Context: an optimization exercise on an open-source flow, tuned for small area and a short achievable clock period. The choices shown serve that exercise and are no tape-out recipe. At most, simulation tests tie the RTL to the original design; equivalence was not proved. Some runs may be left out. An edit can pass the tests and still lose a function that they never use. For runs 3 to 7, only the layout was checked, not whether the RTL still works. Power figures rest on the tool's default switching activity, not on a simulated workload.

Figure 1. Power grid (run 1).
Pins as bars on the die edge.
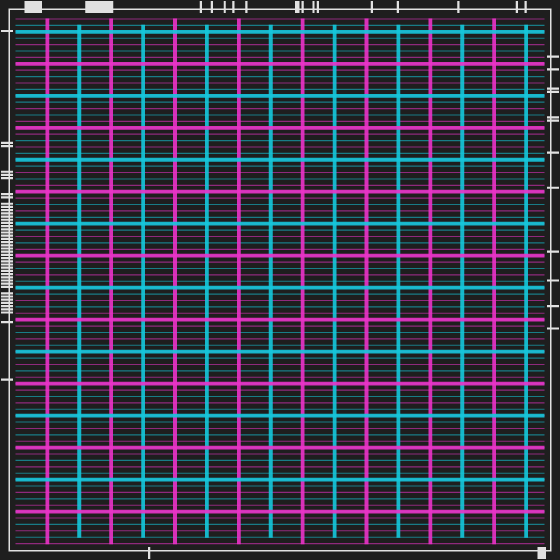
Figure 2. Placed cells, one color a class (run 1).
The bar under the picture is 50 µm long. Fill, decap, tap and diode cells in gray.
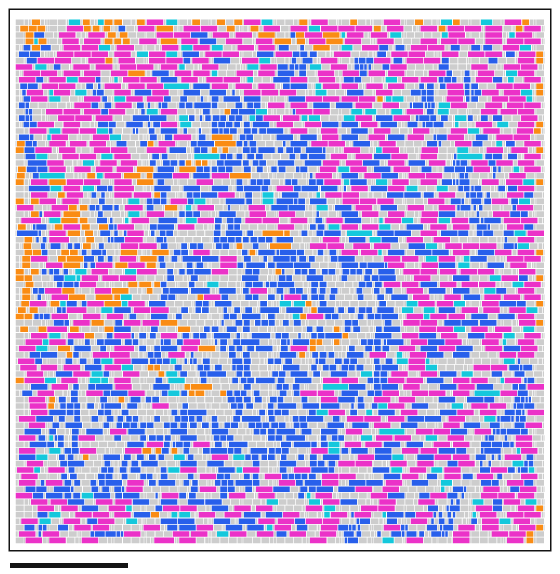
Figure 3. Clock network drawn from the DEF (run 1).
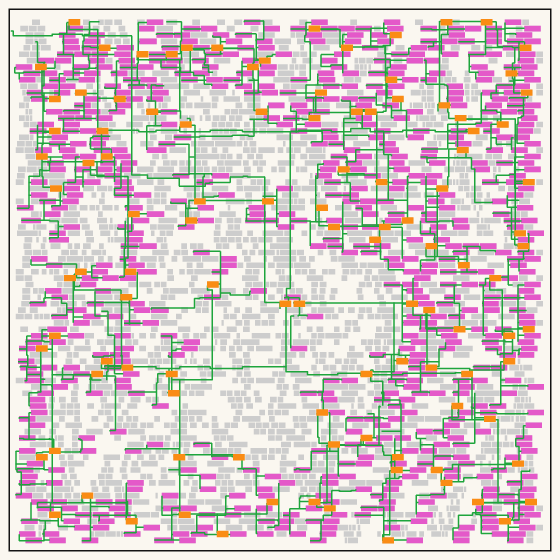
Figure 4. Wiring by layer (run 1).
The bar under the picture is 50 µm long. Two of the layers only.
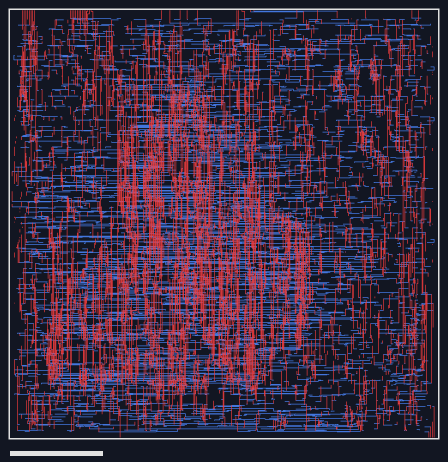
**config.mk**
```make
export PLATFORM = sky130hd
export DESIGN_NAME = FPM
export DESIGN_NICKNAME = FPM
export VERILOG_FILES = /design/flow/design.v
export SDC_FILE = /design/flow/constraint.sdc
export NUM_CORES = 4
export LEC_CHECK = 0
export CAP_MARGIN = 20
export CORE_MARGIN = 2
export CORE_UTILIZATION = 55
export CTS_BUF_LIST = sky130_fd_sc_hd__clkbuf_4 sky130_fd_sc_hd__clkbuf_8
export SETUP_SLACK_MARGIN = 1.0
export SLEW_MARGIN = 20
export SYNTH_HIERARCHICAL = 1
export SYNTH_MINIMUM_KEEP_SIZE = 0
```
**constraint.sdc**
```tcl
create_clock -name core_clock -period 3.0 [get_ports {clk}]
set_input_delay 0.6000 -clock core_clock [delete_from_list [all_inputs] [get_ports {clk}]]
set_output_delay 0.6000 -clock core_clock [all_outputs]
set_load 0.01 [all_outputs]
```
**design.v**
```verilog
module FPM(A, B, SUM, clk);
  input [31:0] A, B;
  input clk;
  output [31:0] SUM;
  wire       s0_sgn = A[31] ^ B[31];
  wire [7:0] s0_exp = A[30:23] + B[30:23] + 8'h81;
  wire [24:0] q = {1'b1, B[22:0], 1'b0};
  wire [11:0] s0_one, s0_two, s0_neg;
  genvar gi, gj;
  generate for (gi = 0; gi < 12; gi = gi + 1) begin : enc
    assign s0_one[gi] = q[2*gi+1] ^ q[2*gi];
    assign s0_two[gi] = (q[2*gi+2] & ~q[2*gi+1] & ~q[2*gi]) | (~q[2*gi+2] & q[2*gi+1] & q[2*gi]);
    assign s0_neg[gi] = q[2*gi+2] & ~(q[2*gi+1] & q[2*gi]);
  end endgenerate
  reg [22:0] r1_a;
  reg [11:0] r1_one, r1_two, r1_neg;
  reg        r1_sgn;
  reg [7:0]  r1_exp;
  always @(posedge clk) begin
    r1_a <= A[22:0]; r1_one <= s0_one; r1_two <= s0_two; r1_neg <= s0_neg;
    r1_sgn <= s0_sgn; r1_exp <= s0_exp;
  end
  wire [11:0] one = r1_one, two = r1_two, neg = r1_neg;
  wire [24:0] m = {1'b1, r1_a[22:0], 1'b0};   
  wire [24:0] pp [0:11];
  generate for (gi = 0; gi < 12; gi = gi + 1) begin : rw
    for (gj = 0; gj < 25; gj = gj + 1) begin : cl
      if (gj == 24)
        assign pp[gi][gj] = two[gi] ^ neg[gi];
      else
        assign pp[gi][gj] = ((one[gi] & m[gj+1]) | (two[gi] & m[gj])) ^ neg[gi];
    end
  end endgenerate
  wire n1 = ~neg[0];
  wire n2 = ~neg[1];
  wire n3 = ~neg[2];
  wire n4 = ~neg[3];
  wire n5 = ~neg[4];
  wire n6 = ~neg[5];
  wire n7 = ~neg[6];
  wire n8 = ~neg[7];
  wire n9 = ~neg[8];
  wire n10 = ~neg[9];
  wire n11 = ~neg[10];
  wire n12 = ~neg[11];
  wire n13, n14;
  fpm_fa un13 (neg[1], pp[0][2], pp[1][0], n13, n14);
  wire n15, n16;
  fpm_fa un15 (neg[2], pp[0][4], pp[1][2], n15, n16);
  wire n17, n18;
  fpm_fa un17 (pp[0][5], pp[1][3], pp[2][1], n17, n18);
  wire n19, n20;
  fpm_fa un19 (neg[3], pp[0][6], pp[1][4], n19, n20);
  wire n21, n22;
  fpm_fa un21 (pp[0][7], pp[1][5], pp[2][3], n21, n22);
  wire n23, n24;
  fpm_fa un23 (neg[4], pp[0][8], pp[1][6], n23, n24);
  wire n25, n26;
  fpm_fa un25 (pp[2][4], pp[3][2], pp[4][0], n25, n26);
  wire n27, n28;
  fpm_fa un27 (pp[0][9], pp[1][7], pp[2][5], n27, n28);
  wire n29, n30;
  fpm_fa un29 (neg[5], pp[0][10], pp[1][8], n29, n30);
  wire n31, n32;
  fpm_fa un31 (pp[2][6], pp[3][4], pp[4][2], n31, n32);
  wire n33, n34;
  fpm_fa un33 (pp[0][11], pp[1][9], pp[2][7], n33, n34);
  wire n35, n36;
  fpm_fa un35 (pp[3][5], pp[4][3], pp[5][1], n35, n36);
  wire n37, n38;
  fpm_fa un37 (neg[6], pp[0][12], pp[1][10], n37, n38);
  wire n39, n40;
  fpm_fa un39 (pp[2][8], pp[3][6], pp[4][4], n39, n40);
  wire n41, n42;
  fpm_fa un41 (pp[0][13], pp[1][11], pp[2][9], n41, n42);
  wire n43, n44;
  fpm_fa un43 (pp[3][7], pp[4][5], pp[5][3], n43, n44);
  wire n45, n46;
  fpm_fa un45 (neg[7], pp[0][14], pp[1][12], n45, n46);
  wire n47, n48;
  fpm_fa un47 (pp[2][10], pp[3][8], pp[4][6], n47, n48);
  wire n49, n50;
  fpm_fa un49 (pp[5][4], pp[6][2], pp[7][0], n49, n50);
  wire n51, n52;
  fpm_fa un51 (pp[0][15], pp[1][13], pp[2][11], n51, n52);
  wire n53, n54;
  fpm_fa un53 (pp[3][9], pp[4][7], pp[5][5], n53, n54);
  wire n55, n56;
  fpm_fa un55 (neg[8], pp[0][16], pp[1][14], n55, n56);
  wire n57, n58;
  fpm_fa un57 (pp[2][12], pp[3][10], pp[4][8], n57, n58);
  wire n59, n60;
  fpm_fa un59 (pp[5][6], pp[6][4], pp[7][2], n59, n60);
  wire n61, n62;
  fpm_fa un61 (pp[0][17], pp[1][15], pp[2][13], n61, n62);
  wire n63, n64;
  fpm_fa un63 (pp[3][11], pp[4][9], pp[5][7], n63, n64);
  wire n65, n66;
  fpm_fa un65 (pp[6][5], pp[7][3], pp[8][1], n65, n66);
  wire n67, n68;
  fpm_fa un67 (neg[9], pp[0][18], pp[1][16], n67, n68);
  wire n69, n70;
  fpm_fa un69 (pp[2][14], pp[3][12], pp[4][10], n69, n70);
  wire n71, n72;
  fpm_fa un71 (pp[5][8], pp[6][6], pp[7][4], n71, n72);
  wire n73, n74;
  fpm_fa un73 (pp[0][19], pp[1][17], pp[2][15], n73, n74);
  wire n75, n76;
  fpm_fa un75 (pp[3][13], pp[4][11], pp[5][9], n75, n76);
  wire n77, n78;
  fpm_fa un77 (pp[6][7], pp[7][5], pp[8][3], n77, n78);
  wire n79, n80;
  fpm_fa un79 (neg[10], pp[0][20], pp[1][18], n79, n80);
  wire n81, n82;
  fpm_fa un81 (pp[2][16], pp[3][14], pp[4][12], n81, n82);
  wire n83, n84;
  fpm_fa un83 (pp[5][10], pp[6][8], pp[7][6], n83, n84);
  wire n85, n86;
  fpm_fa un85 (pp[8][4], pp[9][2], pp[10][0], n85, n86);
  wire n87, n88;
  fpm_fa un87 (pp[0][21], pp[1][19], pp[2][17], n87, n88);
  wire n89, n90;
  fpm_fa un89 (pp[3][15], pp[4][13], pp[5][11], n89, n90);
  wire n91, n92;
  fpm_fa un91 (pp[6][9], pp[7][7], pp[8][5], n91, n92);
  wire n93, n94;
  fpm_fa un93 (neg[11], pp[0][22], pp[1][20], n93, n94);
  wire n95, n96;
  fpm_fa un95 (pp[2][18], pp[3][16], pp[4][14], n95, n96);
  wire n97, n98;
  fpm_fa un97 (pp[5][12], pp[6][10], pp[7][8], n97, n98);
  wire n99, n100;
  fpm_fa un99 (pp[8][6], pp[9][4], pp[10][2], n99, n100);
  wire n101, n102;
  fpm_fa un101 (pp[0][23], pp[1][21], pp[2][19], n101, n102);
  wire n103, n104;
  fpm_fa un103 (pp[3][17], pp[4][15], pp[5][13], n103, n104);
  wire n105, n106;
  fpm_fa un105 (pp[6][11], pp[7][9], pp[8][7], n105, n106);
  wire n107, n108;
  fpm_fa un107 (pp[9][5], pp[10][3], pp[11][1], n107, n108);
  wire n109, n110;
  fpm_fa un109 (r1_a[0], pp[0][24], pp[1][22], n109, n110);
  wire n111, n112;
  fpm_fa un111 (pp[2][20], pp[3][18], pp[4][16], n111, n112);
  wire n113, n114;
  fpm_fa un113 (pp[5][14], pp[6][12], pp[7][10], n113, n114);
  wire n115, n116;
  fpm_fa un115 (pp[8][8], pp[9][6], pp[10][4], n115, n116);
  wire n117, n118;
  fpm_fa un117 (r1_a[1], 1'b1, n1, n117, n118);
  wire n119, n120;
  fpm_fa un119 (pp[1][23], pp[2][21], pp[3][19], n119, n120);
  wire n121, n122;
  fpm_fa un121 (pp[4][17], pp[5][15], pp[6][13], n121, n122);
  wire n123, n124;
  fpm_fa un123 (pp[7][11], pp[8][9], pp[9][7], n123, n124);
  wire n125, n126;
  fpm_fa un125 (r1_a[2], 1'b1, pp[1][24], n125, n126);
  wire n127, n128;
  fpm_fa un127 (pp[2][22], pp[3][20], pp[4][18], n127, n128);
  wire n129, n130;
  fpm_fa un129 (pp[5][16], pp[6][14], pp[7][12], n129, n130);
  wire n131, n132;
  fpm_fa un131 (pp[8][10], pp[9][8], pp[10][6], n131, n132);
  wire n133, n134;
  fpm_fa un133 (r1_a[3], n2, pp[2][23], n133, n134);
  wire n135, n136;
  fpm_fa un135 (pp[3][21], pp[4][19], pp[5][17], n135, n136);
  wire n137, n138;
  fpm_fa un137 (pp[6][15], pp[7][13], pp[8][11], n137, n138);
  wire n139, n140;
  fpm_fa un139 (pp[9][9], pp[10][7], pp[11][5], n139, n140);
  wire n141, n142;
  fpm_fa un141 (r1_a[4], 1'b1, pp[2][24], n141, n142);
  wire n143, n144;
  fpm_fa un143 (pp[3][22], pp[4][20], pp[5][18], n143, n144);
  wire n145, n146;
  fpm_fa un145 (pp[6][16], pp[7][14], pp[8][12], n145, n146);
  wire n147, n148;
  fpm_fa un147 (pp[9][10], pp[10][8], pp[11][6], n147, n148);
  wire n149, n150;
  fpm_fa un149 (r1_a[5], n3, pp[3][23], n149, n150);
  wire n151, n152;
  fpm_fa un151 (pp[4][21], pp[5][19], pp[6][17], n151, n152);
  wire n153, n154;
  fpm_fa un153 (pp[7][15], pp[8][13], pp[9][11], n153, n154);
  wire n155, n156;
  fpm_fa un155 (r1_a[6], 1'b1, pp[3][24], n155, n156);
  wire n157, n158;
  fpm_fa un157 (pp[4][22], pp[5][20], pp[6][18], n157, n158);
  wire n159, n160;
  fpm_fa un159 (pp[7][16], pp[8][14], pp[9][12], n159, n160);
  wire n161, n162;
  fpm_fa un161 (r1_a[7], n4, pp[4][23], n161, n162);
  wire n163, n164;
  fpm_fa un163 (pp[5][21], pp[6][19], pp[7][17], n163, n164);
  wire n165, n166;
  fpm_fa un165 (pp[8][15], pp[9][13], pp[10][11], n165, n166);
  wire n167, n168;
  fpm_fa un167 (r1_a[8], 1'b1, pp[4][24], n167, n168);
  wire n169, n170;
  fpm_fa un169 (pp[5][22], pp[6][20], pp[7][18], n169, n170);
  wire n171, n172;
  fpm_fa un171 (pp[8][16], pp[9][14], pp[10][12], n171, n172);
  wire n173, n174;
  fpm_fa un173 (r1_a[9], n5, pp[5][23], n173, n174);
  wire n175, n176;
  fpm_fa un175 (pp[6][21], pp[7][19], pp[8][17], n175, n176);
  wire n177, n178;
  fpm_fa un177 (pp[9][15], pp[10][13], pp[11][11], n177, n178);
  wire n179, n180;
  fpm_fa un179 (r1_a[10], 1'b1, pp[5][24], n179, n180);
  wire n181, n182;
  fpm_fa un181 (pp[6][22], pp[7][20], pp[8][18], n181, n182);
  wire n183, n184;
  fpm_fa un183 (pp[9][16], pp[10][14], pp[11][12], n183, n184);
  wire n185, n186;
  fpm_fa un185 (r1_a[11], n6, pp[6][23], n185, n186);
  wire n187, n188;
  fpm_fa un187 (pp[7][21], pp[8][19], pp[9][17], n187, n188);
  wire n189, n190;
  fpm_fa un189 (r1_a[12], 1'b1, pp[6][24], n189, n190);
  wire n191, n192;
  fpm_fa un191 (pp[7][22], pp[8][20], pp[9][18], n191, n192);
  wire n193, n194;
  fpm_fa un193 (r1_a[13], n7, pp[7][23], n193, n194);
  wire n195, n196;
  fpm_fa un195 (pp[8][21], pp[9][19], pp[10][17], n195, n196);
  wire n197, n198;
  fpm_fa un197 (r1_a[14], 1'b1, pp[7][24], n197, n198);
  wire n199, n200;
  fpm_fa un199 (pp[8][22], pp[9][20], pp[10][18], n199, n200);
  wire n201, n202;
  fpm_fa un201 (r1_a[15], n8, pp[8][23], n201, n202);
  wire n203, n204;
  fpm_fa un203 (pp[9][21], pp[10][19], pp[11][17], n203, n204);
  wire n205, n206;
  fpm_fa un205 (r1_a[16], 1'b1, pp[8][24], n205, n206);
  wire n207, n208;
  fpm_fa un207 (pp[9][22], pp[10][20], pp[11][18], n207, n208);
  wire n209, n210;
  fpm_fa un209 (r1_a[17], n9, pp[9][23], n209, n210);
  wire n211, n212;
  fpm_fa un211 (r1_a[18], 1'b1, pp[9][24], n211, n212);
  wire n213, n214;
  fpm_fa un213 (r1_a[19], n10, pp[10][23], n213, n214);
  wire n215, n216;
  fpm_fa un215 (r1_a[20], 1'b1, pp[10][24], n215, n216);
  wire n217, n218;
  fpm_fa un217 (r1_a[21], n11, pp[11][23], n217, n218);
  wire n219, n220;
  fpm_fa un219 (r1_a[22], 1'b1, pp[11][24], n219, n220);
  wire n221, n222;
  fpm_fa un221 (pp[0][3], pp[1][1], n14, n221, n222);
  wire n223, n224;
  fpm_fa un223 (pp[2][2], pp[3][0], n18, n223, n224);
  wire n225, n226;
  fpm_fa un225 (pp[3][3], pp[4][1], n24, n225, n226);
  wire n227, n228;
  fpm_fa un227 (pp[5][2], pp[6][0], n34, n227, n228);
  wire n229, n230;
  fpm_fa un229 (pp[6][1], n38, n40, n229, n230);
  wire n231, n232;
  fpm_fa un231 (pp[6][3], pp[7][1], n46, n231, n232);
  wire n233, n234;
  fpm_fa un233 (pp[8][0], n52, n54, n233, n234);
  wire n235, n236;
  fpm_fa un235 (n56, n58, n60, n235, n236);
  wire n237, n238;
  fpm_fa un237 (pp[8][2], pp[9][0], n62, n237, n238);
  wire n239, n240;
  fpm_fa un239 (pp[9][1], n68, n70, n239, n240);
  wire n241, n242;
  fpm_fa un241 (n74, n76, n78, n241, n242);
  wire n243, n244;
  fpm_fa un243 (pp[9][3], pp[10][1], n80, n243, n244);
  wire n245, n246;
  fpm_fa un245 (n82, n84, n86, n245, n246);
  wire n247, n248;
  fpm_fa un247 (pp[11][0], n88, n90, n247, n248);
  wire n249, n250;
  fpm_fa un249 (n94, n96, n98, n249, n250);
  wire n251, n252;
  fpm_fa un251 (pp[11][2], n102, n104, n251, n252);
  wire n253, n254;
  fpm_fa un253 (pp[10][5], pp[11][3], n117, n253, n254);
  wire n255, n256;
  fpm_fa un255 (n110, n112, n114, n255, n256);
  wire n257, n258;
  fpm_fa un257 (pp[11][4], n118, n120, n257, n258);
  wire n259, n260;
  fpm_fa un259 (n126, n128, n130, n259, n260);
  wire n261, n262;
  fpm_fa un261 (n134, n136, n138, n261, n262);
  wire n263, n264;
  fpm_fa un263 (pp[10][9], pp[11][7], n142, n263, n264);
  wire n265, n266;
  fpm_fa un265 (n144, n146, n148, n265, n266);
  wire n267, n268;
  fpm_fa un267 (pp[10][10], pp[11][8], n150, n267, n268);
  wire n269, n270;
  fpm_fa un269 (pp[11][9], n156, n158, n269, n270);
  wire n271, n272;
  fpm_fa un271 (pp[11][10], n162, n164, n271, n272);
  wire n273, n274;
  fpm_fa un273 (n168, n170, n172, n273, n274);
  wire n275, n276;
  fpm_fa un275 (n174, n176, n178, n275, n276);
  wire n277, n278;
  fpm_fa un277 (pp[10][15], pp[11][13], n180, n277, n278);
  wire n279, n280;
  fpm_fa un279 (pp[10][16], pp[11][14], n186, n279, n280);
  wire n281, n282;
  fpm_fa un281 (pp[11][15], n190, n192, n281, n282);
  wire n283, n284;
  fpm_fa un283 (pp[11][16], n194, n196, n283, n284);
  wire n285, n286;
  fpm_fa un285 (pp[10][21], pp[11][19], n206, n285, n286);
  wire n287, n288;
  fpm_fa un287 (pp[10][22], pp[11][20], n210, n287, n288);
  wire n289, n290;
  fpm_fa un289 (1'b1, n12, n220, n289, n290);
  wire n291 = neg[0] & pp[0][0];
  wire n292 = neg[0] | pp[0][0];
  wire n293 = 1'b0 | (pp[0][1] & n291);
  reg [217:0] r2_m;
  reg        r2_sgn;
  reg [7:0]  r2_exp;
  always @(posedge clk) begin
    r2_m <= {n289, n219, n218, n217, n216, n215, n214, pp[11][22], n288, n213, n212, pp[11][21], n287, n286, n211, n285, n209, n208, n207, n205, n204, n202, n284, n203, n201, n200, n198, n283, n282, n199, n197, n281, n280, n195, n193, n279, n278, n191, n189, n188, n277, n276, n187, n185, n184, n182, n275, n274, n183, n181, n179, n273, n272, n177, n175, n173, n271, n270, n171, n169, n167, n166, n269, n268, n165, n163, n161, n160, n267, n266, n264, n159, n157, n155, n154, n152, n265, n263, n262, n153, n151, n149, n261, n260, n147, n145, n143, n141, n140, n259, n258, n139, n137, n135, n133, n132, n257, n256, n254, n131, n129, n127, n125, n124, n122, n255, n252, n253, n123, n121, n119, n116, n251, n250, n115, n113, n111, n109, n108, n106, n249, n248, n107, n105, n103, n101, n100, n247, n246, n244, n99, n97, n95, n93, n92, n245, n243, n242, n91, n89, n87, n241, n240, n85, n83, n81, n79, n239, n238, n77, n75, n73, n72, n237, n236, n71, n69, n67, n66, n64, n235, n234, n65, n63, n61, n233, n232, n59, n57, n55, n231, n53, n51, n50, n48, n230, n49, n47, n45, n44, n42, n229, n228, n43, n41, n227, n39, n37, n36, n35, n33, n32, n30, n226, n31, n29, n28, pp[5][0], n225, n27, n26, n25, n23, n22, n224, n21, n20, pp[3][1], n223, n19, n17, n16, n222, n15, pp[2][0], n221, n13, n293};
    r2_sgn <= r1_sgn; r2_exp <= r1_exp;
  end
  wire n295, n296;
  fpm_fa un295 (r2_m[3], r2_m[4], r2_m[5], n295, n296);
  wire n297, n298;
  fpm_fa un297 (r2_m[10], r2_m[11], r2_m[12], n297, n298);
  wire n299, n300;
  fpm_fa un299 (r2_m[14], r2_m[15], r2_m[16], n299, n300);
  wire n301, n302;
  fpm_fa un301 (r2_m[17], r2_m[18], r2_m[19], n301, n302);
  wire n303, n304;
  fpm_fa un303 (r2_m[20], r2_m[21], r2_m[22], n303, n304);
  wire n305, n306;
  fpm_fa un305 (r2_m[25], r2_m[26], r2_m[27], n305, n306);
  wire n307, n308;
  fpm_fa un307 (r2_m[29], r2_m[30], r2_m[31], n307, n308);
  wire n309, n310;
  fpm_fa un309 (r2_m[33], r2_m[34], r2_m[35], n309, n310);
  wire n311, n312;
  fpm_fa un311 (r2_m[37], r2_m[38], r2_m[39], n311, n312);
  wire n313, n314;
  fpm_fa un313 (r2_m[40], r2_m[41], r2_m[42], n313, n314);
  wire n315, n316;
  fpm_fa un315 (r2_m[43], r2_m[44], r2_m[45], n315, n316);
  wire n317, n318;
  fpm_fa un317 (r2_m[48], r2_m[49], r2_m[50], n317, n318);
  wire n319, n320;
  fpm_fa un319 (r2_m[53], r2_m[54], r2_m[55], n319, n320);
  wire n321, n322;
  fpm_fa un321 (r2_m[58], r2_m[59], r2_m[60], n321, n322);
  wire n323, n324;
  fpm_fa un323 (r2_m[61], r2_m[62], r2_m[63], n323, n324);
  wire n325, n326;
  fpm_fa un325 (r2_m[65], r2_m[66], r2_m[67], n325, n326);
  wire n327, n328;
  fpm_fa un327 (r2_m[68], r2_m[69], r2_m[70], n327, n328);
  wire n329, n330;
  fpm_fa un329 (r2_m[71], r2_m[72], r2_m[73], n329, n330);
  wire n331, n332;
  fpm_fa un331 (r2_m[74], r2_m[75], r2_m[76], n331, n332);
  wire n333, n334;
  fpm_fa un333 (r2_m[77], r2_m[78], r2_m[79], n333, n334);
  wire n335, n336;
  fpm_fa un335 (r2_m[80], r2_m[81], r2_m[82], n335, n336);
  wire n337, n338;
  fpm_fa un337 (r2_m[83], r2_m[84], r2_m[85], n337, n338);
  wire n339, n340;
  fpm_fa un339 (r2_m[86], r2_m[87], r2_m[88], n339, n340);
  wire n341, n342;
  fpm_fa un341 (r2_m[91], r2_m[92], r2_m[93], n341, n342);
  wire n343, n344;
  fpm_fa un343 (r2_m[94], r2_m[95], r2_m[96], n343, n344);
  wire n345, n346;
  fpm_fa un345 (r2_m[98], r2_m[99], r2_m[100], n345, n346);
  wire n347, n348;
  fpm_fa un347 (r2_m[101], r2_m[102], r2_m[103], n347, n348);
  wire n349, n350;
  fpm_fa un349 (r2_m[106], r2_m[107], r2_m[108], n349, n350);
  wire n351, n352;
  fpm_fa un351 (r2_m[109], r2_m[110], r2_m[111], n351, n352);
  wire n353, n354;
  fpm_fa un353 (r2_m[113], r2_m[114], r2_m[115], n353, n354);
  wire n355, n356;
  fpm_fa un355 (r2_m[116], r2_m[117], r2_m[118], n355, n356);
  wire n357, n358;
  fpm_fa un357 (r2_m[119], r2_m[120], r2_m[121], n357, n358);
  wire n359, n360;
  fpm_fa un359 (r2_m[122], r2_m[123], r2_m[124], n359, n360);
  wire n361, n362;
  fpm_fa un361 (r2_m[125], r2_m[126], r2_m[127], n361, n362);
  wire n363, n364;
  fpm_fa un363 (r2_m[129], r2_m[130], r2_m[131], n363, n364);
  wire n365, n366;
  fpm_fa un365 (r2_m[132], r2_m[133], r2_m[134], n365, n366);
  wire n367, n368;
  fpm_fa un367 (r2_m[136], r2_m[137], r2_m[138], n367, n368);
  wire n369, n370;
  fpm_fa un369 (r2_m[139], r2_m[140], r2_m[141], n369, n370);
  wire n371, n372;
  fpm_fa un371 (r2_m[142], r2_m[143], r2_m[144], n371, n372);
  wire n373, n374;
  fpm_fa un373 (r2_m[145], r2_m[146], r2_m[147], n373, n374);
  wire n375, n376;
  fpm_fa un375 (r2_m[150], r2_m[151], r2_m[152], n375, n376);
  wire n377, n378;
  fpm_fa un377 (r2_m[153], r2_m[154], r2_m[155], n377, n378);
  wire n379, n380;
  fpm_fa un379 (r2_m[156], r2_m[157], r2_m[158], n379, n380);
  wire n381, n382;
  fpm_fa un381 (r2_m[159], r2_m[160], r2_m[161], n381, n382);
  wire n383, n384;
  fpm_fa un383 (r2_m[162], r2_m[163], r2_m[164], n383, n384);
  wire n385, n386;
  fpm_fa un385 (r2_m[167], r2_m[168], r2_m[169], n385, n386);
  wire n387, n388;
  fpm_fa un387 (r2_m[172], r2_m[173], r2_m[174], n387, n388);
  wire n389, n390;
  fpm_fa un389 (r2_m[175], r2_m[176], r2_m[177], n389, n390);
  wire n391, n392;
  fpm_fa un391 (r2_m[178], r2_m[179], r2_m[180], n391, n392);
  wire n393, n394;
  fpm_fa un393 (r2_m[183], r2_m[184], r2_m[185], n393, n394);
  wire n395, n396;
  fpm_fa un395 (r2_m[187], r2_m[188], r2_m[189], n395, n396);
  wire n397, n398;
  fpm_fa un397 (r2_m[191], r2_m[192], r2_m[193], n397, n398);
  wire n399, n400;
  fpm_fa un399 (r2_m[196], r2_m[197], r2_m[198], n399, n400);
  wire n401, n402;
  fpm_fa un401 (r2_m[200], r2_m[201], r2_m[202], n401, n402);
  wire n403, n404;
  fpm_fa un403 (r2_m[203], r2_m[204], r2_m[205], n403, n404);
  wire n405, n406;
  fpm_fa un405 (r2_m[206], r2_m[207], r2_m[208], n405, n406);
  wire n407, n408;
  fpm_fa un407 (r2_m[210], r2_m[211], r2_m[212], n407, n408);
  wire n409, n410;
  fpm_fa un409 (r2_m[6], r2_m[7], n296, n409, n410);
  wire n411, n412;
  fpm_fa un411 (r2_m[23], r2_m[24], n302, n411, n412);
  wire n413, n414;
  fpm_fa un413 (r2_m[28], n304, n305, n413, n414);
  wire n415, n416;
  fpm_fa un415 (r2_m[32], n306, n307, n415, n416);
  wire n417, n418;
  fpm_fa un417 (r2_m[36], n308, n309, n417, n418);
  wire n419, n420;
  fpm_fa un419 (n310, n311, n313, n419, n420);
  wire n421, n422;
  fpm_fa un421 (r2_m[46], r2_m[47], n312, n421, n422);
  wire n423, n424;
  fpm_fa un423 (r2_m[51], r2_m[52], n316, n423, n424);
  wire n425, n426;
  fpm_fa un425 (r2_m[56], r2_m[57], n318, n425, n426);
  wire n427, n428;
  fpm_fa un427 (r2_m[64], n320, n321, n427, n428);
  wire n429, n430;
  fpm_fa un429 (n322, n324, n325, n429, n430);
  wire n431, n432;
  fpm_fa un431 (n326, n328, n329, n431, n432);
  wire n433, n434;
  fpm_fa un433 (n330, n332, n333, n433, n434);
  wire n435, n436;
  fpm_fa un435 (r2_m[89], r2_m[90], n334, n435, n436);
  wire n437, n438;
  fpm_fa un437 (n336, n337, n339, n437, n438);
  wire n439, n440;
  fpm_fa un439 (r2_m[97], n338, n340, n439, n440);
  wire n441, n442;
  fpm_fa un441 (r2_m[104], r2_m[105], n342, n441, n442);
  wire n443, n444;
  fpm_fa un443 (n344, n345, n347, n443, n444);
  wire n445, n446;
  fpm_fa un445 (r2_m[112], n346, n348, n445, n446);
  wire n447, n448;
  fpm_fa un447 (n350, n352, n353, n447, n448);
  wire n449, n450;
  fpm_fa un449 (r2_m[128], n354, n356, n449, n450);
  wire n451, n452;
  fpm_fa un451 (n358, n359, n361, n451, n452);
  wire n453, n454;
  fpm_fa un453 (r2_m[135], n360, n362, n453, n454);
  wire n455, n456;
  fpm_fa un455 (n364, n366, n367, n455, n456);
  wire n457, n458;
  fpm_fa un457 (r2_m[148], r2_m[149], n368, n457, n458);
  wire n459, n460;
  fpm_fa un459 (n370, n371, n373, n459, n460);
  wire n461, n462;
  fpm_fa un461 (n372, n374, n375, n461, n462);
  wire n463, n464;
  fpm_fa un463 (n376, n378, n379, n463, n464);
  wire n465, n466;
  fpm_fa un465 (r2_m[165], r2_m[166], n380, n465, n466);
  wire n467, n468;
  fpm_fa un467 (r2_m[170], r2_m[171], n384, n467, n468);
  wire n469, n470;
  fpm_fa un469 (n386, n387, n389, n469, n470);
  wire n471, n472;
  fpm_fa un471 (r2_m[181], r2_m[182], n388, n471, n472);
  wire n473, n474;
  fpm_fa un473 (r2_m[186], n392, n393, n473, n474);
  wire n475, n476;
  fpm_fa un475 (r2_m[190], n394, n395, n475, n476);
  wire n477, n478;
  fpm_fa un477 (r2_m[194], r2_m[195], n396, n477, n478);
  wire n479, n480;
  fpm_fa un479 (r2_m[199], n398, n399, n479, n480);
  wire n481, n482;
  fpm_fa un481 (r2_m[209], n404, n405, n481, n482);
  wire n483, n484;
  fpm_fa un483 (r2_m[213], r2_m[214], n408, n483, n484);
  wire n485, n486;
  fpm_fa un485 (r2_m[8], r2_m[9], n410, n485, n486);
  wire n487, n488;
  fpm_fa un487 (n314, n315, n421, n487, n488);
  wire n489, n490;
  fpm_fa un489 (n317, n422, n423, n489, n490);
  wire n491, n492;
  fpm_fa un491 (n319, n424, n425, n491, n492);
  wire n493, n494;
  fpm_fa un493 (n341, n343, n436, n493, n494);
  wire n495, n496;
  fpm_fa un495 (n349, n351, n442, n495, n496);
  wire n497, n498;
  fpm_fa un497 (n355, n357, n446, n497, n498);
  wire n499, n500;
  fpm_fa un499 (n363, n365, n450, n499, n500);
  wire n501, n502;
  fpm_fa un501 (n377, n458, n460, n501, n502);
  wire n503, n504;
  fpm_fa un503 (n382, n383, n465, n503, n504);
  wire n505, n506;
  fpm_fa un505 (n385, n466, n467, n505, n506);
  wire n507, n508;
  fpm_fa un507 (n390, n391, n471, n507, n508);
  wire n509, n510;
  fpm_fa un509 (n397, n477, n476, n509, n510);
  wire n511, n512;
  fpm_fa un511 (n400, n401, n480, n511, n512);
  wire n513, n514;
  fpm_fa un513 (n406, n407, n482, n513, n514);
  wire n515, n516;
  fpm_fa un515 (r2_m[215], r2_m[216], n484, n515, n516);
  wire n517 = r2_m[0] & r2_m[1];
  wire n518 = r2_m[0] | r2_m[1];
  wire n519 = 1'b0 | (r2_m[2] & n517);
  wire n521 = 1'b0 | (n295 & n519);
  reg [103:0] r3_m;
  reg        r3_sgn;
  reg [7:0]  r3_exp;
  always @(posedge clk) begin
    r3_m <= {n516, r2_m[217], n515, n514, n483, n513, n481, n512, n403, n402, n511, n510, n479, n478, n509, n475, n474, n508, n473, n472, n507, n470, n506, n469, n468, n505, n504, n503, n464, n502, n463, n462, n381, n501, n461, n459, n456, n457, n500, n455, n454, n369, n499, n452, n453, n498, n451, n448, n449, n497, n496, n447, n495, n444, n445, n494, n443, n441, n440, n493, n438, n439, n437, n434, n435, n433, n432, n335, n431, n430, n331, n429, n428, n327, n492, n427, n426, n323, n491, n490, n489, n488, n487, n420, n419, n418, n417, n416, n415, n414, n413, n412, n411, n303, n301, n300, n299, n298, n486, n297, r2_m[13], n485, n521, n409};
    r3_sgn <= r2_sgn; r3_exp <= r2_exp;
  end
  wire n523, n524;
  fpm_fa un523 (r3_m[3], r3_m[4], r3_m[5], n523, n524);
  wire n525, n526;
  fpm_fa un525 (r3_m[26], r3_m[27], r3_m[28], n525, n526);
  wire n527, n528;
  fpm_fa un527 (r3_m[30], r3_m[31], r3_m[32], n527, n528);
  wire n529, n530;
  fpm_fa un529 (r3_m[33], r3_m[34], r3_m[35], n529, n530);
  wire n531, n532;
  fpm_fa un531 (r3_m[36], r3_m[37], r3_m[38], n531, n532);
  wire n533, n534;
  fpm_fa un533 (r3_m[39], r3_m[40], r3_m[41], n533, n534);
  wire n535, n536;
  fpm_fa un535 (r3_m[42], r3_m[43], r3_m[44], n535, n536);
  wire n537, n538;
  fpm_fa un537 (r3_m[45], r3_m[46], r3_m[47], n537, n538);
  wire n539, n540;
  fpm_fa un539 (r3_m[49], r3_m[50], r3_m[51], n539, n540);
  wire n541, n542;
  fpm_fa un541 (r3_m[52], r3_m[53], r3_m[54], n541, n542);
  wire n543, n544;
  fpm_fa un543 (r3_m[55], r3_m[56], r3_m[57], n543, n544);
  wire n545, n546;
  fpm_fa un545 (r3_m[59], r3_m[60], r3_m[61], n545, n546);
  wire n547, n548;
  fpm_fa un547 (r3_m[62], r3_m[63], r3_m[64], n547, n548);
  wire n549, n550;
  fpm_fa un549 (r3_m[66], r3_m[67], r3_m[68], n549, n550);
  wire n551, n552;
  fpm_fa un551 (r3_m[71], r3_m[72], r3_m[73], n551, n552);
  wire n553, n554;
  fpm_fa un553 (r3_m[79], r3_m[80], r3_m[81], n553, n554);
  wire n555, n556;
  fpm_fa un555 (r3_m[84], r3_m[85], r3_m[86], n555, n556);
  wire n557, n558;
  fpm_fa un557 (r3_m[90], r3_m[91], r3_m[92], n557, n558);
  wire n559, n560;
  fpm_fa un559 (r3_m[94], r3_m[95], r3_m[96], n559, n560);
  wire n561, n562;
  fpm_fa un561 (r3_m[6], r3_m[7], n524, n561, n562);
  wire n563, n564;
  fpm_ha hn563 (r3_m[8], r3_m[9], n563, n564);
  wire n565, n566;
  fpm_ha hn565 (r3_m[10], r3_m[11], n565, n566);
  wire n567, n568;
  fpm_ha hn567 (r3_m[12], r3_m[13], n567, n568);
  wire n569, n570;
  fpm_ha hn569 (r3_m[14], r3_m[15], n569, n570);
  wire n571, n572;
  fpm_ha hn571 (r3_m[16], r3_m[17], n571, n572);
  wire n573, n574;
  fpm_ha hn573 (r3_m[18], r3_m[19], n573, n574);
  wire n575, n576;
  fpm_ha hn575 (r3_m[20], r3_m[21], n575, n576);
  wire n577, n578;
  fpm_ha hn577 (r3_m[22], r3_m[23], n577, n578);
  wire n579, n580;
  fpm_ha hn579 (r3_m[24], r3_m[25], n579, n580);
  wire n581, n582;
  fpm_ha hn581 (r3_m[29], n525, n581, n582);
  wire n583, n584;
  fpm_ha hn583 (n526, n527, n583, n584);
  wire n585, n586;
  fpm_ha hn585 (n528, n529, n585, n586);
  wire n587, n588;
  fpm_ha hn587 (n530, n531, n587, n588);
  wire n589, n590;
  fpm_ha hn589 (n532, n533, n589, n590);
  wire n591, n592;
  fpm_ha hn591 (n534, n535, n591, n592);
  wire n593, n594;
  fpm_fa un593 (r3_m[48], n536, n537, n593, n594);
  wire n595, n596;
  fpm_ha hn595 (n538, n539, n595, n596);
  wire n597, n598;
  fpm_ha hn597 (n540, n541, n597, n598);
  wire n599, n600;
  fpm_fa un599 (r3_m[58], n542, n543, n599, n600);
  wire n601, n602;
  fpm_ha hn601 (n544, n545, n601, n602);
  wire n603, n604;
  fpm_fa un603 (r3_m[65], n546, n547, n603, n604);
  wire n605, n606;
  fpm_ha hn605 (n548, n549, n605, n606);
  wire n607, n608;
  fpm_fa un607 (r3_m[69], r3_m[70], n550, n607, n608);
  wire n609, n610;
  fpm_ha hn609 (r3_m[74], n551, n609, n610);
  wire n611, n612;
  fpm_fa un611 (r3_m[75], r3_m[76], n552, n611, n612);
  wire n613, n614;
  fpm_ha hn613 (r3_m[77], r3_m[78], n613, n614);
  wire n615, n616;
  fpm_fa un615 (r3_m[82], r3_m[83], n554, n615, n616);
  wire n617, n618;
  fpm_fa un617 (r3_m[87], r3_m[88], n556, n617, n618);
  wire n619 = r3_m[0] & r3_m[1];
  wire n620 = r3_m[0] | r3_m[1];
  wire n621 = 1'b0 | (r3_m[2] & n619);
  wire n623 = 1'b0 | (n523 & n621);
  reg [73:0] r4_m;
  reg        r4_sgn;
  reg [7:0]  r4_exp;
  always @(posedge clk) begin
    r4_m <= {r3_m[103], r3_m[102], r3_m[101], r3_m[100], r3_m[99], r3_m[98], n560, r3_m[97], n559, n558, r3_m[93], n557, n618, r3_m[89], n617, n616, n555, n615, n553, n614, n612, n613, n611, n610, n608, n609, n607, n606, n604, n605, n603, n602, n600, n601, n599, n598, n597, n596, n594, n595, n593, n592, n591, n590, n589, n588, n587, n586, n585, n584, n583, n582, n581, n580, n579, n578, n577, n576, n575, n574, n573, n572, n571, n570, n569, n568, n567, n566, n565, n564, n562, n563, n623, n561};
    r4_sgn <= r3_sgn; r4_exp <= r3_exp;
  end
  wire [47:0] n625 = {r4_m[72], r4_m[71], r4_m[69], r4_m[68], r4_m[66], r4_m[65], r4_m[63], r4_m[62], r4_m[60], r4_m[59], r4_m[57], r4_m[56], r4_m[54], r4_m[52], r4_m[50], r4_m[48], r4_m[46], r4_m[44], r4_m[42], r4_m[40], r4_m[38], r4_m[36], r4_m[34], r4_m[32], r4_m[30], r4_m[28], r4_m[26], r4_m[24], r4_m[22], r4_m[20], r4_m[18], r4_m[16], r4_m[14], r4_m[12], r4_m[10], r4_m[8], r4_m[6], r4_m[4], r4_m[2], r4_m[0], 1'b0, 1'b0, 1'b0, 1'b0, 1'b0, 1'b0, 1'b0, 1'b0};
  wire [47:0] n626 = {r4_m[73], 1'b0, r4_m[70], 1'b0, r4_m[67], 1'b0, r4_m[64], 1'b0, r4_m[61], 1'b0, r4_m[58], 1'b0, r4_m[55], r4_m[53], r4_m[51], r4_m[49], r4_m[47], r4_m[45], r4_m[43], r4_m[41], r4_m[39], r4_m[37], r4_m[35], r4_m[33], r4_m[31], r4_m[29], r4_m[27], r4_m[25], r4_m[23], r4_m[21], r4_m[19], r4_m[17], r4_m[15], r4_m[13], r4_m[11], r4_m[9], r4_m[7], r4_m[5], r4_m[3], r4_m[1], 1'b0, 1'b0, 1'b0, 1'b0, 1'b0, 1'b0, 1'b0, 1'b0};
  wire [7:0] n627 = {1'b0, n625[14:8]} + {1'b0, n626[14:8]};
  wire [8:0] n628 = {1'b0, n625[22:15]} + {1'b0, n626[22:15]};
  wire [6:0] n629 = {1'b0, n625[28:23]} + {1'b0, n626[28:23]};
  wire [6:0] n630 = {1'b0, n625[34:29]} + {1'b0, n626[34:29]};
  wire [6:0] n631 = {1'b0, n625[40:35]} + {1'b0, n626[40:35]};
  wire [7:0] n632 = {1'b0, n625[47:41]} + {1'b0, n626[47:41]};
  reg r5_lg0;
  reg r5_lg1;
  reg r5_lp1;
  reg [5:0] r5_us0;
  reg r5_ug0;
  reg r5_up0;
  reg [5:0] r5_us1;
  reg r5_ug1;
  reg r5_up1;
  reg [5:0] r5_us2;
  reg r5_ug2;
  reg r5_up2;
  reg [6:0] r5_us3;
  reg r5_ug3;
  reg r5_up3;
  reg        r5_sgn;
  reg [7:0]  r5_exp;
  always @(posedge clk) begin
    r5_lg0 <= n627[7];
    r5_lg1 <= n628[8];
    r5_lp1 <= &(n625[22:15] | n626[22:15]);
    r5_us0 <= n629[5:0];
    r5_ug0 <= n629[6];
    r5_up0 <= &(n625[28:23] | n626[28:23]);
    r5_us1 <= n630[5:0];
    r5_ug1 <= n630[6];
    r5_up1 <= &(n625[34:29] | n626[34:29]);
    r5_us2 <= n631[5:0];
    r5_ug2 <= n631[6];
    r5_up2 <= &(n625[40:35] | n626[40:35]);
    r5_us3 <= n632[6:0];
    r5_ug3 <= n632[7];
    r5_up3 <= &(n625[47:41] | n626[47:41]);
    r5_sgn <= r4_sgn; r5_exp <= r4_exp;
  end
  wire n633 = r5_lg1 | (r5_lp1 & r5_lg0);
  wire [5:0] n634;
  assign n634[0] = 1'b1;
  assign n634[1] = &r5_us0[0:0];
  assign n634[2] = &r5_us0[1:0];
  assign n634[3] = &r5_us0[2:0];
  assign n634[4] = &r5_us0[3:0];
  assign n634[5] = &r5_us0[4:0];
  wire [5:0] n635 = r5_us0 ^ ({6{n633}} & n634);
  wire n636 = r5_ug0 | (r5_up0 & n633);
  wire [5:0] n637;
  assign n637[0] = 1'b1;
  assign n637[1] = &r5_us1[0:0];
  assign n637[2] = &r5_us1[1:0];
  assign n637[3] = &r5_us1[2:0];
  assign n637[4] = &r5_us1[3:0];
  assign n637[5] = &r5_us1[4:0];
  wire [5:0] n638 = r5_us1 ^ ({6{n636}} & n637);
  wire n639 = r5_ug1 | (r5_up1 & n636);
  wire [5:0] n640;
  assign n640[0] = 1'b1;
  assign n640[1] = &r5_us2[0:0];
  assign n640[2] = &r5_us2[1:0];
  assign n640[3] = &r5_us2[2:0];
  assign n640[4] = &r5_us2[3:0];
  assign n640[5] = &r5_us2[4:0];
  wire [5:0] n641 = r5_us2 ^ ({6{n639}} & n640);
  wire n642 = r5_ug2 | (r5_up2 & n639);
  wire [6:0] n643;
  assign n643[0] = 1'b1;
  assign n643[1] = &r5_us3[0:0];
  assign n643[2] = &r5_us3[1:0];
  assign n643[3] = &r5_us3[2:0];
  assign n643[4] = &r5_us3[3:0];
  assign n643[5] = &r5_us3[4:0];
  assign n643[6] = &r5_us3[5:0];
  wire [6:0] n644 = r5_us3 ^ ({7{n642}} & n643);
  wire n645 = r5_ug3 | (r5_up3 & n642);
  wire [24:0] n646 = {n644, n641, n638, n635};
  reg [24:0] r6_p;
  reg        r6_sgn;
  reg [7:0]  r6_exp;
  always @(posedge clk) begin
    r6_p <= n646;
    r6_sgn <= r5_sgn; r6_exp <= r5_exp;
  end
  wire [31:0] n647 = {r6_sgn, r6_exp + {7'd0, r6_p[24]}, r6_p[24] ? r6_p[23:1] : r6_p[22:0]};
  reg [31:0] r7_o;
  always @(posedge clk) r7_o <= n647;
  reg [31:0] r8_o;
  always @(posedge clk) r8_o <= r7_o;
  reg [31:0] r9_o;
  always @(posedge clk) r9_o <= r8_o;
  reg [31:0] r10_o;
  always @(posedge clk) r10_o <= r9_o;
  assign SUM = r10_o;
endmodule
module fpm_fa(a, b, c, s, co);
  input a, b, c;
  output s, co;
  assign s = a ^ b ^ c;
  assign co = (a & b) | (a & c) | (b & c);
endmodule
module fpm_ha(a, b, s, co);
  input a, b;
  output s, co;
  assign s = a ^ b;
  assign co = a & b;
endmodule
```
**run.sh**
```bash
#!/bin/bash
# synth_recipe.tcl (not shown) runs the flow's synth.tcl, then flattens the netlist and writes it again
# the make line also repeats each setting of config.mk as NAME=value (left out here)
make -C /OpenROAD-flow-scripts/flow DESIGN_CONFIG=/design/flow/config.mk WORK_HOME=/design/flow/orfs CLKGATE_MAP_FILE= SYNTH_SCRIPT=/design/flow/synth_recipe.tcl finish
```
==> key figures, run 1 <==
Status
  • Status: finished clean

STA
  • Pins over their slew limit: 0
  • Minimum clock period: 2.01 ns
  • Max-slew headroom: a little under three fifths
  • Layout Skew: between 0.02 and 0.03 ns
  • Final Cycle Share: between 60% and 70%
  • Hold WS: between 0.3 and 0.4 ns
  • Final setup violation count: 0
  • Final hold violation count: 0
  • Achievable Freq: ~0.5 GHz

CTS
  • Clock latency on the worst-skew pair: a little over 0.7 ns
  • Root buffer cell: clkbuf_8
  • Post-CTS setup buffer count: 0
  • H-tree depth: 3
  • Num CTS Buffers: about 110
  • Cts repair resizes: approximately 100
  • CTS Hold Bufs: 0
  • Total clock sinks: 696
  • CTS tree: done
  • Clock tree buffer depth: 3

Hold path
  • Worst Hold Depth: 0
  • Hold EP: r8_o[29]$_DFF_P_
  • Hold path startpoint: r7_o[29]$_DFF_P_
  • Worst hold-check path type: flip-flop to flip-flop

Finish
  • Area grow syn2layout: 18.5%
  • Layout Cells excl Fill: 3035
  • Finished Core Util: between 60% and 70%
  • Largest registers: r2_m: 218 flops, r3_m: 104 flops, r4_m: 74 flops
  • Max reg flops: about 220
  • Ratio of cells with drive above 1 in the final layout: between 10% and 20%
  • Layout Nets: approximately 2700
  • Commonest cells after routing, fill and taps aside: 669 x dfxtp_1, 319 x xnor2_1, 259 x fa_1, 255 x a22oi_1, 136 x clkbuf_8

Detailed routing
  • Post-DRT Antenna Nets: 0
  • Detailed Route WL: around 62 mm
  • Initial DRC Count: between 1000 and 1500
  • 1st-pass router iterations: 6
  • Via count: between 15000 and 20000
  • Vias per cell: 5.26
  • DRC: 0
  • Met2 WL: between 20 and 30 mm
  • Met3 WL: ~5.5 mm
  • Top routing layer in use: met4

Setup path
  • Reg2reg path depth: 5
  • Worst r2r src: r1_a[2]$_DFF_P_
  • CP delay by family, top: adder cells
  • Crit Path Category: flip-flop to flip-flop
  • CP required: around 3.6 ns
  • Cell Chain, Critical Path: buf_4 > a22oi_1 > xnor2_1 > fa_1 > fa_1
  • WP depth: 5
  • CP endpoint: r2_m[57]$_DFF_P_
  • R2R Path End: r2_m[57]$_DFF_P_
  • CP endpoint kind: flip-flop
  • Worst Setup Start Kind: flip-flop
  • Worst EP arrival: approximately 2.6 ns
  • Worst-path fanout max: 12
  • CP Buf/Inv Count: 1
  • Max incr delay on CP: approximately 0.5 ns

Global routing
  • Met2 Usage GRT: 36.3%
  • Routing usage on met1: between 30% and 40%
  • Overflow after GRT: 0
  • First-pass GRT wire length: between 90 and 100 mm
  • Most Crowded Layer GR: met2
  • Antenna violations before repair: 2

Synthesis
  • Simple-Gate Fraction of Synth Area: under 10%
  • Fraction of registers with async set/reset: 0%
  • Largest family of logic cells by synthesized area: adder cells
  • Adder-cell share of the synthesized area: between 20 and 25%
  • Number of synthesized flops with an enable pin: 0
  • Complex-gate fraction of the synthesized area: 8.70%
  • Mux share of post-synthesis cell area: 0.925%
  • Syn_area_per_cell: approximately 13 µm²
  • Sequential fraction of the synthesis area: between 40 and 50%
  • Synthesized cell area: approximately 28000 µm²
  • Largest area contributor in the netlist: dfxtp_1
  • Main synth FF type: dfxtp_1
  • Yosys cell types: 40
  • Synth Warn #: 7
  • Synth top area cells: dfxtp_1 50%, fa_1 20%, xnor2_1 10%

Placed design
  • Cells after DPL: 2826
  • PortBufs: 96
  • Pre-CTS WS: 0.384 ns

Floorplan
  • Core footprint: approximately 50000 µm²
  • Rows: 82
  • Die area: approximately 53000 µm²
  • Die span in x: about 230 µm
  • Die height: roughly 230 µm

Pwr
  • Maximum vdd drop: 0.491 mV
  • Pwr Total: ~34 mW

Run
  • Max-cap violation count: 0
Notes on Figure 1 above:
| color | net |
|---|---|
| magenta | VSS |
| cyan | VDD |
signal pins: 97
met5 straps: 16
met1 rails: 83
met4 straps: 16
rows: 82

Notes on Figure 2 above:
| color | class | cells | share of their area |
|---|---|---|---|
| magenta | flip-flops | 696 | 43% |
| orange | other buffers and delay cells | 186 | 6.6% |
| blue | all other logic | 1278 | 42% |
| cyan | clock drivers and dummy loads | 202 | 7.8% |

Notes on Figure 3 above:
[orange] cells driving clock nets | count: 108
[green] clock wires | length: 8030 µm
[magenta] flip-flops | count: 696
flops lie: widely spread

Notes on Figure 4 above:
| color | layer | wire length |
|---|---|---|
| red | met2 | 27.7 mm |
| blue | met1 | 27.9 mm |

run 1: synth_stat cells, types with 4 or more instances:
cell type	n
nand4_1	6
dfxtp_1	696
a21oi_1	31
nand2_1	24
mux2_2	23
clkbuf_1	95
a22oi_1	263
and2_1	4
a21o_1	9
xnor2_1	319
nand3_1	9
ha_1	107
buf_2	37
inv_1	70
nor2_1	5
nand3b_1	9
o21ai_0	17
o21bai_1	5
nor2b_1	13
xor2_1	31
fa_1	280
nand2b_1	10
run 1: final cells by class:
cell class	instances	share of cell area, %
clock buffer	166	6.32
multi-input combinational	1207	40.5
inverter	71	0.804
sequential	696	42.2
antenna	1	0.00755
clock inverter	36	1.28
tap	672	2.54
timing repair buffer	186	6.40
run 1: modules after synthesis, one instance, submodules excluded:
| module | copies in the design | cells inside | cell area [µm²] |
|---|---|---|---|
| FPM | 1 | 1796 | 22200 |
| fpm_ha | 21 | 1 | 12.5 |
| fpm_fa | 277 | 1 | 20.0 |
run 1: power breakdown:
group | internal (mW) | switching [mW] | total [mW]
Sequential | 13.4 | 1.91 | 15.3
Combinational | 4.72 | 4.89 | 9.62
Clock | 5.19 | 3.62 | 8.81
==> run 2: changes to the inputs <==
--- a/config.mk
+++ b/config.mk
@@ -8,7 +8,6 @@
 export CAP_MARGIN = 20
 export CORE_MARGIN = 2
 export CORE_UTILIZATION = 55
-export CTS_BUF_LIST = sky130_fd_sc_hd__clkbuf_4 sky130_fd_sc_hd__clkbuf_8
 export SETUP_SLACK_MARGIN = 1.0
 export SLEW_MARGIN = 20
 export SYNTH_HIERARCHICAL = 1
==> run 2 against run 1 <==
Against the previous run: sequential power about the same; final area fell by 0.25%; clock-buffer cell count shrank 69; sequential share of layout area up 0.096 points; worst hold slack lost 0.0024 ns; via count is 0.99% lower; critical path depth unchanged; final cell count down 2.5%; clock skew fell by 0.0070 ns; die area unchanged; worst setup slack improved by 0.014 ns; fmax grew 0.68%; critical endpoint is now r2_m[76]$_DFF_P_; highest routed layer unchanged.
==> key figures, run 2 <==
Status
  • Status: finished clean (unchanged)

Global routing
  • Antenna violations before repair: 2 (unchanged)
  • Global Route Usage Sum: 24.0% (about the same)
  • Met2 Usage GRT: 36.7% (was 36.3%)
  • First-pass GRT wire length: 96.3 mm (was 96.8 mm)
  • Routing usage on met1: 33.2% (was 33.1%)
  • Most Crowded Layer GR: met2 (unchanged)
  • Overflow after GRT: 0 (unchanged)

Setup path
  • CP required: 3.47 ns (was 3.56 ns)
  • CP Buf/Inv Count: 1 (unchanged)
  • Crit Path Category: flip-flop to flip-flop (unchanged)
  • Worst r2r src: r1_a[10]$_DFF_P_ (was r1_a[2]$_DFF_P_)
  • CP endpoint kind: flip-flop (unchanged)
  • Worst-path fanout max: 25 (was 12)
  • R2R Path End: r2_m[76]$_DFF_P_ (was r2_m[57]$_DFF_P_)
  • Cell Chain, Critical Path: buf_12 > a22oi_1 > xnor2_1 > fa_1 > fa_1 (was buf_4 > a22oi_1 > xnor2_1 > fa_1 > fa_1)
  • Worst Setup Start Kind: flip-flop (unchanged)
  • Reg2reg path depth: 5 (unchanged)
  • CP endpoint: r2_m[76]$_DFF_P_ (was r2_m[57]$_DFF_P_)
  • Max incr delay on CP: 0.49 ns (was 0.50 ns)
  • WP depth: 5 (unchanged)
  • CP delay by family, top: adder cells (unchanged)
  • Worst EP arrival: 2.47 ns (was 2.57 ns)

Run
  • Max-cap violation count: 0 (unchanged)

Finish
  • Largest registers: r2_m: 218 flops, r3_m: 104 flops, r4_m: 74 flops (unchanged)
  • Register area: 14000 µm² (about the same)
  • Antenna Cells: 0 (was 1)
  • Ratio of cells with drive above 1 in the final layout: 12.5% (was 16.2%)
  • Layout Nets: 2684 (was 2722)
  • Finished Core Util: 65.9% (was 66.1%)
  • Area grow syn2layout: 18.2% (was 18.5%)
  • Commonest cells after routing, fill and taps aside: 671 x dfxtp_1, 319 x xnor2_1, 265 x fa_1, 254 x a22oi_1, 105 x ha_1 (was 669 x dfxtp_1, 319 x xnor2_1, 259 x fa_1, 255 x a22oi_1, 136 x clkbuf_8)
  • Max reg flops: 218 (unchanged)

CTS
  • H-tree depth: 3 (unchanged)
  • Cts repair resizes: 111 (was 104)
  • Clock tree buffer depth: 3 (unchanged)
  • Root buffer cell: clkbuf_16 (was clkbuf_8)
  • Total clock sinks: 696 (unchanged)
  • CTS tree: done (unchanged)
  • Clock latency on the worst-skew pair: 0.62 ns (was 0.71 ns)
  • CTS Hold Bufs: 0 (unchanged)
  • Post-CTS setup buffer count: 0 (unchanged)
  • Num CTS Buffers: 71 (was 108)

STA
  • Final Cycle Share: 66.5% (was 67.0%)
  • Max-slew headroom: 55.7% (was 55.6%)
  • Achievable Freq: 0.501 GHz (was 0.498 GHz)
  • Minimum clock period: 2.00 ns (was 2.01 ns)
  • Pins over their slew limit: 0 (unchanged)
  • Final setup violation count: 0 (unchanged)
  • Layout Skew: 0.0213 ns (was 0.0283 ns)
  • Hold WS: 0.319 ns (was 0.321 ns)
  • Final hold violation count: 0 (unchanged)

Detailed routing
  • Via count: 15800 (was 16000)
  • Detailed Route WL: 62.4 mm (was 62.5 mm)
  • DRC: 0 (unchanged)
  • Initial DRC Count: 1444 (was 1430)
  • Top routing layer in use: met4 (unchanged)
  • Vias per cell: 5.34 (was 5.26)
  • Post-DRT Antenna Nets: 0 (unchanged)
  • 1st-pass router iterations: 6 (unchanged)
  • Met2 WL: 27.8 mm (was 27.7 mm)
  • Met3 WL: 5.26 mm (was 5.48 mm)

Floorplan
  • Die span in x: 230 µm (unchanged)
  • Core footprint: 50200 µm² (unchanged)
  • Rows: 82 (unchanged)

Synthesis
  • Fraction of registers with async set/reset: 0% (unchanged)
  • Largest area contributor in the netlist: dfxtp_1 (unchanged)
  • Synth Register Bits: 696 (unchanged)
  • Most common cell in the netlist: dfxtp_1 (unchanged)
  • Synth top area cells: dfxtp_1 50%, fa_1 20%, xnor2_1 10% (unchanged)
  • Syn_area_per_cell: 13.4 µm² (unchanged)
  • Synth Warn #: 7 (unchanged)
  • Post-synth top area share: 49.8% (unchanged)
  • Synth cell count leaders: 696 x dfxtp_1, 319 x xnor2_1, 280 x fa_1 (unchanged)
  • Main synth FF type: dfxtp_1 (unchanged)
  • Number of synthesized flops with an enable pin: 0 (unchanged)
  • Synthesized cell area: 28000 µm² (unchanged)
  • Yosys cell types: 40 (unchanged)
  • Sequential fraction of the synthesis area: 49.8% (unchanged)

Pwr
  • Cell leakage power: 13.4 nW (was 13.5 nW)
  • Maximum vdd drop: 0.653 mV (was 0.491 mV)

Placed design
  • Dpl hpwl: 41.8 mm (unchanged)
  • Pre-CTS WS: 0.384 ns (unchanged)
  • Placer Congestion: 0.831 (unchanged)

Hold path
  • Hold path startpoint: r7_o[23]$_DFF_P_ (was r7_o[29]$_DFF_P_)
  • Hold EP: r8_o[23]$_DFF_P_ (was r8_o[29]$_DFF_P_)
  • Worst Hold Depth: 0 (unchanged)
  • Worst hold-check path type: flip-flop to flip-flop (unchanged)
-- run 2: cell type report --
class                           count  area share, %
Tap cell                          672           2.54
Clock inverter                     31           1.46
Sequential cell                   696           42.3
Inverter                           71          0.806
Timing Repair Buffer              185           6.28
Clock buffer                       97           6.09
Multi-Input combinational cell   1207           40.5
-- run 2: logic make-up after synthesis --
kind of cell | count (synthesis) | share of synthesized area (%)
compound gates | 338 | 8.70
mux | 23 | 0.925
buf+inv | 203 | 2.89
other cells | 1 | 0.0134
simple gates | 96 | 1.94
fa+ha+maj | 387 | 24.8
flops | 696 | 49.8
xor+xnor | 350 | 11.0
-- run 2: report_power, final --
| group | internal, mW | leakage, nW | switching [mW] | total [mW] |
|---|---|---|---|---|
| registers | 13.4 | 5.87 | 1.91 | 15.3 |
| clock network | 5.56 | 1.22 | 3.67 | 9.22 |
| logic | 4.71 | 6.28 | 4.90 | 9.60 |
| total | 23.7 | 13.4 | 10.5 | 34.2 |
-- run 2: metrics by stage --
stage          cell area (µm²)  total power [mW]  cells
6_report                 33100              34.2   2959
5_1_grt                  33100              36.8   2959
4_1_cts                  32800              34.6   2954
3_5_place_dp             30000              25.3   2826
3_3_place_gp             30000              25.1   2826
2_1_floorplan            28100              21.3   2106
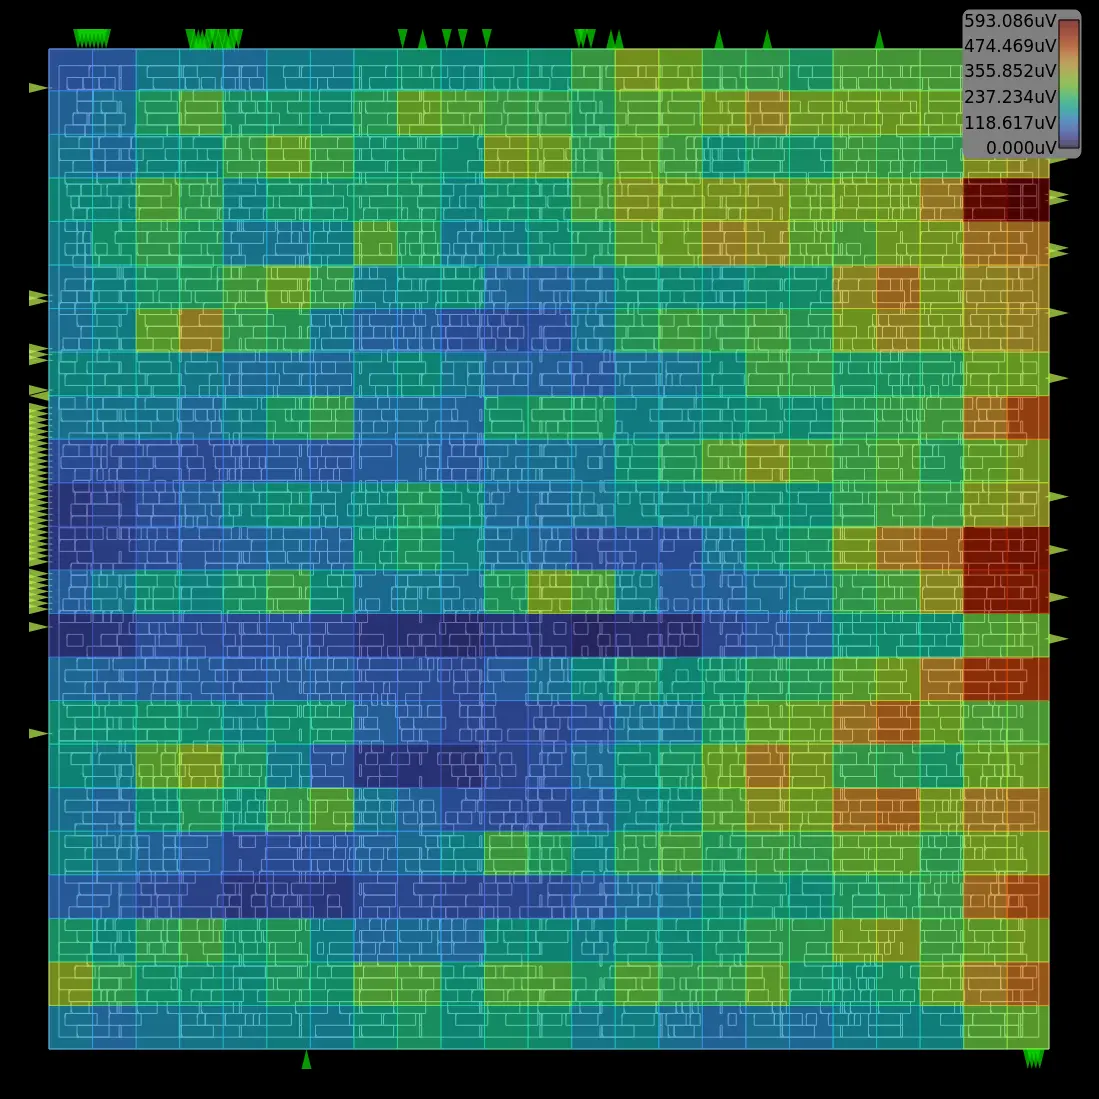
Figure 5: run 2, IR drop over the die.
Pwr Total: 34.2 mW
Int Pwr: 23.7 mW
Power Dens Cells: 1030 nW/µm²
NetSw: 10.5 mW

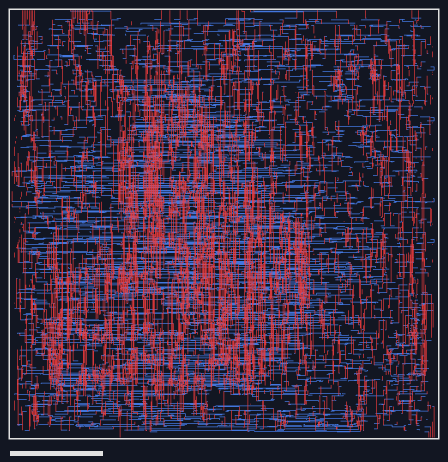
Figure 6: run 2, wiring by layer.
The bar under the picture is 50 µm long. Two of the layers only.
| color | layer | wire length |
|---|---|---|
| blue | met1 | 27.9 mm |
| red | met2 | 27.8 mm |

--- run 3 (changed files replaced; the others as in run 2) ---
==> design.v <==
module FPM(A, B, SUM, clk);
  input [31:0] A, B;
  input clk;
  output [31:0] SUM;
  wire       s0_sgn = A[31] ^ B[31];
  wire [7:0] s0_exp = A[30:23] + B[30:23] + 8'h81;
  wire [25:0] s0_t3 = {2'b00, 1'b1, A[22:0]} + {1'b0, 1'b1, A[22:0], 1'b0};
  wire [24:0] q = {1'b1, B[22:0], 1'b0};
  wire [7:0] s0_m1, s0_m2, s0_m3, s0_m4, s0_neg;
  genvar gi, gj;
  generate for (gi = 0; gi < 8; gi = gi + 1) begin : enc
    wire [3:0] g = q[3*gi+3:3*gi];
    assign s0_neg[gi] = g[3] & ~(g[2] & g[1] & g[0]);
    assign s0_m1[gi] = (g == 4'b0001) | (g == 4'b0010) | (g == 4'b1101) | (g == 4'b1110);
    assign s0_m2[gi] = (g == 4'b0011) | (g == 4'b0100) | (g == 4'b1011) | (g == 4'b1100);
    assign s0_m3[gi] = (g == 4'b0101) | (g == 4'b0110) | (g == 4'b1001) | (g == 4'b1010);
    assign s0_m4[gi] = (g == 4'b0111) | (g == 4'b1000);
  end endgenerate
  reg [22:0] r1_a;
  reg [25:1] r1_t3;
  reg [7:0]  r1_m1, r1_m2, r1_m3, r1_m4, r1_neg;
  reg        r1_sgn;
  reg [7:0]  r1_exp;
  always @(posedge clk) begin
    r1_a <= A[22:0]; r1_t3 <= s0_t3[25:1];
    r1_m1 <= s0_m1; r1_m2 <= s0_m2; r1_m3 <= s0_m3; r1_m4 <= s0_m4; r1_neg <= s0_neg;
    r1_sgn <= s0_sgn; r1_exp <= s0_exp;
  end
  wire [27:0] m1x = {3'b001, r1_a[22:0], 2'b00};      
  wire [25:0] m3x = {r1_t3, r1_a[0]};                   
  wire [25:0] pp [0:7];
  generate for (gi = 0; gi < 8; gi = gi + 1) begin : rw
    for (gj = 0; gj < 26; gj = gj + 1) begin : cl
      assign pp[gi][gj] = ((r1_m1[gi] & m1x[gj+2]) | (r1_m2[gi] & m1x[gj+1]) |
                           (r1_m3[gi] & m3x[gj]) | (r1_m4[gi] & m1x[gj])) ^ r1_neg[gi];
    end
  end endgenerate
  wire n1 = ~r1_neg[0];
  wire n2 = ~r1_neg[1];
  wire n3 = ~r1_neg[2];
  wire n4 = ~r1_neg[3];
  wire n5 = ~r1_neg[4];
  wire n6 = ~r1_neg[5];
  wire n7 = ~r1_neg[6];
  wire n8 = ~r1_neg[7];
  wire n9, n10;
  fpm_fa un9 (r1_neg[1], pp[0][3], pp[1][0], n9, n10);
  wire n11, n12;
  fpm_fa un11 (r1_neg[2], pp[0][6], pp[1][3], n11, n12);
  wire n13, n14;
  fpm_fa un13 (pp[0][7], pp[1][4], pp[2][1], n13, n14);
  wire n15, n16;
  fpm_fa un15 (pp[0][8], pp[1][5], pp[2][2], n15, n16);
  wire n17, n18;
  fpm_fa un17 (r1_neg[3], pp[0][9], pp[1][6], n17, n18);
  wire n19, n20;
  fpm_fa un19 (pp[0][10], pp[1][7], pp[2][4], n19, n20);
  wire n21, n22;
  fpm_fa un21 (pp[0][11], pp[1][8], pp[2][5], n21, n22);
  wire n23, n24;
  fpm_fa un23 (r1_neg[4], pp[0][12], pp[1][9], n23, n24);
  wire n25, n26;
  fpm_fa un25 (pp[2][6], pp[3][3], pp[4][0], n25, n26);
  wire n27, n28;
  fpm_fa un27 (pp[0][13], pp[1][10], pp[2][7], n27, n28);
  wire n29, n30;
  fpm_fa un29 (pp[0][14], pp[1][11], pp[2][8], n29, n30);
  wire n31, n32;
  fpm_fa un31 (r1_neg[5], pp[0][15], pp[1][12], n31, n32);
  wire n33, n34;
  fpm_fa un33 (pp[2][9], pp[3][6], pp[4][3], n33, n34);
  wire n35, n36;
  fpm_fa un35 (pp[0][16], pp[1][13], pp[2][10], n35, n36);
  wire n37, n38;
  fpm_fa un37 (pp[3][7], pp[4][4], pp[5][1], n37, n38);
  wire n39, n40;
  fpm_fa un39 (pp[0][17], pp[1][14], pp[2][11], n39, n40);
  wire n41, n42;
  fpm_fa un41 (pp[3][8], pp[4][5], pp[5][2], n41, n42);
  wire n43, n44;
  fpm_fa un43 (r1_neg[6], pp[0][18], pp[1][15], n43, n44);
  wire n45, n46;
  fpm_fa un45 (pp[2][12], pp[3][9], pp[4][6], n45, n46);
  wire n47, n48;
  fpm_fa un47 (pp[0][19], pp[1][16], pp[2][13], n47, n48);
  wire n49, n50;
  fpm_fa un49 (pp[3][10], pp[4][7], pp[5][4], n49, n50);
  wire n51, n52;
  fpm_fa un51 (pp[0][20], pp[1][17], pp[2][14], n51, n52);
  wire n53, n54;
  fpm_fa un53 (pp[3][11], pp[4][8], pp[5][5], n53, n54);
  wire n55, n56;
  fpm_fa un55 (r1_neg[7], pp[0][21], pp[1][18], n55, n56);
  wire n57, n58;
  fpm_fa un57 (pp[2][15], pp[3][12], pp[4][9], n57, n58);
  wire n59, n60;
  fpm_fa un59 (pp[5][6], pp[6][3], pp[7][0], n59, n60);
  wire n61, n62;
  fpm_fa un61 (pp[0][22], pp[1][19], pp[2][16], n61, n62);
  wire n63, n64;
  fpm_fa un63 (pp[3][13], pp[4][10], pp[5][7], n63, n64);
  wire n65, n66;
  fpm_fa un65 (pp[0][23], pp[1][20], pp[2][17], n65, n66);
  wire n67, n68;
  fpm_fa un67 (pp[3][14], pp[4][11], pp[5][8], n67, n68);
  wire n69, n70;
  fpm_fa un69 (r1_a[0], pp[0][24], pp[1][21], n69, n70);
  wire n71, n72;
  fpm_fa un71 (pp[2][18], pp[3][15], pp[4][12], n71, n72);
  wire n73, n74;
  fpm_fa un73 (pp[5][9], pp[6][6], pp[7][3], n73, n74);
  wire n75, n76;
  fpm_fa un75 (r1_a[1], pp[0][25], pp[1][22], n75, n76);
  wire n77, n78;
  fpm_fa un77 (pp[2][19], pp[3][16], pp[4][13], n77, n78);
  wire n79, n80;
  fpm_fa un79 (pp[5][10], pp[6][7], pp[7][4], n79, n80);
  wire n81, n82;
  fpm_fa un81 (r1_a[2], 1'b1, n1, n81, n82);
  wire n83, n84;
  fpm_fa un83 (pp[1][23], pp[2][20], pp[3][17], n83, n84);
  wire n85, n86;
  fpm_fa un85 (pp[4][14], pp[5][11], pp[6][8], n85, n86);
  wire n87, n88;
  fpm_fa un87 (r1_a[3], 1'b1, pp[1][24], n87, n88);
  wire n89, n90;
  fpm_fa un89 (pp[2][21], pp[3][18], pp[4][15], n89, n90);
  wire n91, n92;
  fpm_fa un91 (pp[5][12], pp[6][9], pp[7][6], n91, n92);
  wire n93, n94;
  fpm_fa un93 (r1_a[4], 1'b1, pp[1][25], n93, n94);
  wire n95, n96;
  fpm_fa un95 (pp[2][22], pp[3][19], pp[4][16], n95, n96);
  wire n97, n98;
  fpm_fa un97 (pp[5][13], pp[6][10], pp[7][7], n97, n98);
  wire n99, n100;
  fpm_fa un99 (r1_a[5], n2, pp[2][23], n99, n100);
  wire n101, n102;
  fpm_fa un101 (pp[3][20], pp[4][17], pp[5][14], n101, n102);
  wire n103, n104;
  fpm_fa un103 (r1_a[6], 1'b1, pp[2][24], n103, n104);
  wire n105, n106;
  fpm_fa un105 (pp[3][21], pp[4][18], pp[5][15], n105, n106);
  wire n107, n108;
  fpm_fa un107 (r1_a[7], 1'b1, pp[2][25], n107, n108);
  wire n109, n110;
  fpm_fa un109 (pp[3][22], pp[4][19], pp[5][16], n109, n110);
  wire n111, n112;
  fpm_fa un111 (r1_a[8], n3, pp[3][23], n111, n112);
  wire n113, n114;
  fpm_fa un113 (pp[4][20], pp[5][17], pp[6][14], n113, n114);
  wire n115, n116;
  fpm_fa un115 (r1_a[9], 1'b1, pp[3][24], n115, n116);
  wire n117, n118;
  fpm_fa un117 (pp[4][21], pp[5][18], pp[6][15], n117, n118);
  wire n119, n120;
  fpm_fa un119 (r1_a[10], 1'b1, pp[3][25], n119, n120);
  wire n121, n122;
  fpm_fa un121 (pp[4][22], pp[5][19], pp[6][16], n121, n122);
  wire n123, n124;
  fpm_fa un123 (r1_a[11], n4, pp[4][23], n123, n124);
  wire n125, n126;
  fpm_fa un125 (pp[5][20], pp[6][17], pp[7][14], n125, n126);
  wire n127, n128;
  fpm_fa un127 (r1_a[12], 1'b1, pp[4][24], n127, n128);
  wire n129, n130;
  fpm_fa un129 (pp[5][21], pp[6][18], pp[7][15], n129, n130);
  wire n131, n132;
  fpm_fa un131 (r1_a[13], 1'b1, pp[4][25], n131, n132);
  wire n133, n134;
  fpm_fa un133 (pp[5][22], pp[6][19], pp[7][16], n133, n134);
  wire n135, n136;
  fpm_fa un135 (r1_a[14], n5, pp[5][23], n135, n136);
  wire n137, n138;
  fpm_fa un137 (r1_a[15], 1'b1, pp[5][24], n137, n138);
  wire n139, n140;
  fpm_fa un139 (r1_a[16], 1'b1, pp[5][25], n139, n140);
  wire n141, n142;
  fpm_fa un141 (r1_a[17], n6, pp[6][23], n141, n142);
  wire n143, n144;
  fpm_fa un143 (r1_a[18], 1'b1, pp[6][24], n143, n144);
  wire n145, n146;
  fpm_fa un145 (r1_a[19], 1'b1, pp[6][25], n145, n146);
  wire n147, n148;
  fpm_fa un147 (r1_a[20], n7, pp[7][23], n147, n148);
  wire n149, n150;
  fpm_fa un149 (r1_a[21], 1'b1, pp[7][24], n149, n150);
  wire n151, n152;
  fpm_fa un151 (r1_a[22], 1'b1, pp[7][25], n151, n152);
  wire n153 = r1_neg[0] & pp[0][0];
  wire n154 = r1_neg[0] | pp[0][0];
  wire n155 = 1'b0 | (pp[0][1] & n153);
  reg [188:0] r2_m;
  reg        r2_sgn;
  reg [7:0]  r2_exp;
  always @(posedge clk) begin
    r2_m <= {n152, n8, 1'b1, n151, n150, n149, n148, n147, n146, n145, n144, pp[7][22], n143, n142, pp[7][21], n141, n140, pp[7][20], n139, n138, pp[7][19], pp[6][22], n137, n136, pp[7][18], pp[6][21], n135, n134, n132, pp[7][17], pp[6][20], n133, n131, n130, n128, n129, n127, n126, n124, n125, n123, n122, n120, n121, n119, n118, n116, pp[7][13], n117, n115, n114, n112, pp[7][12], n113, n111, n110, n108, pp[7][11], n109, n107, n106, n104, pp[7][10], pp[6][13], n105, n103, n102, n100, pp[7][9], pp[6][12], n101, n99, n98, n96, n94, pp[7][8], pp[6][11], n97, n95, n93, n92, n90, n88, n91, n89, n87, n86, n84, n82, n85, n83, n80, n78, n76, pp[7][5], n81, n79, n77, n75, n74, n72, n70, n73, n71, n69, n68, n66, n67, n65, n64, n62, pp[7][2], pp[6][5], n63, n61, n60, n58, n56, pp[7][1], pp[6][4], n59, n57, n55, n54, n52, n53, n51, n50, n48, pp[6][2], n49, n47, n46, n44, pp[6][1], n45, n43, n42, n40, pp[6][0], pp[5][3], n41, n39, n38, n36, n37, n35, n34, n32, n33, n31, n30, pp[5][0], n29, n28, pp[4][2], pp[3][5], n27, n26, n24, pp[4][1], pp[3][4], n25, n23, n22, n21, n20, pp[3][2], n19, n18, pp[3][1], n17, n16, pp[3][0], pp[2][3], n15, n14, n13, n12, n11, pp[2][0], pp[1][2], pp[0][5], n10, pp[1][1], pp[0][4], n9, n155, pp[0][2]};
    r2_sgn <= r1_sgn; r2_exp <= r1_exp;
  end
  wire n157, n158;
  fpm_fa un157 (r2_m[3], r2_m[4], r2_m[5], n157, n158);
  wire n159, n160;
  fpm_fa un159 (r2_m[14], r2_m[15], r2_m[16], n159, n160);
  wire n161, n162;
  fpm_fa un161 (r2_m[18], r2_m[19], r2_m[20], n161, n162);
  wire n163, n164;
  fpm_fa un163 (r2_m[21], r2_m[22], r2_m[23], n163, n164);
  wire n165, n166;
  fpm_fa un165 (r2_m[24], r2_m[25], r2_m[26], n165, n166);
  wire n167, n168;
  fpm_fa un167 (r2_m[27], r2_m[28], r2_m[29], n167, n168);
  wire n169, n170;
  fpm_fa un169 (r2_m[32], r2_m[33], r2_m[34], n169, n170);
  wire n171, n172;
  fpm_fa un171 (r2_m[36], r2_m[37], r2_m[38], n171, n172);
  wire n173, n174;
  fpm_fa un173 (r2_m[40], r2_m[41], r2_m[42], n173, n174);
  wire n175, n176;
  fpm_fa un175 (r2_m[44], r2_m[45], r2_m[46], n175, n176);
  wire n177, n178;
  fpm_fa un177 (r2_m[48], r2_m[49], r2_m[50], n177, n178);
  wire n179, n180;
  fpm_fa un179 (r2_m[51], r2_m[52], r2_m[53], n179, n180);
  wire n181, n182;
  fpm_fa un181 (r2_m[54], r2_m[55], r2_m[56], n181, n182);
  wire n183, n184;
  fpm_fa un183 (r2_m[59], r2_m[60], r2_m[61], n183, n184);
  wire n185, n186;
  fpm_fa un185 (r2_m[64], r2_m[65], r2_m[66], n185, n186);
  wire n187, n188;
  fpm_fa un187 (r2_m[69], r2_m[70], r2_m[71], n187, n188);
  wire n189, n190;
  fpm_fa un189 (r2_m[72], r2_m[73], r2_m[74], n189, n190);
  wire n191, n192;
  fpm_fa un191 (r2_m[76], r2_m[77], r2_m[78], n191, n192);
  wire n193, n194;
  fpm_fa un193 (r2_m[79], r2_m[80], r2_m[81], n193, n194);
  wire n195, n196;
  fpm_fa un195 (r2_m[82], r2_m[83], r2_m[84], n195, n196);
  wire n197, n198;
  fpm_fa un197 (r2_m[87], r2_m[88], r2_m[89], n197, n198);
  wire n199, n200;
  fpm_fa un199 (r2_m[90], r2_m[91], r2_m[92], n199, n200);
  wire n201, n202;
  fpm_fa un201 (r2_m[93], r2_m[94], r2_m[95], n201, n202);
  wire n203, n204;
  fpm_fa un203 (r2_m[96], r2_m[97], r2_m[98], n203, n204);
  wire n205, n206;
  fpm_fa un205 (r2_m[100], r2_m[101], r2_m[102], n205, n206);
  wire n207, n208;
  fpm_fa un207 (r2_m[103], r2_m[104], r2_m[105], n207, n208);
  wire n209, n210;
  fpm_fa un209 (r2_m[106], r2_m[107], r2_m[108], n209, n210);
  wire n211, n212;
  fpm_fa un211 (r2_m[109], r2_m[110], r2_m[111], n211, n212);
  wire n213, n214;
  fpm_fa un213 (r2_m[112], r2_m[113], r2_m[114], n213, n214);
  wire n215, n216;
  fpm_fa un215 (r2_m[115], r2_m[116], r2_m[117], n215, n216);
  wire n217, n218;
  fpm_fa un217 (r2_m[119], r2_m[120], r2_m[121], n217, n218);
  wire n219, n220;
  fpm_fa un219 (r2_m[122], r2_m[123], r2_m[124], n219, n220);
  wire n221, n222;
  fpm_fa un221 (r2_m[125], r2_m[126], r2_m[127], n221, n222);
  wire n223, n224;
  fpm_fa un223 (r2_m[128], r2_m[129], r2_m[130], n223, n224);
  wire n225, n226;
  fpm_fa un225 (r2_m[131], r2_m[132], r2_m[133], n225, n226);
  wire n227, n228;
  fpm_fa un227 (r2_m[136], r2_m[137], r2_m[138], n227, n228);
  wire n229, n230;
  fpm_fa un229 (r2_m[141], r2_m[142], r2_m[143], n229, n230);
  wire n231, n232;
  fpm_fa un231 (r2_m[146], r2_m[147], r2_m[148], n231, n232);
  wire n233, n234;
  fpm_fa un233 (r2_m[150], r2_m[151], r2_m[152], n233, n234);
  wire n235, n236;
  fpm_fa un235 (r2_m[154], r2_m[155], r2_m[156], n235, n236);
  wire n237, n238;
  fpm_fa un237 (r2_m[158], r2_m[159], r2_m[160], n237, n238);
  wire n239, n240;
  fpm_fa un239 (r2_m[163], r2_m[164], r2_m[165], n239, n240);
  wire n241, n242;
  fpm_fa un241 (r2_m[167], r2_m[168], r2_m[169], n241, n242);
  wire n243, n244;
  fpm_fa un243 (r2_m[171], r2_m[172], r2_m[173], n243, n244);
  wire n245, n246;
  fpm_fa un245 (r2_m[174], r2_m[175], r2_m[176], n245, n246);
  wire n247, n248;
  fpm_fa un247 (r2_m[177], r2_m[178], r2_m[179], n247, n248);
  wire n249, n250;
  fpm_fa un249 (r2_m[186], r2_m[187], r2_m[188], n249, n250);
  wire n251, n252;
  fpm_fa un251 (r2_m[6], r2_m[7], n158, n251, n252);
  wire n253, n254;
  fpm_fa un253 (r2_m[30], r2_m[31], n166, n253, n254);
  wire n255, n256;
  fpm_fa un255 (r2_m[35], n168, n169, n255, n256);
  wire n257, n258;
  fpm_fa un257 (r2_m[39], n170, n171, n257, n258);
  wire n259, n260;
  fpm_fa un259 (r2_m[43], n172, n173, n259, n260);
  wire n261, n262;
  fpm_fa un261 (r2_m[47], n174, n175, n261, n262);
  wire n263, n264;
  fpm_fa un263 (n176, n177, n179, n263, n264);
  wire n265, n266;
  fpm_fa un265 (r2_m[57], r2_m[58], n178, n265, n266);
  wire n267, n268;
  fpm_fa un267 (r2_m[62], r2_m[63], n182, n267, n268);
  wire n269, n270;
  fpm_fa un269 (r2_m[67], r2_m[68], n184, n269, n270);
  wire n271, n272;
  fpm_fa un271 (r2_m[75], n186, n187, n271, n272);
  wire n273, n274;
  fpm_fa un273 (n188, n190, n191, n273, n274);
  wire n275, n276;
  fpm_fa un275 (r2_m[85], r2_m[86], n192, n275, n276);
  wire n277, n278;
  fpm_fa un277 (n196, n197, n199, n277, n278);
  wire n279, n280;
  fpm_fa un279 (r2_m[99], n198, n200, n279, n280);
  wire n281, n282;
  fpm_fa un281 (n202, n204, n205, n281, n282);
  wire n283, n284;
  fpm_fa un283 (n206, n208, n209, n283, n284);
  wire n285, n286;
  fpm_fa un285 (r2_m[118], n210, n212, n285, n286);
  wire n287, n288;
  fpm_fa un287 (n214, n216, n217, n287, n288);
  wire n289, n290;
  fpm_fa un289 (n218, n220, n221, n289, n290);
  wire n291, n292;
  fpm_fa un291 (r2_m[134], r2_m[135], n222, n291, n292);
  wire n293, n294;
  fpm_fa un293 (r2_m[139], r2_m[140], n226, n293, n294);
  wire n295, n296;
  fpm_fa un295 (r2_m[144], r2_m[145], n228, n295, n296);
  wire n297, n298;
  fpm_fa un297 (r2_m[149], n230, n231, n297, n298);
  wire n299, n300;
  fpm_fa un299 (r2_m[153], n232, n233, n299, n300);
  wire n301, n302;
  fpm_fa un301 (r2_m[157], n234, n235, n301, n302);
  wire n303, n304;
  fpm_fa un303 (r2_m[161], r2_m[162], n236, n303, n304);
  wire n305, n306;
  fpm_fa un305 (r2_m[166], n238, n239, n305, n306);
  wire n307, n308;
  fpm_fa un307 (r2_m[170], n240, n241, n307, n308);
  wire n309, n310;
  fpm_fa un309 (r2_m[180], r2_m[181], n248, n309, n310);
  wire n311, n312;
  fpm_fa un311 (r2_m[8], r2_m[9], n252, n311, n312);
  wire n313, n314;
  fpm_fa un313 (n180, n181, n265, n313, n314);
  wire n315, n316;
  fpm_fa un315 (n183, n266, n267, n315, n316);
  wire n317, n318;
  fpm_fa un317 (n185, n268, n269, n317, n318);
  wire n319, n320;
  fpm_fa un319 (n194, n195, n275, n319, n320);
  wire n321, n322;
  fpm_fa un321 (n201, n203, n279, n321, n322);
  wire n323, n324;
  fpm_fa un323 (n213, n215, n285, n323, n324);
  wire n325, n326;
  fpm_fa un325 (n224, n225, n291, n325, n326);
  wire n327, n328;
  fpm_fa un327 (n227, n292, n293, n327, n328);
  wire n329, n330;
  fpm_fa un329 (n229, n294, n295, n329, n330);
  wire n331, n332;
  fpm_fa un331 (n237, n303, n302, n331, n332);
  wire n333, n334;
  fpm_fa un333 (n242, n243, n308, n333, n334);
  wire n335, n336;
  fpm_fa un335 (r2_m[182], r2_m[183], n310, n335, n336);
  wire n337 = r2_m[0] & r2_m[1];
  wire n338 = r2_m[0] | r2_m[1];
  wire n339 = 1'b0 | (r2_m[2] & n337);
  wire n341 = 1'b0 | (n157 & n339);
  reg [94:0] r3_m;
  reg        r3_sgn;
  reg [7:0]  r3_exp;
  always @(posedge clk) begin
    r3_m <= {n249, n336, r2_m[185], r2_m[184], n335, n309, n247, n246, n334, n245, n244, n333, n307, n306, n332, n305, n304, n331, n301, n300, n299, n298, n330, n297, n296, n329, n328, n327, n326, n325, n290, n289, n288, n223, n324, n287, n286, n219, n323, n284, n283, n282, n211, n322, n281, n280, n207, n321, n278, n320, n277, n276, n319, n274, n273, n272, n193, n318, n271, n270, n189, n317, n316, n315, n314, n313, n264, n263, n262, n261, n260, n259, n258, n257, n256, n255, n254, n253, n167, n165, n164, n163, n162, n161, n160, n159, r2_m[17], r2_m[13], r2_m[12], n312, r2_m[11], r2_m[10], n311, n341, n251};
    r3_sgn <= r2_sgn; r3_exp <= r2_exp;
  end
  wire n343, n344;
  fpm_fa un343 (r3_m[3], r3_m[4], r3_m[5], n343, n344);
  wire n345, n346;
  fpm_fa un345 (r3_m[34], r3_m[35], r3_m[36], n345, n346);
  wire n347, n348;
  fpm_fa un347 (r3_m[38], r3_m[39], r3_m[40], n347, n348);
  wire n349, n350;
  fpm_fa un349 (r3_m[43], r3_m[44], r3_m[45], n349, n350);
  wire n351, n352;
  fpm_fa un351 (r3_m[48], r3_m[49], r3_m[50], n351, n352);
  wire n353, n354;
  fpm_fa un353 (r3_m[52], r3_m[53], r3_m[54], n353, n354);
  wire n355, n356;
  fpm_fa un355 (r3_m[57], r3_m[58], r3_m[59], n355, n356);
  wire n357, n358;
  fpm_fa un357 (r3_m[61], r3_m[62], r3_m[63], n357, n358);
  wire n359, n360;
  fpm_fa un359 (r3_m[70], r3_m[71], r3_m[72], n359, n360);
  wire n361, n362;
  fpm_fa un361 (r3_m[78], r3_m[79], r3_m[80], n361, n362);
  wire n363, n364;
  fpm_fa un363 (r3_m[84], r3_m[85], r3_m[86], n363, n364);
  wire n365, n366;
  fpm_fa un365 (r3_m[91], r3_m[92], r3_m[93], n365, n366);
  wire n367, n368;
  fpm_fa un367 (r3_m[6], r3_m[7], n344, n367, n368);
  wire n369, n370;
  fpm_ha hn369 (r3_m[8], r3_m[9], n369, n370);
  wire n371, n372;
  fpm_ha hn371 (r3_m[10], r3_m[11], n371, n372);
  wire n373, n374;
  fpm_ha hn373 (r3_m[12], r3_m[13], n373, n374);
  wire n375, n376;
  fpm_ha hn375 (r3_m[14], r3_m[15], n375, n376);
  wire n377, n378;
  fpm_ha hn377 (r3_m[16], r3_m[17], n377, n378);
  wire n379, n380;
  fpm_ha hn379 (r3_m[18], r3_m[19], n379, n380);
  wire n381, n382;
  fpm_ha hn381 (r3_m[20], r3_m[21], n381, n382);
  wire n383, n384;
  fpm_ha hn383 (r3_m[22], r3_m[23], n383, n384);
  wire n385, n386;
  fpm_ha hn385 (r3_m[24], r3_m[25], n385, n386);
  wire n387, n388;
  fpm_ha hn387 (r3_m[26], r3_m[27], n387, n388);
  wire n389, n390;
  fpm_ha hn389 (r3_m[28], r3_m[29], n389, n390);
  wire n391, n392;
  fpm_ha hn391 (r3_m[30], r3_m[31], n391, n392);
  wire n393, n394;
  fpm_ha hn393 (r3_m[32], r3_m[33], n393, n394);
  wire n395, n396;
  fpm_ha hn395 (r3_m[37], n345, n395, n396);
  wire n397, n398;
  fpm_ha hn397 (n346, n347, n397, n398);
  wire n399, n400;
  fpm_fa un399 (r3_m[41], r3_m[42], n348, n399, n400);
  wire n401, n402;
  fpm_fa un401 (r3_m[46], r3_m[47], n350, n401, n402);
  wire n403, n404;
  fpm_ha hn403 (r3_m[51], n351, n403, n404);
  wire n405, n406;
  fpm_ha hn405 (n352, n353, n405, n406);
  wire n407, n408;
  fpm_fa un407 (r3_m[55], r3_m[56], n354, n407, n408);
  wire n409, n410;
  fpm_ha hn409 (r3_m[60], n355, n409, n410);
  wire n411, n412;
  fpm_ha hn411 (n356, n357, n411, n412);
  wire n413, n414;
  fpm_fa un413 (r3_m[64], r3_m[65], n358, n413, n414);
  wire n415, n416;
  fpm_ha hn415 (r3_m[66], r3_m[67], n415, n416);
  wire n417, n418;
  fpm_ha hn417 (r3_m[68], r3_m[69], n417, n418);
  wire n419, n420;
  fpm_fa un419 (r3_m[73], r3_m[74], n360, n419, n420);
  wire n421, n422;
  fpm_ha hn421 (r3_m[75], r3_m[76], n421, n422);
  wire n423, n424;
  fpm_fa un423 (r3_m[81], r3_m[82], n362, n423, n424);
  wire n425, n426;
  fpm_fa un425 (r3_m[87], r3_m[88], n364, n425, n426);
  wire n427 = r3_m[0] & r3_m[1];
  wire n428 = r3_m[0] | r3_m[1];
  wire n429 = 1'b0 | (r3_m[2] & n427);
  wire n431 = 1'b0 | (n343 & n429);
  reg [71:0] r4_m;
  reg        r4_sgn;
  reg [7:0]  r4_exp;
  always @(posedge clk) begin
    r4_m <= {n366, r3_m[94], n365, r3_m[90], n426, r3_m[89], n425, n363, n424, r3_m[83], n423, n361, n422, r3_m[77], n420, n421, n419, n359, n418, n417, n416, n414, n415, n413, n412, n411, n410, n408, n409, n407, n406, n405, n404, n402, n403, n401, n400, n349, n399, n398, n397, n396, n395, n394, n393, n392, n391, n390, n389, n388, n387, n386, n385, n384, n383, n382, n381, n380, n379, n378, n377, n376, n375, n374, n373, n372, n371, n370, n368, n369, n431, n367};
    r4_sgn <= r3_sgn; r4_exp <= r3_exp;
  end
  wire [47:0] n433 = {r4_m[70], r4_m[69], r4_m[68], r4_m[66], r4_m[65], r4_m[64], r4_m[62], r4_m[61], r4_m[60], r4_m[58], r4_m[56], r4_m[55], r4_m[53], r4_m[51], r4_m[49], r4_m[47], r4_m[45], r4_m[43], r4_m[41], r4_m[39], r4_m[37], r4_m[36], r4_m[34], r4_m[32], r4_m[30], r4_m[28], r4_m[26], r4_m[24], r4_m[22], r4_m[20], r4_m[18], r4_m[16], r4_m[14], r4_m[12], r4_m[10], r4_m[8], r4_m[6], r4_m[4], r4_m[2], r4_m[0], 1'b0, 1'b0, 1'b0, 1'b0, 1'b0, 1'b0, 1'b0, 1'b0};
  wire [47:0] n434 = {r4_m[71], 1'b0, 1'b0, r4_m[67], 1'b0, 1'b0, r4_m[63], 1'b0, 1'b0, r4_m[59], r4_m[57], 1'b0, r4_m[54], r4_m[52], r4_m[50], r4_m[48], r4_m[46], r4_m[44], r4_m[42], r4_m[40], r4_m[38], 1'b0, r4_m[35], r4_m[33], r4_m[31], r4_m[29], r4_m[27], r4_m[25], r4_m[23], r4_m[21], r4_m[19], r4_m[17], r4_m[15], r4_m[13], r4_m[11], r4_m[9], r4_m[7], r4_m[5], r4_m[3], r4_m[1], 1'b0, 1'b0, 1'b0, 1'b0, 1'b0, 1'b0, 1'b0, 1'b0};
  wire [7:0] n435 = {1'b0, n433[14:8]} + {1'b0, n434[14:8]};
  wire [8:0] n436 = {1'b0, n433[22:15]} + {1'b0, n434[22:15]};
  wire [6:0] n437 = {1'b0, n433[28:23]} + {1'b0, n434[28:23]};
  wire [6:0] n438 = {1'b0, n433[34:29]} + {1'b0, n434[34:29]};
  wire [6:0] n439 = {1'b0, n433[40:35]} + {1'b0, n434[40:35]};
  wire [7:0] n440 = {1'b0, n433[47:41]} + {1'b0, n434[47:41]};
  reg r5_lg0;
  reg r5_lg1;
  reg r5_lp1;
  reg [5:0] r5_us0;
  reg r5_ug0;
  reg r5_up0;
  reg [5:0] r5_us1;
  reg r5_ug1;
  reg r5_up1;
  reg [5:0] r5_us2;
  reg r5_ug2;
  reg r5_up2;
  reg [6:0] r5_us3;
  reg r5_ug3;
  reg r5_up3;
  reg        r5_sgn;
  reg [7:0]  r5_exp;
  always @(posedge clk) begin
    r5_lg0 <= n435[7];
    r5_lg1 <= n436[8];
    r5_lp1 <= &(n433[22:15] | n434[22:15]);
    r5_us0 <= n437[5:0];
    r5_ug0 <= n437[6];
    r5_up0 <= &(n433[28:23] | n434[28:23]);
    r5_us1 <= n438[5:0];
    r5_ug1 <= n438[6];
    r5_up1 <= &(n433[34:29] | n434[34:29]);
    r5_us2 <= n439[5:0];
    r5_ug2 <= n439[6];
    r5_up2 <= &(n433[40:35] | n434[40:35]);
    r5_us3 <= n440[6:0];
    r5_ug3 <= n440[7];
    r5_up3 <= &(n433[47:41] | n434[47:41]);
    r5_sgn <= r4_sgn; r5_exp <= r4_exp;
  end
  wire n441 = r5_lg1 | (r5_lp1 & r5_lg0);
  wire [5:0] n442;
  assign n442[0] = 1'b1;
  assign n442[1] = &r5_us0[0:0];
  assign n442[2] = &r5_us0[1:0];
  assign n442[3] = &r5_us0[2:0];
  assign n442[4] = &r5_us0[3:0];
  assign n442[5] = &r5_us0[4:0];
  wire [5:0] n443 = r5_us0 ^ ({6{n441}} & n442);
  wire n444 = r5_ug0 | (r5_up0 & n441);
  wire [5:0] n445;
  assign n445[0] = 1'b1;
  assign n445[1] = &r5_us1[0:0];
  assign n445[2] = &r5_us1[1:0];
  assign n445[3] = &r5_us1[2:0];
  assign n445[4] = &r5_us1[3:0];
  assign n445[5] = &r5_us1[4:0];
  wire [5:0] n446 = r5_us1 ^ ({6{n444}} & n445);
  wire n447 = r5_ug1 | (r5_up1 & n444);
  wire [5:0] n448;
  assign n448[0] = 1'b1;
  assign n448[1] = &r5_us2[0:0];
  assign n448[2] = &r5_us2[1:0];
  assign n448[3] = &r5_us2[2:0];
  assign n448[4] = &r5_us2[3:0];
  assign n448[5] = &r5_us2[4:0];
  wire [5:0] n449 = r5_us2 ^ ({6{n447}} & n448);
  wire n450 = r5_ug2 | (r5_up2 & n447);
  wire [6:0] n451;
  assign n451[0] = 1'b1;
  assign n451[1] = &r5_us3[0:0];
  assign n451[2] = &r5_us3[1:0];
  assign n451[3] = &r5_us3[2:0];
  assign n451[4] = &r5_us3[3:0];
  assign n451[5] = &r5_us3[4:0];
  assign n451[6] = &r5_us3[5:0];
  wire [6:0] n452 = r5_us3 ^ ({7{n450}} & n451);
  wire n453 = r5_ug3 | (r5_up3 & n450);
  wire [24:0] n454 = {n452, n449, n446, n443};
  reg [24:0] r6_p;
  reg        r6_sgn;
  reg [7:0]  r6_exp;
  always @(posedge clk) begin
    r6_p <= n454;
    r6_sgn <= r5_sgn; r6_exp <= r5_exp;
  end
  wire [31:0] n455 = {r6_sgn, r6_exp + {7'd0, r6_p[24]}, r6_p[24] ? r6_p[23:1] : r6_p[22:0]};
  reg [31:0] r7_o;
  always @(posedge clk) r7_o <= n455;
  reg [31:0] r8_o;
  always @(posedge clk) r8_o <= r7_o;
  reg [31:0] r9_o;
  always @(posedge clk) r9_o <= r8_o;
  reg [31:0] r10_o;
  always @(posedge clk) r10_o <= r9_o;
  assign SUM = r10_o;
endmodule
module fpm_fa(a, b, c, s, co);
  input a, b, c;
  output s, co;
  assign s = a ^ b ^ c;
  assign co = (a & b) | (a & c) | (b & c);
endmodule
module fpm_ha(a, b, s, co);
  input a, b;
  output s, co;
  assign s = a ^ b;
  assign co = a & b;
endmodule
==> run 3 against run 2 <==
Against the previous run: clock power decreased by 9.5%; clock skew increased by 0.012 ns; highest routed layer is now met5; still clean on timing, DRC and antenna; critical path type is now primary input to flip-flop; final area decreased by 2.4%.
==> key figures, run 3 <==
Setup path
  • Worst Setup Start Kind: primary input (was flip-flop)
  • Worst-path fanout max: 2 (was 25)
  • CP delay by family, top: compound AO/OA/AOI/OAI gates (was adder cells)
  • Max incr delay on CP: 0.42 ns (was 0.49 ns)
  • CP endpoint kind: flip-flop (unchanged)
  • Slowest CP cell: a2111oi_4 (was fa_1)
  • CP Buf/Inv Count: 1 (unchanged)
  • WP depth: 9 (was 5)
  • Worst EP arrival: 2.68 ns (was 2.47 ns)
  • Cell Chain, Critical Path: buf_8 > ha_4 > fa_2 > a211oi_4 > o21ai_2 > a2111oi_4 > o31ai_4 > a2111o_1 > o21ai_1 (was buf_12 > a22oi_1 > xnor2_1 > fa_1 > fa_1)
  • Reg2reg path depth: 4 (was 5)
  • CP required: 3.52 ns (was 3.47 ns)
  • Crit Path Category: primary input to flip-flop (was flip-flop to flip-flop)

Finish
  • Multi-input gates: 1307 (was 1207)
  • Register area: 13700 µm² (was 14000 µm²)
  • Finished Core Util: 64.8% (was 65.9%)
  • Sequential cell area share: 42.5% (was 42.3%)
  • Area grow syn2layout: 17.1% (was 18.2%)
  • Max reg flops: 188 (was 218)
  • Seq_cells: 684 (was 696)
  • Clock-cell share: 7.02% (was 7.56%)
  • Ratio of cells with drive above 1 in the final layout: 14.3% (was 12.5%)
  • Non-clk buf share: 5.43% (was 6.28%)
  • Share of cell area taken by multi-input logic gates: 41.7% (was 40.5%)
  • Largest class: sequential cells (unchanged)
  • Layout Nets: 2702 (was 2684)
  • Largest registers: r2_m: 188 flops, r3_m: 95 flops, r4_m: 72 flops (was r2_m: 218 flops, r3_m: 104 flops, r4_m: 74 flops)
  • Commonest cells after routing, fill and taps aside: 661 x dfxtp_1, 266 x xnor2_1, 182 x fa_1, 168 x a22o_1, 160 x a221oi_1 (was 671 x dfxtp_1, 319 x xnor2_1, 265 x fa_1, 254 x a22oi_1, 105 x ha_1)
  • # clk buffers: 95 (was 97)
  • Layout Cells excl Fill: 3060 (was 2959)
  • Antenna Cells: 1 (was 0)
  • Nonclk buf count: 205 (was 185)

Run
  • Max-cap violation count: 0 (unchanged)

Synthesis
  • Most common cell in the netlist: dfxtp_1 (unchanged)
  • Simple-Gate Fraction of Synth Area: 3.25% (was 1.94%)
  • Fraction of registers with async set/reset: 0% (unchanged)
  • Synth Warn #: 7 (unchanged)
  • Complex-gate fraction of the synthesized area: 14.8% (was 8.70%)
  • Xor and xnor area share after synthesis: 9.18% (was 11.0%)
  • Mux share of post-synthesis cell area: 0.976% (was 0.925%)
  • Syn_area_per_cell: 12.4 µm² (was 13.4 µm²)
  • Adder-cell share of the synthesized area: 18.8% (was 24.8%)
  • Number of synthesized flops with an enable pin: 0 (unchanged)
  • Synth Register Bits: 684 (was 696)
  • Synth cell count leaders: 684 x dfxtp_1, 267 x xnor2_1, 186 x fa_1 (was 696 x dfxtp_1, 319 x xnor2_1, 280 x fa_1)
  • Largest area contributor in the netlist: dfxtp_1 (unchanged)
  • Sequential fraction of the synthesis area: 49.7% (was 49.8%)
  • Synthesized cell area: 27600 µm² (was 28000 µm²)
  • Yosys cell types: 61 (was 40)
  • Synth top area cells: dfxtp_1 50%, fa_1 14%, xnor2_1 8.5% (was dfxtp_1 50%, fa_1 20%, xnor2_1 10%)
  • Main synth FF type: dfxtp_1 (unchanged)
  • Largest family of logic cells by synthesized area: adder cells (unchanged)

Pwr
  • Clock Power: 8.34 mW (was 9.22 mW)
  • Clock power share: 26.4% (was 27.0%)
  • Flop pwr share: 46.9% (was 44.9%)
  • Net Sw Frac: 30.1% (was 30.7%)
  • Comb power frac: 26.7% (was 28.1%)
  • Power Combinational: 8.45 mW (was 9.60 mW)
  • Power in sequential cells: 14.8 mW (was 15.3 mW)
  • Maximum vdd drop: 0.699 mV (was 0.653 mV)
  • Top Consumer: sequential cells (unchanged)
  • Cell leakage power: 13.0 nW (was 13.4 nW)

Floorplan
  • Die area: 51900 µm² (was 52700 µm²)
  • Die span in x: 228 µm (was 230 µm)
  • IO Pins: 97 (unchanged)
  • Core footprint: 49900 µm² (was 50200 µm²)
  • Rows: 82 (unchanged)
  • Die height: 228 µm (was 230 µm)

Hold path
  • Worst hold-check path type: primary input to flip-flop (was flip-flop to flip-flop)
  • Worst Hold Depth: 1 (was 0)

Global routing
  • First-pass GRT wire length: 98.2 mm (was 96.3 mm)
  • Overflow after GRT: 0 (unchanged)
  • Most Crowded Layer GR: met2 (unchanged)
  • Met2 Usage GRT: 36.6% (was 36.7%)
  • Routing usage on met1: 33.3% (was 33.2%)
  • Antenna violations before repair: 2 (unchanged)
  • Global Route Usage Sum: 24.1% (was 24.0%)

STA
  • Final setup violation count: 0 (unchanged)
  • Pins over their slew limit: 0 (unchanged)
  • Final Cycle Share: 72.0% (was 66.5%)
  • Layout Skew: 0.0336 ns (was 0.0213 ns)
  • Max-slew headroom: 50.2% (was 55.7%)
  • Minimum clock period: 2.16 ns (was 2.00 ns)
  • Hold WS: 0.139 ns (was 0.319 ns)
  • Achievable Freq: 0.463 GHz (was 0.501 GHz)
  • RSZ-0062 raised after global routing: yes (unchanged)

Detailed routing
  • Via count: 17400 (was 15800)
  • DRC: 0 (unchanged)
  • Vias per cell: 5.68 (was 5.34)
  • Top routing layer in use: met5 (was met4)
  • Met3 WL: 5.34 mm (was 5.26 mm)
  • Detailed Route WL: 62.4 mm (about the same)
  • 1st-pass router iterations: 7 (was 6)
  • Post-DRT Antenna Nets: 0 (unchanged)
  • Met2 WL: 27.2 mm (was 27.8 mm)
  • Initial DRC Count: 1276 (was 1444)

Placed design
  • Pre-CTS WS: -0.186 ns (was 0.384 ns)
  • Dpl hpwl: 43.4 mm (was 41.8 mm)
  • Placer Congestion: 0.926 (was 0.831)
  • Area post-placement: 29700 µm² (was 30000 µm²)
  • PortBufs: 96 (unchanged)

CTS
  • Root buffer cell: clkbuf_16 (unchanged)
  • Num CTS Buffers: 69 (was 71)
  • Total clock sinks: 684 (was 696)
  • Clock latency on the worst-skew pair: 0.60 ns (was 0.62 ns)
  • H-tree depth: 3 (unchanged)
  • Reg clk slew, reported paths: 0.05 ns (was 0.06 ns)
  • CTS tree: done (unchanged)
  • Clock tree buffer depth: 3 (unchanged)

Status
  • Status: finished clean (unchanged)
==> run 3: changes by cell type after synthesis, moves of 26 or more <==
cell,delta
a221oi_1,+177
a22o_1,+168
a22oi_1,-255
buf_1,+32
buf_2,-37
clkbuf_1,+51
fa_1,-94
nor2_1,+26
xnor2_1,-52
==> run 3: Yosys stat by module (local to each module, per instance) <==
module,flops+latches,area (µm²),copies in the design,cells
fpm_fa,0,20.0,182,1
fpm_ha,0,12.5,22,1
FPM,684,23700,1,2018
==> run 3: path summary, 6_finish.rpt <==
kind | slack, ns | to | startpoint
max reg2reg | 1.02 | r2_m[66]$_DFF_P_ | r1_t3[18]$_DFF_P_
max | 0.84 | r1_t3[23]$_DFF_P_ | A[0]
min | 0.14 | r1_a[0]$_DFF_P_ | A[0]
min reg2reg | 0.32 | r8_o[25]$_DFF_P_ | r7_o[25]$_DFF_P_
==> run 3: what timing repair did <==
| item | in CTS | in global routing |
|---|---|---|
| setup endpoints to repair | 114 | 47 |
| buffers inserted | 8 | 8 |
| gates cloned | 0 | 0 |
| resized for setup | 91 | 67 |
| pin swaps | 18 | 31 |
| hold buffers | 0 | 0 |
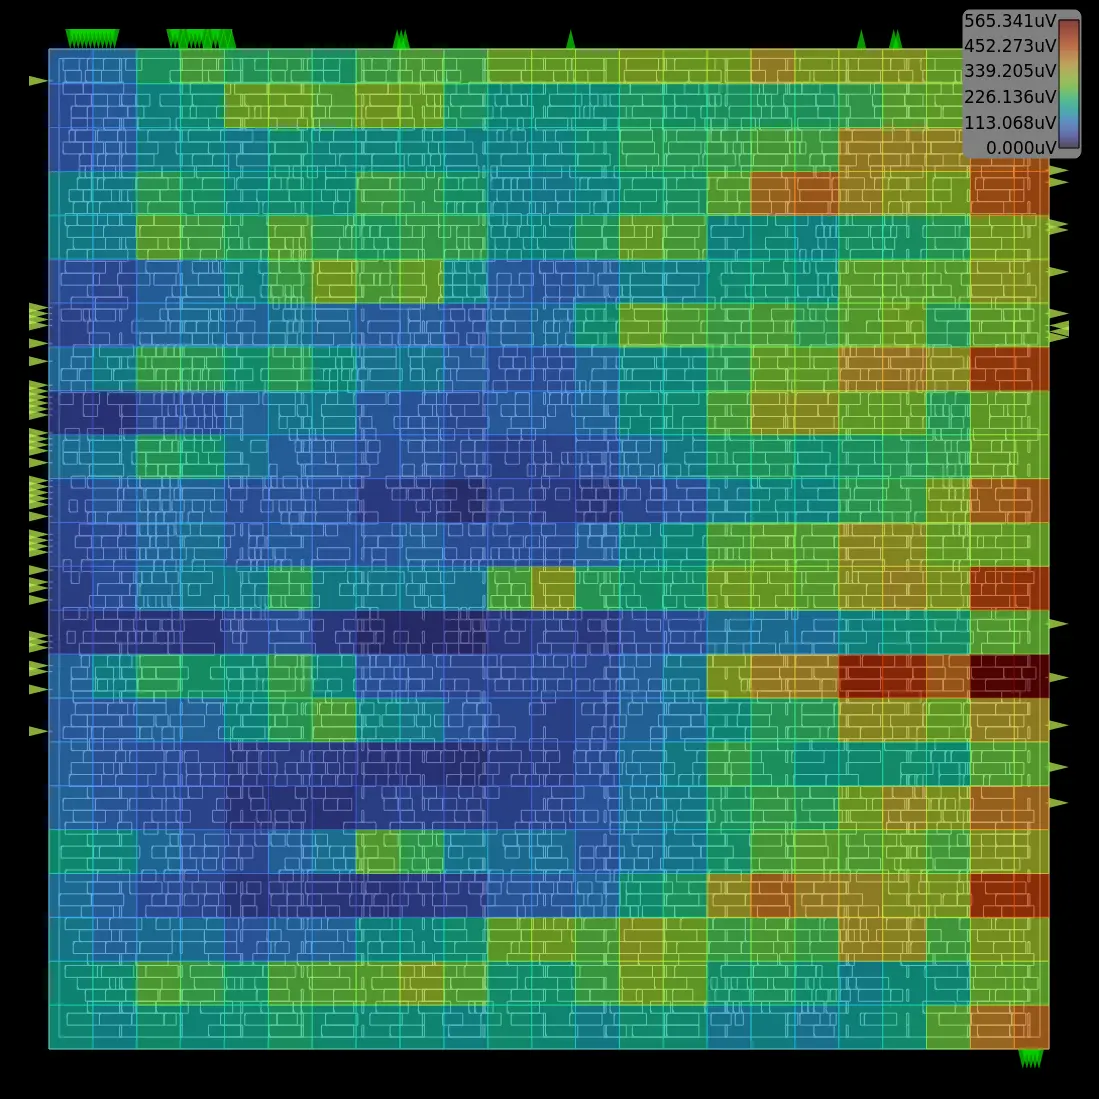
Figure 7: run 3, IR drop over the die.
Pwr Total: 31.6 mW
Power Dens Cells: 979 nW/µm²
Int Pwr: 22.1 mW
NetSw: 9.52 mW

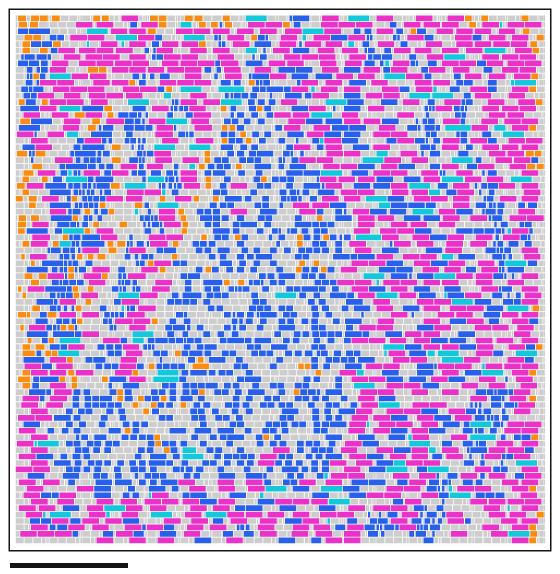
Figure 8: run 3, placed cells, one color a class.
The bar under the picture is 50 µm long. Fill, decap, tap and diode cells in gray.
| color | class | cells | share of their area |
|---|---|---|---|
| blue | all other logic | 1375 | 44% |
| cyan | clock drivers and dummy loads | 123 | 7.2% |
| orange | other buffers and delay cells | 205 | 5.6% |
| magenta | flip-flops | 684 | 44% |

==> run 4: a larger rewrite; changed files in full <==
==> design.v <==
module FPM(A, B, SUM, clk);
  input [31:0] A, B;
  input clk;
  output [31:0] SUM;
  wire       s0_sgn = A[31] ^ B[31];
  wire [7:0] s0_exp = A[30:23] + B[30:23] + 8'h81;
  wire [24:0] q = {1'b1, B[22:0], 1'b0};
  wire [11:0] s0_one, s0_two, s0_neg;
  genvar gi, gj;
  generate for (gi = 0; gi < 12; gi = gi + 1) begin : enc
    assign s0_one[gi] = q[2*gi+1] ^ q[2*gi];
    assign s0_two[gi] = (q[2*gi+2] & ~q[2*gi+1] & ~q[2*gi]) | (~q[2*gi+2] & q[2*gi+1] & q[2*gi]);
    assign s0_neg[gi] = q[2*gi+2] & ~(q[2*gi+1] & q[2*gi]);
  end endgenerate
  reg [22:0] r1_a;
  reg [11:0] r1_one, r1_two, r1_neg;
  reg        r1_sgn;
  reg [7:0]  r1_exp;
  always @(posedge clk) begin
    r1_a <= A[22:0]; r1_one <= s0_one; r1_two <= s0_two; r1_neg <= s0_neg;
    r1_sgn <= s0_sgn; r1_exp <= s0_exp;
  end
  wire [11:0] one = r1_one, two = r1_two, neg = r1_neg;
  wire [24:0] m = {1'b1, r1_a[22:0], 1'b0};   
  wire [24:0] pp [0:11];
  generate for (gi = 0; gi < 12; gi = gi + 1) begin : rw
    for (gj = 0; gj < 25; gj = gj + 1) begin : cl
      if (gj == 24)
        assign pp[gi][gj] = two[gi] ^ neg[gi];
      else
        assign pp[gi][gj] = ((one[gi] & m[gj+1]) | (two[gi] & m[gj])) ^ neg[gi];
    end
  end endgenerate
  wire n1 = ~neg[0];
  wire n2 = ~neg[1];
  wire n3 = ~neg[2];
  wire n4 = ~neg[3];
  wire n5 = ~neg[4];
  wire n6 = ~neg[5];
  wire n7 = ~neg[6];
  wire n8 = ~neg[7];
  wire n9 = ~neg[8];
  wire n10 = ~neg[9];
  wire n11 = ~neg[10];
  wire n12 = ~neg[11];
  wire n13 = ~neg[0];
  wire n14 = ~neg[0];
  wire n15, n16;
  fpm_fa un15 (neg[1], pp[0][2], pp[1][0], n15, n16);
  wire n17, n18;
  fpm_fa un17 (neg[2], pp[0][4], pp[1][2], n17, n18);
  wire n19, n20;
  fpm_fa un19 (pp[0][5], pp[1][3], pp[2][1], n19, n20);
  wire n21, n22;
  fpm_fa un21 (neg[3], pp[0][6], pp[1][4], n21, n22);
  wire n23, n24;
  fpm_fa un23 (pp[0][7], pp[1][5], pp[2][3], n23, n24);
  wire n25, n26;
  fpm_fa un25 (neg[4], pp[0][8], pp[1][6], n25, n26);
  wire n27, n28;
  fpm_fa un27 (pp[2][4], pp[3][2], pp[4][0], n27, n28);
  wire n29, n30;
  fpm_fa un29 (pp[0][9], pp[1][7], pp[2][5], n29, n30);
  wire n31, n32;
  fpm_fa un31 (neg[5], pp[0][10], pp[1][8], n31, n32);
  wire n33, n34;
  fpm_fa un33 (pp[2][6], pp[3][4], pp[4][2], n33, n34);
  wire n35, n36;
  fpm_fa un35 (pp[0][11], pp[1][9], pp[2][7], n35, n36);
  wire n37, n38;
  fpm_fa un37 (pp[3][5], pp[4][3], pp[5][1], n37, n38);
  wire n39, n40;
  fpm_fa un39 (neg[6], pp[0][12], pp[1][10], n39, n40);
  wire n41, n42;
  fpm_fa un41 (pp[2][8], pp[3][6], pp[4][4], n41, n42);
  wire n43, n44;
  fpm_fa un43 (pp[0][13], pp[1][11], pp[2][9], n43, n44);
  wire n45, n46;
  fpm_fa un45 (pp[3][7], pp[4][5], pp[5][3], n45, n46);
  wire n47, n48;
  fpm_fa un47 (neg[7], pp[0][14], pp[1][12], n47, n48);
  wire n49, n50;
  fpm_fa un49 (pp[2][10], pp[3][8], pp[4][6], n49, n50);
  wire n51, n52;
  fpm_fa un51 (pp[5][4], pp[6][2], pp[7][0], n51, n52);
  wire n53, n54;
  fpm_fa un53 (pp[0][15], pp[1][13], pp[2][11], n53, n54);
  wire n55, n56;
  fpm_fa un55 (pp[3][9], pp[4][7], pp[5][5], n55, n56);
  wire n57, n58;
  fpm_fa un57 (neg[8], pp[0][16], pp[1][14], n57, n58);
  wire n59, n60;
  fpm_fa un59 (pp[2][12], pp[3][10], pp[4][8], n59, n60);
  wire n61, n62;
  fpm_fa un61 (pp[5][6], pp[6][4], pp[7][2], n61, n62);
  wire n63, n64;
  fpm_fa un63 (pp[0][17], pp[1][15], pp[2][13], n63, n64);
  wire n65, n66;
  fpm_fa un65 (pp[3][11], pp[4][9], pp[5][7], n65, n66);
  wire n67, n68;
  fpm_fa un67 (pp[6][5], pp[7][3], pp[8][1], n67, n68);
  wire n69, n70;
  fpm_fa un69 (neg[9], pp[0][18], pp[1][16], n69, n70);
  wire n71, n72;
  fpm_fa un71 (pp[2][14], pp[3][12], pp[4][10], n71, n72);
  wire n73, n74;
  fpm_fa un73 (pp[5][8], pp[6][6], pp[7][4], n73, n74);
  wire n75, n76;
  fpm_fa un75 (pp[0][19], pp[1][17], pp[2][15], n75, n76);
  wire n77, n78;
  fpm_fa un77 (pp[3][13], pp[4][11], pp[5][9], n77, n78);
  wire n79, n80;
  fpm_fa un79 (pp[6][7], pp[7][5], pp[8][3], n79, n80);
  wire n81, n82;
  fpm_fa un81 (neg[10], pp[0][20], pp[1][18], n81, n82);
  wire n83, n84;
  fpm_fa un83 (pp[2][16], pp[3][14], pp[4][12], n83, n84);
  wire n85, n86;
  fpm_fa un85 (pp[5][10], pp[6][8], pp[7][6], n85, n86);
  wire n87, n88;
  fpm_fa un87 (pp[8][4], pp[9][2], pp[10][0], n87, n88);
  wire n89, n90;
  fpm_fa un89 (pp[0][21], pp[1][19], pp[2][17], n89, n90);
  wire n91, n92;
  fpm_fa un91 (pp[3][15], pp[4][13], pp[5][11], n91, n92);
  wire n93, n94;
  fpm_fa un93 (pp[6][9], pp[7][7], pp[8][5], n93, n94);
  wire n95, n96;
  fpm_fa un95 (neg[11], pp[0][22], pp[1][20], n95, n96);
  wire n97, n98;
  fpm_fa un97 (pp[2][18], pp[3][16], pp[4][14], n97, n98);
  wire n99, n100;
  fpm_fa un99 (pp[5][12], pp[6][10], pp[7][8], n99, n100);
  wire n101, n102;
  fpm_fa un101 (pp[8][6], pp[9][4], pp[10][2], n101, n102);
  wire n103, n104;
  fpm_fa un103 (pp[0][23], pp[1][21], pp[2][19], n103, n104);
  wire n105, n106;
  fpm_fa un105 (pp[3][17], pp[4][15], pp[5][13], n105, n106);
  wire n107, n108;
  fpm_fa un107 (pp[6][11], pp[7][9], pp[8][7], n107, n108);
  wire n109, n110;
  fpm_fa un109 (pp[9][5], pp[10][3], pp[11][1], n109, n110);
  wire n111, n112;
  fpm_fa un111 (r1_a[0], pp[0][24], pp[1][22], n111, n112);
  wire n113, n114;
  fpm_fa un113 (pp[2][20], pp[3][18], pp[4][16], n113, n114);
  wire n115, n116;
  fpm_fa un115 (pp[5][14], pp[6][12], pp[7][10], n115, n116);
  wire n117, n118;
  fpm_fa un117 (pp[8][8], pp[9][6], pp[10][4], n117, n118);
  wire n119, n120;
  fpm_fa un119 (r1_a[1], neg[0], pp[1][23], n119, n120);
  wire n121, n122;
  fpm_fa un121 (pp[2][21], pp[3][19], pp[4][17], n121, n122);
  wire n123, n124;
  fpm_fa un123 (pp[5][15], pp[6][13], pp[7][11], n123, n124);
  wire n125, n126;
  fpm_fa un125 (pp[8][9], pp[9][7], pp[10][5], n125, n126);
  wire n127, n128;
  fpm_fa un127 (r1_a[2], neg[0], pp[1][24], n127, n128);
  wire n129, n130;
  fpm_fa un129 (pp[2][22], pp[3][20], pp[4][18], n129, n130);
  wire n131, n132;
  fpm_fa un131 (pp[5][16], pp[6][14], pp[7][12], n131, n132);
  wire n133, n134;
  fpm_fa un133 (pp[8][10], pp[9][8], pp[10][6], n133, n134);
  wire n135, n136;
  fpm_fa un135 (r1_a[3], n2, n14, n135, n136);
  wire n137, n138;
  fpm_fa un137 (pp[2][23], pp[3][21], pp[4][19], n137, n138);
  wire n139, n140;
  fpm_fa un139 (pp[5][17], pp[6][15], pp[7][13], n139, n140);
  wire n141, n142;
  fpm_fa un141 (pp[8][11], pp[9][9], pp[10][7], n141, n142);
  wire n143, n144;
  fpm_fa un143 (r1_a[4], 1'b1, pp[2][24], n143, n144);
  wire n145, n146;
  fpm_fa un145 (pp[3][22], pp[4][20], pp[5][18], n145, n146);
  wire n147, n148;
  fpm_fa un147 (pp[6][16], pp[7][14], pp[8][12], n147, n148);
  wire n149, n150;
  fpm_fa un149 (pp[9][10], pp[10][8], pp[11][6], n149, n150);
  wire n151, n152;
  fpm_fa un151 (r1_a[5], n3, pp[3][23], n151, n152);
  wire n153, n154;
  fpm_fa un153 (pp[4][21], pp[5][19], pp[6][17], n153, n154);
  wire n155, n156;
  fpm_fa un155 (pp[7][15], pp[8][13], pp[9][11], n155, n156);
  wire n157, n158;
  fpm_fa un157 (r1_a[6], 1'b1, pp[3][24], n157, n158);
  wire n159, n160;
  fpm_fa un159 (pp[4][22], pp[5][20], pp[6][18], n159, n160);
  wire n161, n162;
  fpm_fa un161 (pp[7][16], pp[8][14], pp[9][12], n161, n162);
  wire n163, n164;
  fpm_fa un163 (r1_a[7], n4, pp[4][23], n163, n164);
  wire n165, n166;
  fpm_fa un165 (pp[5][21], pp[6][19], pp[7][17], n165, n166);
  wire n167, n168;
  fpm_fa un167 (pp[8][15], pp[9][13], pp[10][11], n167, n168);
  wire n169, n170;
  fpm_fa un169 (r1_a[8], 1'b1, pp[4][24], n169, n170);
  wire n171, n172;
  fpm_fa un171 (pp[5][22], pp[6][20], pp[7][18], n171, n172);
  wire n173, n174;
  fpm_fa un173 (pp[8][16], pp[9][14], pp[10][12], n173, n174);
  wire n175, n176;
  fpm_fa un175 (r1_a[9], n5, pp[5][23], n175, n176);
  wire n177, n178;
  fpm_fa un177 (pp[6][21], pp[7][19], pp[8][17], n177, n178);
  wire n179, n180;
  fpm_fa un179 (pp[9][15], pp[10][13], pp[11][11], n179, n180);
  wire n181, n182;
  fpm_fa un181 (r1_a[10], 1'b1, pp[5][24], n181, n182);
  wire n183, n184;
  fpm_fa un183 (pp[6][22], pp[7][20], pp[8][18], n183, n184);
  wire n185, n186;
  fpm_fa un185 (pp[9][16], pp[10][14], pp[11][12], n185, n186);
  wire n187, n188;
  fpm_fa un187 (r1_a[11], n6, pp[6][23], n187, n188);
  wire n189, n190;
  fpm_fa un189 (pp[7][21], pp[8][19], pp[9][17], n189, n190);
  wire n191, n192;
  fpm_fa un191 (r1_a[12], 1'b1, pp[6][24], n191, n192);
  wire n193, n194;
  fpm_fa un193 (pp[7][22], pp[8][20], pp[9][18], n193, n194);
  wire n195, n196;
  fpm_fa un195 (r1_a[13], n7, pp[7][23], n195, n196);
  wire n197, n198;
  fpm_fa un197 (pp[8][21], pp[9][19], pp[10][17], n197, n198);
  wire n199, n200;
  fpm_fa un199 (r1_a[14], 1'b1, pp[7][24], n199, n200);
  wire n201, n202;
  fpm_fa un201 (pp[8][22], pp[9][20], pp[10][18], n201, n202);
  wire n203, n204;
  fpm_fa un203 (r1_a[15], n8, pp[8][23], n203, n204);
  wire n205, n206;
  fpm_fa un205 (pp[9][21], pp[10][19], pp[11][17], n205, n206);
  wire n207, n208;
  fpm_fa un207 (r1_a[16], 1'b1, pp[8][24], n207, n208);
  wire n209, n210;
  fpm_fa un209 (pp[9][22], pp[10][20], pp[11][18], n209, n210);
  wire n211, n212;
  fpm_fa un211 (r1_a[17], n9, pp[9][23], n211, n212);
  wire n213, n214;
  fpm_fa un213 (r1_a[18], 1'b1, pp[9][24], n213, n214);
  wire n215, n216;
  fpm_fa un215 (r1_a[19], n10, pp[10][23], n215, n216);
  wire n217, n218;
  fpm_fa un217 (r1_a[20], 1'b1, pp[10][24], n217, n218);
  wire n219, n220;
  fpm_fa un219 (r1_a[21], n11, pp[11][23], n219, n220);
  wire n221, n222;
  fpm_fa un221 (r1_a[22], 1'b1, pp[11][24], n221, n222);
  wire n223, n224;
  fpm_fa un223 (pp[0][3], pp[1][1], n16, n223, n224);
  wire n225, n226;
  fpm_fa un225 (pp[2][2], pp[3][0], n20, n225, n226);
  wire n227, n228;
  fpm_fa un227 (pp[3][1], n22, n23, n227, n228);
  wire n229, n230;
  fpm_fa un229 (n24, n25, n27, n229, n230);
  wire n231, n232;
  fpm_fa un231 (pp[3][3], pp[4][1], n26, n231, n232);
  wire n233, n234;
  fpm_fa un233 (pp[5][0], n30, n31, n233, n234);
  wire n235, n236;
  fpm_fa un235 (n32, n34, n35, n235, n236);
  wire n237, n238;
  fpm_fa un237 (pp[5][2], pp[6][0], n36, n237, n238);
  wire n239, n240;
  fpm_fa un239 (n38, n39, n41, n239, n240);
  wire n241, n242;
  fpm_fa un241 (pp[6][1], n40, n42, n241, n242);
  wire n243, n244;
  fpm_fa un243 (n44, n46, n47, n243, n244);
  wire n245, n246;
  fpm_fa un245 (pp[6][3], pp[7][1], n48, n245, n246);
  wire n247, n248;
  fpm_fa un247 (n50, n52, n53, n247, n248);
  wire n249, n250;
  fpm_fa un249 (pp[8][0], n54, n56, n249, n250);
  wire n251, n252;
  fpm_fa un251 (n57, n59, n61, n251, n252);
  wire n253, n254;
  fpm_fa un253 (n58, n60, n62, n253, n254);
  wire n255, n256;
  fpm_fa un255 (n63, n65, n67, n255, n256);
  wire n257, n258;
  fpm_fa un257 (pp[8][2], pp[9][0], n64, n257, n258);
  wire n259, n260;
  fpm_fa un259 (n66, n68, n69, n259, n260);
  wire n261, n262;
  fpm_fa un261 (pp[9][1], n70, n72, n261, n262);
  wire n263, n264;
  fpm_fa un263 (n74, n75, n77, n263, n264);
  wire n265, n266;
  fpm_fa un265 (n76, n78, n80, n265, n266);
  wire n267, n268;
  fpm_fa un267 (n81, n83, n85, n267, n268);
  wire n269, n270;
  fpm_fa un269 (pp[9][3], pp[10][1], n82, n269, n270);
  wire n271, n272;
  fpm_fa un271 (n84, n86, n88, n271, n272);
  wire n273, n274;
  fpm_fa un273 (n89, n91, n93, n273, n274);
  wire n275, n276;
  fpm_fa un275 (pp[11][0], n90, n92, n275, n276);
  wire n277, n278;
  fpm_fa un277 (n94, n95, n97, n277, n278);
  wire n279, n280;
  fpm_ha hn279 (n99, n101, n279, n280);
  wire n281, n282;
  fpm_fa un281 (n96, n98, n100, n281, n282);
  wire n283, n284;
  fpm_fa un283 (n102, n103, n105, n283, n284);
  wire n285, n286;
  fpm_ha hn285 (n107, n109, n285, n286);
  wire n287, n288;
  fpm_fa un287 (pp[11][2], n104, n106, n287, n288);
  wire n289, n290;
  fpm_fa un289 (n108, n110, n111, n289, n290);
  wire n291, n292;
  fpm_fa un291 (n113, n115, n117, n291, n292);
  wire n293, n294;
  fpm_fa un293 (pp[11][3], n112, n114, n293, n294);
  wire n295, n296;
  fpm_fa un295 (n116, n118, n119, n295, n296);
  wire n297, n298;
  fpm_fa un297 (n121, n123, n125, n297, n298);
  wire n299, n300;
  fpm_fa un299 (pp[11][4], n120, n122, n299, n300);
  wire n301, n302;
  fpm_fa un301 (n124, n126, n127, n301, n302);
  wire n303, n304;
  fpm_fa un303 (n129, n131, n133, n303, n304);
  wire n305, n306;
  fpm_fa un305 (pp[11][5], n135, n128, n305, n306);
  wire n307, n308;
  fpm_fa un307 (n130, n132, n134, n307, n308);
  wire n309, n310;
  fpm_fa un309 (n137, n139, n141, n309, n310);
  wire n311, n312;
  fpm_fa un311 (n136, n138, n140, n311, n312);
  wire n313, n314;
  fpm_fa un313 (n142, n143, n145, n313, n314);
  wire n315, n316;
  fpm_ha hn315 (n147, n149, n315, n316);
  wire n317, n318;
  fpm_fa un317 (pp[10][9], pp[11][7], n144, n317, n318);
  wire n319, n320;
  fpm_fa un319 (n146, n148, n150, n319, n320);
  wire n321, n322;
  fpm_fa un321 (n151, n153, n155, n321, n322);
  wire n323, n324;
  fpm_fa un323 (pp[10][10], pp[11][8], n152, n323, n324);
  wire n325, n326;
  fpm_fa un325 (n154, n156, n157, n325, n326);
  wire n327, n328;
  fpm_ha hn327 (n159, n161, n327, n328);
  wire n329, n330;
  fpm_fa un329 (pp[11][9], n158, n160, n329, n330);
  wire n331, n332;
  fpm_fa un331 (n162, n163, n165, n331, n332);
  wire n333, n334;
  fpm_fa un333 (pp[11][10], n164, n166, n333, n334);
  wire n335, n336;
  fpm_fa un335 (n168, n169, n171, n335, n336);
  wire n337, n338;
  fpm_fa un337 (n170, n172, n174, n337, n338);
  wire n339, n340;
  fpm_fa un339 (n175, n177, n179, n339, n340);
  wire n341, n342;
  fpm_fa un341 (n176, n178, n180, n341, n342);
  wire n343, n344;
  fpm_fa un343 (n181, n183, n185, n343, n344);
  wire n345, n346;
  fpm_fa un345 (pp[10][15], pp[11][13], n182, n345, n346);
  wire n347, n348;
  fpm_fa un347 (n184, n186, n187, n347, n348);
  wire n349, n350;
  fpm_fa un349 (pp[10][16], pp[11][14], n188, n349, n350);
  wire n351, n352;
  fpm_fa un351 (n190, n191, n193, n351, n352);
  wire n353, n354;
  fpm_fa un353 (pp[11][15], n192, n194, n353, n354);
  wire n355, n356;
  fpm_fa un355 (pp[11][16], n196, n198, n355, n356);
  wire n357, n358;
  fpm_fa un357 (n200, n202, n203, n357, n358);
  wire n359, n360;
  fpm_fa un359 (n204, n206, n207, n359, n360);
  wire n361, n362;
  fpm_fa un361 (pp[10][21], pp[11][19], n208, n361, n362);
  wire n363, n364;
  fpm_fa un363 (pp[10][22], pp[11][20], n212, n363, n364);
  wire n365, n366;
  fpm_fa un365 (pp[11][21], n214, n215, n365, n366);
  wire n367, n368;
  fpm_fa un367 (pp[11][22], n216, n217, n367, n368);
  wire n369, n370;
  fpm_ha hn369 (n43, n45, n369, n370);
  wire n371, n372;
  fpm_ha hn371 (n49, n51, n371, n372);
  wire n373, n374;
  fpm_ha hn373 (n71, n73, n373, n374);
  wire n375, n376;
  fpm_ha hn375 (n195, n197, n375, n376);
  wire n377, n378;
  fpm_ha hn377 (n199, n201, n377, n378);
  wire n379 = neg[0] & pp[0][0];
  wire n380 = neg[0] | pp[0][0];
  wire n381 = 1'b0 | (pp[0][1] & n379);
  reg [183:0] r2_m;
  reg        r2_sgn;
  reg [7:0]  r2_exp;
  always @(posedge clk) begin
    r2_m <= {n222, neg[11], n221, n220, n368, n219, n218, n367, n366, n365, n364, n363, n362, n213, n360, n361, n211, n210, n359, n358, n209, n357, n356, n378, n205, n355, n354, n377, n376, n352, n353, n350, n375, n351, n348, n349, n346, n347, n344, n345, n342, n189, n343, n340, n341, n338, n339, n336, n337, n334, n335, n332, n333, n330, n173, n331, n326, n329, n324, n328, n167, n325, n322, n323, n320, n318, n327, n321, n314, n319, n317, n312, n316, n313, n310, n311, n308, n306, n315, n309, n304, n302, n307, n305, n300, n303, n301, n298, n296, n299, n294, n297, n295, n292, n290, n293, n288, n291, n289, n284, n287, n282, n286, n283, n278, n281, n276, n285, n280, n277, n274, n275, n272, n270, n279, n273, n268, n271, n269, n266, n267, n264, n265, n262, n87, n263, n260, n261, n258, n374, n79, n259, n256, n257, n254, n373, n255, n252, n253, n250, n251, n248, n249, n246, n247, n244, n245, n372, n55, n243, n242, n371, n370, n240, n241, n238, n369, n239, n236, n237, n235, n234, n37, n233, n232, n33, n230, n231, n29, n28, n229, n228, n227, n226, n225, n21, n19, n18, n224, n17, pp[2][0], n223, n15, n381};
    r2_sgn <= r1_sgn; r2_exp <= r1_exp;
  end
  wire n383, n384;
  fpm_fa un383 (r2_m[3], r2_m[4], r2_m[5], n383, n384);
  wire n385, n386;
  fpm_fa un385 (r2_m[14], r2_m[15], r2_m[16], n385, n386);
  wire n387, n388;
  fpm_fa un387 (r2_m[18], r2_m[19], r2_m[20], n387, n388);
  wire n389, n390;
  fpm_fa un389 (r2_m[21], r2_m[22], r2_m[23], n389, n390);
  wire n391, n392;
  fpm_fa un391 (r2_m[24], r2_m[25], r2_m[26], n391, n392);
  wire n393, n394;
  fpm_fa un393 (r2_m[27], r2_m[28], r2_m[29], n393, n394);
  wire n395, n396;
  fpm_fa un395 (r2_m[31], r2_m[32], r2_m[33], n395, n396);
  wire n397, n398;
  fpm_fa un397 (r2_m[35], r2_m[36], r2_m[37], n397, n398);
  wire n399, n400;
  fpm_fa un399 (r2_m[40], r2_m[41], r2_m[42], n399, n400);
  wire n401, n402;
  fpm_fa un401 (r2_m[44], r2_m[45], r2_m[46], n401, n402);
  wire n403, n404;
  fpm_fa un403 (r2_m[48], r2_m[49], r2_m[50], n403, n404);
  wire n405, n406;
  fpm_fa un405 (r2_m[53], r2_m[54], r2_m[55], n405, n406);
  wire n407, n408;
  fpm_fa un407 (r2_m[56], r2_m[57], r2_m[58], n407, n408);
  wire n409, n410;
  fpm_fa un409 (r2_m[59], r2_m[60], r2_m[61], n409, n410);
  wire n411, n412;
  fpm_ha hn411 (r2_m[62], r2_m[63], n411, n412);
  wire n413, n414;
  fpm_fa un413 (r2_m[64], r2_m[65], r2_m[66], n413, n414);
  wire n415, n416;
  fpm_ha hn415 (r2_m[67], r2_m[68], n415, n416);
  wire n417, n418;
  fpm_fa un417 (r2_m[69], r2_m[70], r2_m[71], n417, n418);
  wire n419, n420;
  fpm_fa un419 (r2_m[72], r2_m[73], r2_m[74], n419, n420);
  wire n421, n422;
  fpm_fa un421 (r2_m[75], r2_m[76], r2_m[77], n421, n422);
  wire n423, n424;
  fpm_fa un423 (r2_m[78], r2_m[79], r2_m[80], n423, n424);
  wire n425, n426;
  fpm_fa un425 (r2_m[81], r2_m[82], r2_m[83], n425, n426);
  wire n427, n428;
  fpm_fa un427 (r2_m[84], r2_m[85], r2_m[86], n427, n428);
  wire n429, n430;
  fpm_fa un429 (r2_m[87], r2_m[88], r2_m[89], n429, n430);
  wire n431, n432;
  fpm_fa un431 (r2_m[90], r2_m[91], r2_m[92], n431, n432);
  wire n433, n434;
  fpm_fa un433 (r2_m[93], r2_m[94], r2_m[95], n433, n434);
  wire n435, n436;
  fpm_fa un435 (r2_m[96], r2_m[97], r2_m[98], n435, n436);
  wire n437, n438;
  fpm_fa un437 (r2_m[99], r2_m[100], r2_m[101], n437, n438);
  wire n439, n440;
  fpm_fa un439 (r2_m[102], r2_m[103], r2_m[104], n439, n440);
  wire n441, n442;
  fpm_fa un441 (r2_m[105], r2_m[106], r2_m[107], n441, n442);
  wire n443, n444;
  fpm_fa un443 (r2_m[108], r2_m[109], r2_m[110], n443, n444);
  wire n445, n446;
  fpm_fa un445 (r2_m[111], r2_m[112], r2_m[113], n445, n446);
  wire n447, n448;
  fpm_fa un447 (r2_m[114], r2_m[115], r2_m[116], n447, n448);
  wire n449, n450;
  fpm_fa un449 (r2_m[117], r2_m[118], r2_m[119], n449, n450);
  wire n451, n452;
  fpm_fa un451 (r2_m[120], r2_m[121], r2_m[122], n451, n452);
  wire n453, n454;
  fpm_fa un453 (r2_m[123], r2_m[124], r2_m[125], n453, n454);
  wire n455, n456;
  fpm_fa un455 (r2_m[126], r2_m[127], r2_m[128], n455, n456);
  wire n457, n458;
  fpm_fa un457 (r2_m[129], r2_m[130], r2_m[131], n457, n458);
  wire n459, n460;
  fpm_ha hn459 (r2_m[132], r2_m[133], n459, n460);
  wire n461, n462;
  fpm_fa un461 (r2_m[134], r2_m[135], r2_m[136], n461, n462);
  wire n463, n464;
  fpm_fa un463 (r2_m[138], r2_m[139], r2_m[140], n463, n464);
  wire n465, n466;
  fpm_fa un465 (r2_m[142], r2_m[143], r2_m[144], n465, n466);
  wire n467, n468;
  fpm_fa un467 (r2_m[147], r2_m[148], r2_m[149], n467, n468);
  wire n469, n470;
  fpm_fa un469 (r2_m[151], r2_m[152], r2_m[153], n469, n470);
  wire n471, n472;
  fpm_fa un471 (r2_m[155], r2_m[156], r2_m[157], n471, n472);
  wire n473, n474;
  fpm_fa un473 (r2_m[159], r2_m[160], r2_m[161], n473, n474);
  wire n475, n476;
  fpm_fa un475 (r2_m[163], r2_m[164], r2_m[165], n475, n476);
  wire n477, n478;
  fpm_fa un477 (r2_m[166], r2_m[167], r2_m[168], n477, n478);
  wire n479, n480;
  fpm_fa un479 (r2_m[170], r2_m[171], r2_m[172], n479, n480);
  wire n481, n482;
  fpm_fa un481 (r2_m[177], r2_m[178], r2_m[179], n481, n482);
  wire n483, n484;
  fpm_fa un483 (r2_m[6], r2_m[7], n384, n483, n484);
  wire n485, n486;
  fpm_fa un485 (r2_m[30], n392, n393, n485, n486);
  wire n487, n488;
  fpm_fa un487 (r2_m[34], n394, n395, n487, n488);
  wire n489, n490;
  fpm_fa un489 (r2_m[38], r2_m[39], n396, n489, n490);
  wire n491, n492;
  fpm_fa un491 (r2_m[43], n398, n399, n491, n492);
  wire n493, n494;
  fpm_fa un493 (r2_m[47], n400, n401, n493, n494);
  wire n495, n496;
  fpm_fa un495 (r2_m[51], r2_m[52], n402, n495, n496);
  wire n497, n498;
  fpm_fa un497 (n404, n405, n407, n497, n498);
  wire n499, n500;
  fpm_fa un499 (n411, n406, n408, n499, n500);
  wire n501, n502;
  fpm_fa un501 (n412, n415, n410, n501, n502);
  wire n503, n504;
  fpm_fa un503 (n416, n414, n417, n503, n504);
  wire n505, n506;
  fpm_fa un505 (n418, n420, n421, n505, n506);
  wire n507, n508;
  fpm_fa un507 (n422, n424, n425, n507, n508);
  wire n509, n510;
  fpm_fa un509 (n426, n428, n429, n509, n510);
  wire n511, n512;
  fpm_fa un511 (n430, n432, n433, n511, n512);
  wire n513, n514;
  fpm_fa un513 (n434, n436, n437, n513, n514);
  wire n515, n516;
  fpm_fa un515 (n438, n440, n441, n515, n516);
  wire n517, n518;
  fpm_fa un517 (n442, n444, n445, n517, n518);
  wire n519, n520;
  fpm_fa un519 (n446, n448, n449, n519, n520);
  wire n521, n522;
  fpm_fa un521 (n450, n452, n453, n521, n522);
  wire n523, n524;
  fpm_fa un523 (n459, n454, n456, n523, n524);
  wire n525, n526;
  fpm_fa un525 (r2_m[137], n460, n458, n525, n526);
  wire n527, n528;
  fpm_fa un527 (r2_m[141], n462, n463, n527, n528);
  wire n529, n530;
  fpm_fa un529 (r2_m[145], r2_m[146], n464, n529, n530);
  wire n531, n532;
  fpm_fa un531 (r2_m[150], n466, n467, n531, n532);
  wire n533, n534;
  fpm_fa un533 (r2_m[154], n468, n469, n533, n534);
  wire n535, n536;
  fpm_fa un535 (r2_m[158], n470, n471, n535, n536);
  wire n537, n538;
  fpm_fa un537 (r2_m[162], n472, n473, n537, n538);
  wire n539, n540;
  fpm_fa un539 (r2_m[169], n476, n477, n539, n540);
  wire n541, n542;
  fpm_fa un541 (r2_m[173], r2_m[174], n480, n541, n542);
  wire n543, n544;
  fpm_fa un543 (r2_m[180], r2_m[181], n482, n543, n544);
  wire n545, n546;
  fpm_fa un545 (r2_m[8], r2_m[9], n484, n545, n546);
  wire n547, n548;
  fpm_ha hn547 (r2_m[10], r2_m[11], n547, n548);
  wire n549, n550;
  fpm_ha hn549 (r2_m[12], r2_m[13], n549, n550);
  wire n551, n552;
  fpm_ha hn551 (r2_m[17], n385, n551, n552);
  wire n553, n554;
  fpm_ha hn553 (n386, n387, n553, n554);
  wire n555, n556;
  fpm_ha hn555 (n388, n389, n555, n556);
  wire n557, n558;
  fpm_ha hn557 (n390, n391, n557, n558);
  wire n559, n560;
  fpm_fa un559 (n397, n489, n488, n559, n560);
  wire n561, n562;
  fpm_ha hn561 (n490, n491, n561, n562);
  wire n563, n564;
  fpm_ha hn563 (n492, n493, n563, n564);
  wire n565, n566;
  fpm_fa un565 (n403, n495, n494, n565, n566);
  wire n567, n568;
  fpm_ha hn567 (n496, n497, n567, n568);
  wire n569, n570;
  fpm_fa un569 (n409, n499, n498, n569, n570);
  wire n571, n572;
  fpm_fa un571 (n413, n500, n501, n571, n572);
  wire n573, n574;
  fpm_fa un573 (n419, n502, n503, n573, n574);
  wire n575, n576;
  fpm_fa un575 (n423, n504, n505, n575, n576);
  wire n577, n578;
  fpm_fa un577 (n427, n506, n507, n577, n578);
  wire n579, n580;
  fpm_fa un579 (n431, n508, n509, n579, n580);
  wire n581, n582;
  fpm_fa un581 (n435, n510, n511, n581, n582);
  wire n583, n584;
  fpm_fa un583 (n439, n512, n513, n583, n584);
  wire n585, n586;
  fpm_fa un585 (n443, n514, n515, n585, n586);
  wire n587, n588;
  fpm_fa un587 (n447, n516, n517, n587, n588);
  wire n589, n590;
  fpm_fa un589 (n451, n518, n519, n589, n590);
  wire n591, n592;
  fpm_fa un591 (n455, n520, n521, n591, n592);
  wire n593, n594;
  fpm_fa un593 (n457, n523, n522, n593, n594);
  wire n595, n596;
  fpm_fa un595 (n461, n524, n525, n595, n596);
  wire n597, n598;
  fpm_ha hn597 (n526, n527, n597, n598);
  wire n599, n600;
  fpm_fa un599 (n465, n529, n528, n599, n600);
  wire n601, n602;
  fpm_ha hn601 (n530, n531, n601, n602);
  wire n603, n604;
  fpm_ha hn603 (n532, n533, n603, n604);
  wire n605, n606;
  fpm_ha hn605 (n534, n535, n605, n606);
  wire n607, n608;
  fpm_ha hn607 (n536, n537, n607, n608);
  wire n609, n610;
  fpm_fa un609 (n474, n475, n538, n609, n610);
  wire n611, n612;
  fpm_fa un611 (n478, n479, n540, n611, n612);
  wire n613, n614;
  fpm_fa un613 (r2_m[175], r2_m[176], n542, n613, n614);
  wire n615, n616;
  fpm_fa un615 (r2_m[182], r2_m[183], n544, n615, n616);
  wire n617 = r2_m[0] & r2_m[1];
  wire n618 = r2_m[0] | r2_m[1];
  wire n619 = 1'b0 | (r2_m[2] & n617);
  wire n621 = 1'b0 | (n383 & n619);
  reg [79:0] r3_m;
  reg        r3_sgn;
  reg [7:0]  r3_exp;
  always @(posedge clk) begin
    r3_m <= {n615, n543, n614, n481, n613, n612, n541, n611, n610, n539, n609, n608, n607, n606, n605, n604, n603, n602, n600, n601, n599, n598, n596, n597, n595, n594, n592, n593, n591, n590, n589, n588, n587, n586, n585, n584, n583, n582, n581, n580, n579, n578, n577, n576, n575, n574, n573, n572, n571, n570, n569, n568, n566, n567, n565, n564, n563, n562, n560, n561, n559, n487, n486, n485, n558, n557, n556, n555, n554, n553, n552, n551, n550, n549, n548, n546, n547, n545, n621, n483};
    r3_sgn <= r2_sgn; r3_exp <= r2_exp;
  end
  wire [47:0] n623 = {r3_m[79], r3_m[78], r3_m[76], r3_m[75], r3_m[73], r3_m[72], r3_m[70], r3_m[68], r3_m[66], r3_m[64], r3_m[62], r3_m[60], r3_m[58], r3_m[56], r3_m[54], r3_m[52], r3_m[50], r3_m[48], r3_m[46], r3_m[44], r3_m[42], r3_m[40], r3_m[38], r3_m[36], r3_m[34], r3_m[32], r3_m[30], r3_m[28], r3_m[26], r3_m[24], r3_m[22], r3_m[20], r3_m[19], r3_m[17], r3_m[15], r3_m[13], r3_m[11], r3_m[9], r3_m[7], r3_m[5], r3_m[3], r3_m[2], r3_m[0], 1'b0, 1'b0, 1'b0, 1'b0, 1'b0};
  wire [47:0] n624 = {1'b0, 1'b0, r3_m[77], 1'b0, r3_m[74], 1'b0, r3_m[71], r3_m[69], r3_m[67], r3_m[65], r3_m[63], r3_m[61], r3_m[59], r3_m[57], r3_m[55], r3_m[53], r3_m[51], r3_m[49], r3_m[47], r3_m[45], r3_m[43], r3_m[41], r3_m[39], r3_m[37], r3_m[35], r3_m[33], r3_m[31], r3_m[29], r3_m[27], r3_m[25], r3_m[23], r3_m[21], 1'b0, r3_m[18], r3_m[16], r3_m[14], r3_m[12], r3_m[10], r3_m[8], r3_m[6], r3_m[4], 1'b0, r3_m[1], 1'b0, 1'b0, 1'b0, 1'b0, 1'b0};
  wire [2:0] n625 = {1'b0, n623[6:5]} + {1'b0, n624[6:5]};
  wire [8:0] n626 = {1'b0, n623[14:7]} + {1'b0, n624[14:7]};
  wire [8:0] n627 = {1'b0, n623[22:15]} + {1'b0, n624[22:15]};
  wire [6:0] n628 = {1'b0, n623[28:23]} + {1'b0, n624[28:23]};
  wire [6:0] n629 = {1'b0, n623[34:29]} + {1'b0, n624[34:29]};
  wire [6:0] n630 = {1'b0, n623[40:35]} + {1'b0, n624[40:35]};
  wire [7:0] n631 = {1'b0, n623[47:41]} + {1'b0, n624[47:41]};
  reg r4_lg0;
  reg r4_lg1;
  reg r4_lp1;
  reg r4_lg2;
  reg r4_lp2;
  reg [5:0] r4_us0;
  reg r4_ug0;
  reg r4_up0;
  reg [5:0] r4_us1;
  reg r4_ug1;
  reg r4_up1;
  reg [5:0] r4_us2;
  reg r4_ug2;
  reg r4_up2;
  reg [6:0] r4_us3;
  reg r4_ug3;
  reg r4_up3;
  reg        r4_sgn;
  reg [7:0]  r4_exp;
  always @(posedge clk) begin
    r4_lg0 <= n625[2];
    r4_lg1 <= n626[8];
    r4_lp1 <= &(n623[14:7] | n624[14:7]);
    r4_lg2 <= n627[8];
    r4_lp2 <= &(n623[22:15] | n624[22:15]);
    r4_us0 <= n628[5:0];
    r4_ug0 <= n628[6];
    r4_up0 <= &(n623[28:23] | n624[28:23]);
    r4_us1 <= n629[5:0];
    r4_ug1 <= n629[6];
    r4_up1 <= &(n623[34:29] | n624[34:29]);
    r4_us2 <= n630[5:0];
    r4_ug2 <= n630[6];
    r4_up2 <= &(n623[40:35] | n624[40:35]);
    r4_us3 <= n631[6:0];
    r4_ug3 <= n631[7];
    r4_up3 <= &(n623[47:41] | n624[47:41]);
    r4_sgn <= r3_sgn; r4_exp <= r3_exp;
  end
  wire n632 = r4_lg1 | (r4_lp1 & r4_lg0);
  wire n633 = r4_lg2 | (r4_lp2 & n632);
  wire [5:0] n634;
  assign n634[0] = 1'b1;
  assign n634[1] = &r4_us0[0:0];
  assign n634[2] = &r4_us0[1:0];
  assign n634[3] = &r4_us0[2:0];
  assign n634[4] = &r4_us0[3:0];
  assign n634[5] = &r4_us0[4:0];
  wire [5:0] n635 = r4_us0 ^ ({6{n633}} & n634);
  wire n636 = r4_ug0 | (r4_up0 & n633);
  wire [5:0] n637;
  assign n637[0] = 1'b1;
  assign n637[1] = &r4_us1[0:0];
  assign n637[2] = &r4_us1[1:0];
  assign n637[3] = &r4_us1[2:0];
  assign n637[4] = &r4_us1[3:0];
  assign n637[5] = &r4_us1[4:0];
  wire [5:0] n638 = r4_us1 ^ ({6{n636}} & n637);
  wire n639 = r4_ug1 | (r4_up1 & n636);
  wire [5:0] n640;
  assign n640[0] = 1'b1;
  assign n640[1] = &r4_us2[0:0];
  assign n640[2] = &r4_us2[1:0];
  assign n640[3] = &r4_us2[2:0];
  assign n640[4] = &r4_us2[3:0];
  assign n640[5] = &r4_us2[4:0];
  wire [5:0] n641 = r4_us2 ^ ({6{n639}} & n640);
  wire n642 = r4_ug2 | (r4_up2 & n639);
  wire [6:0] n643;
  assign n643[0] = 1'b1;
  assign n643[1] = &r4_us3[0:0];
  assign n643[2] = &r4_us3[1:0];
  assign n643[3] = &r4_us3[2:0];
  assign n643[4] = &r4_us3[3:0];
  assign n643[5] = &r4_us3[4:0];
  assign n643[6] = &r4_us3[5:0];
  wire [6:0] n644 = r4_us3 ^ ({7{n642}} & n643);
  wire n645 = r4_ug3 | (r4_up3 & n642);
  wire [24:0] n646 = {n644, n641, n638, n635};
  reg [24:0] r5_p;
  reg        r5_sgn;
  reg [7:0]  r5_exp;
  always @(posedge clk) begin
    r5_p <= n646;
    r5_sgn <= r4_sgn; r5_exp <= r4_exp;
  end
  wire [31:0] n647 = {r5_sgn, r5_exp + {7'd0, r5_p[24]}, r5_p[24] ? r5_p[23:1] : r5_p[22:0]};
  reg [31:0] r6_o;
  always @(posedge clk) r6_o <= n647;
  reg [31:0] r7_o;
  always @(posedge clk) r7_o <= r6_o;
  reg [31:0] r8_o;
  always @(posedge clk) r8_o <= r7_o;
  reg [31:0] r9_o;
  always @(posedge clk) r9_o <= r8_o;
  reg [31:0] r10_o;
  always @(posedge clk) r10_o <= r9_o;
  assign SUM = r10_o;
endmodule
module fpm_fa(a, b, c, s, co);
  input a, b, c;
  output s, co;
  assign s = a ^ b ^ c;
  assign co = (a & b) | (a & c) | (b & c);
endmodule
module fpm_ha(a, b, s, co);
  input a, b;
  output s, co;
  assign s = a ^ b;
  assign co = a & b;
endmodule
==> config.mk <==
export PLATFORM = sky130hd
export DESIGN_NAME = FPM
export DESIGN_NICKNAME = FPM
export VERILOG_FILES = /design/flow/design.v
export SDC_FILE = /design/flow/constraint.sdc
export NUM_CORES = 4
export LEC_CHECK = 0
export CAP_MARGIN = 20
export CORE_MARGIN = 2
export CORE_UTILIZATION = 55
export SETUP_SLACK_MARGIN = 0.95
export SLEW_MARGIN = 20
export SYNTH_HIERARCHICAL = 1
export SYNTH_MINIMUM_KEEP_SIZE = 0
==> run 4 against run 3 <==
Against the previous run: non-clock buffer count shrank 13; wire length grew 6.5%; die area shrank 5.2%; still clean on timing, DRC and antenna; global-route usage grew 1.5 points; via count shrank 7.5%; highest routed layer is now met4.
==> key figures, run 4 <==
Status
  • Status: finished clean (unchanged)

Synthesis
  • Synth cell count leaders: 589 x dfxtp_1, 318 x xnor2_1, 277 x fa_1 (was 684 x dfxtp_1, 267 x xnor2_1, 186 x fa_1)
  • Synth Register Bits: 589 (was 684)
  • Yosys cell types: 44 (was 61)
  • Synth Warn #: 7 (unchanged)
  • Largest area contributor in the netlist: dfxtp_1 (unchanged)
  • Synthesized cell area: 26100 µm² (was 27600 µm²)
  • Number of synthesized flops with an enable pin: 0 (unchanged)
  • Sequential fraction of the synthesis area: 45.1% (was 49.7%)
  • Fraction of registers with async set/reset: 0% (unchanged)
  • Post-synth top area share: 45.1% (was 49.7%)
  • Most common cell in the netlist: dfxtp_1 (unchanged)
  • Synth top area cells: dfxtp_1 45%, fa_1 21%, xnor2_1 11% (was dfxtp_1 50%, fa_1 14%, xnor2_1 8.5%)

Floorplan
  • Die span in x: 222 µm (was 228 µm)
  • Rows: 79 (was 82)
  • N_taps: 607 (was 672)
  • IO Pins: 97 (unchanged)
  • Die height: 222 µm (was 228 µm)
  • Die area: 49300 µm² (was 51900 µm²)

Finish
  • Antenna Cells: 2 (was 1)
  • Max reg flops: 184 (was 188)
  • Sequential cell area share: 37.2% (was 42.5%)
  • Area grow syn2layout: 22.1% (was 17.1%)
  • Largest class: multi-input gates (was sequential cells)
  • Nonclk buf count: 192 (was 205)
  • Share of cell area taken by multi-input logic gates: 44.2% (was 41.7%)
  • Seq_cells: 589 (was 684)
  • Layout Nets: 2628 (was 2702)
  • Register area: 11900 µm² (was 13700 µm²)
  • Commonest cells after routing, fill and taps aside: 563 x dfxtp_1, 292 x xnor2_1, 254 x fa_1, 189 x a22oi_1, 122 x ha_1 (was 661 x dfxtp_1, 266 x xnor2_1, 182 x fa_1, 168 x a22o_1, 160 x a221oi_1)

CTS
  • Clock tree buffer depth: 3 (unchanged)
  • Post-CTS setup buffer count: 0 (was 8)
  • Reg clk slew, reported paths: 0.06 ns (was 0.05 ns)
  • Cts repair resizes: 173 (was 91)
  • Total clock sinks: 589 (was 684)
  • CTS Hold Bufs: 0 (unchanged)
  • Num CTS Buffers: 57 (was 69)
  • Clock latency on the worst-skew pair: 0.64 ns (was 0.60 ns)
  • H-tree depth: 2 (was 3)
  • Root buffer cell: clkbuf_16 (unchanged)

STA
  • Max-slew headroom: 62.4% (was 50.2%)
  • Final setup violation count: 0 (unchanged)
  • RSZ-0062 raised after global routing: yes (unchanged)
  • Minimum clock period: 2.11 ns (was 2.16 ns)
  • Achievable Freq: 0.474 GHz (was 0.463 GHz)
  • Hold WS: 0.323 ns (was 0.139 ns)
  • Layout Skew: 0.0228 ns (was 0.0336 ns)
  • Final Cycle Share: 70.3% (was 72.0%)

Pwr
  • Flop pwr share: 40.3% (was 46.9%)
  • Clock Power: 7.46 mW (was 8.34 mW)
  • Cell leakage power: 13.0 nW (about the same)
  • Power in sequential cells: 13.0 mW (was 14.8 mW)
  • Clock power share: 23.2% (was 26.4%)
  • Top Consumer: sequential cells (unchanged)
  • Net Sw Frac: 33.0% (was 30.1%)

Global routing
  • Overflow after GRT: 0 (unchanged)
  • Antenna violations before repair: 1 (was 2)
  • First-pass GRT wire length: 96.1 mm (was 98.2 mm)

Setup path
  • Max incr delay on CP: 0.50 ns (was 0.42 ns)
  • Worst Setup Start Kind: flip-flop (was primary input)
  • Worst EP arrival: 2.62 ns (was 2.68 ns)
  • R2R Path End: r2_m[137]$_DFF_P_ (was r2_m[66]$_DFF_P_)
  • Worst r2r src: r1_one[8]$_DFF_P_ (was r1_t3[18]$_DFF_P_)
  • CP endpoint: r2_m[137]$_DFF_P_ (was r1_t3[23]$_DFF_P_)
  • Slowest CP cell: fa_1 (was a2111oi_4)
  • Crit Path Category: flip-flop to flip-flop (was primary input to flip-flop)
  • CP endpoint kind: flip-flop (unchanged)
  • CP required: 3.52 ns (about the same)

Run
  • Max-cap violation count: 0 (unchanged)

Placed design
  • PortBufs: 96 (unchanged)

Detailed routing
  • Via count: 16100 (was 17400)
  • Vias per cell: 5.71 (was 5.68)
  • Detailed Route WL: 66.4 mm (was 62.4 mm)
  • 1st-pass router iterations: 6 (was 7)
  • Top routing layer in use: met4 (was met5)
  • DRC: 0 (unchanged)
  • Post-DRT Antenna Nets: 0 (unchanged)

Hold path
  • Worst Hold Depth: 0 (was 1)
  • Hold EP: r7_o[12]$_DFF_P_ (was r1_a[0]$_DFF_P_)
[run 4: kinds of logic (layout without fill, tap and decap cells)]
| logic type | count (synthesis) | in the layout | share of synthesized area, % |
|---|---|---|---|
| multiplexers | 23 | 23 | 0.991 |
| flip-flops | 589 | 589 | 45.1 |
| XOR/XNOR | 349 | 349 | 11.7 |
| other | 1 | 12 | 0.0144 |
| buffers and inverters | 231 | 395 | 3.50 |
| AND/OR/NAND/NOR | 99 | 99 | 2.14 |
| AO/OA/AOI/OAI | 343 | 343 | 9.42 |
| adder cells (fa/ha/maj) | 400 | 400 | 27.1 |
[run 4: through the flow]
step,instances,util (%),power [mW]
2_1_floorplan,2044,-,20.3
3_3_place_gp,2679,59.6,24.3
3_5_place_dp,2679,59.6,24.6
4_1_cts,2790,65.4,32.3
5_1_grt,2815,68.2,34.8
6_report,2817,68.2,32.2
[run 4: worst max-delay path, delay by kind of cell (launching register included)]
family,cells,cell delay [ns]
buf+inv,1,0.26
flops,1,0.34
xor+xnor,1,0.29
fa+ha+maj,2,0.96
compound gates,1,0.14
[run 4: routing by layer]
layer	up-vias	track usage (%)
met5	-	0
met3	249	6.59
met1	7911	33.9
met4	0	11.4
li1	7007	-
met2	907	40.0
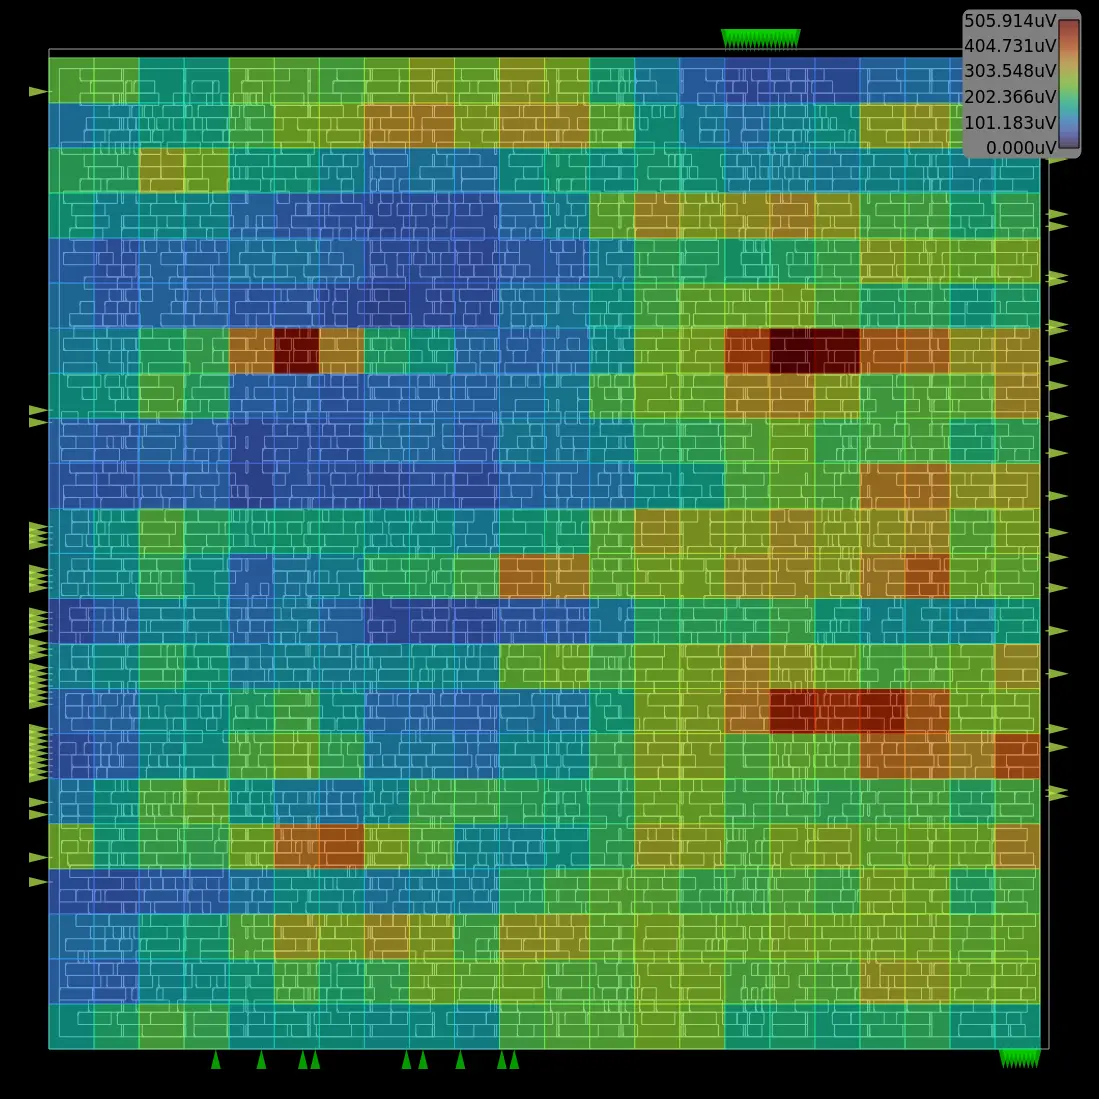
Figure 9: run 4, IR drop over the die.
Int Pwr: 21.6 mW
Power Dens Cells: 1010 nW/µm²

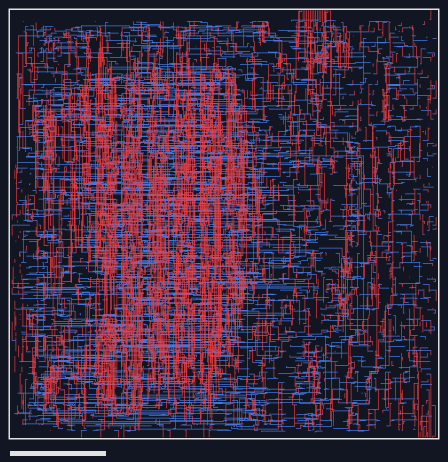
Figure 10: run 4, wiring by layer.
The bar under the picture is 50 µm long. Two of the layers only.
| color | layer | wire length |
|---|---|---|
| red | met2 | 29.3 mm |
| blue | met1 | 26.5 mm |

==> run 5: a larger rewrite; changed files in full <==
removed: run.sh
==> design.v <==
module FPM(A, B, SUM, clk);
  input [31:0] A, B;
  input clk;
  output [31:0] SUM;
  wire       s0_sgn = A[31] ^ B[31];
  wire [7:0] s0_exp = A[30:23] + B[30:23] + 8'h81;
  wire n1 = A[1] & A[0];
  wire n2 = A[1] ^ A[0];
  wire n3 = A[2] & A[1];
  wire n4 = A[2] ^ A[1];
  wire n5 = A[3] & A[2];
  wire n6 = A[3] ^ A[2];
  wire n7 = A[4] & A[3];
  wire n8 = A[4] ^ A[3];
  wire n9 = A[5] & A[4];
  wire n10 = A[5] ^ A[4];
  wire n11 = A[6] & A[5];
  wire n12 = A[6] ^ A[5];
  wire n13 = A[7] & A[6];
  wire n14 = A[7] ^ A[6];
  wire n15 = A[8] & A[7];
  wire n16 = A[8] ^ A[7];
  wire n17 = A[9] & A[8];
  wire n18 = A[9] ^ A[8];
  wire n19 = A[10] & A[9];
  wire n20 = A[10] ^ A[9];
  wire n21 = A[11] & A[10];
  wire n22 = A[11] ^ A[10];
  wire n23 = A[12] & A[11];
  wire n24 = A[12] ^ A[11];
  wire n25 = A[13] & A[12];
  wire n26 = A[13] ^ A[12];
  wire n27 = A[14] & A[13];
  wire n28 = A[14] ^ A[13];
  wire n29 = A[15] & A[14];
  wire n30 = A[15] ^ A[14];
  wire n31 = A[16] & A[15];
  wire n32 = A[16] ^ A[15];
  wire n33 = A[17] & A[16];
  wire n34 = A[17] ^ A[16];
  wire n35 = A[18] & A[17];
  wire n36 = A[18] ^ A[17];
  wire n37 = A[19] & A[18];
  wire n38 = A[19] ^ A[18];
  wire n39 = A[20] & A[19];
  wire n40 = A[20] ^ A[19];
  wire n41 = A[21] & A[20];
  wire n42 = A[21] ^ A[20];
  wire n43 = A[22] & A[21];
  wire n44 = A[22] ^ A[21];
  wire n45 = 1'b1 & A[22];
  wire n46 = 1'b1 ^ A[22];
  wire n47;
  fpm_ao an47 (n1, n2, 1'b0, n47);
  wire n48;
  fpm_ao an48 (n5, n6, n3, n48);
  wire n49 = n6 & n4;
  wire n50;
  fpm_ao an50 (n9, n10, n7, n50);
  wire n51 = n10 & n8;
  wire n52;
  fpm_ao an52 (n13, n14, n11, n52);
  wire n53 = n14 & n12;
  wire n54;
  fpm_ao an54 (n17, n18, n15, n54);
  wire n55 = n18 & n16;
  wire n56;
  fpm_ao an56 (n21, n22, n19, n56);
  wire n57 = n22 & n20;
  wire n58;
  fpm_ao an58 (n25, n26, n23, n58);
  wire n59 = n26 & n24;
  wire n60;
  fpm_ao an60 (n29, n30, n27, n60);
  wire n61 = n30 & n28;
  wire n62;
  fpm_ao an62 (n33, n34, n31, n62);
  wire n63 = n34 & n32;
  wire n64;
  fpm_ao an64 (n37, n38, n35, n64);
  wire n65 = n38 & n36;
  wire n66;
  fpm_ao an66 (n41, n42, n39, n66);
  wire n67 = n42 & n40;
  wire n68;
  fpm_ao an68 (n45, n46, n43, n68);
  wire n69 = n46 & n44;
  wire n70;
  fpm_ao an70 (1'b0, 1'b0, 1'b0, n70);
  wire n71 = 1'b0 & 1'b1;
  wire n72;
  fpm_ao an72 (n3, n4, n47, n72);
  wire n73;
  fpm_ao an73 (n48, n49, n47, n73);
  wire n74;
  fpm_ao an74 (n11, n12, n50, n74);
  wire n75 = n12 & n51;
  wire n76;
  fpm_ao an76 (n52, n53, n50, n76);
  wire n77 = n53 & n51;
  wire n78;
  fpm_ao an78 (n19, n20, n54, n78);
  wire n79 = n20 & n55;
  wire n80;
  fpm_ao an80 (n56, n57, n54, n80);
  wire n81 = n57 & n55;
  wire n82;
  fpm_ao an82 (n27, n28, n58, n82);
  wire n83 = n28 & n59;
  wire n84;
  fpm_ao an84 (n60, n61, n58, n84);
  wire n85 = n61 & n59;
  wire n86;
  fpm_ao an86 (n35, n36, n62, n86);
  wire n87 = n36 & n63;
  wire n88;
  fpm_ao an88 (n64, n65, n62, n88);
  wire n89 = n65 & n63;
  wire n90;
  fpm_ao an90 (n43, n44, n66, n90);
  wire n91 = n44 & n67;
  wire n92;
  fpm_ao an92 (n68, n69, n66, n92);
  wire n93 = n69 & n67;
  wire n94;
  fpm_ao an94 (n7, n8, n73, n94);
  wire n95;
  fpm_ao an95 (n50, n51, n73, n95);
  wire n96;
  fpm_ao an96 (n74, n75, n73, n96);
  wire n97;
  fpm_ao an97 (n76, n77, n73, n97);
  wire n98;
  fpm_ao an98 (n23, n24, n80, n98);
  wire n99 = n24 & n81;
  wire n100;
  fpm_ao an100 (n58, n59, n80, n100);
  wire n101 = n59 & n81;
  wire n102;
  fpm_ao an102 (n82, n83, n80, n102);
  wire n103 = n83 & n81;
  wire n104;
  fpm_ao an104 (n84, n85, n80, n104);
  wire n105 = n85 & n81;
  wire n106;
  fpm_ao an106 (n39, n40, n88, n106);
  wire n107 = n40 & n89;
  wire n108;
  fpm_ao an108 (n66, n67, n88, n108);
  wire n109 = n67 & n89;
  wire n110;
  fpm_ao an110 (n90, n91, n88, n110);
  wire n111 = n91 & n89;
  wire n112;
  fpm_ao an112 (n92, n93, n88, n112);
  wire n113 = n93 & n89;
  wire n114;
  fpm_ao an114 (n15, n16, n97, n114);
  wire n115;
  fpm_ao an115 (n54, n55, n97, n115);
  wire n116;
  fpm_ao an116 (n78, n79, n97, n116);
  wire n117;
  fpm_ao an117 (n80, n81, n97, n117);
  wire n118;
  fpm_ao an118 (n98, n99, n97, n118);
  wire n119;
  fpm_ao an119 (n100, n101, n97, n119);
  wire n120;
  fpm_ao an120 (n102, n103, n97, n120);
  wire n121;
  fpm_ao an121 (n104, n105, n97, n121);
  wire n122;
  fpm_ao an122 (1'b0, 1'b1, n112, n122);
  wire n123 = 1'b1 & n113;
  wire n124;
  fpm_ao an124 (n70, n71, n112, n124);
  wire n125 = n71 & n113;
  wire n126;
  fpm_ao an126 (n31, n32, n121, n126);
  wire n127;
  fpm_ao an127 (n62, n63, n121, n127);
  wire n128;
  fpm_ao an128 (n86, n87, n121, n128);
  wire n129;
  fpm_ao an129 (n88, n89, n121, n129);
  wire n130;
  fpm_ao an130 (n106, n107, n121, n130);
  wire n131;
  fpm_ao an131 (n108, n109, n121, n131);
  wire n132;
  fpm_ao an132 (n110, n111, n121, n132);
  wire n133;
  fpm_ao an133 (n112, n113, n121, n133);
  wire n134;
  fpm_ao an134 (n122, n123, n121, n134);
  wire n135;
  fpm_ao an135 (n124, n125, n121, n135);
  wire [25:0] s0_t3 = {(1'b0 ^ n134), (1'b1 ^ n133), (n46 ^ n132), (n44 ^ n131), (n42 ^ n130), (n40 ^ n129), (n38 ^ n128), (n36 ^ n127), (n34 ^ n126), (n32 ^ n121), (n30 ^ n120), (n28 ^ n119), (n26 ^ n118), (n24 ^ n117), (n22 ^ n116), (n20 ^ n115), (n18 ^ n114), (n16 ^ n97), (n14 ^ n96), (n12 ^ n95), (n10 ^ n94), (n8 ^ n73), (n6 ^ n72), (n4 ^ n47), (n2 ^ 1'b0), A[0]};
  wire [24:0] q = {1'b1, B[22:0], 1'b0};
  wire [7:0] s0_m1, s0_m2, s0_m3, s0_m4, s0_neg;
  genvar gi, gj;
  generate for (gi = 0; gi < 8; gi = gi + 1) begin : enc
    wire [3:0] g = q[3*gi+3:3*gi];
    assign s0_neg[gi] = g[3] & ~(g[2] & g[1] & g[0]);
    assign s0_m1[gi] = (g == 4'b0001) | (g == 4'b0010) | (g == 4'b1101) | (g == 4'b1110);
    assign s0_m2[gi] = (g == 4'b0011) | (g == 4'b0100) | (g == 4'b1011) | (g == 4'b1100);
    assign s0_m3[gi] = (g == 4'b0101) | (g == 4'b0110) | (g == 4'b1001) | (g == 4'b1010);
    assign s0_m4[gi] = (g == 4'b0111) | (g == 4'b1000);
  end endgenerate
  reg [22:0] r1_a;
  reg [25:1] r1_t3;
  reg [7:0]  r1_m1, r1_m2, r1_m3, r1_m4, r1_neg;
  reg        r1_sgn;
  reg [7:0]  r1_exp;
  always @(posedge clk) begin
    r1_a <= A[22:0]; r1_t3 <= s0_t3[25:1];
    r1_m1 <= s0_m1; r1_m2 <= s0_m2; r1_m3 <= s0_m3; r1_m4 <= s0_m4; r1_neg <= s0_neg;
    r1_sgn <= s0_sgn; r1_exp <= s0_exp;
  end
  wire [27:0] m1x = {3'b001, r1_a[22:0], 2'b00};      
  wire [25:0] m3x = {r1_t3, r1_a[0]};                   
  wire [25:0] pp [0:7];
  generate for (gi = 0; gi < 8; gi = gi + 1) begin : rw
    for (gj = 0; gj < 26; gj = gj + 1) begin : cl
      assign pp[gi][gj] = ((r1_m1[gi] & m1x[gj+2]) | (r1_m2[gi] & m1x[gj+1]) |
                           (r1_m3[gi] & m3x[gj]) | (r1_m4[gi] & m1x[gj])) ^ r1_neg[gi];
    end
  end endgenerate
  wire n136 = ~r1_neg[0];
  wire n137 = ~r1_neg[1];
  wire n138 = ~r1_neg[2];
  wire n139 = ~r1_neg[3];
  wire n140 = ~r1_neg[4];
  wire n141 = ~r1_neg[5];
  wire n142 = ~r1_neg[6];
  wire n143 = ~r1_neg[7];
  wire n144 = ~r1_neg[0];
  wire n145 = ~r1_neg[0];
  wire n146 = ~r1_neg[0];
  wire n147, n148;
  fpm_x3 xn147 (r1_neg[1], pp[0][3], pp[1][0], n147);
  fpm_mj mn148 (r1_neg[1], pp[0][3], pp[1][0], n148);
  wire n149, n150;
  fpm_x3 xn149 (r1_neg[2], pp[0][6], pp[1][3], n149);
  fpm_mj mn150 (r1_neg[2], pp[0][6], pp[1][3], n150);
  wire n151, n152;
  fpm_x3 xn151 (pp[0][7], pp[1][4], pp[2][1], n151);
  fpm_mj mn152 (pp[0][7], pp[1][4], pp[2][1], n152);
  wire n153, n154;
  fpm_x3 xn153 (pp[0][8], pp[1][5], pp[2][2], n153);
  fpm_mj mn154 (pp[0][8], pp[1][5], pp[2][2], n154);
  wire n155, n156;
  fpm_x3 xn155 (r1_neg[3], pp[0][9], pp[1][6], n155);
  fpm_mj mn156 (r1_neg[3], pp[0][9], pp[1][6], n156);
  wire n157, n158;
  fpm_x3 xn157 (pp[0][10], pp[1][7], pp[2][4], n157);
  fpm_mj mn158 (pp[0][10], pp[1][7], pp[2][4], n158);
  wire n159, n160;
  fpm_x3 xn159 (pp[0][11], pp[1][8], pp[2][5], n159);
  fpm_mj mn160 (pp[0][11], pp[1][8], pp[2][5], n160);
  wire n161, n162;
  fpm_x3 xn161 (r1_neg[4], pp[0][12], pp[1][9], n161);
  fpm_mj mn162 (r1_neg[4], pp[0][12], pp[1][9], n162);
  wire n163, n164;
  fpm_x3 xn163 (pp[2][6], pp[3][3], pp[4][0], n163);
  fpm_mj mn164 (pp[2][6], pp[3][3], pp[4][0], n164);
  wire n165, n166;
  fpm_x3 xn165 (pp[0][13], pp[1][10], pp[2][7], n165);
  fpm_mj mn166 (pp[0][13], pp[1][10], pp[2][7], n166);
  wire n167, n168;
  fpm_x3 xn167 (pp[0][14], pp[1][11], pp[2][8], n167);
  fpm_mj mn168 (pp[0][14], pp[1][11], pp[2][8], n168);
  wire n169, n170;
  fpm_x3 xn169 (r1_neg[5], pp[0][15], pp[1][12], n169);
  fpm_mj mn170 (r1_neg[5], pp[0][15], pp[1][12], n170);
  wire n171, n172;
  fpm_x3 xn171 (pp[2][9], pp[3][6], pp[4][3], n171);
  fpm_mj mn172 (pp[2][9], pp[3][6], pp[4][3], n172);
  wire n173, n174;
  fpm_x3 xn173 (pp[0][16], pp[1][13], pp[2][10], n173);
  fpm_mj mn174 (pp[0][16], pp[1][13], pp[2][10], n174);
  wire n175, n176;
  fpm_x3 xn175 (pp[3][7], pp[4][4], pp[5][1], n175);
  fpm_mj mn176 (pp[3][7], pp[4][4], pp[5][1], n176);
  wire n177, n178;
  fpm_x3 xn177 (pp[0][17], pp[1][14], pp[2][11], n177);
  fpm_mj mn178 (pp[0][17], pp[1][14], pp[2][11], n178);
  wire n179, n180;
  fpm_x3 xn179 (pp[3][8], pp[4][5], pp[5][2], n179);
  fpm_mj mn180 (pp[3][8], pp[4][5], pp[5][2], n180);
  wire n181, n182;
  fpm_x3 xn181 (r1_neg[6], pp[0][18], pp[1][15], n181);
  fpm_mj mn182 (r1_neg[6], pp[0][18], pp[1][15], n182);
  wire n183, n184;
  fpm_x3 xn183 (pp[2][12], pp[3][9], pp[4][6], n183);
  fpm_mj mn184 (pp[2][12], pp[3][9], pp[4][6], n184);
  wire n185, n186;
  fpm_x3 xn185 (pp[0][19], pp[1][16], pp[2][13], n185);
  fpm_mj mn186 (pp[0][19], pp[1][16], pp[2][13], n186);
  wire n187, n188;
  fpm_x3 xn187 (pp[3][10], pp[4][7], pp[5][4], n187);
  fpm_mj mn188 (pp[3][10], pp[4][7], pp[5][4], n188);
  wire n189, n190;
  fpm_x3 xn189 (pp[0][20], pp[1][17], pp[2][14], n189);
  fpm_mj mn190 (pp[0][20], pp[1][17], pp[2][14], n190);
  wire n191, n192;
  fpm_x3 xn191 (pp[3][11], pp[4][8], pp[5][5], n191);
  fpm_mj mn192 (pp[3][11], pp[4][8], pp[5][5], n192);
  wire n193, n194;
  fpm_x3 xn193 (r1_neg[7], pp[0][21], pp[1][18], n193);
  fpm_mj mn194 (r1_neg[7], pp[0][21], pp[1][18], n194);
  wire n195, n196;
  fpm_x3 xn195 (pp[2][15], pp[3][12], pp[4][9], n195);
  fpm_mj mn196 (pp[2][15], pp[3][12], pp[4][9], n196);
  wire n197, n198;
  fpm_x3 xn197 (pp[5][6], pp[6][3], pp[7][0], n197);
  fpm_mj mn198 (pp[5][6], pp[6][3], pp[7][0], n198);
  wire n199, n200;
  fpm_x3 xn199 (pp[0][22], pp[1][19], pp[2][16], n199);
  fpm_mj mn200 (pp[0][22], pp[1][19], pp[2][16], n200);
  wire n201, n202;
  fpm_x3 xn201 (pp[3][13], pp[4][10], pp[5][7], n201);
  fpm_mj mn202 (pp[3][13], pp[4][10], pp[5][7], n202);
  wire n203, n204;
  fpm_ha hn203 (pp[6][4], pp[7][1], n203, n204);
  wire n205, n206;
  fpm_x3 xn205 (pp[0][23], pp[1][20], pp[2][17], n205);
  fpm_mj mn206 (pp[0][23], pp[1][20], pp[2][17], n206);
  wire n207, n208;
  fpm_x3 xn207 (pp[3][14], pp[4][11], pp[5][8], n207);
  fpm_mj mn208 (pp[3][14], pp[4][11], pp[5][8], n208);
  wire n209, n210;
  fpm_ha hn209 (pp[6][5], pp[7][2], n209, n210);
  wire n211, n212;
  fpm_x3 xn211 (r1_a[0], pp[0][24], pp[1][21], n211);
  fpm_mj mn212 (r1_a[0], pp[0][24], pp[1][21], n212);
  wire n213, n214;
  fpm_x3 xn213 (pp[2][18], pp[3][15], pp[4][12], n213);
  fpm_mj mn214 (pp[2][18], pp[3][15], pp[4][12], n214);
  wire n215, n216;
  fpm_x3 xn215 (pp[5][9], pp[6][6], pp[7][3], n215);
  fpm_mj mn216 (pp[5][9], pp[6][6], pp[7][3], n216);
  wire n217, n218;
  fpm_x3 xn217 (r1_a[1], pp[0][25], pp[1][22], n217);
  fpm_mj mn218 (r1_a[1], pp[0][25], pp[1][22], n218);
  wire n219, n220;
  fpm_x3 xn219 (pp[2][19], pp[3][16], pp[4][13], n219);
  fpm_mj mn220 (pp[2][19], pp[3][16], pp[4][13], n220);
  wire n221, n222;
  fpm_x3 xn221 (pp[5][10], pp[6][7], pp[7][4], n221);
  fpm_mj mn222 (pp[5][10], pp[6][7], pp[7][4], n222);
  wire n223, n224;
  fpm_x3 xn223 (r1_a[2], r1_neg[0], pp[1][23], n223);
  fpm_mj mn224 (r1_a[2], r1_neg[0], pp[1][23], n224);
  wire n225, n226;
  fpm_x3 xn225 (pp[2][20], pp[3][17], pp[4][14], n225);
  fpm_mj mn226 (pp[2][20], pp[3][17], pp[4][14], n226);
  wire n227, n228;
  fpm_x3 xn227 (pp[5][11], pp[6][8], pp[7][5], n227);
  fpm_mj mn228 (pp[5][11], pp[6][8], pp[7][5], n228);
  wire n229, n230;
  fpm_x3 xn229 (r1_a[3], r1_neg[0], pp[1][24], n229);
  fpm_mj mn230 (r1_a[3], r1_neg[0], pp[1][24], n230);
  wire n231, n232;
  fpm_x3 xn231 (pp[2][21], pp[3][18], pp[4][15], n231);
  fpm_mj mn232 (pp[2][21], pp[3][18], pp[4][15], n232);
  wire n233, n234;
  fpm_x3 xn233 (pp[5][12], pp[6][9], pp[7][6], n233);
  fpm_mj mn234 (pp[5][12], pp[6][9], pp[7][6], n234);
  wire n235, n236;
  fpm_x3 xn235 (r1_a[4], r1_neg[0], pp[1][25], n235);
  fpm_mj mn236 (r1_a[4], r1_neg[0], pp[1][25], n236);
  wire n237, n238;
  fpm_x3 xn237 (pp[2][22], pp[3][19], pp[4][16], n237);
  fpm_mj mn238 (pp[2][22], pp[3][19], pp[4][16], n238);
  wire n239, n240;
  fpm_x3 xn239 (pp[5][13], pp[6][10], pp[7][7], n239);
  fpm_mj mn240 (pp[5][13], pp[6][10], pp[7][7], n240);
  wire n241, n242;
  fpm_fa un241 (r1_a[5], n137, n146, n241, n242);
  wire n243, n244;
  fpm_x3 xn243 (pp[2][23], pp[3][20], pp[4][17], n243);
  fpm_mj mn244 (pp[2][23], pp[3][20], pp[4][17], n244);
  wire n245, n246;
  fpm_x3 xn245 (pp[5][14], pp[6][11], pp[7][8], n245);
  fpm_mj mn246 (pp[5][14], pp[6][11], pp[7][8], n246);
  wire n247, n248;
  fpm_x3 xn247 (r1_a[6], 1'b1, pp[2][24], n247);
  fpm_mj mn248 (r1_a[6], 1'b1, pp[2][24], n248);
  wire n249, n250;
  fpm_x3 xn249 (pp[3][21], pp[4][18], pp[5][15], n249);
  fpm_mj mn250 (pp[3][21], pp[4][18], pp[5][15], n250);
  wire n251, n252;
  fpm_ha hn251 (pp[6][12], pp[7][9], n251, n252);
  wire n253, n254;
  fpm_x3 xn253 (r1_a[7], 1'b1, pp[2][25], n253);
  fpm_mj mn254 (r1_a[7], 1'b1, pp[2][25], n254);
  wire n255, n256;
  fpm_x3 xn255 (pp[3][22], pp[4][19], pp[5][16], n255);
  fpm_mj mn256 (pp[3][22], pp[4][19], pp[5][16], n256);
  wire n257, n258;
  fpm_ha hn257 (pp[6][13], pp[7][10], n257, n258);
  wire n259, n260;
  fpm_x3 xn259 (r1_a[8], n138, pp[3][23], n259);
  fpm_mj mn260 (r1_a[8], n138, pp[3][23], n260);
  wire n261, n262;
  fpm_x3 xn261 (pp[4][20], pp[5][17], pp[6][14], n261);
  fpm_mj mn262 (pp[4][20], pp[5][17], pp[6][14], n262);
  wire n263, n264;
  fpm_x3 xn263 (r1_a[9], 1'b1, pp[3][24], n263);
  fpm_mj mn264 (r1_a[9], 1'b1, pp[3][24], n264);
  wire n265, n266;
  fpm_x3 xn265 (pp[4][21], pp[5][18], pp[6][15], n265);
  fpm_mj mn266 (pp[4][21], pp[5][18], pp[6][15], n266);
  wire n267, n268;
  fpm_x3 xn267 (r1_a[10], 1'b1, pp[3][25], n267);
  fpm_mj mn268 (r1_a[10], 1'b1, pp[3][25], n268);
  wire n269, n270;
  fpm_x3 xn269 (pp[4][22], pp[5][19], pp[6][16], n269);
  fpm_mj mn270 (pp[4][22], pp[5][19], pp[6][16], n270);
  wire n271, n272;
  fpm_x3 xn271 (r1_a[11], n139, pp[4][23], n271);
  fpm_mj mn272 (r1_a[11], n139, pp[4][23], n272);
  wire n273, n274;
  fpm_x3 xn273 (pp[5][20], pp[6][17], pp[7][14], n273);
  fpm_mj mn274 (pp[5][20], pp[6][17], pp[7][14], n274);
  wire n275, n276;
  fpm_x3 xn275 (r1_a[12], 1'b1, pp[4][24], n275);
  fpm_mj mn276 (r1_a[12], 1'b1, pp[4][24], n276);
  wire n277, n278;
  fpm_x3 xn277 (pp[5][21], pp[6][18], pp[7][15], n277);
  fpm_mj mn278 (pp[5][21], pp[6][18], pp[7][15], n278);
  wire n279, n280;
  fpm_x3 xn279 (r1_a[13], 1'b1, pp[4][25], n279);
  fpm_mj mn280 (r1_a[13], 1'b1, pp[4][25], n280);
  wire n281, n282;
  fpm_x3 xn281 (pp[5][22], pp[6][19], pp[7][16], n281);
  fpm_mj mn282 (pp[5][22], pp[6][19], pp[7][16], n282);
  wire n283, n284;
  fpm_x3 xn283 (r1_a[14], n140, pp[5][23], n283);
  fpm_mj mn284 (r1_a[14], n140, pp[5][23], n284);
  wire n285, n286;
  fpm_x3 xn285 (r1_a[15], 1'b1, pp[5][24], n285);
  fpm_mj mn286 (r1_a[15], 1'b1, pp[5][24], n286);
  wire n287, n288;
  fpm_x3 xn287 (r1_a[16], 1'b1, pp[5][25], n287);
  fpm_mj mn288 (r1_a[16], 1'b1, pp[5][25], n288);
  wire n289, n290;
  fpm_x3 xn289 (r1_a[17], n141, pp[6][23], n289);
  fpm_mj mn290 (r1_a[17], n141, pp[6][23], n290);
  wire n291, n292;
  fpm_x3 xn291 (r1_a[18], 1'b1, pp[6][24], n291);
  fpm_mj mn292 (r1_a[18], 1'b1, pp[6][24], n292);
  wire n293, n294;
  fpm_x3 xn293 (r1_a[19], 1'b1, pp[6][25], n293);
  fpm_mj mn294 (r1_a[19], 1'b1, pp[6][25], n294);
  wire n295, n296;
  fpm_x3 xn295 (r1_a[20], n142, pp[7][23], n295);
  fpm_mj mn296 (r1_a[20], n142, pp[7][23], n296);
  wire n297, n298;
  fpm_x3 xn297 (r1_a[21], 1'b1, pp[7][24], n297);
  fpm_mj mn298 (r1_a[21], 1'b1, pp[7][24], n298);
  wire n299, n300;
  fpm_x3 xn299 (r1_a[22], 1'b1, pp[7][25], n299);
  fpm_mj mn300 (r1_a[22], 1'b1, pp[7][25], n300);
  wire n301, n302;
  fpm_ha hn301 (pp[3][4], pp[4][1], n301, n302);
  wire n303, n304;
  fpm_ha hn303 (pp[3][5], pp[4][2], n303, n304);
  wire n305, n306;
  fpm_ha hn305 (pp[5][3], pp[6][0], n305, n306);
  wire n307, n308;
  fpm_ha hn307 (pp[6][20], pp[7][17], n307, n308);
  wire n309, n310;
  fpm_ha hn309 (pp[6][21], pp[7][18], n309, n310);
  wire n311, n312;
  fpm_ha hn311 (pp[6][22], pp[7][19], n311, n312);
  reg [188:0] r2_m;
  reg        r2_sgn;
  reg [7:0]  r2_exp;
  always @(posedge clk) begin
    r2_m <= {n300, r1_neg[7], n299, n298, n297, n296, n295, n294, n293, n292, pp[7][22], n291, n290, pp[7][21], n289, n288, n312, pp[7][20], n287, n311, n286, n310, n285, n309, n284, n308, n283, n307, n282, n280, n281, n279, n278, n276, n277, n275, n274, n272, n273, n271, n270, n268, n269, n267, n266, n264, pp[7][13], n265, n263, n262, n260, pp[7][12], n261, n259, n256, n254, n258, pp[7][11], n255, n253, n257, n250, n248, n252, n249, n247, n251, n246, n244, n242, n245, n243, n240, n238, n236, n241, n239, n237, n235, n234, n232, n230, n233, n231, n229, n228, n226, n224, n227, n225, n223, n222, n220, n218, n221, n219, n217, n216, n214, n212, n215, n213, n211, n208, n206, n210, n207, n205, n209, n202, n200, n204, n201, n199, n203, n198, n196, n194, n197, n195, n193, n192, n190, n191, n189, n188, n186, pp[6][2], n187, n185, n184, n182, n306, pp[6][1], n183, n181, n305, n180, n178, n179, n177, n176, n174, n175, n173, n172, n170, n171, n169, n168, n304, pp[5][0], n167, n303, n166, n302, n165, n301, n164, n162, n163, n161, n160, n159, n158, pp[3][2], n157, n156, pp[3][1], n155, n154, pp[3][0], pp[2][3], n153, n152, n151, n150, n149, pp[2][0], pp[1][2], pp[0][5], n148, pp[1][1], pp[0][4], n147, pp[0][2], pp[0][1], pp[0][0], r1_neg[0]};
    r2_sgn <= r1_sgn; r2_exp <= r1_exp;
  end
  wire n313, n314;
  fpm_fa un313 (r2_m[5], r2_m[6], r2_m[7], n313, n314);
  wire n315, n316;
  fpm_fa un315 (r2_m[16], r2_m[17], r2_m[18], n315, n316);
  wire n317, n318;
  fpm_fa un317 (r2_m[20], r2_m[21], r2_m[22], n317, n318);
  wire n319, n320;
  fpm_fa un319 (r2_m[23], r2_m[24], r2_m[25], n319, n320);
  wire n321, n322;
  fpm_fa un321 (r2_m[26], r2_m[27], r2_m[28], n321, n322);
  wire n323, n324;
  fpm_fa un323 (r2_m[29], r2_m[30], r2_m[31], n323, n324);
  wire n325, n326;
  fpm_fa un325 (r2_m[33], r2_m[34], r2_m[35], n325, n326);
  wire n327, n328;
  fpm_fa un327 (r2_m[37], r2_m[38], r2_m[39], n327, n328);
  wire n329, n330;
  fpm_fa un329 (r2_m[42], r2_m[43], r2_m[44], n329, n330);
  wire n331, n332;
  fpm_fa un331 (r2_m[46], r2_m[47], r2_m[48], n331, n332);
  wire n333, n334;
  fpm_fa un333 (r2_m[50], r2_m[51], r2_m[52], n333, n334);
  wire n335, n336;
  fpm_fa un335 (r2_m[55], r2_m[56], r2_m[57], n335, n336);
  wire n337, n338;
  fpm_fa un337 (r2_m[58], r2_m[59], r2_m[60], n337, n338);
  wire n339, n340;
  fpm_fa un339 (r2_m[61], r2_m[62], r2_m[63], n339, n340);
  wire n341, n342;
  fpm_ha hn341 (r2_m[64], r2_m[65], n341, n342);
  wire n343, n344;
  fpm_fa un343 (r2_m[66], r2_m[67], r2_m[68], n343, n344);
  wire n345, n346;
  fpm_ha hn345 (r2_m[69], r2_m[70], n345, n346);
  wire n347, n348;
  fpm_fa un347 (r2_m[71], r2_m[72], r2_m[73], n347, n348);
  wire n349, n350;
  fpm_fa un349 (r2_m[74], r2_m[75], r2_m[76], n349, n350);
  wire n351, n352;
  fpm_fa un351 (r2_m[77], r2_m[78], r2_m[79], n351, n352);
  wire n353, n354;
  fpm_fa un353 (r2_m[80], r2_m[81], r2_m[82], n353, n354);
  wire n355, n356;
  fpm_fa un355 (r2_m[83], r2_m[84], r2_m[85], n355, n356);
  wire n357, n358;
  fpm_fa un357 (r2_m[86], r2_m[87], r2_m[88], n357, n358);
  wire n359, n360;
  fpm_fa un359 (r2_m[89], r2_m[90], r2_m[91], n359, n360);
  wire n361, n362;
  fpm_fa un361 (r2_m[92], r2_m[93], r2_m[94], n361, n362);
  wire n363, n364;
  fpm_fa un363 (r2_m[95], r2_m[96], r2_m[97], n363, n364);
  wire n365, n366;
  fpm_fa un365 (r2_m[98], r2_m[99], r2_m[100], n365, n366);
  wire n367, n368;
  fpm_fa un367 (r2_m[101], r2_m[102], r2_m[103], n367, n368);
  wire n369, n370;
  fpm_fa un369 (r2_m[104], r2_m[105], r2_m[106], n369, n370);
  wire n371, n372;
  fpm_fa un371 (r2_m[107], r2_m[108], r2_m[109], n371, n372);
  wire n373, n374;
  fpm_fa un373 (r2_m[110], r2_m[111], r2_m[112], n373, n374);
  wire n375, n376;
  fpm_fa un375 (r2_m[113], r2_m[114], r2_m[115], n375, n376);
  wire n377, n378;
  fpm_fa un377 (r2_m[116], r2_m[117], r2_m[118], n377, n378);
  wire n379, n380;
  fpm_fa un379 (r2_m[119], r2_m[120], r2_m[121], n379, n380);
  wire n381, n382;
  fpm_fa un381 (r2_m[122], r2_m[123], r2_m[124], n381, n382);
  wire n383, n384;
  fpm_fa un383 (r2_m[125], r2_m[126], r2_m[127], n383, n384);
  wire n385, n386;
  fpm_fa un385 (r2_m[128], r2_m[129], r2_m[130], n385, n386);
  wire n387, n388;
  fpm_fa un387 (r2_m[131], r2_m[132], r2_m[133], n387, n388);
  wire n389, n390;
  fpm_fa un389 (r2_m[134], r2_m[135], r2_m[136], n389, n390);
  wire n391, n392;
  fpm_fa un391 (r2_m[137], r2_m[138], r2_m[139], n391, n392);
  wire n393, n394;
  fpm_ha hn393 (r2_m[140], r2_m[141], n393, n394);
  wire n395, n396;
  fpm_fa un395 (r2_m[142], r2_m[143], r2_m[144], n395, n396);
  wire n397, n398;
  fpm_ha hn397 (r2_m[145], r2_m[146], n397, n398);
  wire n399, n400;
  fpm_fa un399 (r2_m[147], r2_m[148], r2_m[149], n399, n400);
  wire n401, n402;
  fpm_fa un401 (r2_m[151], r2_m[152], r2_m[153], n401, n402);
  wire n403, n404;
  fpm_fa un403 (r2_m[155], r2_m[156], r2_m[157], n403, n404);
  wire n405, n406;
  fpm_fa un405 (r2_m[159], r2_m[160], r2_m[161], n405, n406);
  wire n407, n408;
  fpm_fa un407 (r2_m[163], r2_m[164], r2_m[165], n407, n408);
  wire n409, n410;
  fpm_fa un409 (r2_m[167], r2_m[168], r2_m[169], n409, n410);
  wire n411, n412;
  fpm_fa un411 (r2_m[171], r2_m[172], r2_m[173], n411, n412);
  wire n413, n414;
  fpm_fa un413 (r2_m[175], r2_m[176], r2_m[177], n413, n414);
  wire n415, n416;
  fpm_fa un415 (r2_m[178], r2_m[179], r2_m[180], n415, n416);
  wire n417, n418;
  fpm_fa un417 (r2_m[8], r2_m[9], n314, n417, n418);
  wire n419, n420;
  fpm_fa un419 (r2_m[32], n322, n323, n419, n420);
  wire n421, n422;
  fpm_fa un421 (r2_m[36], n324, n325, n421, n422);
  wire n423, n424;
  fpm_fa un423 (r2_m[40], r2_m[41], n326, n423, n424);
  wire n425, n426;
  fpm_fa un425 (r2_m[45], n328, n329, n425, n426);
  wire n427, n428;
  fpm_fa un427 (r2_m[49], n330, n331, n427, n428);
  wire n429, n430;
  fpm_fa un429 (r2_m[53], r2_m[54], n332, n429, n430);
  wire n431, n432;
  fpm_fa un431 (n334, n335, n337, n431, n432);
  wire n433, n434;
  fpm_fa un433 (n341, n336, n338, n433, n434);
  wire n435, n436;
  fpm_fa un435 (n342, n345, n340, n435, n436);
  wire n437, n438;
  fpm_fa un437 (n346, n344, n347, n437, n438);
  wire n439, n440;
  fpm_fa un439 (n348, n350, n351, n439, n440);
  wire n441, n442;
  fpm_fa un441 (n352, n354, n355, n441, n442);
  wire n443, n444;
  fpm_fa un443 (n356, n358, n359, n443, n444);
  wire n445, n446;
  fpm_fa un445 (n360, n362, n363, n445, n446);
  wire n447, n448;
  fpm_fa un447 (n364, n366, n367, n447, n448);
  wire n449, n450;
  fpm_fa un449 (n368, n370, n371, n449, n450);
  wire n451, n452;
  fpm_fa un451 (n372, n374, n375, n451, n452);
  wire n453, n454;
  fpm_fa un453 (n376, n378, n379, n453, n454);
  wire n455, n456;
  fpm_fa un455 (n380, n382, n383, n455, n456);
  wire n457, n458;
  fpm_fa un457 (n384, n386, n387, n457, n458);
  wire n459, n460;
  fpm_fa un459 (n393, n388, n390, n459, n460);
  wire n461, n462;
  fpm_fa un461 (n394, n397, n392, n461, n462);
  wire n463, n464;
  fpm_fa un463 (r2_m[150], n398, n396, n463, n464);
  wire n465, n466;
  fpm_fa un465 (r2_m[154], n400, n401, n465, n466);
  wire n467, n468;
  fpm_fa un467 (r2_m[158], n402, n403, n467, n468);
  wire n469, n470;
  fpm_fa un469 (r2_m[162], n404, n405, n469, n470);
  wire n471, n472;
  fpm_fa un471 (r2_m[166], n406, n407, n471, n472);
  wire n473, n474;
  fpm_fa un473 (r2_m[170], n408, n409, n473, n474);
  wire n475, n476;
  fpm_fa un475 (r2_m[174], n410, n411, n475, n476);
  wire n477, n478;
  fpm_fa un477 (r2_m[181], r2_m[182], n416, n477, n478);
  wire n479, n480;
  fpm_fa un479 (r2_m[10], r2_m[11], n418, n479, n480);
  wire n481, n482;
  fpm_ha hn481 (r2_m[12], r2_m[13], n481, n482);
  wire n483, n484;
  fpm_ha hn483 (r2_m[14], r2_m[15], n483, n484);
  wire n485, n486;
  fpm_ha hn485 (r2_m[19], n315, n485, n486);
  wire n487, n488;
  fpm_ha hn487 (n316, n317, n487, n488);
  wire n489, n490;
  fpm_ha hn489 (n318, n319, n489, n490);
  wire n491, n492;
  fpm_ha hn491 (n320, n321, n491, n492);
  wire n493, n494;
  fpm_fa un493 (n327, n423, n422, n493, n494);
  wire n495, n496;
  fpm_ha hn495 (n424, n425, n495, n496);
  wire n497, n498;
  fpm_ha hn497 (n426, n427, n497, n498);
  wire n499, n500;
  fpm_fa un499 (n333, n429, n428, n499, n500);
  wire n501, n502;
  fpm_ha hn501 (n430, n431, n501, n502);
  wire n503, n504;
  fpm_fa un503 (n339, n433, n432, n503, n504);
  wire n505, n506;
  fpm_fa un505 (n343, n434, n435, n505, n506);
  wire n507, n508;
  fpm_x3 xn507 (n349, n436, n437, n507);
  fpm_mj mn508 (n349, n436, n437, n508);
  wire n509, n510;
  fpm_x3 xn509 (n353, n438, n439, n509);
  fpm_mj mn510 (n353, n438, n439, n510);
  wire n511, n512;
  fpm_x3 xn511 (n357, n440, n441, n511);
  fpm_mj mn512 (n357, n440, n441, n512);
  wire n513, n514;
  fpm_x3 xn513 (n361, n442, n443, n513);
  fpm_mj mn514 (n361, n442, n443, n514);
  wire n515, n516;
  fpm_x3 xn515 (n365, n444, n445, n515);
  fpm_mj mn516 (n365, n444, n445, n516);
  wire n517, n518;
  fpm_x3 xn517 (n369, n446, n447, n517);
  fpm_mj mn518 (n369, n446, n447, n518);
  wire n519, n520;
  fpm_x3 xn519 (n373, n448, n449, n519);
  fpm_mj mn520 (n373, n448, n449, n520);
  wire n521, n522;
  fpm_x3 xn521 (n377, n450, n451, n521);
  fpm_mj mn522 (n377, n450, n451, n522);
  wire n523, n524;
  fpm_x3 xn523 (n381, n452, n453, n523);
  fpm_mj mn524 (n381, n452, n453, n524);
  wire n525, n526;
  fpm_x3 xn525 (n385, n454, n455, n525);
  fpm_mj mn526 (n385, n454, n455, n526);
  wire n527, n528;
  fpm_x3 xn527 (n389, n456, n457, n527);
  fpm_mj mn528 (n389, n456, n457, n528);
  wire n529, n530;
  fpm_fa un529 (n391, n459, n458, n529, n530);
  wire n531, n532;
  fpm_fa un531 (n395, n460, n461, n531, n532);
  wire n533, n534;
  fpm_fa un533 (n399, n462, n463, n533, n534);
  wire n535, n536;
  fpm_ha hn535 (n464, n465, n535, n536);
  wire n537, n538;
  fpm_ha hn537 (n466, n467, n537, n538);
  wire n539, n540;
  fpm_ha hn539 (n468, n469, n539, n540);
  wire n541, n542;
  fpm_ha hn541 (n470, n471, n541, n542);
  wire n543, n544;
  fpm_ha hn543 (n472, n473, n543, n544);
  wire n545, n546;
  fpm_ha hn545 (n474, n475, n545, n546);
  wire n547, n548;
  fpm_fa un547 (n412, n413, n476, n547, n548);
  wire n549, n550;
  fpm_ha hn549 (n414, n415, n549, n550);
  wire n551, n552;
  fpm_fa un551 (r2_m[183], r2_m[184], n478, n551, n552);
  wire n553, n554;
  fpm_ha hn553 (r2_m[185], r2_m[186], n553, n554);
  wire n555, n556;
  fpm_ha hn555 (r2_m[187], r2_m[188], n555, n556);
  wire n557 = r2_m[0] & r2_m[1];
  wire n558 = r2_m[0] | r2_m[1];
  wire n559 = 1'b0 | (r2_m[2] & n557);
  wire n561 = 1'b0 | (r2_m[4] & 1'b0);
  wire n562 = r2_m[4] & r2_m[3];
  wire n563 = n561 | (n562 & n559);
  wire n565 = n313 & n563;
  wire n566 = n313 | n563;
  wire n567 = 1'b0 | (n417 & n565);
  reg [81:0] r3_m;
  reg        r3_sgn;
  reg [7:0]  r3_exp;
  always @(posedge clk) begin
    r3_m <= {n555, n554, n552, n553, n551, n477, n550, n548, n549, n547, n546, n545, n544, n543, n542, n541, n540, n539, n538, n537, n536, n534, n535, n533, n532, n531, n530, n529, n528, n527, n526, n525, n524, n523, n522, n521, n520, n519, n518, n517, n516, n515, n514, n513, n512, n511, n510, n509, n508, n507, n506, n505, n504, n503, n502, n500, n501, n499, n498, n497, n496, n494, n495, n493, n421, n420, n419, n492, n491, n490, n489, n488, n487, n486, n485, n484, n483, n482, n480, n481, n567, n479};
    r3_sgn <= r2_sgn; r3_exp <= r2_exp;
  end
  wire [47:0] n569 = {r3_m[80], r3_m[78], r3_m[77], r3_m[75], r3_m[73], r3_m[71], r3_m[69], r3_m[67], r3_m[65], r3_m[63], r3_m[61], r3_m[59], r3_m[57], r3_m[55], r3_m[53], r3_m[51], r3_m[49], r3_m[47], r3_m[45], r3_m[43], r3_m[41], r3_m[39], r3_m[37], r3_m[35], r3_m[33], r3_m[31], r3_m[29], r3_m[27], r3_m[25], r3_m[23], r3_m[21], r3_m[19], r3_m[18], r3_m[16], r3_m[14], r3_m[12], r3_m[10], r3_m[8], r3_m[6], r3_m[4], r3_m[2], r3_m[0], 1'b0, 1'b0, 1'b0, 1'b0, 1'b0, 1'b0};
  wire [47:0] n570 = {r3_m[81], r3_m[79], 1'b0, r3_m[76], r3_m[74], r3_m[72], r3_m[70], r3_m[68], r3_m[66], r3_m[64], r3_m[62], r3_m[60], r3_m[58], r3_m[56], r3_m[54], r3_m[52], r3_m[50], r3_m[48], r3_m[46], r3_m[44], r3_m[42], r3_m[40], r3_m[38], r3_m[36], r3_m[34], r3_m[32], r3_m[30], r3_m[28], r3_m[26], r3_m[24], r3_m[22], r3_m[20], 1'b0, r3_m[17], r3_m[15], r3_m[13], r3_m[11], r3_m[9], r3_m[7], r3_m[5], r3_m[3], r3_m[1], 1'b0, 1'b0, 1'b0, 1'b0, 1'b0, 1'b0};
  wire [1:0] n571 = {1'b0, n569[6:6]} + {1'b0, n570[6:6]};
  wire [8:0] n572 = {1'b0, n569[14:7]} + {1'b0, n570[14:7]};
  wire [8:0] n573 = {1'b0, n569[22:15]} + {1'b0, n570[22:15]};
  wire [6:0] n574 = {1'b0, n569[28:23]} + {1'b0, n570[28:23]};
  wire [6:0] n575 = {1'b0, n569[34:29]} + {1'b0, n570[34:29]};
  wire [6:0] n576 = {1'b0, n569[40:35]} + {1'b0, n570[40:35]};
  wire [7:0] n577 = {1'b0, n569[47:41]} + {1'b0, n570[47:41]};
  reg r4_lg0;
  reg r4_lg1;
  reg r4_lp1;
  reg r4_lg2;
  reg r4_lp2;
  reg [5:0] r4_us0;
  reg r4_ug0;
  reg r4_up0;
  reg [5:0] r4_us1;
  reg r4_ug1;
  reg r4_up1;
  reg [5:0] r4_us2;
  reg r4_ug2;
  reg r4_up2;
  reg [6:0] r4_us3;
  reg r4_ug3;
  reg r4_up3;
  reg        r4_sgn;
  reg [7:0]  r4_exp;
  always @(posedge clk) begin
    r4_lg0 <= n571[1];
    r4_lg1 <= n572[8];
    r4_lp1 <= &(n569[14:7] | n570[14:7]);
    r4_lg2 <= n573[8];
    r4_lp2 <= &(n569[22:15] | n570[22:15]);
    r4_us0 <= n574[5:0];
    r4_ug0 <= n574[6];
    r4_up0 <= &(n569[28:23] | n570[28:23]);
    r4_us1 <= n575[5:0];
    r4_ug1 <= n575[6];
    r4_up1 <= &(n569[34:29] | n570[34:29]);
    r4_us2 <= n576[5:0];
    r4_ug2 <= n576[6];
    r4_up2 <= &(n569[40:35] | n570[40:35]);
    r4_us3 <= n577[6:0];
    r4_ug3 <= n577[7];
    r4_up3 <= &(n569[47:41] | n570[47:41]);
    r4_sgn <= r3_sgn; r4_exp <= r3_exp;
  end
  wire n578 = r4_lg1 | (r4_lp1 & r4_lg0);
  wire n579 = r4_lg2 | (r4_lp2 & n578);
  wire [5:0] n580;
  assign n580[0] = 1'b1;
  assign n580[1] = &r4_us0[0:0];
  assign n580[2] = &r4_us0[1:0];
  assign n580[3] = &r4_us0[2:0];
  assign n580[4] = &r4_us0[3:0];
  assign n580[5] = &r4_us0[4:0];
  wire [5:0] n581 = r4_us0 ^ ({6{n579}} & n580);
  wire n582 = r4_ug0 | (r4_up0 & n579);
  wire [5:0] n583;
  assign n583[0] = 1'b1;
  assign n583[1] = &r4_us1[0:0];
  assign n583[2] = &r4_us1[1:0];
  assign n583[3] = &r4_us1[2:0];
  assign n583[4] = &r4_us1[3:0];
  assign n583[5] = &r4_us1[4:0];
  wire [5:0] n584 = r4_us1 ^ ({6{n582}} & n583);
  wire n585 = r4_ug1 | (r4_up1 & n582);
  wire [5:0] n586;
  assign n586[0] = 1'b1;
  assign n586[1] = &r4_us2[0:0];
  assign n586[2] = &r4_us2[1:0];
  assign n586[3] = &r4_us2[2:0];
  assign n586[4] = &r4_us2[3:0];
  assign n586[5] = &r4_us2[4:0];
  wire [5:0] n587 = r4_us2 ^ ({6{n585}} & n586);
  wire n588 = r4_ug2 | (r4_up2 & n585);
  wire [6:0] n589;
  assign n589[0] = 1'b1;
  assign n589[1] = &r4_us3[0:0];
  assign n589[2] = &r4_us3[1:0];
  assign n589[3] = &r4_us3[2:0];
  assign n589[4] = &r4_us3[3:0];
  assign n589[5] = &r4_us3[4:0];
  assign n589[6] = &r4_us3[5:0];
  wire [6:0] n590 = r4_us3 ^ ({7{n588}} & n589);
  wire n591 = r4_ug3 | (r4_up3 & n588);
  wire [24:0] n592 = {n590, n587, n584, n581};
  reg [24:0] r5_p;
  reg        r5_sgn;
  reg [7:0]  r5_exp;
  always @(posedge clk) begin
    r5_p <= n592;
    r5_sgn <= r4_sgn; r5_exp <= r4_exp;
  end
  wire [31:0] n593 = {r5_sgn, r5_exp + {7'd0, r5_p[24]}, r5_p[24] ? r5_p[23:1] : r5_p[22:0]};
  reg [31:0] r6_o;
  always @(posedge clk) r6_o <= n593;
  reg [31:0] r7_o;
  always @(posedge clk) r7_o <= r6_o;
  reg [31:0] r8_o;
  always @(posedge clk) r8_o <= r7_o;
  reg [31:0] r9_o;
  always @(posedge clk) r9_o <= r8_o;
  reg [31:0] r10_o;
  always @(posedge clk) r10_o <= r9_o;
  assign SUM = r10_o;
endmodule
module fpm_fa(a, b, c, s, co);
  input a, b, c;
  output s, co;
  assign s = a ^ b ^ c;
  assign co = (a & b) | (a & c) | (b & c);
endmodule
module fpm_x3(a, b, c, s);
  input a, b, c;
  output s;
  assign s = a ^ b ^ c;
endmodule
module fpm_mj(a, b, c, co);
  input a, b, c;
  output co;
  assign co = (a & b) | (a & c) | (b & c);
endmodule
module fpm_ao(g, p, c, y);
  input g, p, c;
  output y;
  assign y = g | (p & c);
endmodule
module fpm_ha(a, b, s, co);
  input a, b;
  output s, co;
  assign s = a ^ b;
  assign co = a & b;
endmodule
==> flow/run.sh <==
#!/bin/bash
# Layout: the standard ORFS flow (standard.sh, unchanged synthesis and
# steps), except that the buffers global placement puts on the input and
# output ports are plain buffers (buf_2, resized later as timing needs)
# instead of the delay cell buffer_ports picks by default.
set -euo pipefail
cd "$(dirname "$0")/.."
export BUFFER_PORTS_ARGS="-buffer_cell sky130_fd_sc_hd__buf_2"
bash standard.sh > standard_flow.log 2>&1
==> standard.sh <==
#!/bin/bash
# synth_recipe.tcl (not shown) runs the flow's synth.tcl, then flattens the netlist and writes it again
# the make line also repeats each setting of config.mk as NAME=value (left out here)
make -C /OpenROAD-flow-scripts/flow DESIGN_CONFIG=/design/flow/config.mk WORK_HOME=/design/flow/orfs CLKGATE_MAP_FILE= SYNTH_SCRIPT=/design/flow/synth_recipe.tcl "${@:-finish}"
==> config.mk <==
export PLATFORM = sky130hd
export DESIGN_NAME = FPM
export DESIGN_NICKNAME = FPM
export VERILOG_FILES = /design/flow/design.v
export SDC_FILE = /design/flow/constraint.sdc
export NUM_CORES = 4
export LEC_CHECK = 0
export CAP_MARGIN = 20
export CORE_MARGIN = 2
export CORE_UTILIZATION = 55
export CTS_CLUSTER_DIAMETER = 100
export CTS_CLUSTER_SIZE = 32
export SETUP_SLACK_MARGIN = 1.05
export SLEW_MARGIN = 20
export SYNTH_HIERARCHICAL = 1
export SYNTH_MINIMUM_KEEP_SIZE = 0
==> run 5 against run 4 <==
Against the previous run: power fell by 7.3%; critical endpoint is now r2_m[124]$_DFF_P_; highest routed layer unchanged; largest power group unchanged; clock-buffer cell count fell by 48; synthesized area rose by 10%; non-clock buffer count rose by 27; register-to-register slack improved by 0.18 ns; via count rose by 9.9%; still clean; utilization fell by 7.3 points.
==> key figures, run 5 <==
CTS
  • Clock latency on the worst-skew pair: 0.64 ns (about the same)
  • Cts repair resizes: 47 (was 173)
  • Root buffer cell: clkbuf_16 (unchanged)
  • CTS tree: done (unchanged)
  • Post-CTS setup buffer count: 0 (unchanged)
  • Total clock sinks: 625 (was 589)
  • Num CTS Buffers: 25 (was 57)
  • Reg clk slew, reported paths: 0.12 ns (was 0.06 ns)
  • CTS Hold Bufs: 0 (unchanged)
  • Clock tree buffer depth: 3 (unchanged)
  • H-tree depth: 1 (was 2)

Pwr
  • Maximum vdd drop: 0.528 mV (was 0.645 mV)
  • Comb power frac: 40.2% (was 36.5%)
  • Cell leakage power: 13.5 nW (was 13.0 nW)
  • Clock power share: 14.0% (was 23.2%)
  • Int Pwr: 20.0 mW (was 21.6 mW)
  • Top Consumer: sequential cells (unchanged)
  • Flop pwr share: 45.7% (was 40.3%)
  • Power Dens Cells: 952 nW/µm² (was 1010 nW/µm²)
  • Clock Power: 4.20 mW (was 7.46 mW)
  • Power Combinational: 12.0 mW (was 11.8 mW)
  • Power in sequential cells: 13.7 mW (was 13.0 mW)
  • Net Sw Frac: 33.1% (was 33.0%)

Synthesis
  • Xor and xnor area share after synthesis: 15.9% (was 11.7%)
  • Mux share of post-synthesis cell area: 0.902% (was 0.991%)
  • Most common cell in the netlist: dfxtp_1 (unchanged)
  • Simple-Gate Fraction of Synth Area: 2.87% (was 2.14%)
  • Fraction of registers with async set/reset: 0% (unchanged)
  • Complex-gate fraction of the synthesized area: 16.6% (was 9.42%)
  • Number of synthesized flops with an enable pin: 0 (unchanged)
  • Adder-cell share of the synthesized area: 16.0% (was 27.1%)
  • Largest area contributor in the netlist: dfxtp_1 (unchanged)
  • Post-synth top area share: 43.6% (was 45.1%)
  • Synthesized cell area: 28700 µm² (was 26100 µm²)
  • Post-Synthesis Cells: 2285 (was 2035)
  • Synth top area cells: dfxtp_1 44%, xnor2_1 7.8%, xor3_1 6.9% (was dfxtp_1 45%, fa_1 21%, xnor2_1 11%)
  • Yosys cell types: 51 (was 44)
  • Syn_area_per_cell: 12.6 µm² (was 12.8 µm²)
  • Synth Register Bits: 625 (was 589)
  • Main synth FF type: dfxtp_1 (unchanged)
  • Largest family of logic cells by synthesized area: compound AO/OA/AOI/OAI gates (was adder cells)
  • Synth cell count leaders: 625 x dfxtp_1, 257 x xnor2_1, 168 x a22o_1 (was 589 x dfxtp_1, 318 x xnor2_1, 277 x fa_1)
  • Synth Warn #: 7 (unchanged)
  • Sequential fraction of the synthesis area: 43.6% (was 45.1%)

Detailed routing
  • 1st-pass router iterations: 7 (was 6)
  • Post-DRT Antenna Nets: 0 (unchanged)
  • Via count: 17700 (was 16100)
  • Vias per cell: 5.76 (was 5.71)
  • M1 WL: 30.6 mm (was 26.5 mm)
  • Met3 WL: 5.10 mm (was 7.34 mm)
  • Top routing layer in use: met4 (unchanged)
  • Wirelength per Cell: 21.9 µm (was 23.6 µm)
  • Initial DRC Count: 1135 (was 1315)
  • DRC: 0 (unchanged)
  • Met2 WL: 29.4 mm (was 29.3 mm)
  • Detailed Route WL: 67.2 mm (was 66.4 mm)

Finish
  • Layout Cells excl Fill: 3068 (was 2817)
  • Commonest cells after routing, fill and taps aside: 575 x dfxtp_1, 254 x xnor2_1, 168 x a22o_1, 133 x ha_1, 113 x a221oi_2 (was 563 x dfxtp_1, 292 x xnor2_1, 254 x fa_1, 189 x a22oi_1, 122 x ha_1)
  • Register with the most flip-flops: r2_m (unchanged)
  • Area grow syn2layout: 9.24% (was 22.1%)
  • Layout Nets: 2681 (was 2628)
  • Finished Core Util: 60.9% (was 68.2%)
  • Filler cells: 4251 (was 3430)
  • Finished layout cell area: 31400 µm² (was 31900 µm²)
  • Commonest non-fill, non-tap cell in the layout: dfxtp_1 (unchanged)
  • Largest registers: r2_m: 189 flops, r3_m: 82 flops (was r2_m: 184 flops, r3_m: 80 flops)
  • Multi-input logic area: 15300 µm² (was 14100 µm²)
  • Ratio of cells with drive above 1 in the final layout: 23.4% (was 17.2%)
  • Max reg flops: 189 (was 184)
  • Register area: 12600 µm² (was 11900 µm²)

STA
  • Achievable Freq: 0.518 GHz (was 0.474 GHz)
  • Minimum clock period: 1.93 ns (was 2.11 ns)
  • Final worst slack: 1.07 ns (was 0.892 ns)
  • Hold WS: 0.0702 ns (was 0.323 ns)
  • Final setup violation count: 0 (unchanged)
  • Final Cycle Share: 64.4% (was 70.3%)
  • RSZ-0062 raised after global routing: yes (unchanged)
  • Pins over their slew limit: 0 (unchanged)
  • Setup TNS: 0 ns (unchanged)
  • Worst Tran Pin Value: 0.652 ns (was 0.559 ns)
  • Final hold violation count: 0 (unchanged)
  • Max-slew headroom: 56.5% (was 62.4%)
  • Layout Skew: 0.0427 ns (was 0.0228 ns)

Placed design
  • PortBufs: 96 (unchanged)
  • Area post-placement: 30200 µm² (was 27900 µm²)
  • Pre-CTS WS: 0.618 ns (was 0.356 ns)
  • Placer Congestion: 0.907 (was 0.864)
  • Dpl hpwl: 48.8 mm (was 37.6 mm)
  • Cells after DPL: 3015 (was 2679)

Floorplan
  • Rows: 83 (was 79)
  • IO Pins: 97 (unchanged)
  • Core footprint: 51500 µm² (was 46800 µm²)
  • Die span in x: 233 µm (was 222 µm)
  • Initial core utilization: 55.8% (was 55.9%)
  • Die area: 54100 µm² (was 49300 µm²)
  • Die height: 233 µm (was 222 µm)

Setup path
  • R2R Path End: r2_m[124]$_DFF_P_ (was r2_m[137]$_DFF_P_)
  • Crit Path Category: flip-flop to flip-flop (unchanged)
  • Worst r2r src: r1_m4[4]$_DFF_P_ (was r1_one[8]$_DFF_P_)
  • Max incr delay on CP: 0.56 ns (was 0.50 ns)
  • Worst-path fanout max: 24 (unchanged)
  • CP endpoint kind: flip-flop (unchanged)
  • Worst Setup Start Kind: flip-flop (unchanged)
  • Reg2reg path depth: 5 (unchanged)
  • CP endpoint: r2_m[124]$_DFF_P_ (was r2_m[137]$_DFF_P_)
  • Cell Chain, Critical Path: buf_4 > a22o_1 > a221oi_1 > xnor2_1 > xor3_2 (was buf_8 > a22oi_1 > xnor2_1 > fa_1 > fa_1)
  • R2R Setup Slk: 1.07 ns (was 0.89 ns)
  • CP required: 3.50 ns (was 3.52 ns)
  • Slowest CP cell: xor3_2 (was fa_1)
  • Worst EP arrival: 2.43 ns (was 2.62 ns)
  • Crit path launch: r1_m4[4]$_DFF_P_ (was r1_one[8]$_DFF_P_)

Global routing
  • Most Crowded Layer GR: met2 (unchanged)
  • Met3 usage: 4.50% (was 6.59%)
  • Vias in the first global route: 17700 (was 16800)
  • Routing usage on met1: 35.3% (was 33.9%)
  • Met2 Usage GRT: 38.7% (was 40.0%)
  • Overflow after GRT: 0 (unchanged)
  • Global Route Usage Sum: 24.8% (was 25.6%)
  • First-pass GRT wire length: 104 mm (was 96.1 mm)
  • Antenna violations before repair: 3 (was 1)
  • Pin count of the biggest net entering global routing: 33 (was 28)

Status
  • Status: finished clean (unchanged)

Hold path
  • Worst hold-check path type: primary input to flip-flop (was flip-flop to flip-flop)
  • Hold path startpoint: A[0] (was r6_o[12]$_DFF_P_)
  • Worst Hold Depth: 1 (was 0)
  • Hold EP: r1_a[0]$_DFF_P_ (was r7_o[12]$_DFF_P_)

Run
  • Max-cap violation count: 0 (unchanged)
run 5: changes by cell type after synthesis, moves of 83 or more:
cell	previous run	this run
a22o_1	0	168
a221oi_2	0	102
maj3_2	0	83
xor3_1	0	83
a22oi_1	263	8
fa_1	277	95
run 5: worst max-delay path, delay by kind of cell (launching register included):
kind / cells / cell delay [ns]
buffers and inverters: 1 / 0.22
flip-flops: 1 / 0.32
XOR/XNOR: 2 / 0.79
AO/OA/AOI/OAI: 2 / 0.46
run 5: Yosys stat by module (local to each module, per instance):
| module | flops+latches | copies in the design | cells | cell area [µm²] |
|---|---|---|---|---|
| fpm_ha | 0 | 32 | 1 | 12.5 |
| fpm_x3 | 0 | 83 | 1 | 23.8 |
| fpm_mj | 0 | 83 | 1 | 11.3 |
| fpm_ao | 0 | 54 | 1 | 7.51 |
| FPM | 625 | 1 | 1943 | 23200 |
| fpm_fa | 0 | 90 | 1 | 20.0 |
run 5: cell type report:
cell class	instances	area share [%]
diodes	1	0.00797
clock buffers	25	1.99
clock inverters	9	0.359
inverters	100	1.20
multi-input cells	1409	48.8
flip-flops and latches	625	40.2
well taps	680	2.71
repair buffers	219	4.73
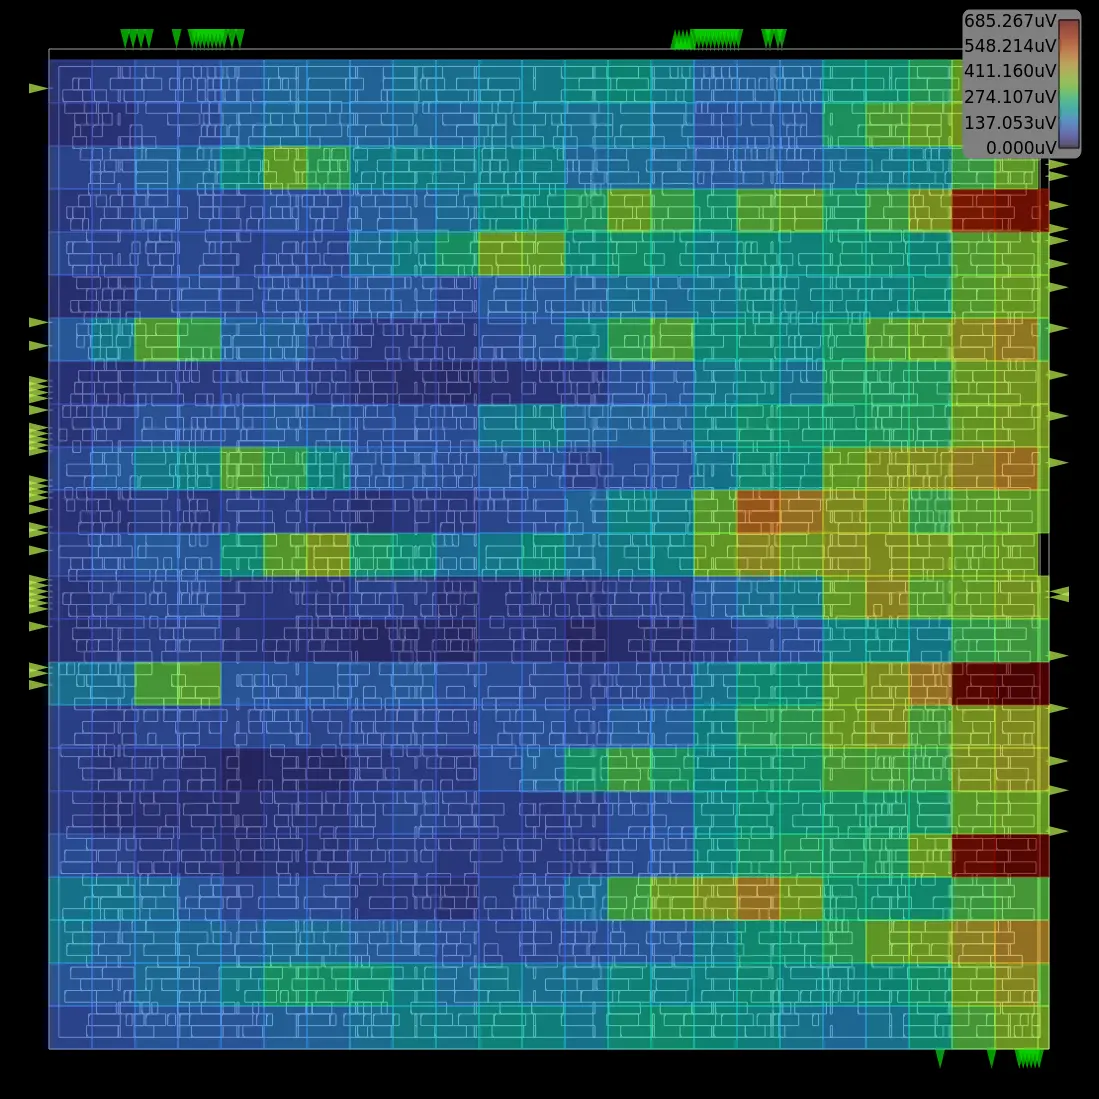
Figure 11: run 5, IR drop over the die.
NetSw: 9.90 mW
Pwr Total: 29.9 mW

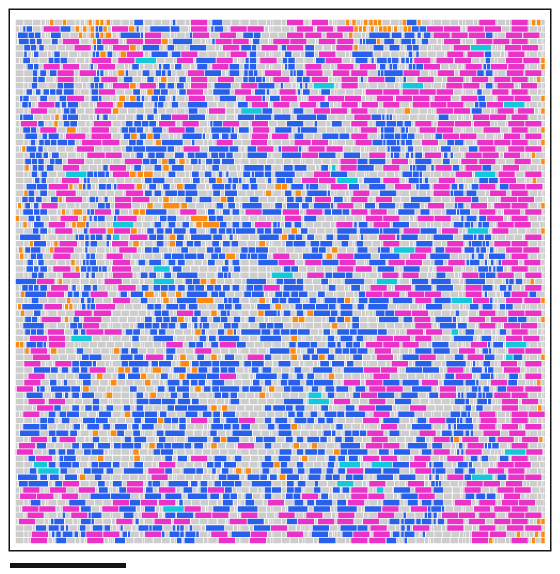
Figure 12: run 5, placed cells, one color a class.
The bar under the picture is 50 µm long. Fill, decap, tap and diode cells in gray.
| color | class | cells | share of their area |
|---|---|---|---|
| blue | all other logic | 1509 | 51% |
| orange | other buffers and delay cells | 219 | 4.9% |
| magenta | flip-flops | 625 | 41% |
| cyan | clock drivers and dummy loads | 34 | 2.4% |

## Run 6: large edit since run 5, in outline
design.v: 891 -> 841 lines; modules unchanged: 2
  FPM: edited, 864 -> 829 lines
  removed: fpm_x3, fpm_mj, fpm_ao
==> run.sh (new file) <==
#!/bin/bash
# synth_recipe.tcl (not shown) runs the flow's synth.tcl, then flattens the netlist and writes it again
# the make line also repeats each setting of config.mk as NAME=value (left out here)
make -C /OpenROAD-flow-scripts/flow DESIGN_CONFIG=/design/flow/config.mk WORK_HOME=/design/flow/orfs CLKGATE_MAP_FILE= SYNTH_SCRIPT=/design/flow/synth_recipe.tcl finish
--- a/config.mk
+++ b/config.mk
@@ -9,7 +9,5 @@
 export CORE_MARGIN = 2
 export CORE_UTILIZATION = 55
-export CTS_CLUSTER_DIAMETER = 100
-export CTS_CLUSTER_SIZE = 32
-export SETUP_SLACK_MARGIN = 1.05
+export SETUP_SLACK_MARGIN = 1.0
 export SLEW_MARGIN = 20
 export SYNTH_HIERARCHICAL = 1
removed: flow/run.sh
removed: standard.sh
==> run 6 against run 5 <==
Against the previous run: largest power group unchanged; critical path type unchanged; highest routed layer is now met5; clock power up 120%; fmax decreased by 4.3%; non-clock buffer count fell by 27; final area up 3.3%.
==> key figures, run 6 <==
CTS
  • Num CTS Buffers: 71 (was 25)
  • Total clock sinks: 684 (was 625)
  • Clock tree buffer depth: 3 (unchanged)
  • Root buffer cell: clkbuf_16 (unchanged)
  • Reg clk slew, reported paths: 0.06 ns (was 0.12 ns)
  • CTS tree: done (unchanged)
  • H-tree depth: 3 (was 1)
  • Clock latency on the worst-skew pair: 0.61 ns (was 0.64 ns)

Synthesis
  • Synth cell count leaders: 684 x dfxtp_1, 267 x xnor2_1, 186 x fa_1 (was 625 x dfxtp_1, 257 x xnor2_1, 168 x a22o_1)
  • Synthesized cell area: 27700 µm² (was 28700 µm²)
  • Mux share of post-synthesis cell area: 1.01% (was 0.902%)
  • Syn_area_per_cell: 12.3 µm² (was 12.6 µm²)
  • Complex-gate fraction of the synthesized area: 14.7% (was 16.6%)
  • Post-synth top area share: 49.5% (was 43.6%)
  • Synth Warn #: 7 (unchanged)
  • Sequential fraction of the synthesis area: 49.5% (was 43.6%)
  • Yosys cell types: 57 (was 51)
  • Simple-Gate Fraction of Synth Area: 3.23% (was 2.87%)
  • Synth top area cells: dfxtp_1 50%, fa_1 13%, xnor2_1 8.5% (was dfxtp_1 44%, xnor2_1 7.8%, xor3_1 6.9%)
  • Fraction of registers with async set/reset: 0% (unchanged)
  • Adder-cell share of the synthesized area: 18.7% (was 16.0%)
  • Largest area contributor in the netlist: dfxtp_1 (unchanged)
  • Synth Register Bits: 684 (was 625)
  • Post-Synthesis Cells: 2244 (was 2285)
  • Number of synthesized flops with an enable pin: 0 (unchanged)
  • Main synth FF type: dfxtp_1 (unchanged)
  • Most common cell in the netlist: dfxtp_1 (unchanged)
  • Largest family of logic cells by synthesized area: adder cells (was compound AO/OA/AOI/OAI gates)
  • Xor and xnor area share after synthesis: 9.22% (was 15.9%)

STA
  • Final Cycle Share: 67.2% (was 64.4%)
  • Layout Skew: 0.0299 ns (was 0.0427 ns)
  • Minimum clock period: 2.02 ns (was 1.93 ns)
  • Max-slew headroom: 47.0% (was 56.5%)
  • Final setup violation count: 0 (unchanged)
  • Final worst slack: 0.983 ns (was 1.07 ns)
  • Hold WS: 0.241 ns (was 0.0702 ns)
  • RSZ-0062 raised after global routing: yes (unchanged)
  • Pins over their slew limit: 0 (unchanged)
  • Final hold violation count: 0 (unchanged)
  • Worst Tran Pin Value: 0.793 ns (was 0.652 ns)
  • Achievable Freq: 0.496 GHz (was 0.518 GHz)
  • Setup TNS: 0 ns (unchanged)

Finish
  • Finished Core Util: 65.0% (was 60.9%)
  • Register with the most flip-flops: r2_m (unchanged)
  • Largest registers: r2_m: 188 flops, r3_m: 95 flops, r4_m: 72 flops (was r2_m: 189 flops, r3_m: 82 flops)
  • Filler cells: 3838 (was 4251)
  • Ratio of cells with drive above 1 in the final layout: 13.7% (was 23.4%)
  • Layout Cells excl Fill: 3066 (was 3068)
  • Commonest cells after routing, fill and taps aside: 653 x dfxtp_1, 267 x xnor2_1, 183 x fa_1, 168 x a22o_1, 162 x a221oi_1 (was 575 x dfxtp_1, 254 x xnor2_1, 168 x a22o_1, 133 x ha_1, 113 x a221oi_2)
  • Commonest non-fill, non-tap cell in the layout: dfxtp_1 (unchanged)
  • Area grow syn2layout: 17.2% (was 9.24%)
  • Max reg flops: 188 (was 189)
  • Layout Nets: 2707 (was 2681)
  • Finished layout cell area: 32400 µm² (was 31400 µm²)

Pwr
  • Net Sw Frac: 29.7% (was 33.1%)
  • Maximum vdd drop: 0.708 mV (was 0.528 mV)
  • Clock Power: 9.20 mW (was 4.20 mW)
  • Cell leakage power: 13.1 nW (was 13.5 nW)
  • Flop pwr share: 46.0% (was 45.7%)
  • Top Consumer: sequential cells (unchanged)
  • Power Combinational: 8.28 mW (was 12.0 mW)
  • Power in sequential cells: 14.9 mW (was 13.7 mW)
  • NetSw: 9.64 mW (was 9.90 mW)
  • Int Pwr: 22.8 mW (was 20.0 mW)
  • Clock power share: 28.4% (was 14.0%)
  • Comb power frac: 25.6% (was 40.2%)
  • Power Dens Cells: 1000 nW/µm² (was 952 nW/µm²)
  • Pwr Total: 32.4 mW (was 29.9 mW)

Run
  • Max-cap violation count: 0 (unchanged)

Placed design
  • PortBufs: 96 (unchanged)
  • Placer Congestion: 0.892 (was 0.907)
  • Dpl hpwl: 43.2 mm (was 48.8 mm)
  • Cells after DPL: 2926 (was 3015)
  • Area post-placement: 29600 µm² (was 30200 µm²)
  • Pre-CTS WS: 0.109 ns (was 0.618 ns)

Setup path
  • R2R Path End: r2_m[62]$_DFF_P_ (was r2_m[124]$_DFF_P_)
  • Worst Setup Start Kind: flip-flop (unchanged)
  • Crit path launch: r1_t3[20]$_DFF_P_ (was r1_m4[4]$_DFF_P_)
  • Worst r2r src: r1_t3[20]$_DFF_P_ (was r1_m4[4]$_DFF_P_)
  • R2R Setup Slk: 0.98 ns (was 1.07 ns)
  • Worst EP arrival: 2.48 ns (was 2.43 ns)
  • WP depth: 4 (was 5)
  • Cell Chain, Critical Path: a22o_1 > a221oi_1 > xnor2_1 > fa_1 (was buf_4 > a22o_1 > a221oi_1 > xnor2_1 > xor3_2)
  • CP delay by family, top: compound AO/OA/AOI/OAI gates (was XOR/XNOR gates)
  • Max incr delay on CP: 0.55 ns (was 0.56 ns)
  • CP endpoint kind: flip-flop (unchanged)
  • Reg2reg path depth: 4 (was 5)
  • Slowest CP cell: fa_1 (was xor3_2)
  • Worst-path fanout max: 8 (was 24)
  • CP Buf/Inv Count: 0 (was 1)
  • CP endpoint: r2_m[62]$_DFF_P_ (was r2_m[124]$_DFF_P_)
  • Crit Path Category: flip-flop to flip-flop (unchanged)
  • CP required: 3.46 ns (was 3.50 ns)

Detailed routing
  • Vias per cell: 5.72 (was 5.76)
  • 1st-pass router iterations: 7 (unchanged)
  • Initial DRC Count: 1553 (was 1135)
  • Via count: 17500 (was 17700)
  • DRC: 0 (unchanged)
  • Detailed Route WL: 63.8 mm (was 67.2 mm)
  • Wirelength per Cell: 20.8 µm (was 21.9 µm)
  • Post-DRT Antenna Nets: 0 (unchanged)

Global routing
  • Overflow after GRT: 0 (unchanged)
  • First-pass GRT wire length: 100 mm (was 104 mm)
  • Vias in the first global route: 17800 (was 17700)
  • Antenna violations before repair: 6 (was 3)
  • Global Route Usage Sum: 24.6% (was 24.8%)
  • Pin count of the biggest net entering global routing: 28 (was 33)

Hold path
  • Hold path startpoint: A[0] (unchanged)
  • Worst Hold Depth: 1 (unchanged)
  • Worst hold-check path type: primary input to flip-flop (unchanged)
  • Hold EP: r1_a[0]$_DFF_P_ (unchanged)

Floorplan
  • IO Pins: 97 (unchanged)
  • Rows: 82 (was 83)
  • Initial core utilization: 55.5% (was 55.8%)
  • Die height: 228 µm (was 233 µm)
  • Die span in x: 228 µm (was 233 µm)
  • Die area: 52100 µm² (was 54100 µm²)
  • Core footprint: 49900 µm² (was 51500 µm²)

Status
  • Status: finished clean (unchanged)
-- run 6: cell families after synthesis --
| family | count (synthesis) |
|---|---|
| AND/OR/NAND/NOR | 177 |
| adder cells (fa/ha/maj) | 302 |
| multiplexers | 25 |
| flip-flops | 684 |
| AO/OA/AOI/OAI | 504 |
| other | 1 |
| XOR/XNOR | 291 |
| buffers and inverters | 260 |
-- run 6: area by class of cell --
| type | count | area, µm² | area share (%) |
|---|---|---|---|
| clock inverter | 35 | 520 | 1.61 |
| clock buffer | 91 | 1990 | 6.15 |
| inverter | 76 | 285 | 0.880 |
| multi-input combinational | 1315 | 13400 | 41.3 |
| antenna | 1 | 2.50 | 0.00772 |
| sequential | 684 | 13700 | 42.4 |
| timing repair buffer | 192 | 1650 | 5.10 |
| tap | 672 | 841 | 2.59 |
-- run 6: what timing repair did --
action / 4_1_cts / 5_1_grt
setup buffers: 13 / 0
hold buffers: 0 / 0
endpoints found under the setup margin: 131 / 43
pin swaps: 11 / 17
cloned: 0 / 0
resized for setup: 81 / 46
-- run 6: layer usage --
metal  track usage, %  share of wire, %
met5                0              0.13
met3             7.25               9.2
met4             9.17               3.4
met2             37.4                44
met1             33.5                44
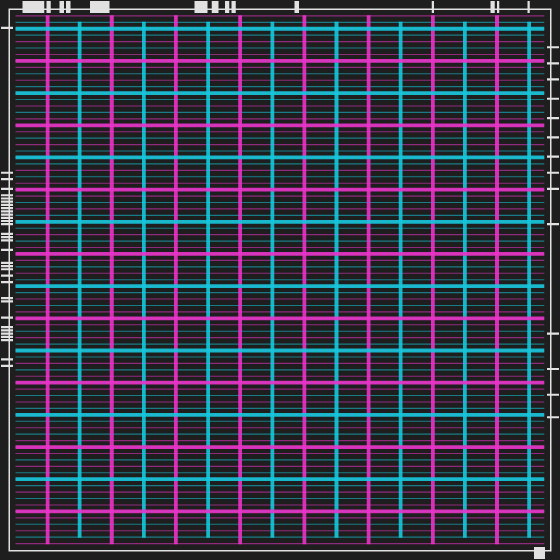
Figure 13: run 6, power grid.
Pins as bars on the die edge.
| color | net |
|---|---|
| cyan | VDD |
| magenta | VSS |
met4 straps: 16
signal pins: 97

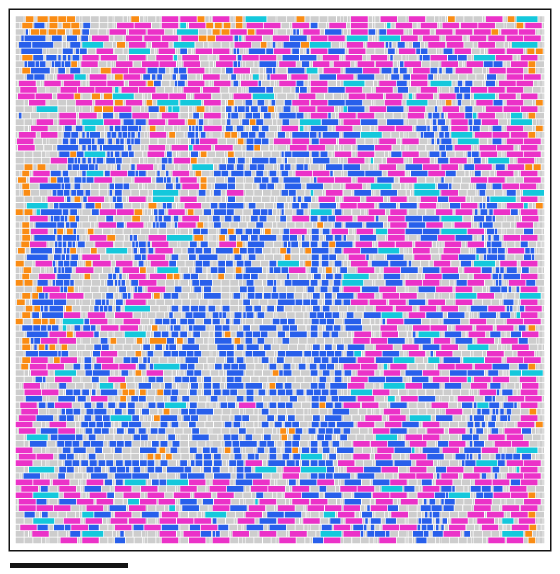
Figure 14: run 6, placed cells, one color a class.
The bar under the picture is 50 µm long. Fill, decap, tap and diode cells in gray.
| color | class | cells | share of their area |
|---|---|---|---|
| orange | other buffers and delay cells | 192 | 5.2% |
| magenta | flip-flops | 684 | 44% |
| blue | all other logic | 1391 | 43% |
| cyan | clock drivers and dummy loads | 126 | 8.0% |

==> run 7: changes to the inputs <==
--- a/config.mk
+++ b/config.mk
@@ -8,6 +8,8 @@
 export CAP_MARGIN = 20
 export CORE_MARGIN = 2
 export CORE_UTILIZATION = 55
+export CTS_CLUSTER_DIAMETER = 100
+export CTS_CLUSTER_SIZE = 32
 export SETUP_SLACK_MARGIN = 1.0
 export SLEW_MARGIN = 20
 export SYNTH_HIERARCHICAL = 1
==> run 7 against run 6 <==
Against the previous run: still clean on timing, DRC and antenna; first-iteration DRC count is 1.6% lower; critical path depth is 4 higher; fmax down 0.27%; global-route usage down 0.94 points; via count shrank 2.4%.
==> key figures, run 7 <==
Setup path
  • Slowest CP cell: clkdlybuf4s50_1 (was fa_1)
  • Reg2reg path depth: 4 (unchanged)
  • Crit path launch: A[13] (was r1_t3[20]$_DFF_P_)
  • CP required: 3.47 ns (was 3.46 ns)
  • WP depth: 8 (was 4)
  • CP endpoint kind: flip-flop (unchanged)
  • CP delay by family, top: compound AO/OA/AOI/OAI gates (unchanged)
  • Worst r2r src: r1_t3[20]$_DFF_P_ (unchanged)
  • CP Buf/Inv Count: 1 (was 0)
  • Worst EP arrival: 2.50 ns (was 2.48 ns)
  • R2R Path End: r2_m[62]$_DFF_P_ (unchanged)
  • CP dominant cell by count: a21o_1
  • Worst-path fanout max: 5 (was 8)
  • Crit Path Category: primary input to flip-flop (was flip-flop to flip-flop)
  • CP endpoint: r1_t3[20]$_DFF_P_ (was r2_m[62]$_DFF_P_)
  • R2R Setup Slk: 1.01 ns (was 0.98 ns)
  • Max incr delay on CP: 0.54 ns (was 0.55 ns)
  • Cell Chain, Critical Path: clkdlybuf4s50_1 > ha_4 > a21o_1 > a21o_1 > a21o_1 > or3_1 > mux2i_1 > a311oi_1 (was a22o_1 > a221oi_1 > xnor2_1 > fa_1)
  • Worst Setup Start Kind: primary input (was flip-flop)

Pwr
  • Maximum vdd drop: 0.563 mV (was 0.708 mV)
  • Power Dens Cells: 899 nW/µm² (was 1000 nW/µm²)
  • Pwr Total: 27.5 mW (was 32.4 mW)
  • Cell leakage power: 12.2 nW (was 13.1 nW)

Finish
  • Layout Cells excl Fill: 2968 (was 3066)
  • Layout Nets: 2658 (was 2707)
  • Finished layout cell area: 30600 µm² (was 32400 µm²)
  • Largest registers: r2_m: 188 flops, r3_m: 95 flops, r4_m: 72 flops (unchanged)
  • Ratio of cells with drive above 1 in the final layout: 10.1% (was 13.7%)
  • Commonest cells after routing, fill and taps aside: 654 x dfxtp_1, 267 x xnor2_1, 183 x fa_1, 168 x a22o_1, 166 x a221oi_1 (was 653 x dfxtp_1, 267 x xnor2_1, 183 x fa_1, 168 x a22o_1, 162 x a221oi_1)
  • Register with the most flip-flops: r2_m (unchanged)
  • Finished Core Util: 61.3% (was 65.0%)
  • Filler cells: 4005 (was 3838)
  • Max reg flops: 188 (unchanged)
  • Antenna Cells: 0 (was 1)
  • Area grow syn2layout: 10.5% (was 17.2%)
  • Commonest non-fill, non-tap cell in the layout: dfxtp_1 (unchanged)

Floorplan
  • Die height: 228 µm (unchanged)
  • Die span in x: 228 µm (unchanged)
  • Initial core utilization: 55.5% (unchanged)
  • Rows: 82 (unchanged)
  • Core footprint: 49900 µm² (unchanged)
  • Die area: 52100 µm² (unchanged)
  • IO Pins: 97 (unchanged)

Status
  • Status: finished clean (unchanged)

Synthesis
  • Synth Warn #: 7 (unchanged)
  • Main synth FF type: dfxtp_1 (unchanged)
  • Number of synthesized flops with an enable pin: 0 (unchanged)
  • Synth Register Bits: 684 (unchanged)
  • Synth top area cells: dfxtp_1 50%, fa_1 13%, xnor2_1 8.5% (unchanged)
  • Largest area contributor in the netlist: dfxtp_1 (unchanged)
  • Post-synth top area share: 49.5% (unchanged)
  • Synthesized cell area: 27700 µm² (unchanged)
  • Fraction of registers with async set/reset: 0% (unchanged)
  • Synth cell count leaders: 684 x dfxtp_1, 267 x xnor2_1, 186 x fa_1 (unchanged)
  • Sequential fraction of the synthesis area: 49.5% (unchanged)
  • Most common cell in the netlist: dfxtp_1 (unchanged)
  • Yosys cell types: 57 (unchanged)
  • Post-Synthesis Cells: 2244 (unchanged)
  • Syn_area_per_cell: 12.3 µm² (unchanged)

CTS
  • CTS tree: done (unchanged)
  • Reg clk slew, reported paths: 0.12 ns (was 0.06 ns)
  • Total clock sinks: 684 (unchanged)
  • Num CTS Buffers: 26 (was 71)
  • Root buffer cell: clkbuf_16 (unchanged)
  • Clock latency on the worst-skew pair: 0.61 ns (about the same)
  • CTS Hold Bufs: 0 (unchanged)
  • Clock tree buffer depth: 3 (unchanged)
  • H-tree depth: 1 (was 3)

Run
  • Max-cap violation count: 0 (unchanged)

Placed design
  • Cells after DPL: 2926 (unchanged)
  • Dpl hpwl: 43.2 mm (unchanged)
  • PortBufs: 96 (unchanged)
  • Area post-placement: 29600 µm² (unchanged)
  • Placer Congestion: 0.892 (unchanged)
  • Pre-CTS WS: 0.109 ns (unchanged)

Global routing
  • First-pass GRT wire length: 97.6 mm (was 100 mm)
  • Antenna violations before repair: 5 (was 6)
  • Global Route Usage Sum: 23.7% (was 24.6%)
  • Overflow after GRT: 0 (unchanged)
  • Vias in the first global route: 17300 (was 17800)
  • Pin count of the biggest net entering global routing: 33 (was 28)
  • Most Crowded Layer GR: met2 (unchanged)
  • Met3 usage: 4.90% (was 7.25%)
  • Routing usage on met1: 33.7% (was 33.5%)
  • Met2 Usage GRT: 36.5% (was 37.4%)

Detailed routing
  • Wirelength per Cell: 21.0 µm (was 20.8 µm)
  • Met2 WL: 27.0 mm (was 27.8 mm)
  • Top routing layer in use: met5 (unchanged)
  • 1st-pass router iterations: 9 (was 7)
  • Vias per cell: 5.77 (was 5.72)
  • Detailed Route WL: 62.3 mm (was 63.8 mm)
  • DRC: 0 (unchanged)
  • Post-DRT Antenna Nets: 0 (unchanged)
  • Via count: 17100 (was 17500)
  • Initial DRC Count: 1528 (was 1553)
  • M1 WL: 28.0 mm (was 27.9 mm)
  • Met3 WL: 5.36 mm (was 5.89 mm)

STA
  • RSZ-0062 raised after global routing: yes (unchanged)
  • Final hold violation count: 0 (unchanged)
  • Hold WS: 0.232 ns (was 0.241 ns)
  • Final setup violation count: 0 (unchanged)
  • Worst Tran Pin Value: 0.847 ns (was 0.793 ns)
  • Final worst slack: 0.978 ns (was 0.983 ns)
  • Achievable Freq: 0.494 GHz (was 0.496 GHz)
  • Max-slew headroom: 43.4% (was 47.0%)
  • Pins over their slew limit: 0 (unchanged)
  • Layout Skew: 0.0265 ns (was 0.0299 ns)
  • Minimum clock period: 2.02 ns (about the same)
  • Final Cycle Share: 67.4% (was 67.2%)
  • Setup TNS: 0 ns (unchanged)

Hold path
  • Worst Hold Depth: 1 (unchanged)
  • Hold EP: r1_a[6]$_DFF_P_ (was r1_a[0]$_DFF_P_)
  • Hold path startpoint: A[6] (was A[0])
  • Worst hold-check path type: primary input to flip-flop (unchanged)
-- run 7: cell counts after synthesis --
No cell type changed its count.
-- run 7: area by class of cell --
class | instances | area [µm²] | area share (%)
clock buffers | 27 | 676 | 2.21
clock inverters | 6 | 66.3 | 0.217
inverters | 76 | 285 | 0.933
multi-input cells | 1315 | 13300 | 43.6
flip-flops and latches | 684 | 13700 | 44.9
well taps | 672 | 841 | 2.75
repair buffers | 188 | 1640 | 5.36
-- run 7: kinds of logic (layout without fill, tap and decap cells) --
family | after synthesis | in the layout | synth area share, %
fa+ha+maj | 302 | 302 | 18.7
xor+xnor | 291 | 291 | 9.22
compound gates | 504 | 504 | 14.7
mux | 25 | 25 | 1.01
flops | 684 | 684 | 49.5
buf+inv | 260 | 297 | 3.57
simple gates | 177 | 177 | 3.23
other cells | 1 | 16 | 0.0136
-- run 7: power by group --
part           switching [mW]  internal [mW]
clock                    2.65           1.67
combinational            4.11           4.19
sequential               2.00           12.9
-- run 7: repair_timing --
item | CTS | global route
hold endpoints to repair | 0 | 0
setup buffers | 9 | 0
setup endpoints to repair | 135 | 50
pin swaps | 7 | 12
resized for setup | 78 | 42
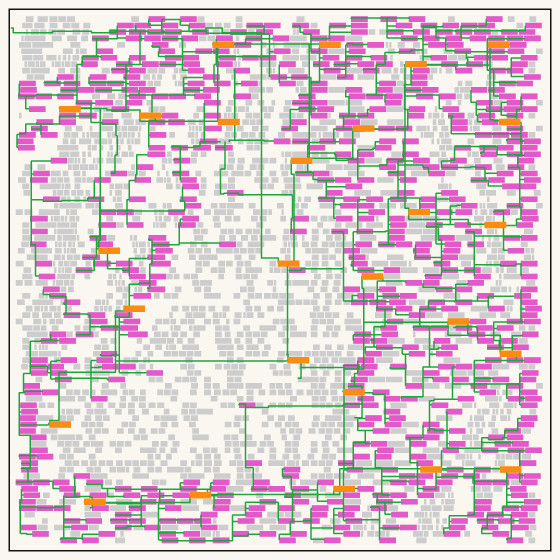
Figure 15: run 7, clock network drawn from the DEF.
[green] clock wires | length: 6400 µm
[magenta] flip-flops | count: 684
[orange] cells driving clock nets | count: 26
flops lie: widely spread
routed clock nets: 27

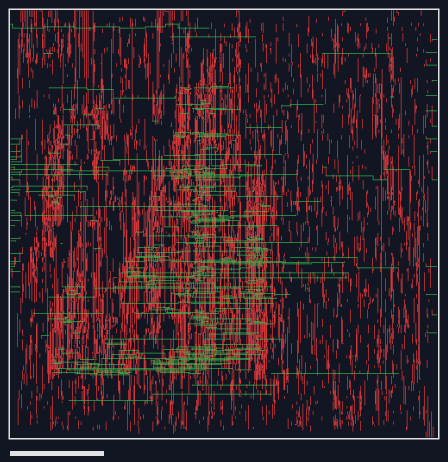
Figure 16: run 7, wiring by layer.
The bar under the picture is 50 µm long. Two of the layers only.
| color | layer | wire length |
|---|---|---|
| red | met2 | 27.0 mm |
| green | met3 | 5360 µm |

==> run 8: too many edits to list; what changed since run 7 <==
design.v: 841 -> 843 lines; modules unchanged: 2
  FPM: edited, 829 -> 831 lines
--- a/config.mk
+++ b/config.mk
@@ -9,7 +9,5 @@
 export CORE_MARGIN = 2
 export CORE_UTILIZATION = 55
-export CTS_CLUSTER_DIAMETER = 100
-export CTS_CLUSTER_SIZE = 32
-export SETUP_SLACK_MARGIN = 1.0
+export SETUP_SLACK_MARGIN = 0.95
 export SLEW_MARGIN = 20
 export SYNTH_HIERARCHICAL = 1
==> run 8 against run 7 <==
Against the previous run: largest power group unchanged; synthesized area shrank 3.5%; worst hold slack lost 0.14 ns; still clean on timing, DRC and antenna; synthesized cell count shrank 1.1%; register-to-register slack lost 0.03 ns; first-iteration DRC count grew 2.0%; wire length shrank 0.90%; flip-flop and latch count shrank 60.
==> key figures, run 8 <==
Status
  • Status: finished clean (unchanged)

Detailed routing
  • Wirelength per Cell: 20.8 µm (was 21.0 µm)
  • DRC: 0 (unchanged)
  • Top routing layer in use: met5 (unchanged)
  • Detailed Route WL: 61.7 mm (was 62.3 mm)
  • M1 WL: 27.3 mm (was 28.0 mm)
  • Vias per cell: 5.78 (was 5.77)
  • 1st-pass router iterations: 6 (was 9)
  • Via count: 17200 (was 17100)
  • Initial DRC Count: 1559 (was 1528)
  • Met3 WL: 5.34 mm (was 5.36 mm)
  • Met2 WL: 27.2 mm (was 27.0 mm)
  • Post-DRT Antenna Nets: 0 (unchanged)

STA
  • Hold WS: 0.0951 ns (was 0.232 ns)
  • Pins over their slew limit: 0 (unchanged)
  • Worst Tran Pin Value: 0.836 ns (was 0.847 ns)
  • Layout Skew: 0.0242 ns (was 0.0265 ns)
  • Final worst slack: 0.979 ns (was 0.978 ns)
  • Final Cycle Share: 67.4% (about the same)
  • Achievable Freq: 0.495 GHz (was 0.494 GHz)
  • RSZ-0062 raised after global routing: yes (unchanged)
  • Minimum clock period: 2.02 ns (about the same)
  • Final setup violation count: 0 (unchanged)
  • Setup TNS: 0 ns (unchanged)
  • Final hold violation count: 0 (unchanged)
  • Max-slew headroom: 44.2% (was 43.4%)

CTS
  • Clock latency on the worst-skew pair: 0.63 ns (was 0.61 ns)
  • Reg clk slew, reported paths: 0.06 ns (was 0.12 ns)
  • Clock tree buffer depth: 3 (unchanged)
  • Total clock sinks: 624 (was 684)
  • CTS Hold Bufs: 0 (unchanged)
  • Root buffer cell: clkbuf_16 (unchanged)
  • CTS tree: done (unchanged)
  • H-tree depth: 2 (was 1)
  • Num CTS Buffers: 60 (was 26)

Placed design
  • Cells after DPL: 2851 (was 2926)
  • Dpl hpwl: 42.4 mm (was 43.2 mm)
  • Pre-CTS WS: -0.155 ns (was 0.109 ns)
  • PortBufs: 96 (unchanged)
  • Placer Congestion: 0.886 (was 0.892)
  • Area post-placement: 28600 µm² (was 29600 µm²)

Finish
  • Ratio of cells with drive above 1 in the final layout: 11.6% (was 10.1%)
  • Register with the most flip-flops: r2_m (unchanged)
  • Finished Core Util: 64.5% (was 61.3%)
  • Commonest non-fill, non-tap cell in the layout: dfxtp_1 (unchanged)
  • Register area: 12500 µm² (was 13700 µm²)
  • Largest registers: r2_m: 187 flops, r3_m: 83 flops (was r2_m: 188 flops, r3_m: 95 flops, r4_m: 72 flops)
  • Layout Cells excl Fill: 2970 (was 2968)
  • Commonest cells after routing, fill and taps aside: 606 x dfxtp_1, 263 x xnor2_1, 177 x fa_1, 176 x a221oi_1, 168 x a22o_1 (was 654 x dfxtp_1, 267 x xnor2_1, 183 x fa_1, 168 x a22o_1, 166 x a221oi_1)
  • Filler cells: 3771 (was 4005)
  • Multi-input logic area: 13400 µm² (was 13300 µm²)
  • Finished layout cell area: 30900 µm² (was 30600 µm²)
  • Layout Nets: 2689 (was 2658)
  • Max reg flops: 187 (was 188)

Pwr
  • Comb power frac: 31.0% (was 30.2%)
  • Clock Power: 7.90 mW (was 4.32 mW)
  • Flop pwr share: 43.5% (was 54.1%)
  • Net Sw Frac: 31.5% (was 31.9%)
  • Top Consumer: sequential cells (unchanged)
  • Cell leakage power: 12.7 nW (was 12.2 nW)
  • Pwr Total: 31.0 mW (was 27.5 mW)
  • Int Pwr: 21.2 mW (was 18.7 mW)
  • Power Combinational: 9.61 mW (was 8.30 mW)
  • Maximum vdd drop: 0.582 mV (was 0.563 mV)
  • Power in sequential cells: 13.5 mW (was 14.9 mW)
  • Clock power share: 25.5% (was 15.7%)
  • Power Dens Cells: 1000 nW/µm² (was 899 nW/µm²)

Setup path
  • Slowest CP cell: dfxtp_1 (was clkdlybuf4s50_1)
  • Worst EP arrival: 2.50 ns (about the same)
  • Worst r2r src: r1_m1[0]$_DFF_P_ (was r1_t3[20]$_DFF_P_)
  • CP required: 3.48 ns (was 3.47 ns)
  • CP delay by family, top: flip-flops (was compound AO/OA/AOI/OAI gates)
  • Worst-path fanout max: 20 (was 5)
  • Cell Chain, Critical Path: a221oi_1 > xnor2_1 > fa_1 (was clkdlybuf4s50_1 > ha_4 > a21o_1 > a21o_1 > a21o_1 > or3_1 > mux2i_1 > a311oi_1)
  • CP endpoint kind: flip-flop (unchanged)
  • Crit Path Category: flip-flop to flip-flop (was primary input to flip-flop)
  • CP Buf/Inv Count: 0 (was 1)
  • Reg2reg path depth: 3 (was 4)
  • CP endpoint: r2_m[66]$_DFF_P_ (was r1_t3[20]$_DFF_P_)
  • R2R Setup Slk: 0.98 ns (was 1.01 ns)
  • WP depth: 3 (was 8)
  • R2R Path End: r2_m[66]$_DFF_P_ (was r2_m[62]$_DFF_P_)
  • Worst Setup Start Kind: flip-flop (was primary input)

Global routing
  • Met3 usage: 6.13% (was 4.90%)
  • Routing usage on met1: 33.4% (was 33.7%)
  • Met2 Usage GRT: 38.0% (was 36.5%)
  • Most Crowded Layer GR: met2 (unchanged)
  • Pin count of the biggest net entering global routing: 29 (was 33)
  • Vias in the first global route: 17300 (about the same)
  • Overflow after GRT: 0 (unchanged)
  • Antenna violations before repair: 4 (was 5)
  • Global Route Usage Sum: 24.6% (was 23.7%)
  • First-pass GRT wire length: 96.2 mm (was 97.6 mm)

Synthesis
  • Post-Synthesis Cells: 2220 (was 2244)
  • Main synth FF type: dfxtp_1 (unchanged)
  • Sequential fraction of the synthesis area: 46.8% (was 49.5%)
  • Largest area contributor in the netlist: dfxtp_1 (unchanged)
  • Mux share of post-synthesis cell area: 0.970% (was 1.01%)
  • Number of synthesized flops with an enable pin: 0 (unchanged)
  • Post-synth top area share: 46.8% (was 49.5%)
  • Synth top area cells: dfxtp_1 47%, fa_1 13%, xnor2_1 8.6% (was dfxtp_1 50%, fa_1 13%, xnor2_1 8.5%)
  • Synth Register Bits: 624 (was 684)
  • Synthesized cell area: 26700 µm² (was 27700 µm²)
  • Complex-gate fraction of the synthesized area: 15.7% (was 14.7%)
  • Synth cell count leaders: 624 x dfxtp_1, 263 x xnor2_1, 179 x fa_1 (was 684 x dfxtp_1, 267 x xnor2_1, 186 x fa_1)
  • Fraction of registers with async set/reset: 0% (unchanged)
  • Xor and xnor area share after synthesis: 9.41% (was 9.22%)
  • Synth Warn #: 7 (unchanged)
  • Yosys cell types: 61 (was 57)
  • Adder-cell share of the synthesized area: 20.0% (was 18.7%)
  • Simple-Gate Fraction of Synth Area: 3.02% (was 3.23%)
  • Largest family of logic cells by synthesized area: adder cells (unchanged)

Hold path
  • Worst hold-check path type: primary input to flip-flop (unchanged)
  • Hold EP: r1_a[0]$_DFF_P_ (was r1_a[6]$_DFF_P_)
  • Hold path startpoint: A[0] (was A[6])
  • Worst Hold Depth: 1 (unchanged)

Floorplan
  • Rows: 80 (was 82)
  • Core footprint: 47800 µm² (was 49900 µm²)
  • Die height: 224 µm (was 228 µm)
  • Die area: 50300 µm² (was 52100 µm²)
  • IO Pins: 97 (unchanged)
  • Die span in x: 224 µm (was 228 µm)

Run
  • Max-cap violation count: 0 (unchanged)
## run 8: cell count changes in the layout (fill, tap and decap cells not counted), moves of 10 or more
cell       before  now
a221oi_1      166  176
a221oi_2       10    0
clkbuf_16      27   60
clkbuf_8        0   12
clkinv_2        0   13
dfxtp_1       654  606
dfxtp_2        28   18
ha_1           99  121
inv_1          75  103
mux2_1          0   20
mux2_2         23    3
o21ai_0        33   21
o21ai_1         3   22
## run 8: repair_timing
item | in CTS | in global routing
setup endpoints to repair | 67 | 61
gates resized for setup | 75 | 39
setup buffers | 3 | 3
hold endpoints to repair | 0 | 0
pin swaps | 12 | 11
## run 8: cells by family after synthesis
family                   after synthesis
flip-flops                           624
AO/OA/AOI/OAI                        521
adder cells (fa/ha/maj)              320
XOR/XNOR                             287
buffers and inverters                286
AND/OR/NAND/NOR                      158
multiplexers                          23
other                                  1
## run 8: final cells by class
cell class,instances,share of cell area [%]
multi-input combinational,1321,43.6
sequential,624,40.6
clock buffer,79,5.49
timing repair buffer,189,5.17
tap,615,2.49
clock inverter,33,1.43
inverter,108,1.31
antenna,1,0.00811
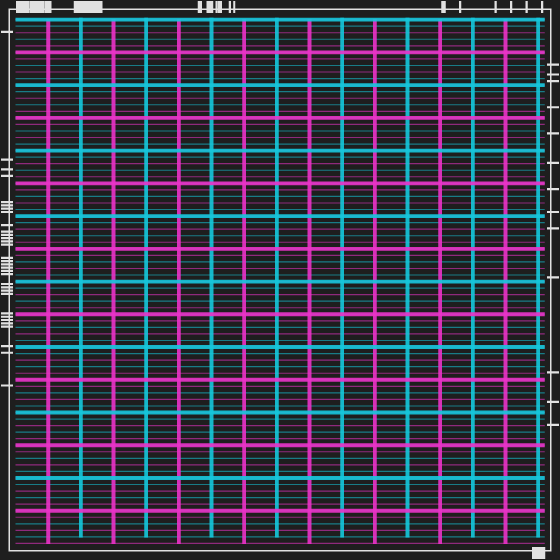
Figure 17: run 8, power grid.
Pins as bars on the die edge.
| color | net |
|---|---|
| cyan | VDD |
| magenta | VSS |
signal pins: 97
rows: 80
met1 rails: 81
met4 straps: 16
met5 straps: 16

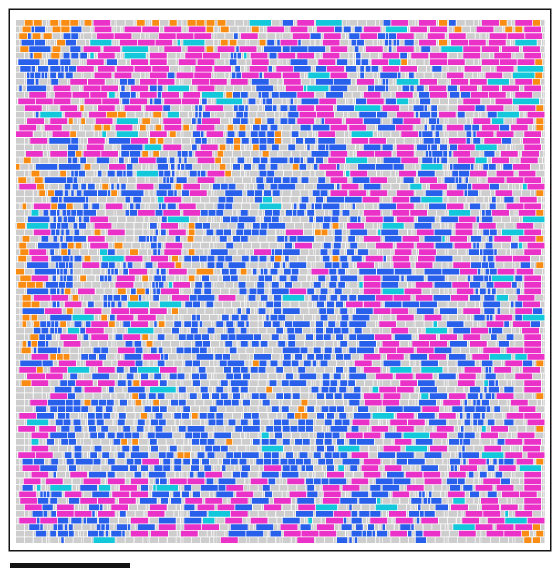
Figure 18: run 8, placed cells, one color a class.
The bar under the picture is 50 µm long. Fill, decap, tap and diode cells in gray.
| color | class | cells | share of their area |
|---|---|---|---|
| blue | all other logic | 1429 | 46% |
| cyan | clock drivers and dummy loads | 112 | 7.1% |
| orange | other buffers and delay cells | 189 | 5.3% |
| magenta | flip-flops | 624 | 42% |

==> run 9: changes to the inputs <==
--- a/config.mk
+++ b/config.mk
@@ -8,6 +8,8 @@
 export CAP_MARGIN = 20
 export CORE_MARGIN = 2
 export CORE_UTILIZATION = 55
+export CTS_CLUSTER_DIAMETER = 80
+export CTS_CLUSTER_SIZE = 24
 export SETUP_SLACK_MARGIN = 0.95
 export SLEW_MARGIN = 20
 export SYNTH_HIERARCHICAL = 1
==> run 9 against run 8 <==
Against the previous run: still clean on timing, DRC and antenna; synthesized area unchanged; wire length fell by 1.1%; global-route usage shrank 0.28 points; clock power is 37% lower; power fell by 9.2%; clock skew grew 0.0053 ns; final cell count is 2.2% lower; worst hold slack better by 0.039 ns; combinational power grew 0.5%; clock-buffer cell count is 41 lower; critical endpoint is now r1_t3[23]$_DFF_P_; largest cell class unchanged; highest routed layer is now met4.
==> key figures, run 9 <==
Finish
  • Finished layout cell area: 29900 µm² (was 30900 µm²)
  • Layout Cells excl Fill: 2906 (was 2970)
  • Register with the most flip-flops: r2_m (unchanged)
  • Ratio of cells with drive above 1 in the final layout: 9.69% (was 11.6%)
  • Commonest non-fill, non-tap cell in the layout: dfxtp_1 (unchanged)
  • Max reg flops: 187 (unchanged)
  • Area grow syn2layout: 12.0% (was 15.6%)
  • Layout Nets: 2664 (was 2689)
  • Commonest cells after routing, fill and taps aside: 608 x dfxtp_1, 262 x xnor2_1, 177 x fa_1, 176 x a221oi_1, 168 x a22o_1 (was 606 x dfxtp_1, 263 x xnor2_1, 177 x fa_1, 176 x a221oi_1, 168 x a22o_1)
  • Largest registers: r2_m: 187 flops, r3_m: 83 flops (unchanged)
  • Finished Core Util: 62.5% (was 64.5%)

Floorplan
  • Initial core utilization: 55.8% (unchanged)
  • Die span in x: 224 µm (unchanged)
  • Core footprint: 47800 µm² (unchanged)
  • Rows: 80 (unchanged)
  • Die area: 50300 µm² (unchanged)
  • Die height: 224 µm (unchanged)
  • IO Pins: 97 (unchanged)

Synthesis
  • Synth Warn #: 7 (unchanged)
  • Most common cell in the netlist: dfxtp_1 (unchanged)
  • Synth Register Bits: 624 (unchanged)
  • Largest family of logic cells by synthesized area: adder cells (unchanged)
  • Adder-cell share of the synthesized area: 20.0% (unchanged)
  • Main synth FF type: dfxtp_1 (unchanged)
  • Simple-Gate Fraction of Synth Area: 3.02% (unchanged)
  • Sequential fraction of the synthesis area: 46.8% (unchanged)
  • Complex-gate fraction of the synthesized area: 15.7% (unchanged)
  • Mux share of post-synthesis cell area: 0.970% (unchanged)
  • Yosys cell types: 61 (unchanged)
  • Syn_area_per_cell: 12.0 µm² (unchanged)
  • Fraction of registers with async set/reset: 0% (unchanged)
  • Largest area contributor in the netlist: dfxtp_1 (unchanged)
  • Number of synthesized flops with an enable pin: 0 (unchanged)
  • Post-synth top area share: 46.8% (unchanged)
  • Synth cell count leaders: 624 x dfxtp_1, 263 x xnor2_1, 179 x fa_1 (unchanged)
  • Synthesized cell area: 26700 µm² (unchanged)
  • Post-Synthesis Cells: 2220 (unchanged)
  • Synth top area cells: dfxtp_1 47%, fa_1 13%, xnor2_1 8.6% (unchanged)
  • Xor and xnor area share after synthesis: 9.41% (unchanged)

Pwr
  • Power in sequential cells: 13.4 mW (was 13.5 mW)
  • Top Consumer: sequential cells (unchanged)
  • Comb power frac: 34.4% (was 31.0%)
  • Clock power share: 17.8% (was 25.5%)
  • Flop pwr share: 47.8% (was 43.5%)
  • Clock Power: 5.01 mW (was 7.90 mW)
  • Net Sw Frac: 32.7% (was 31.5%)
  • Cell leakage power: 12.3 nW (was 12.7 nW)
  • Power Combinational: 9.66 mW (was 9.61 mW)
  • Maximum vdd drop: 0.556 mV (was 0.582 mV)

CTS
  • CTS Hold Bufs: 0 (unchanged)
  • Total clock sinks: 624 (unchanged)
  • H-tree depth: 2 (unchanged)
  • Cts repair resizes: 63 (was 75)
  • Clock tree buffer depth: 3 (unchanged)
  • Reg clk slew, reported paths: 0.09 ns (was 0.06 ns)
  • Num CTS Buffers: 34 (was 60)
  • CTS tree: done (unchanged)
  • Post-CTS setup buffer count: 4 (was 3)
  • Root buffer cell: clkbuf_16 (unchanged)
  • Clock latency on the worst-skew pair: 0.57 ns (was 0.63 ns)

Placed design
  • Cells after DPL: 2851 (unchanged)
  • Dpl hpwl: 42.4 mm (unchanged)
  • Pre-CTS WS: -0.155 ns (unchanged)
  • Area post-placement: 28600 µm² (unchanged)
  • Placer Congestion: 0.886 (unchanged)
  • PortBufs: 96 (unchanged)

Global routing
  • First-pass GRT wire length: 95.0 mm (was 96.2 mm)
  • Global Route Usage Sum: 24.3% (was 24.6%)
  • Antenna violations before repair: 3 (was 4)
  • Overflow after GRT: 0 (unchanged)
  • Pin count of the biggest net entering global routing: 29 (unchanged)
  • Vias in the first global route: 17000 (was 17300)

STA
  • Max-slew headroom: 45.3% (was 44.2%)
  • Layout Skew: 0.0295 ns (was 0.0242 ns)
  • Final hold violation count: 0 (unchanged)
  • Final setup violation count: 0 (unchanged)
  • RSZ-0062 raised after global routing: yes (unchanged)
  • Achievable Freq: 0.485 GHz (was 0.495 GHz)
  • Minimum clock period: 2.06 ns (was 2.02 ns)
  • Hold WS: 0.134 ns (was 0.0951 ns)
  • Pins over their slew limit: 0 (unchanged)
  • Setup TNS: 0 ns (unchanged)
  • Worst Tran Pin Value: 0.820 ns (was 0.836 ns)
  • Final Cycle Share: 68.7% (was 67.4%)
  • Final worst slack: 0.940 ns (was 0.979 ns)

Setup path
  • Worst Setup Start Kind: primary input (was flip-flop)
  • CP required: 3.44 ns (was 3.48 ns)
  • Crit Path Category: primary input to flip-flop (was flip-flop to flip-flop)
  • Max incr delay on CP: 0.37 ns (was 0.82 ns)
  • Worst EP arrival: 2.50 ns (about the same)
  • Slowest CP cell: fa_2 (was dfxtp_1)
  • Cell Chain, Critical Path: buf_8 > ha_4 > inv_2 > fa_2 > nor2b_2 > o31a_1 > o2111ai_2 > a21boi_2 > a221oi_4 > nor4b_2 > a211oi_2 (was a221oi_1 > xnor2_1 > fa_1)
  • CP Buf/Inv Count: 2 (was 0)
  • Worst-path fanout max: 3 (was 20)
  • CP endpoint kind: flip-flop (unchanged)
  • CP delay by family, top: compound AO/OA/AOI/OAI gates (was flip-flops)

Detailed routing
  • Initial DRC Count: 1662 (was 1559)
  • Wirelength per Cell: 21.0 µm (was 20.8 µm)
  • Via count: 17000 (was 17200)
  • Detailed Route WL: 61.1 mm (was 61.7 mm)
  • 1st-pass router iterations: 6 (unchanged)
  • Vias per cell: 5.84 (was 5.78)
  • DRC: 0 (unchanged)
  • Post-DRT Antenna Nets: 0 (unchanged)

Hold path
  • Worst hold-check path type: primary input to flip-flop (unchanged)

Run
  • Max-cap violation count: 0 (unchanged)

Status
  • Status: finished clean (unchanged)
[run 9: cell counts after synthesis]
No cell type changed its count.
[run 9: layer usage]
metal	vias up	global-route usage [%]	routed length (µm)
li1	7844	-	-
met1	8224	33.8	27200
met2	749	37.5	26800
met3	145	5.30	5150
met4	0	8.84	1870
met5	-	0	0
[run 9: area by class of cell]
| type | count | area, µm² |
|---|---|---|
| fill | 3833 | 17900 |
| multi-input combinational | 1321 | 13500 |
| sequential | 624 | 12500 |
| timing repair buffer | 190 | 1670 |
| clock buffer | 38 | 917 |
| tap | 615 | 769 |
| inverter | 108 | 405 |
| clock inverter | 9 | 135 |
| antenna | 1 | 2.50 |
[run 9: path summary, 6_finish.rpt]
path,start,endpoint,slack [ns],cells after the start
hold reg to reg,r7_o[0]$_DFF_P_,r8_o[0]$_DFF_P_,0.32,0
setup reg to reg,r1_t3[11]$_DFF_P_,r2_m[63]$_DFF_P_,1.00,4
hold / removal,A[0],r1_a[0]$_DFF_P_,0.13,1
setup / recovery,A[1],r1_t3[23]$_DFF_P_,0.94,11
[run 9: worst register-to-register path, cell delays in order, from the launching register on]
cell and delay [ns]:
dfxtp_1 0.82, a22o_1 0.26, a221oi_1 0.06, xnor2_1 0.32, fa_1 0.44
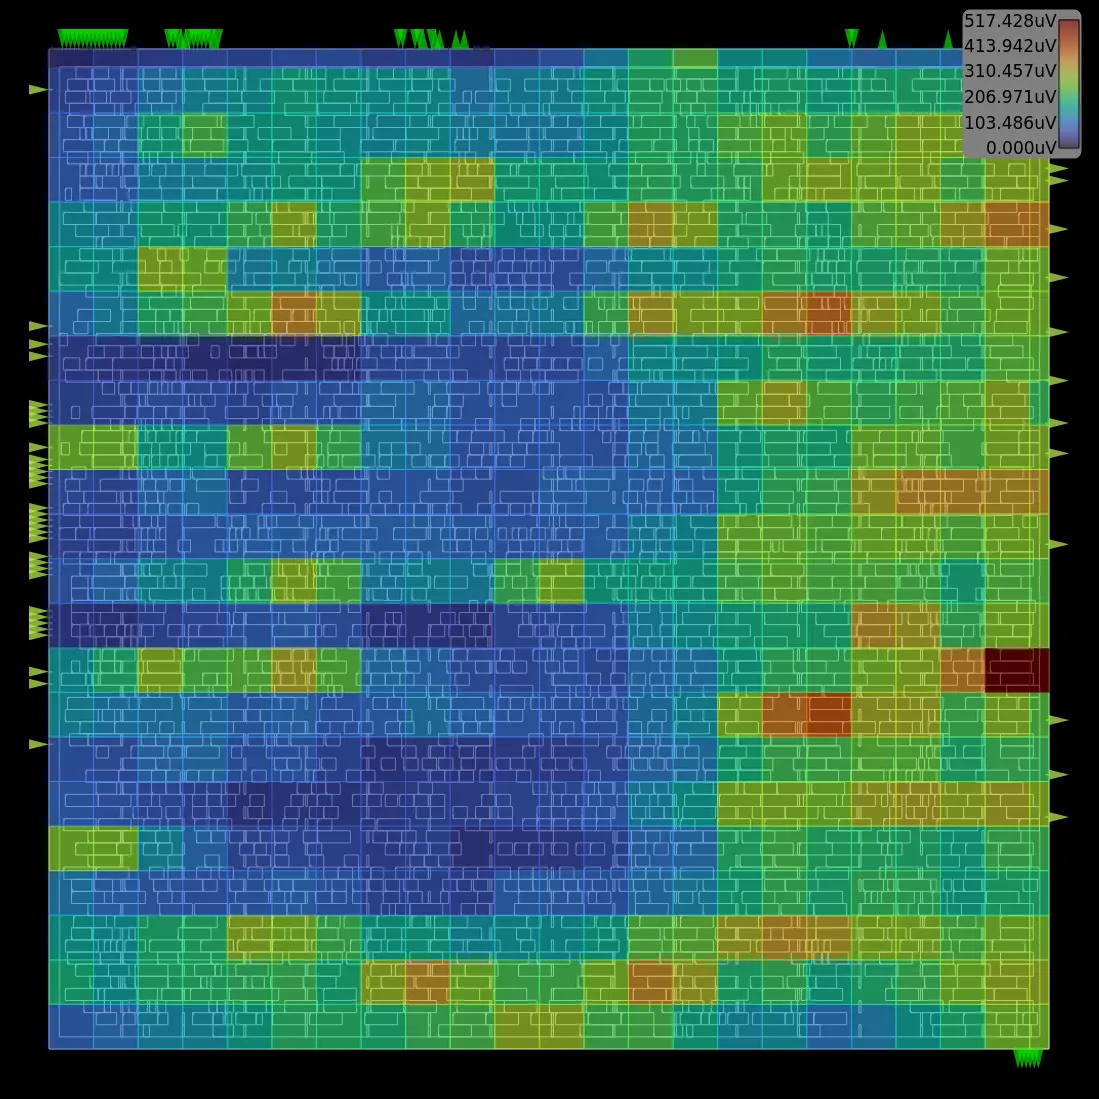
Figure 19: run 9, IR drop over the die.
Pwr Total: 28.1 mW
Power Dens Cells: 941 nW/µm²
NetSw: 9.21 mW
Int Pwr: 18.9 mW

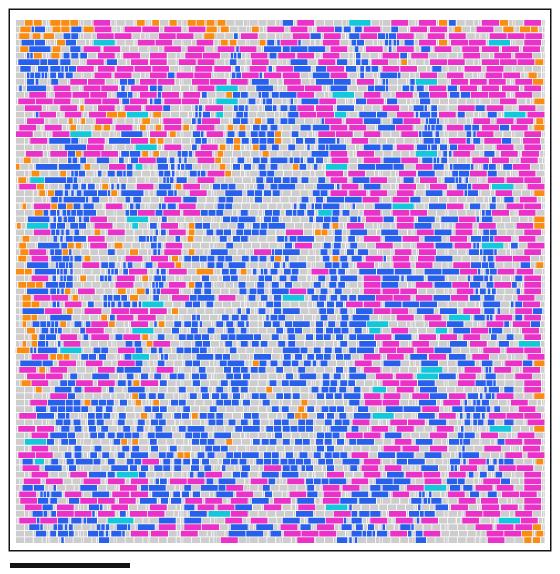
Figure 20: run 9, placed cells, one color a class.
The bar under the picture is 50 µm long. Fill, decap, tap and diode cells in gray.
| color | class | cells | share of their area |
|---|---|---|---|
| magenta | flip-flops | 624 | 43% |
| orange | other buffers and delay cells | 190 | 5.7% |
| cyan | clock drivers and dummy loads | 47 | 3.6% |
| blue | all other logic | 1429 | 48% |

==> run 10: changes to the inputs <==
--- a/config.mk
+++ b/config.mk
@@ -8,8 +8,8 @@
 export CAP_MARGIN = 20
 export CORE_MARGIN = 2
 export CORE_UTILIZATION = 55
-export CTS_CLUSTER_DIAMETER = 80
-export CTS_CLUSTER_SIZE = 24
+export CTS_CLUSTER_DIAMETER = 60
+export CTS_CLUSTER_SIZE = 32
 export SETUP_SLACK_MARGIN = 0.95
 export SLEW_MARGIN = 20
 export SYNTH_HIERARCHICAL = 1
==> run 10 against run 9 <==
Against the previous run: clock skew is 0.0087 ns higher; still clean; sequential power is essentially flat; register-to-register slack lost 0.05 ns; sequential share of layout area down 0.61 points; highest routed layer is now met5; global-route usage about the same; worst setup slack improved by 0.0087 ns.
==> key figures, run 10 <==
Global routing
  • Met2 Usage GRT: 37.8% (was 37.5%)
  • Antenna violations before repair: 4 (was 3)
  • Routing usage on met1: 33.6% (was 33.8%)
  • Vias in the first global route: 17000 (about the same)
  • Most Crowded Layer GR: met2 (unchanged)
  • Pin count of the biggest net entering global routing: 33 (was 29)

Detailed routing
  • DRC: 0 (unchanged)
  • Post-DRT Antenna Nets: 0 (unchanged)
  • Via count: 17000 (about the same)
  • M1 WL: 27.2 mm (about the same)
  • Vias per cell: 5.80 (was 5.84)
  • Wirelength per Cell: 20.9 µm (was 21.0 µm)
  • Met2 WL: 26.9 mm (was 26.8 mm)
  • Top routing layer in use: met5 (was met4)
  • Initial DRC Count: 1511 (was 1662)
  • Detailed Route WL: 61.3 mm (was 61.1 mm)

STA
  • RSZ-0062 raised after global routing: yes (unchanged)
  • Final hold violation count: 0 (unchanged)
  • Final setup violation count: 0 (unchanged)
  • Max-slew headroom: 43.3% (was 45.3%)
  • Hold WS: 0.134 ns (about the same)
  • Minimum clock period: 2.05 ns (was 2.06 ns)
  • Setup TNS: 0 ns (unchanged)
  • Final worst slack: 0.948 ns (was 0.940 ns)
  • Final Cycle Share: 68.4% (was 68.7%)

Synthesis
  • Yosys cell types: 61 (unchanged)
  • Number of synthesized flops with an enable pin: 0 (unchanged)
  • Post-synth top area share: 46.8% (unchanged)
  • Largest area contributor in the netlist: dfxtp_1 (unchanged)
  • Most common cell in the netlist: dfxtp_1 (unchanged)
  • Synth top area cells: dfxtp_1 47%, fa_1 13%, xnor2_1 8.6% (unchanged)
  • Sequential fraction of the synthesis area: 46.8% (unchanged)
  • Synth Warn #: 7 (unchanged)

Finish
  • Antenna Cells: 1 (unchanged)
  • Filler cells: 3795 (was 3833)
  • Share of cell area taken by multi-input logic gates: 44.4% (was 45.1%)
  • Largest registers: r2_m: 187 flops, r3_m: 83 flops (unchanged)
  • Multi-input gates: 1321 (unchanged)
  • Finished Core Util: 63.4% (was 62.5%)
  • Max reg flops: 187 (unchanged)
  • Clock-cell share: 5.24% (was 3.52%)
  • Finished layout cell area: 30300 µm² (was 29900 µm²)
  • Register with the most flip-flops: r2_m (unchanged)
  • Largest class: multi-input gates (unchanged)
  • Inverters: 108 (unchanged)
  • Area grow syn2layout: 13.6% (was 12.0%)
  • Multi-input logic area: 13500 µm² (about the same)
  • # clk buffers: 44 (was 38)

CTS
  • Num CTS Buffers: 40 (was 34)
  • Total clock sinks: 624 (unchanged)
  • CTS Hold Bufs: 0 (unchanged)
  • H-tree depth: 2 (unchanged)
  • Clock tree buffer depth: 3 (unchanged)
  • Clock latency on the worst-skew pair: 0.59 ns (was 0.57 ns)
  • CTS tree: done (unchanged)

Floorplan
  • Initial core utilization: 55.8% (unchanged)
  • IO Pins: 97 (unchanged)
  • N_taps: 615 (unchanged)
  • Rows: 80 (unchanged)
  • Core footprint: 47800 µm² (unchanged)
  • Die area: 50300 µm² (unchanged)

Hold path
  • Worst hold-check path type: primary input to flip-flop (unchanged)
  • Worst Hold Depth: 1 (unchanged)
  • Hold EP: r1_a[0]$_DFF_P_ (unchanged)

Pwr
  • Power Dens Cells: 970 nW/µm² (was 941 nW/µm²)
  • Pwr Total: 29.4 mW (was 28.1 mW)

Setup path
  • Worst-path fanout max: 17 (was 3)
  • Worst r2r src: r1_m4[6]$_DFF_P_ (was r1_t3[11]$_DFF_P_)
  • Max incr delay on CP: 0.88 ns (was 0.37 ns)
  • Slowest CP cell: dfxtp_1 (was fa_2)
  • Crit Path Category: flip-flop to flip-flop (was primary input to flip-flop)
  • Reg2reg path depth: 4 (unchanged)
  • CP Buf/Inv Count: 1 (was 2)
  • R2R Path End: r2_m[175]$_DFF_P_ (was r2_m[63]$_DFF_P_)
  • CP delay by family, top: flip-flops (was compound AO/OA/AOI/OAI gates)
  • CP endpoint kind: flip-flop (unchanged)
  • Worst Setup Start Kind: flip-flop (was primary input)
  • R2R Setup Slk: 0.95 ns (was 1.00 ns)
  • CP endpoint: r2_m[175]$_DFF_P_ (was r1_t3[23]$_DFF_P_)

Placed design
  • Dpl hpwl: 42.4 mm (unchanged)
  • Placer Congestion: 0.886 (unchanged)
  • Area post-placement: 28600 µm² (unchanged)
  • Pre-CTS WS: -0.155 ns (unchanged)

Status
  • Status: finished clean (unchanged)
==> run 10: changes by cell type in the layout (fill, tap and decap cells not counted), moves of 3 or more <==
| cell | change |
|---|---|
| dlymetal6s2s_1 | -18 |
| dlygate4sd2_1 | +17 |
| inv_12 | +8 |
| clkbuf_16 | +7 |
| clkinv_16 | +3 |
| clkinv_4 | +3 |
| clkinv_8 | +3 |
==> run 10: what timing repair did <==
action / 4_1_cts / 5_1_grt
buffers inserted: 3 / 3
pin swaps: 12 / 14
gates resized for setup: 82 / 41
endpoints found under the setup margin: 69 / 45
cloned: 0 / 0
==> run 10: where the power goes <==
group          internal [mW]  switching, mW
Clock                   3.10           3.31
Sequential              11.7           1.70
Combinational           4.75           4.83
==> run 10: logic make-up after synthesis <==
| family | after synthesis | synth area share (%) |
|---|---|---|
| and+or+nand+nor | 158 | 3.02 |
| muxes | 23 | 0.970 |
| xor gates and xnor gates | 287 | 9.41 |
| AOI/OAI and AO/OA | 521 | 15.7 |
| buffers and inverters | 286 | 4.06 |
| other | 1 | 0.0140 |
| DFF | 624 | 46.8 |
| adders and majority gates | 320 | 20.0 |
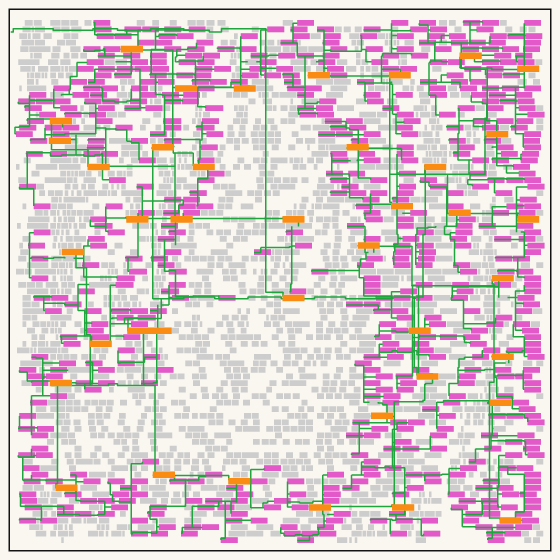
Figure 21: run 10, clock network drawn from the DEF.
[magenta] flip-flops | count: 624
[orange] cells driving clock nets | count: 40
[green] clock wires | length: 6170 µm
routed clock nets: 41

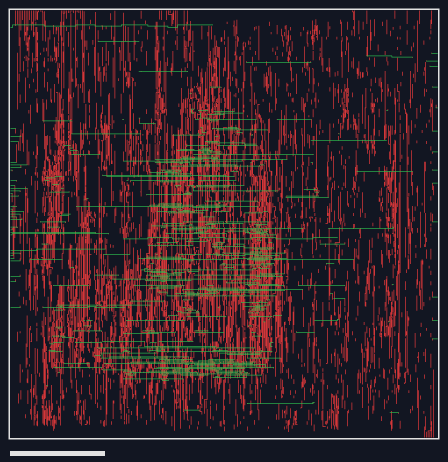
Figure 22: run 10, wiring by layer.
The bar under the picture is 50 µm long. Two of the layers only.
| color | layer | wire length |
|---|---|---|
| red | met2 | 26.9 mm |
| green | met3 | 5210 µm |

==> afterwards: timing with drivers on the ports <==
The results above use ideal ports. As a check the final layouts listed here were re-extracted and re-timed, cells and wires unchanged. Step 1, drivers: a clkbuf_16 drives clk and a buf_2 each remaining input, both assumed. Step 2 also shifts input and output timing later by t, the mid clock arrival at the registers, as if the neighbouring blocks saw the same clock. Three values: no drivers, after step 1, after step 2; two values: the first two.
run | t, ns | slack for setup (ns) | worst hold slack (ns) | worst setup path at the end
run 1 | 0.745 | 0.990 / 0.990 / 0.370 | 0.321 / 0.313 / 0.321 | input to register
run 2 | 0.665 | 1.004 / 1.004 / 0.427 | 0.319 / 0.319 / 0.319 | input to register
run 3 | 0.641 | 0.839 / 0.861 / 0.220 | 0.139 / 0.128 / 0.316 | input to register
run 4 | 0.683 | 0.892 / 0.892 / 0.358 | 0.323 / 0.323 / 0.323 | input to register
run 5 | 0.673 | 1.069 / 1.069 / 0.636 | 0.070 / 0.034 / 0.332 | input to register
run 6 | 0.659 | 0.983 / 0.983 / 0.429 | 0.241 / 0.200 / 0.318 | input to register
run 7 | 0.651 | 0.978 / 1.003 / 0.353 | 0.232 / 0.192 / 0.334 | input to register
run 8 | 0.677 | 0.979 / 0.979 / 0.353 | 0.095 / 0.072 / 0.322 | input to register
run 9 | 0.619 | 0.940 / 0.937 / 0.332 | 0.134 / 0.110 / 0.325 | input to register
run 10 | 0.637 | 0.948 / 0.948 / 0.342 | 0.134 / 0.110 / 0.328 | input to register
After both steps every run listed still meets setup and hold. For run 8, which loses most, drivers alone change the setup slack by 0.000 ns; drivers and shift together by -0.626 ns.
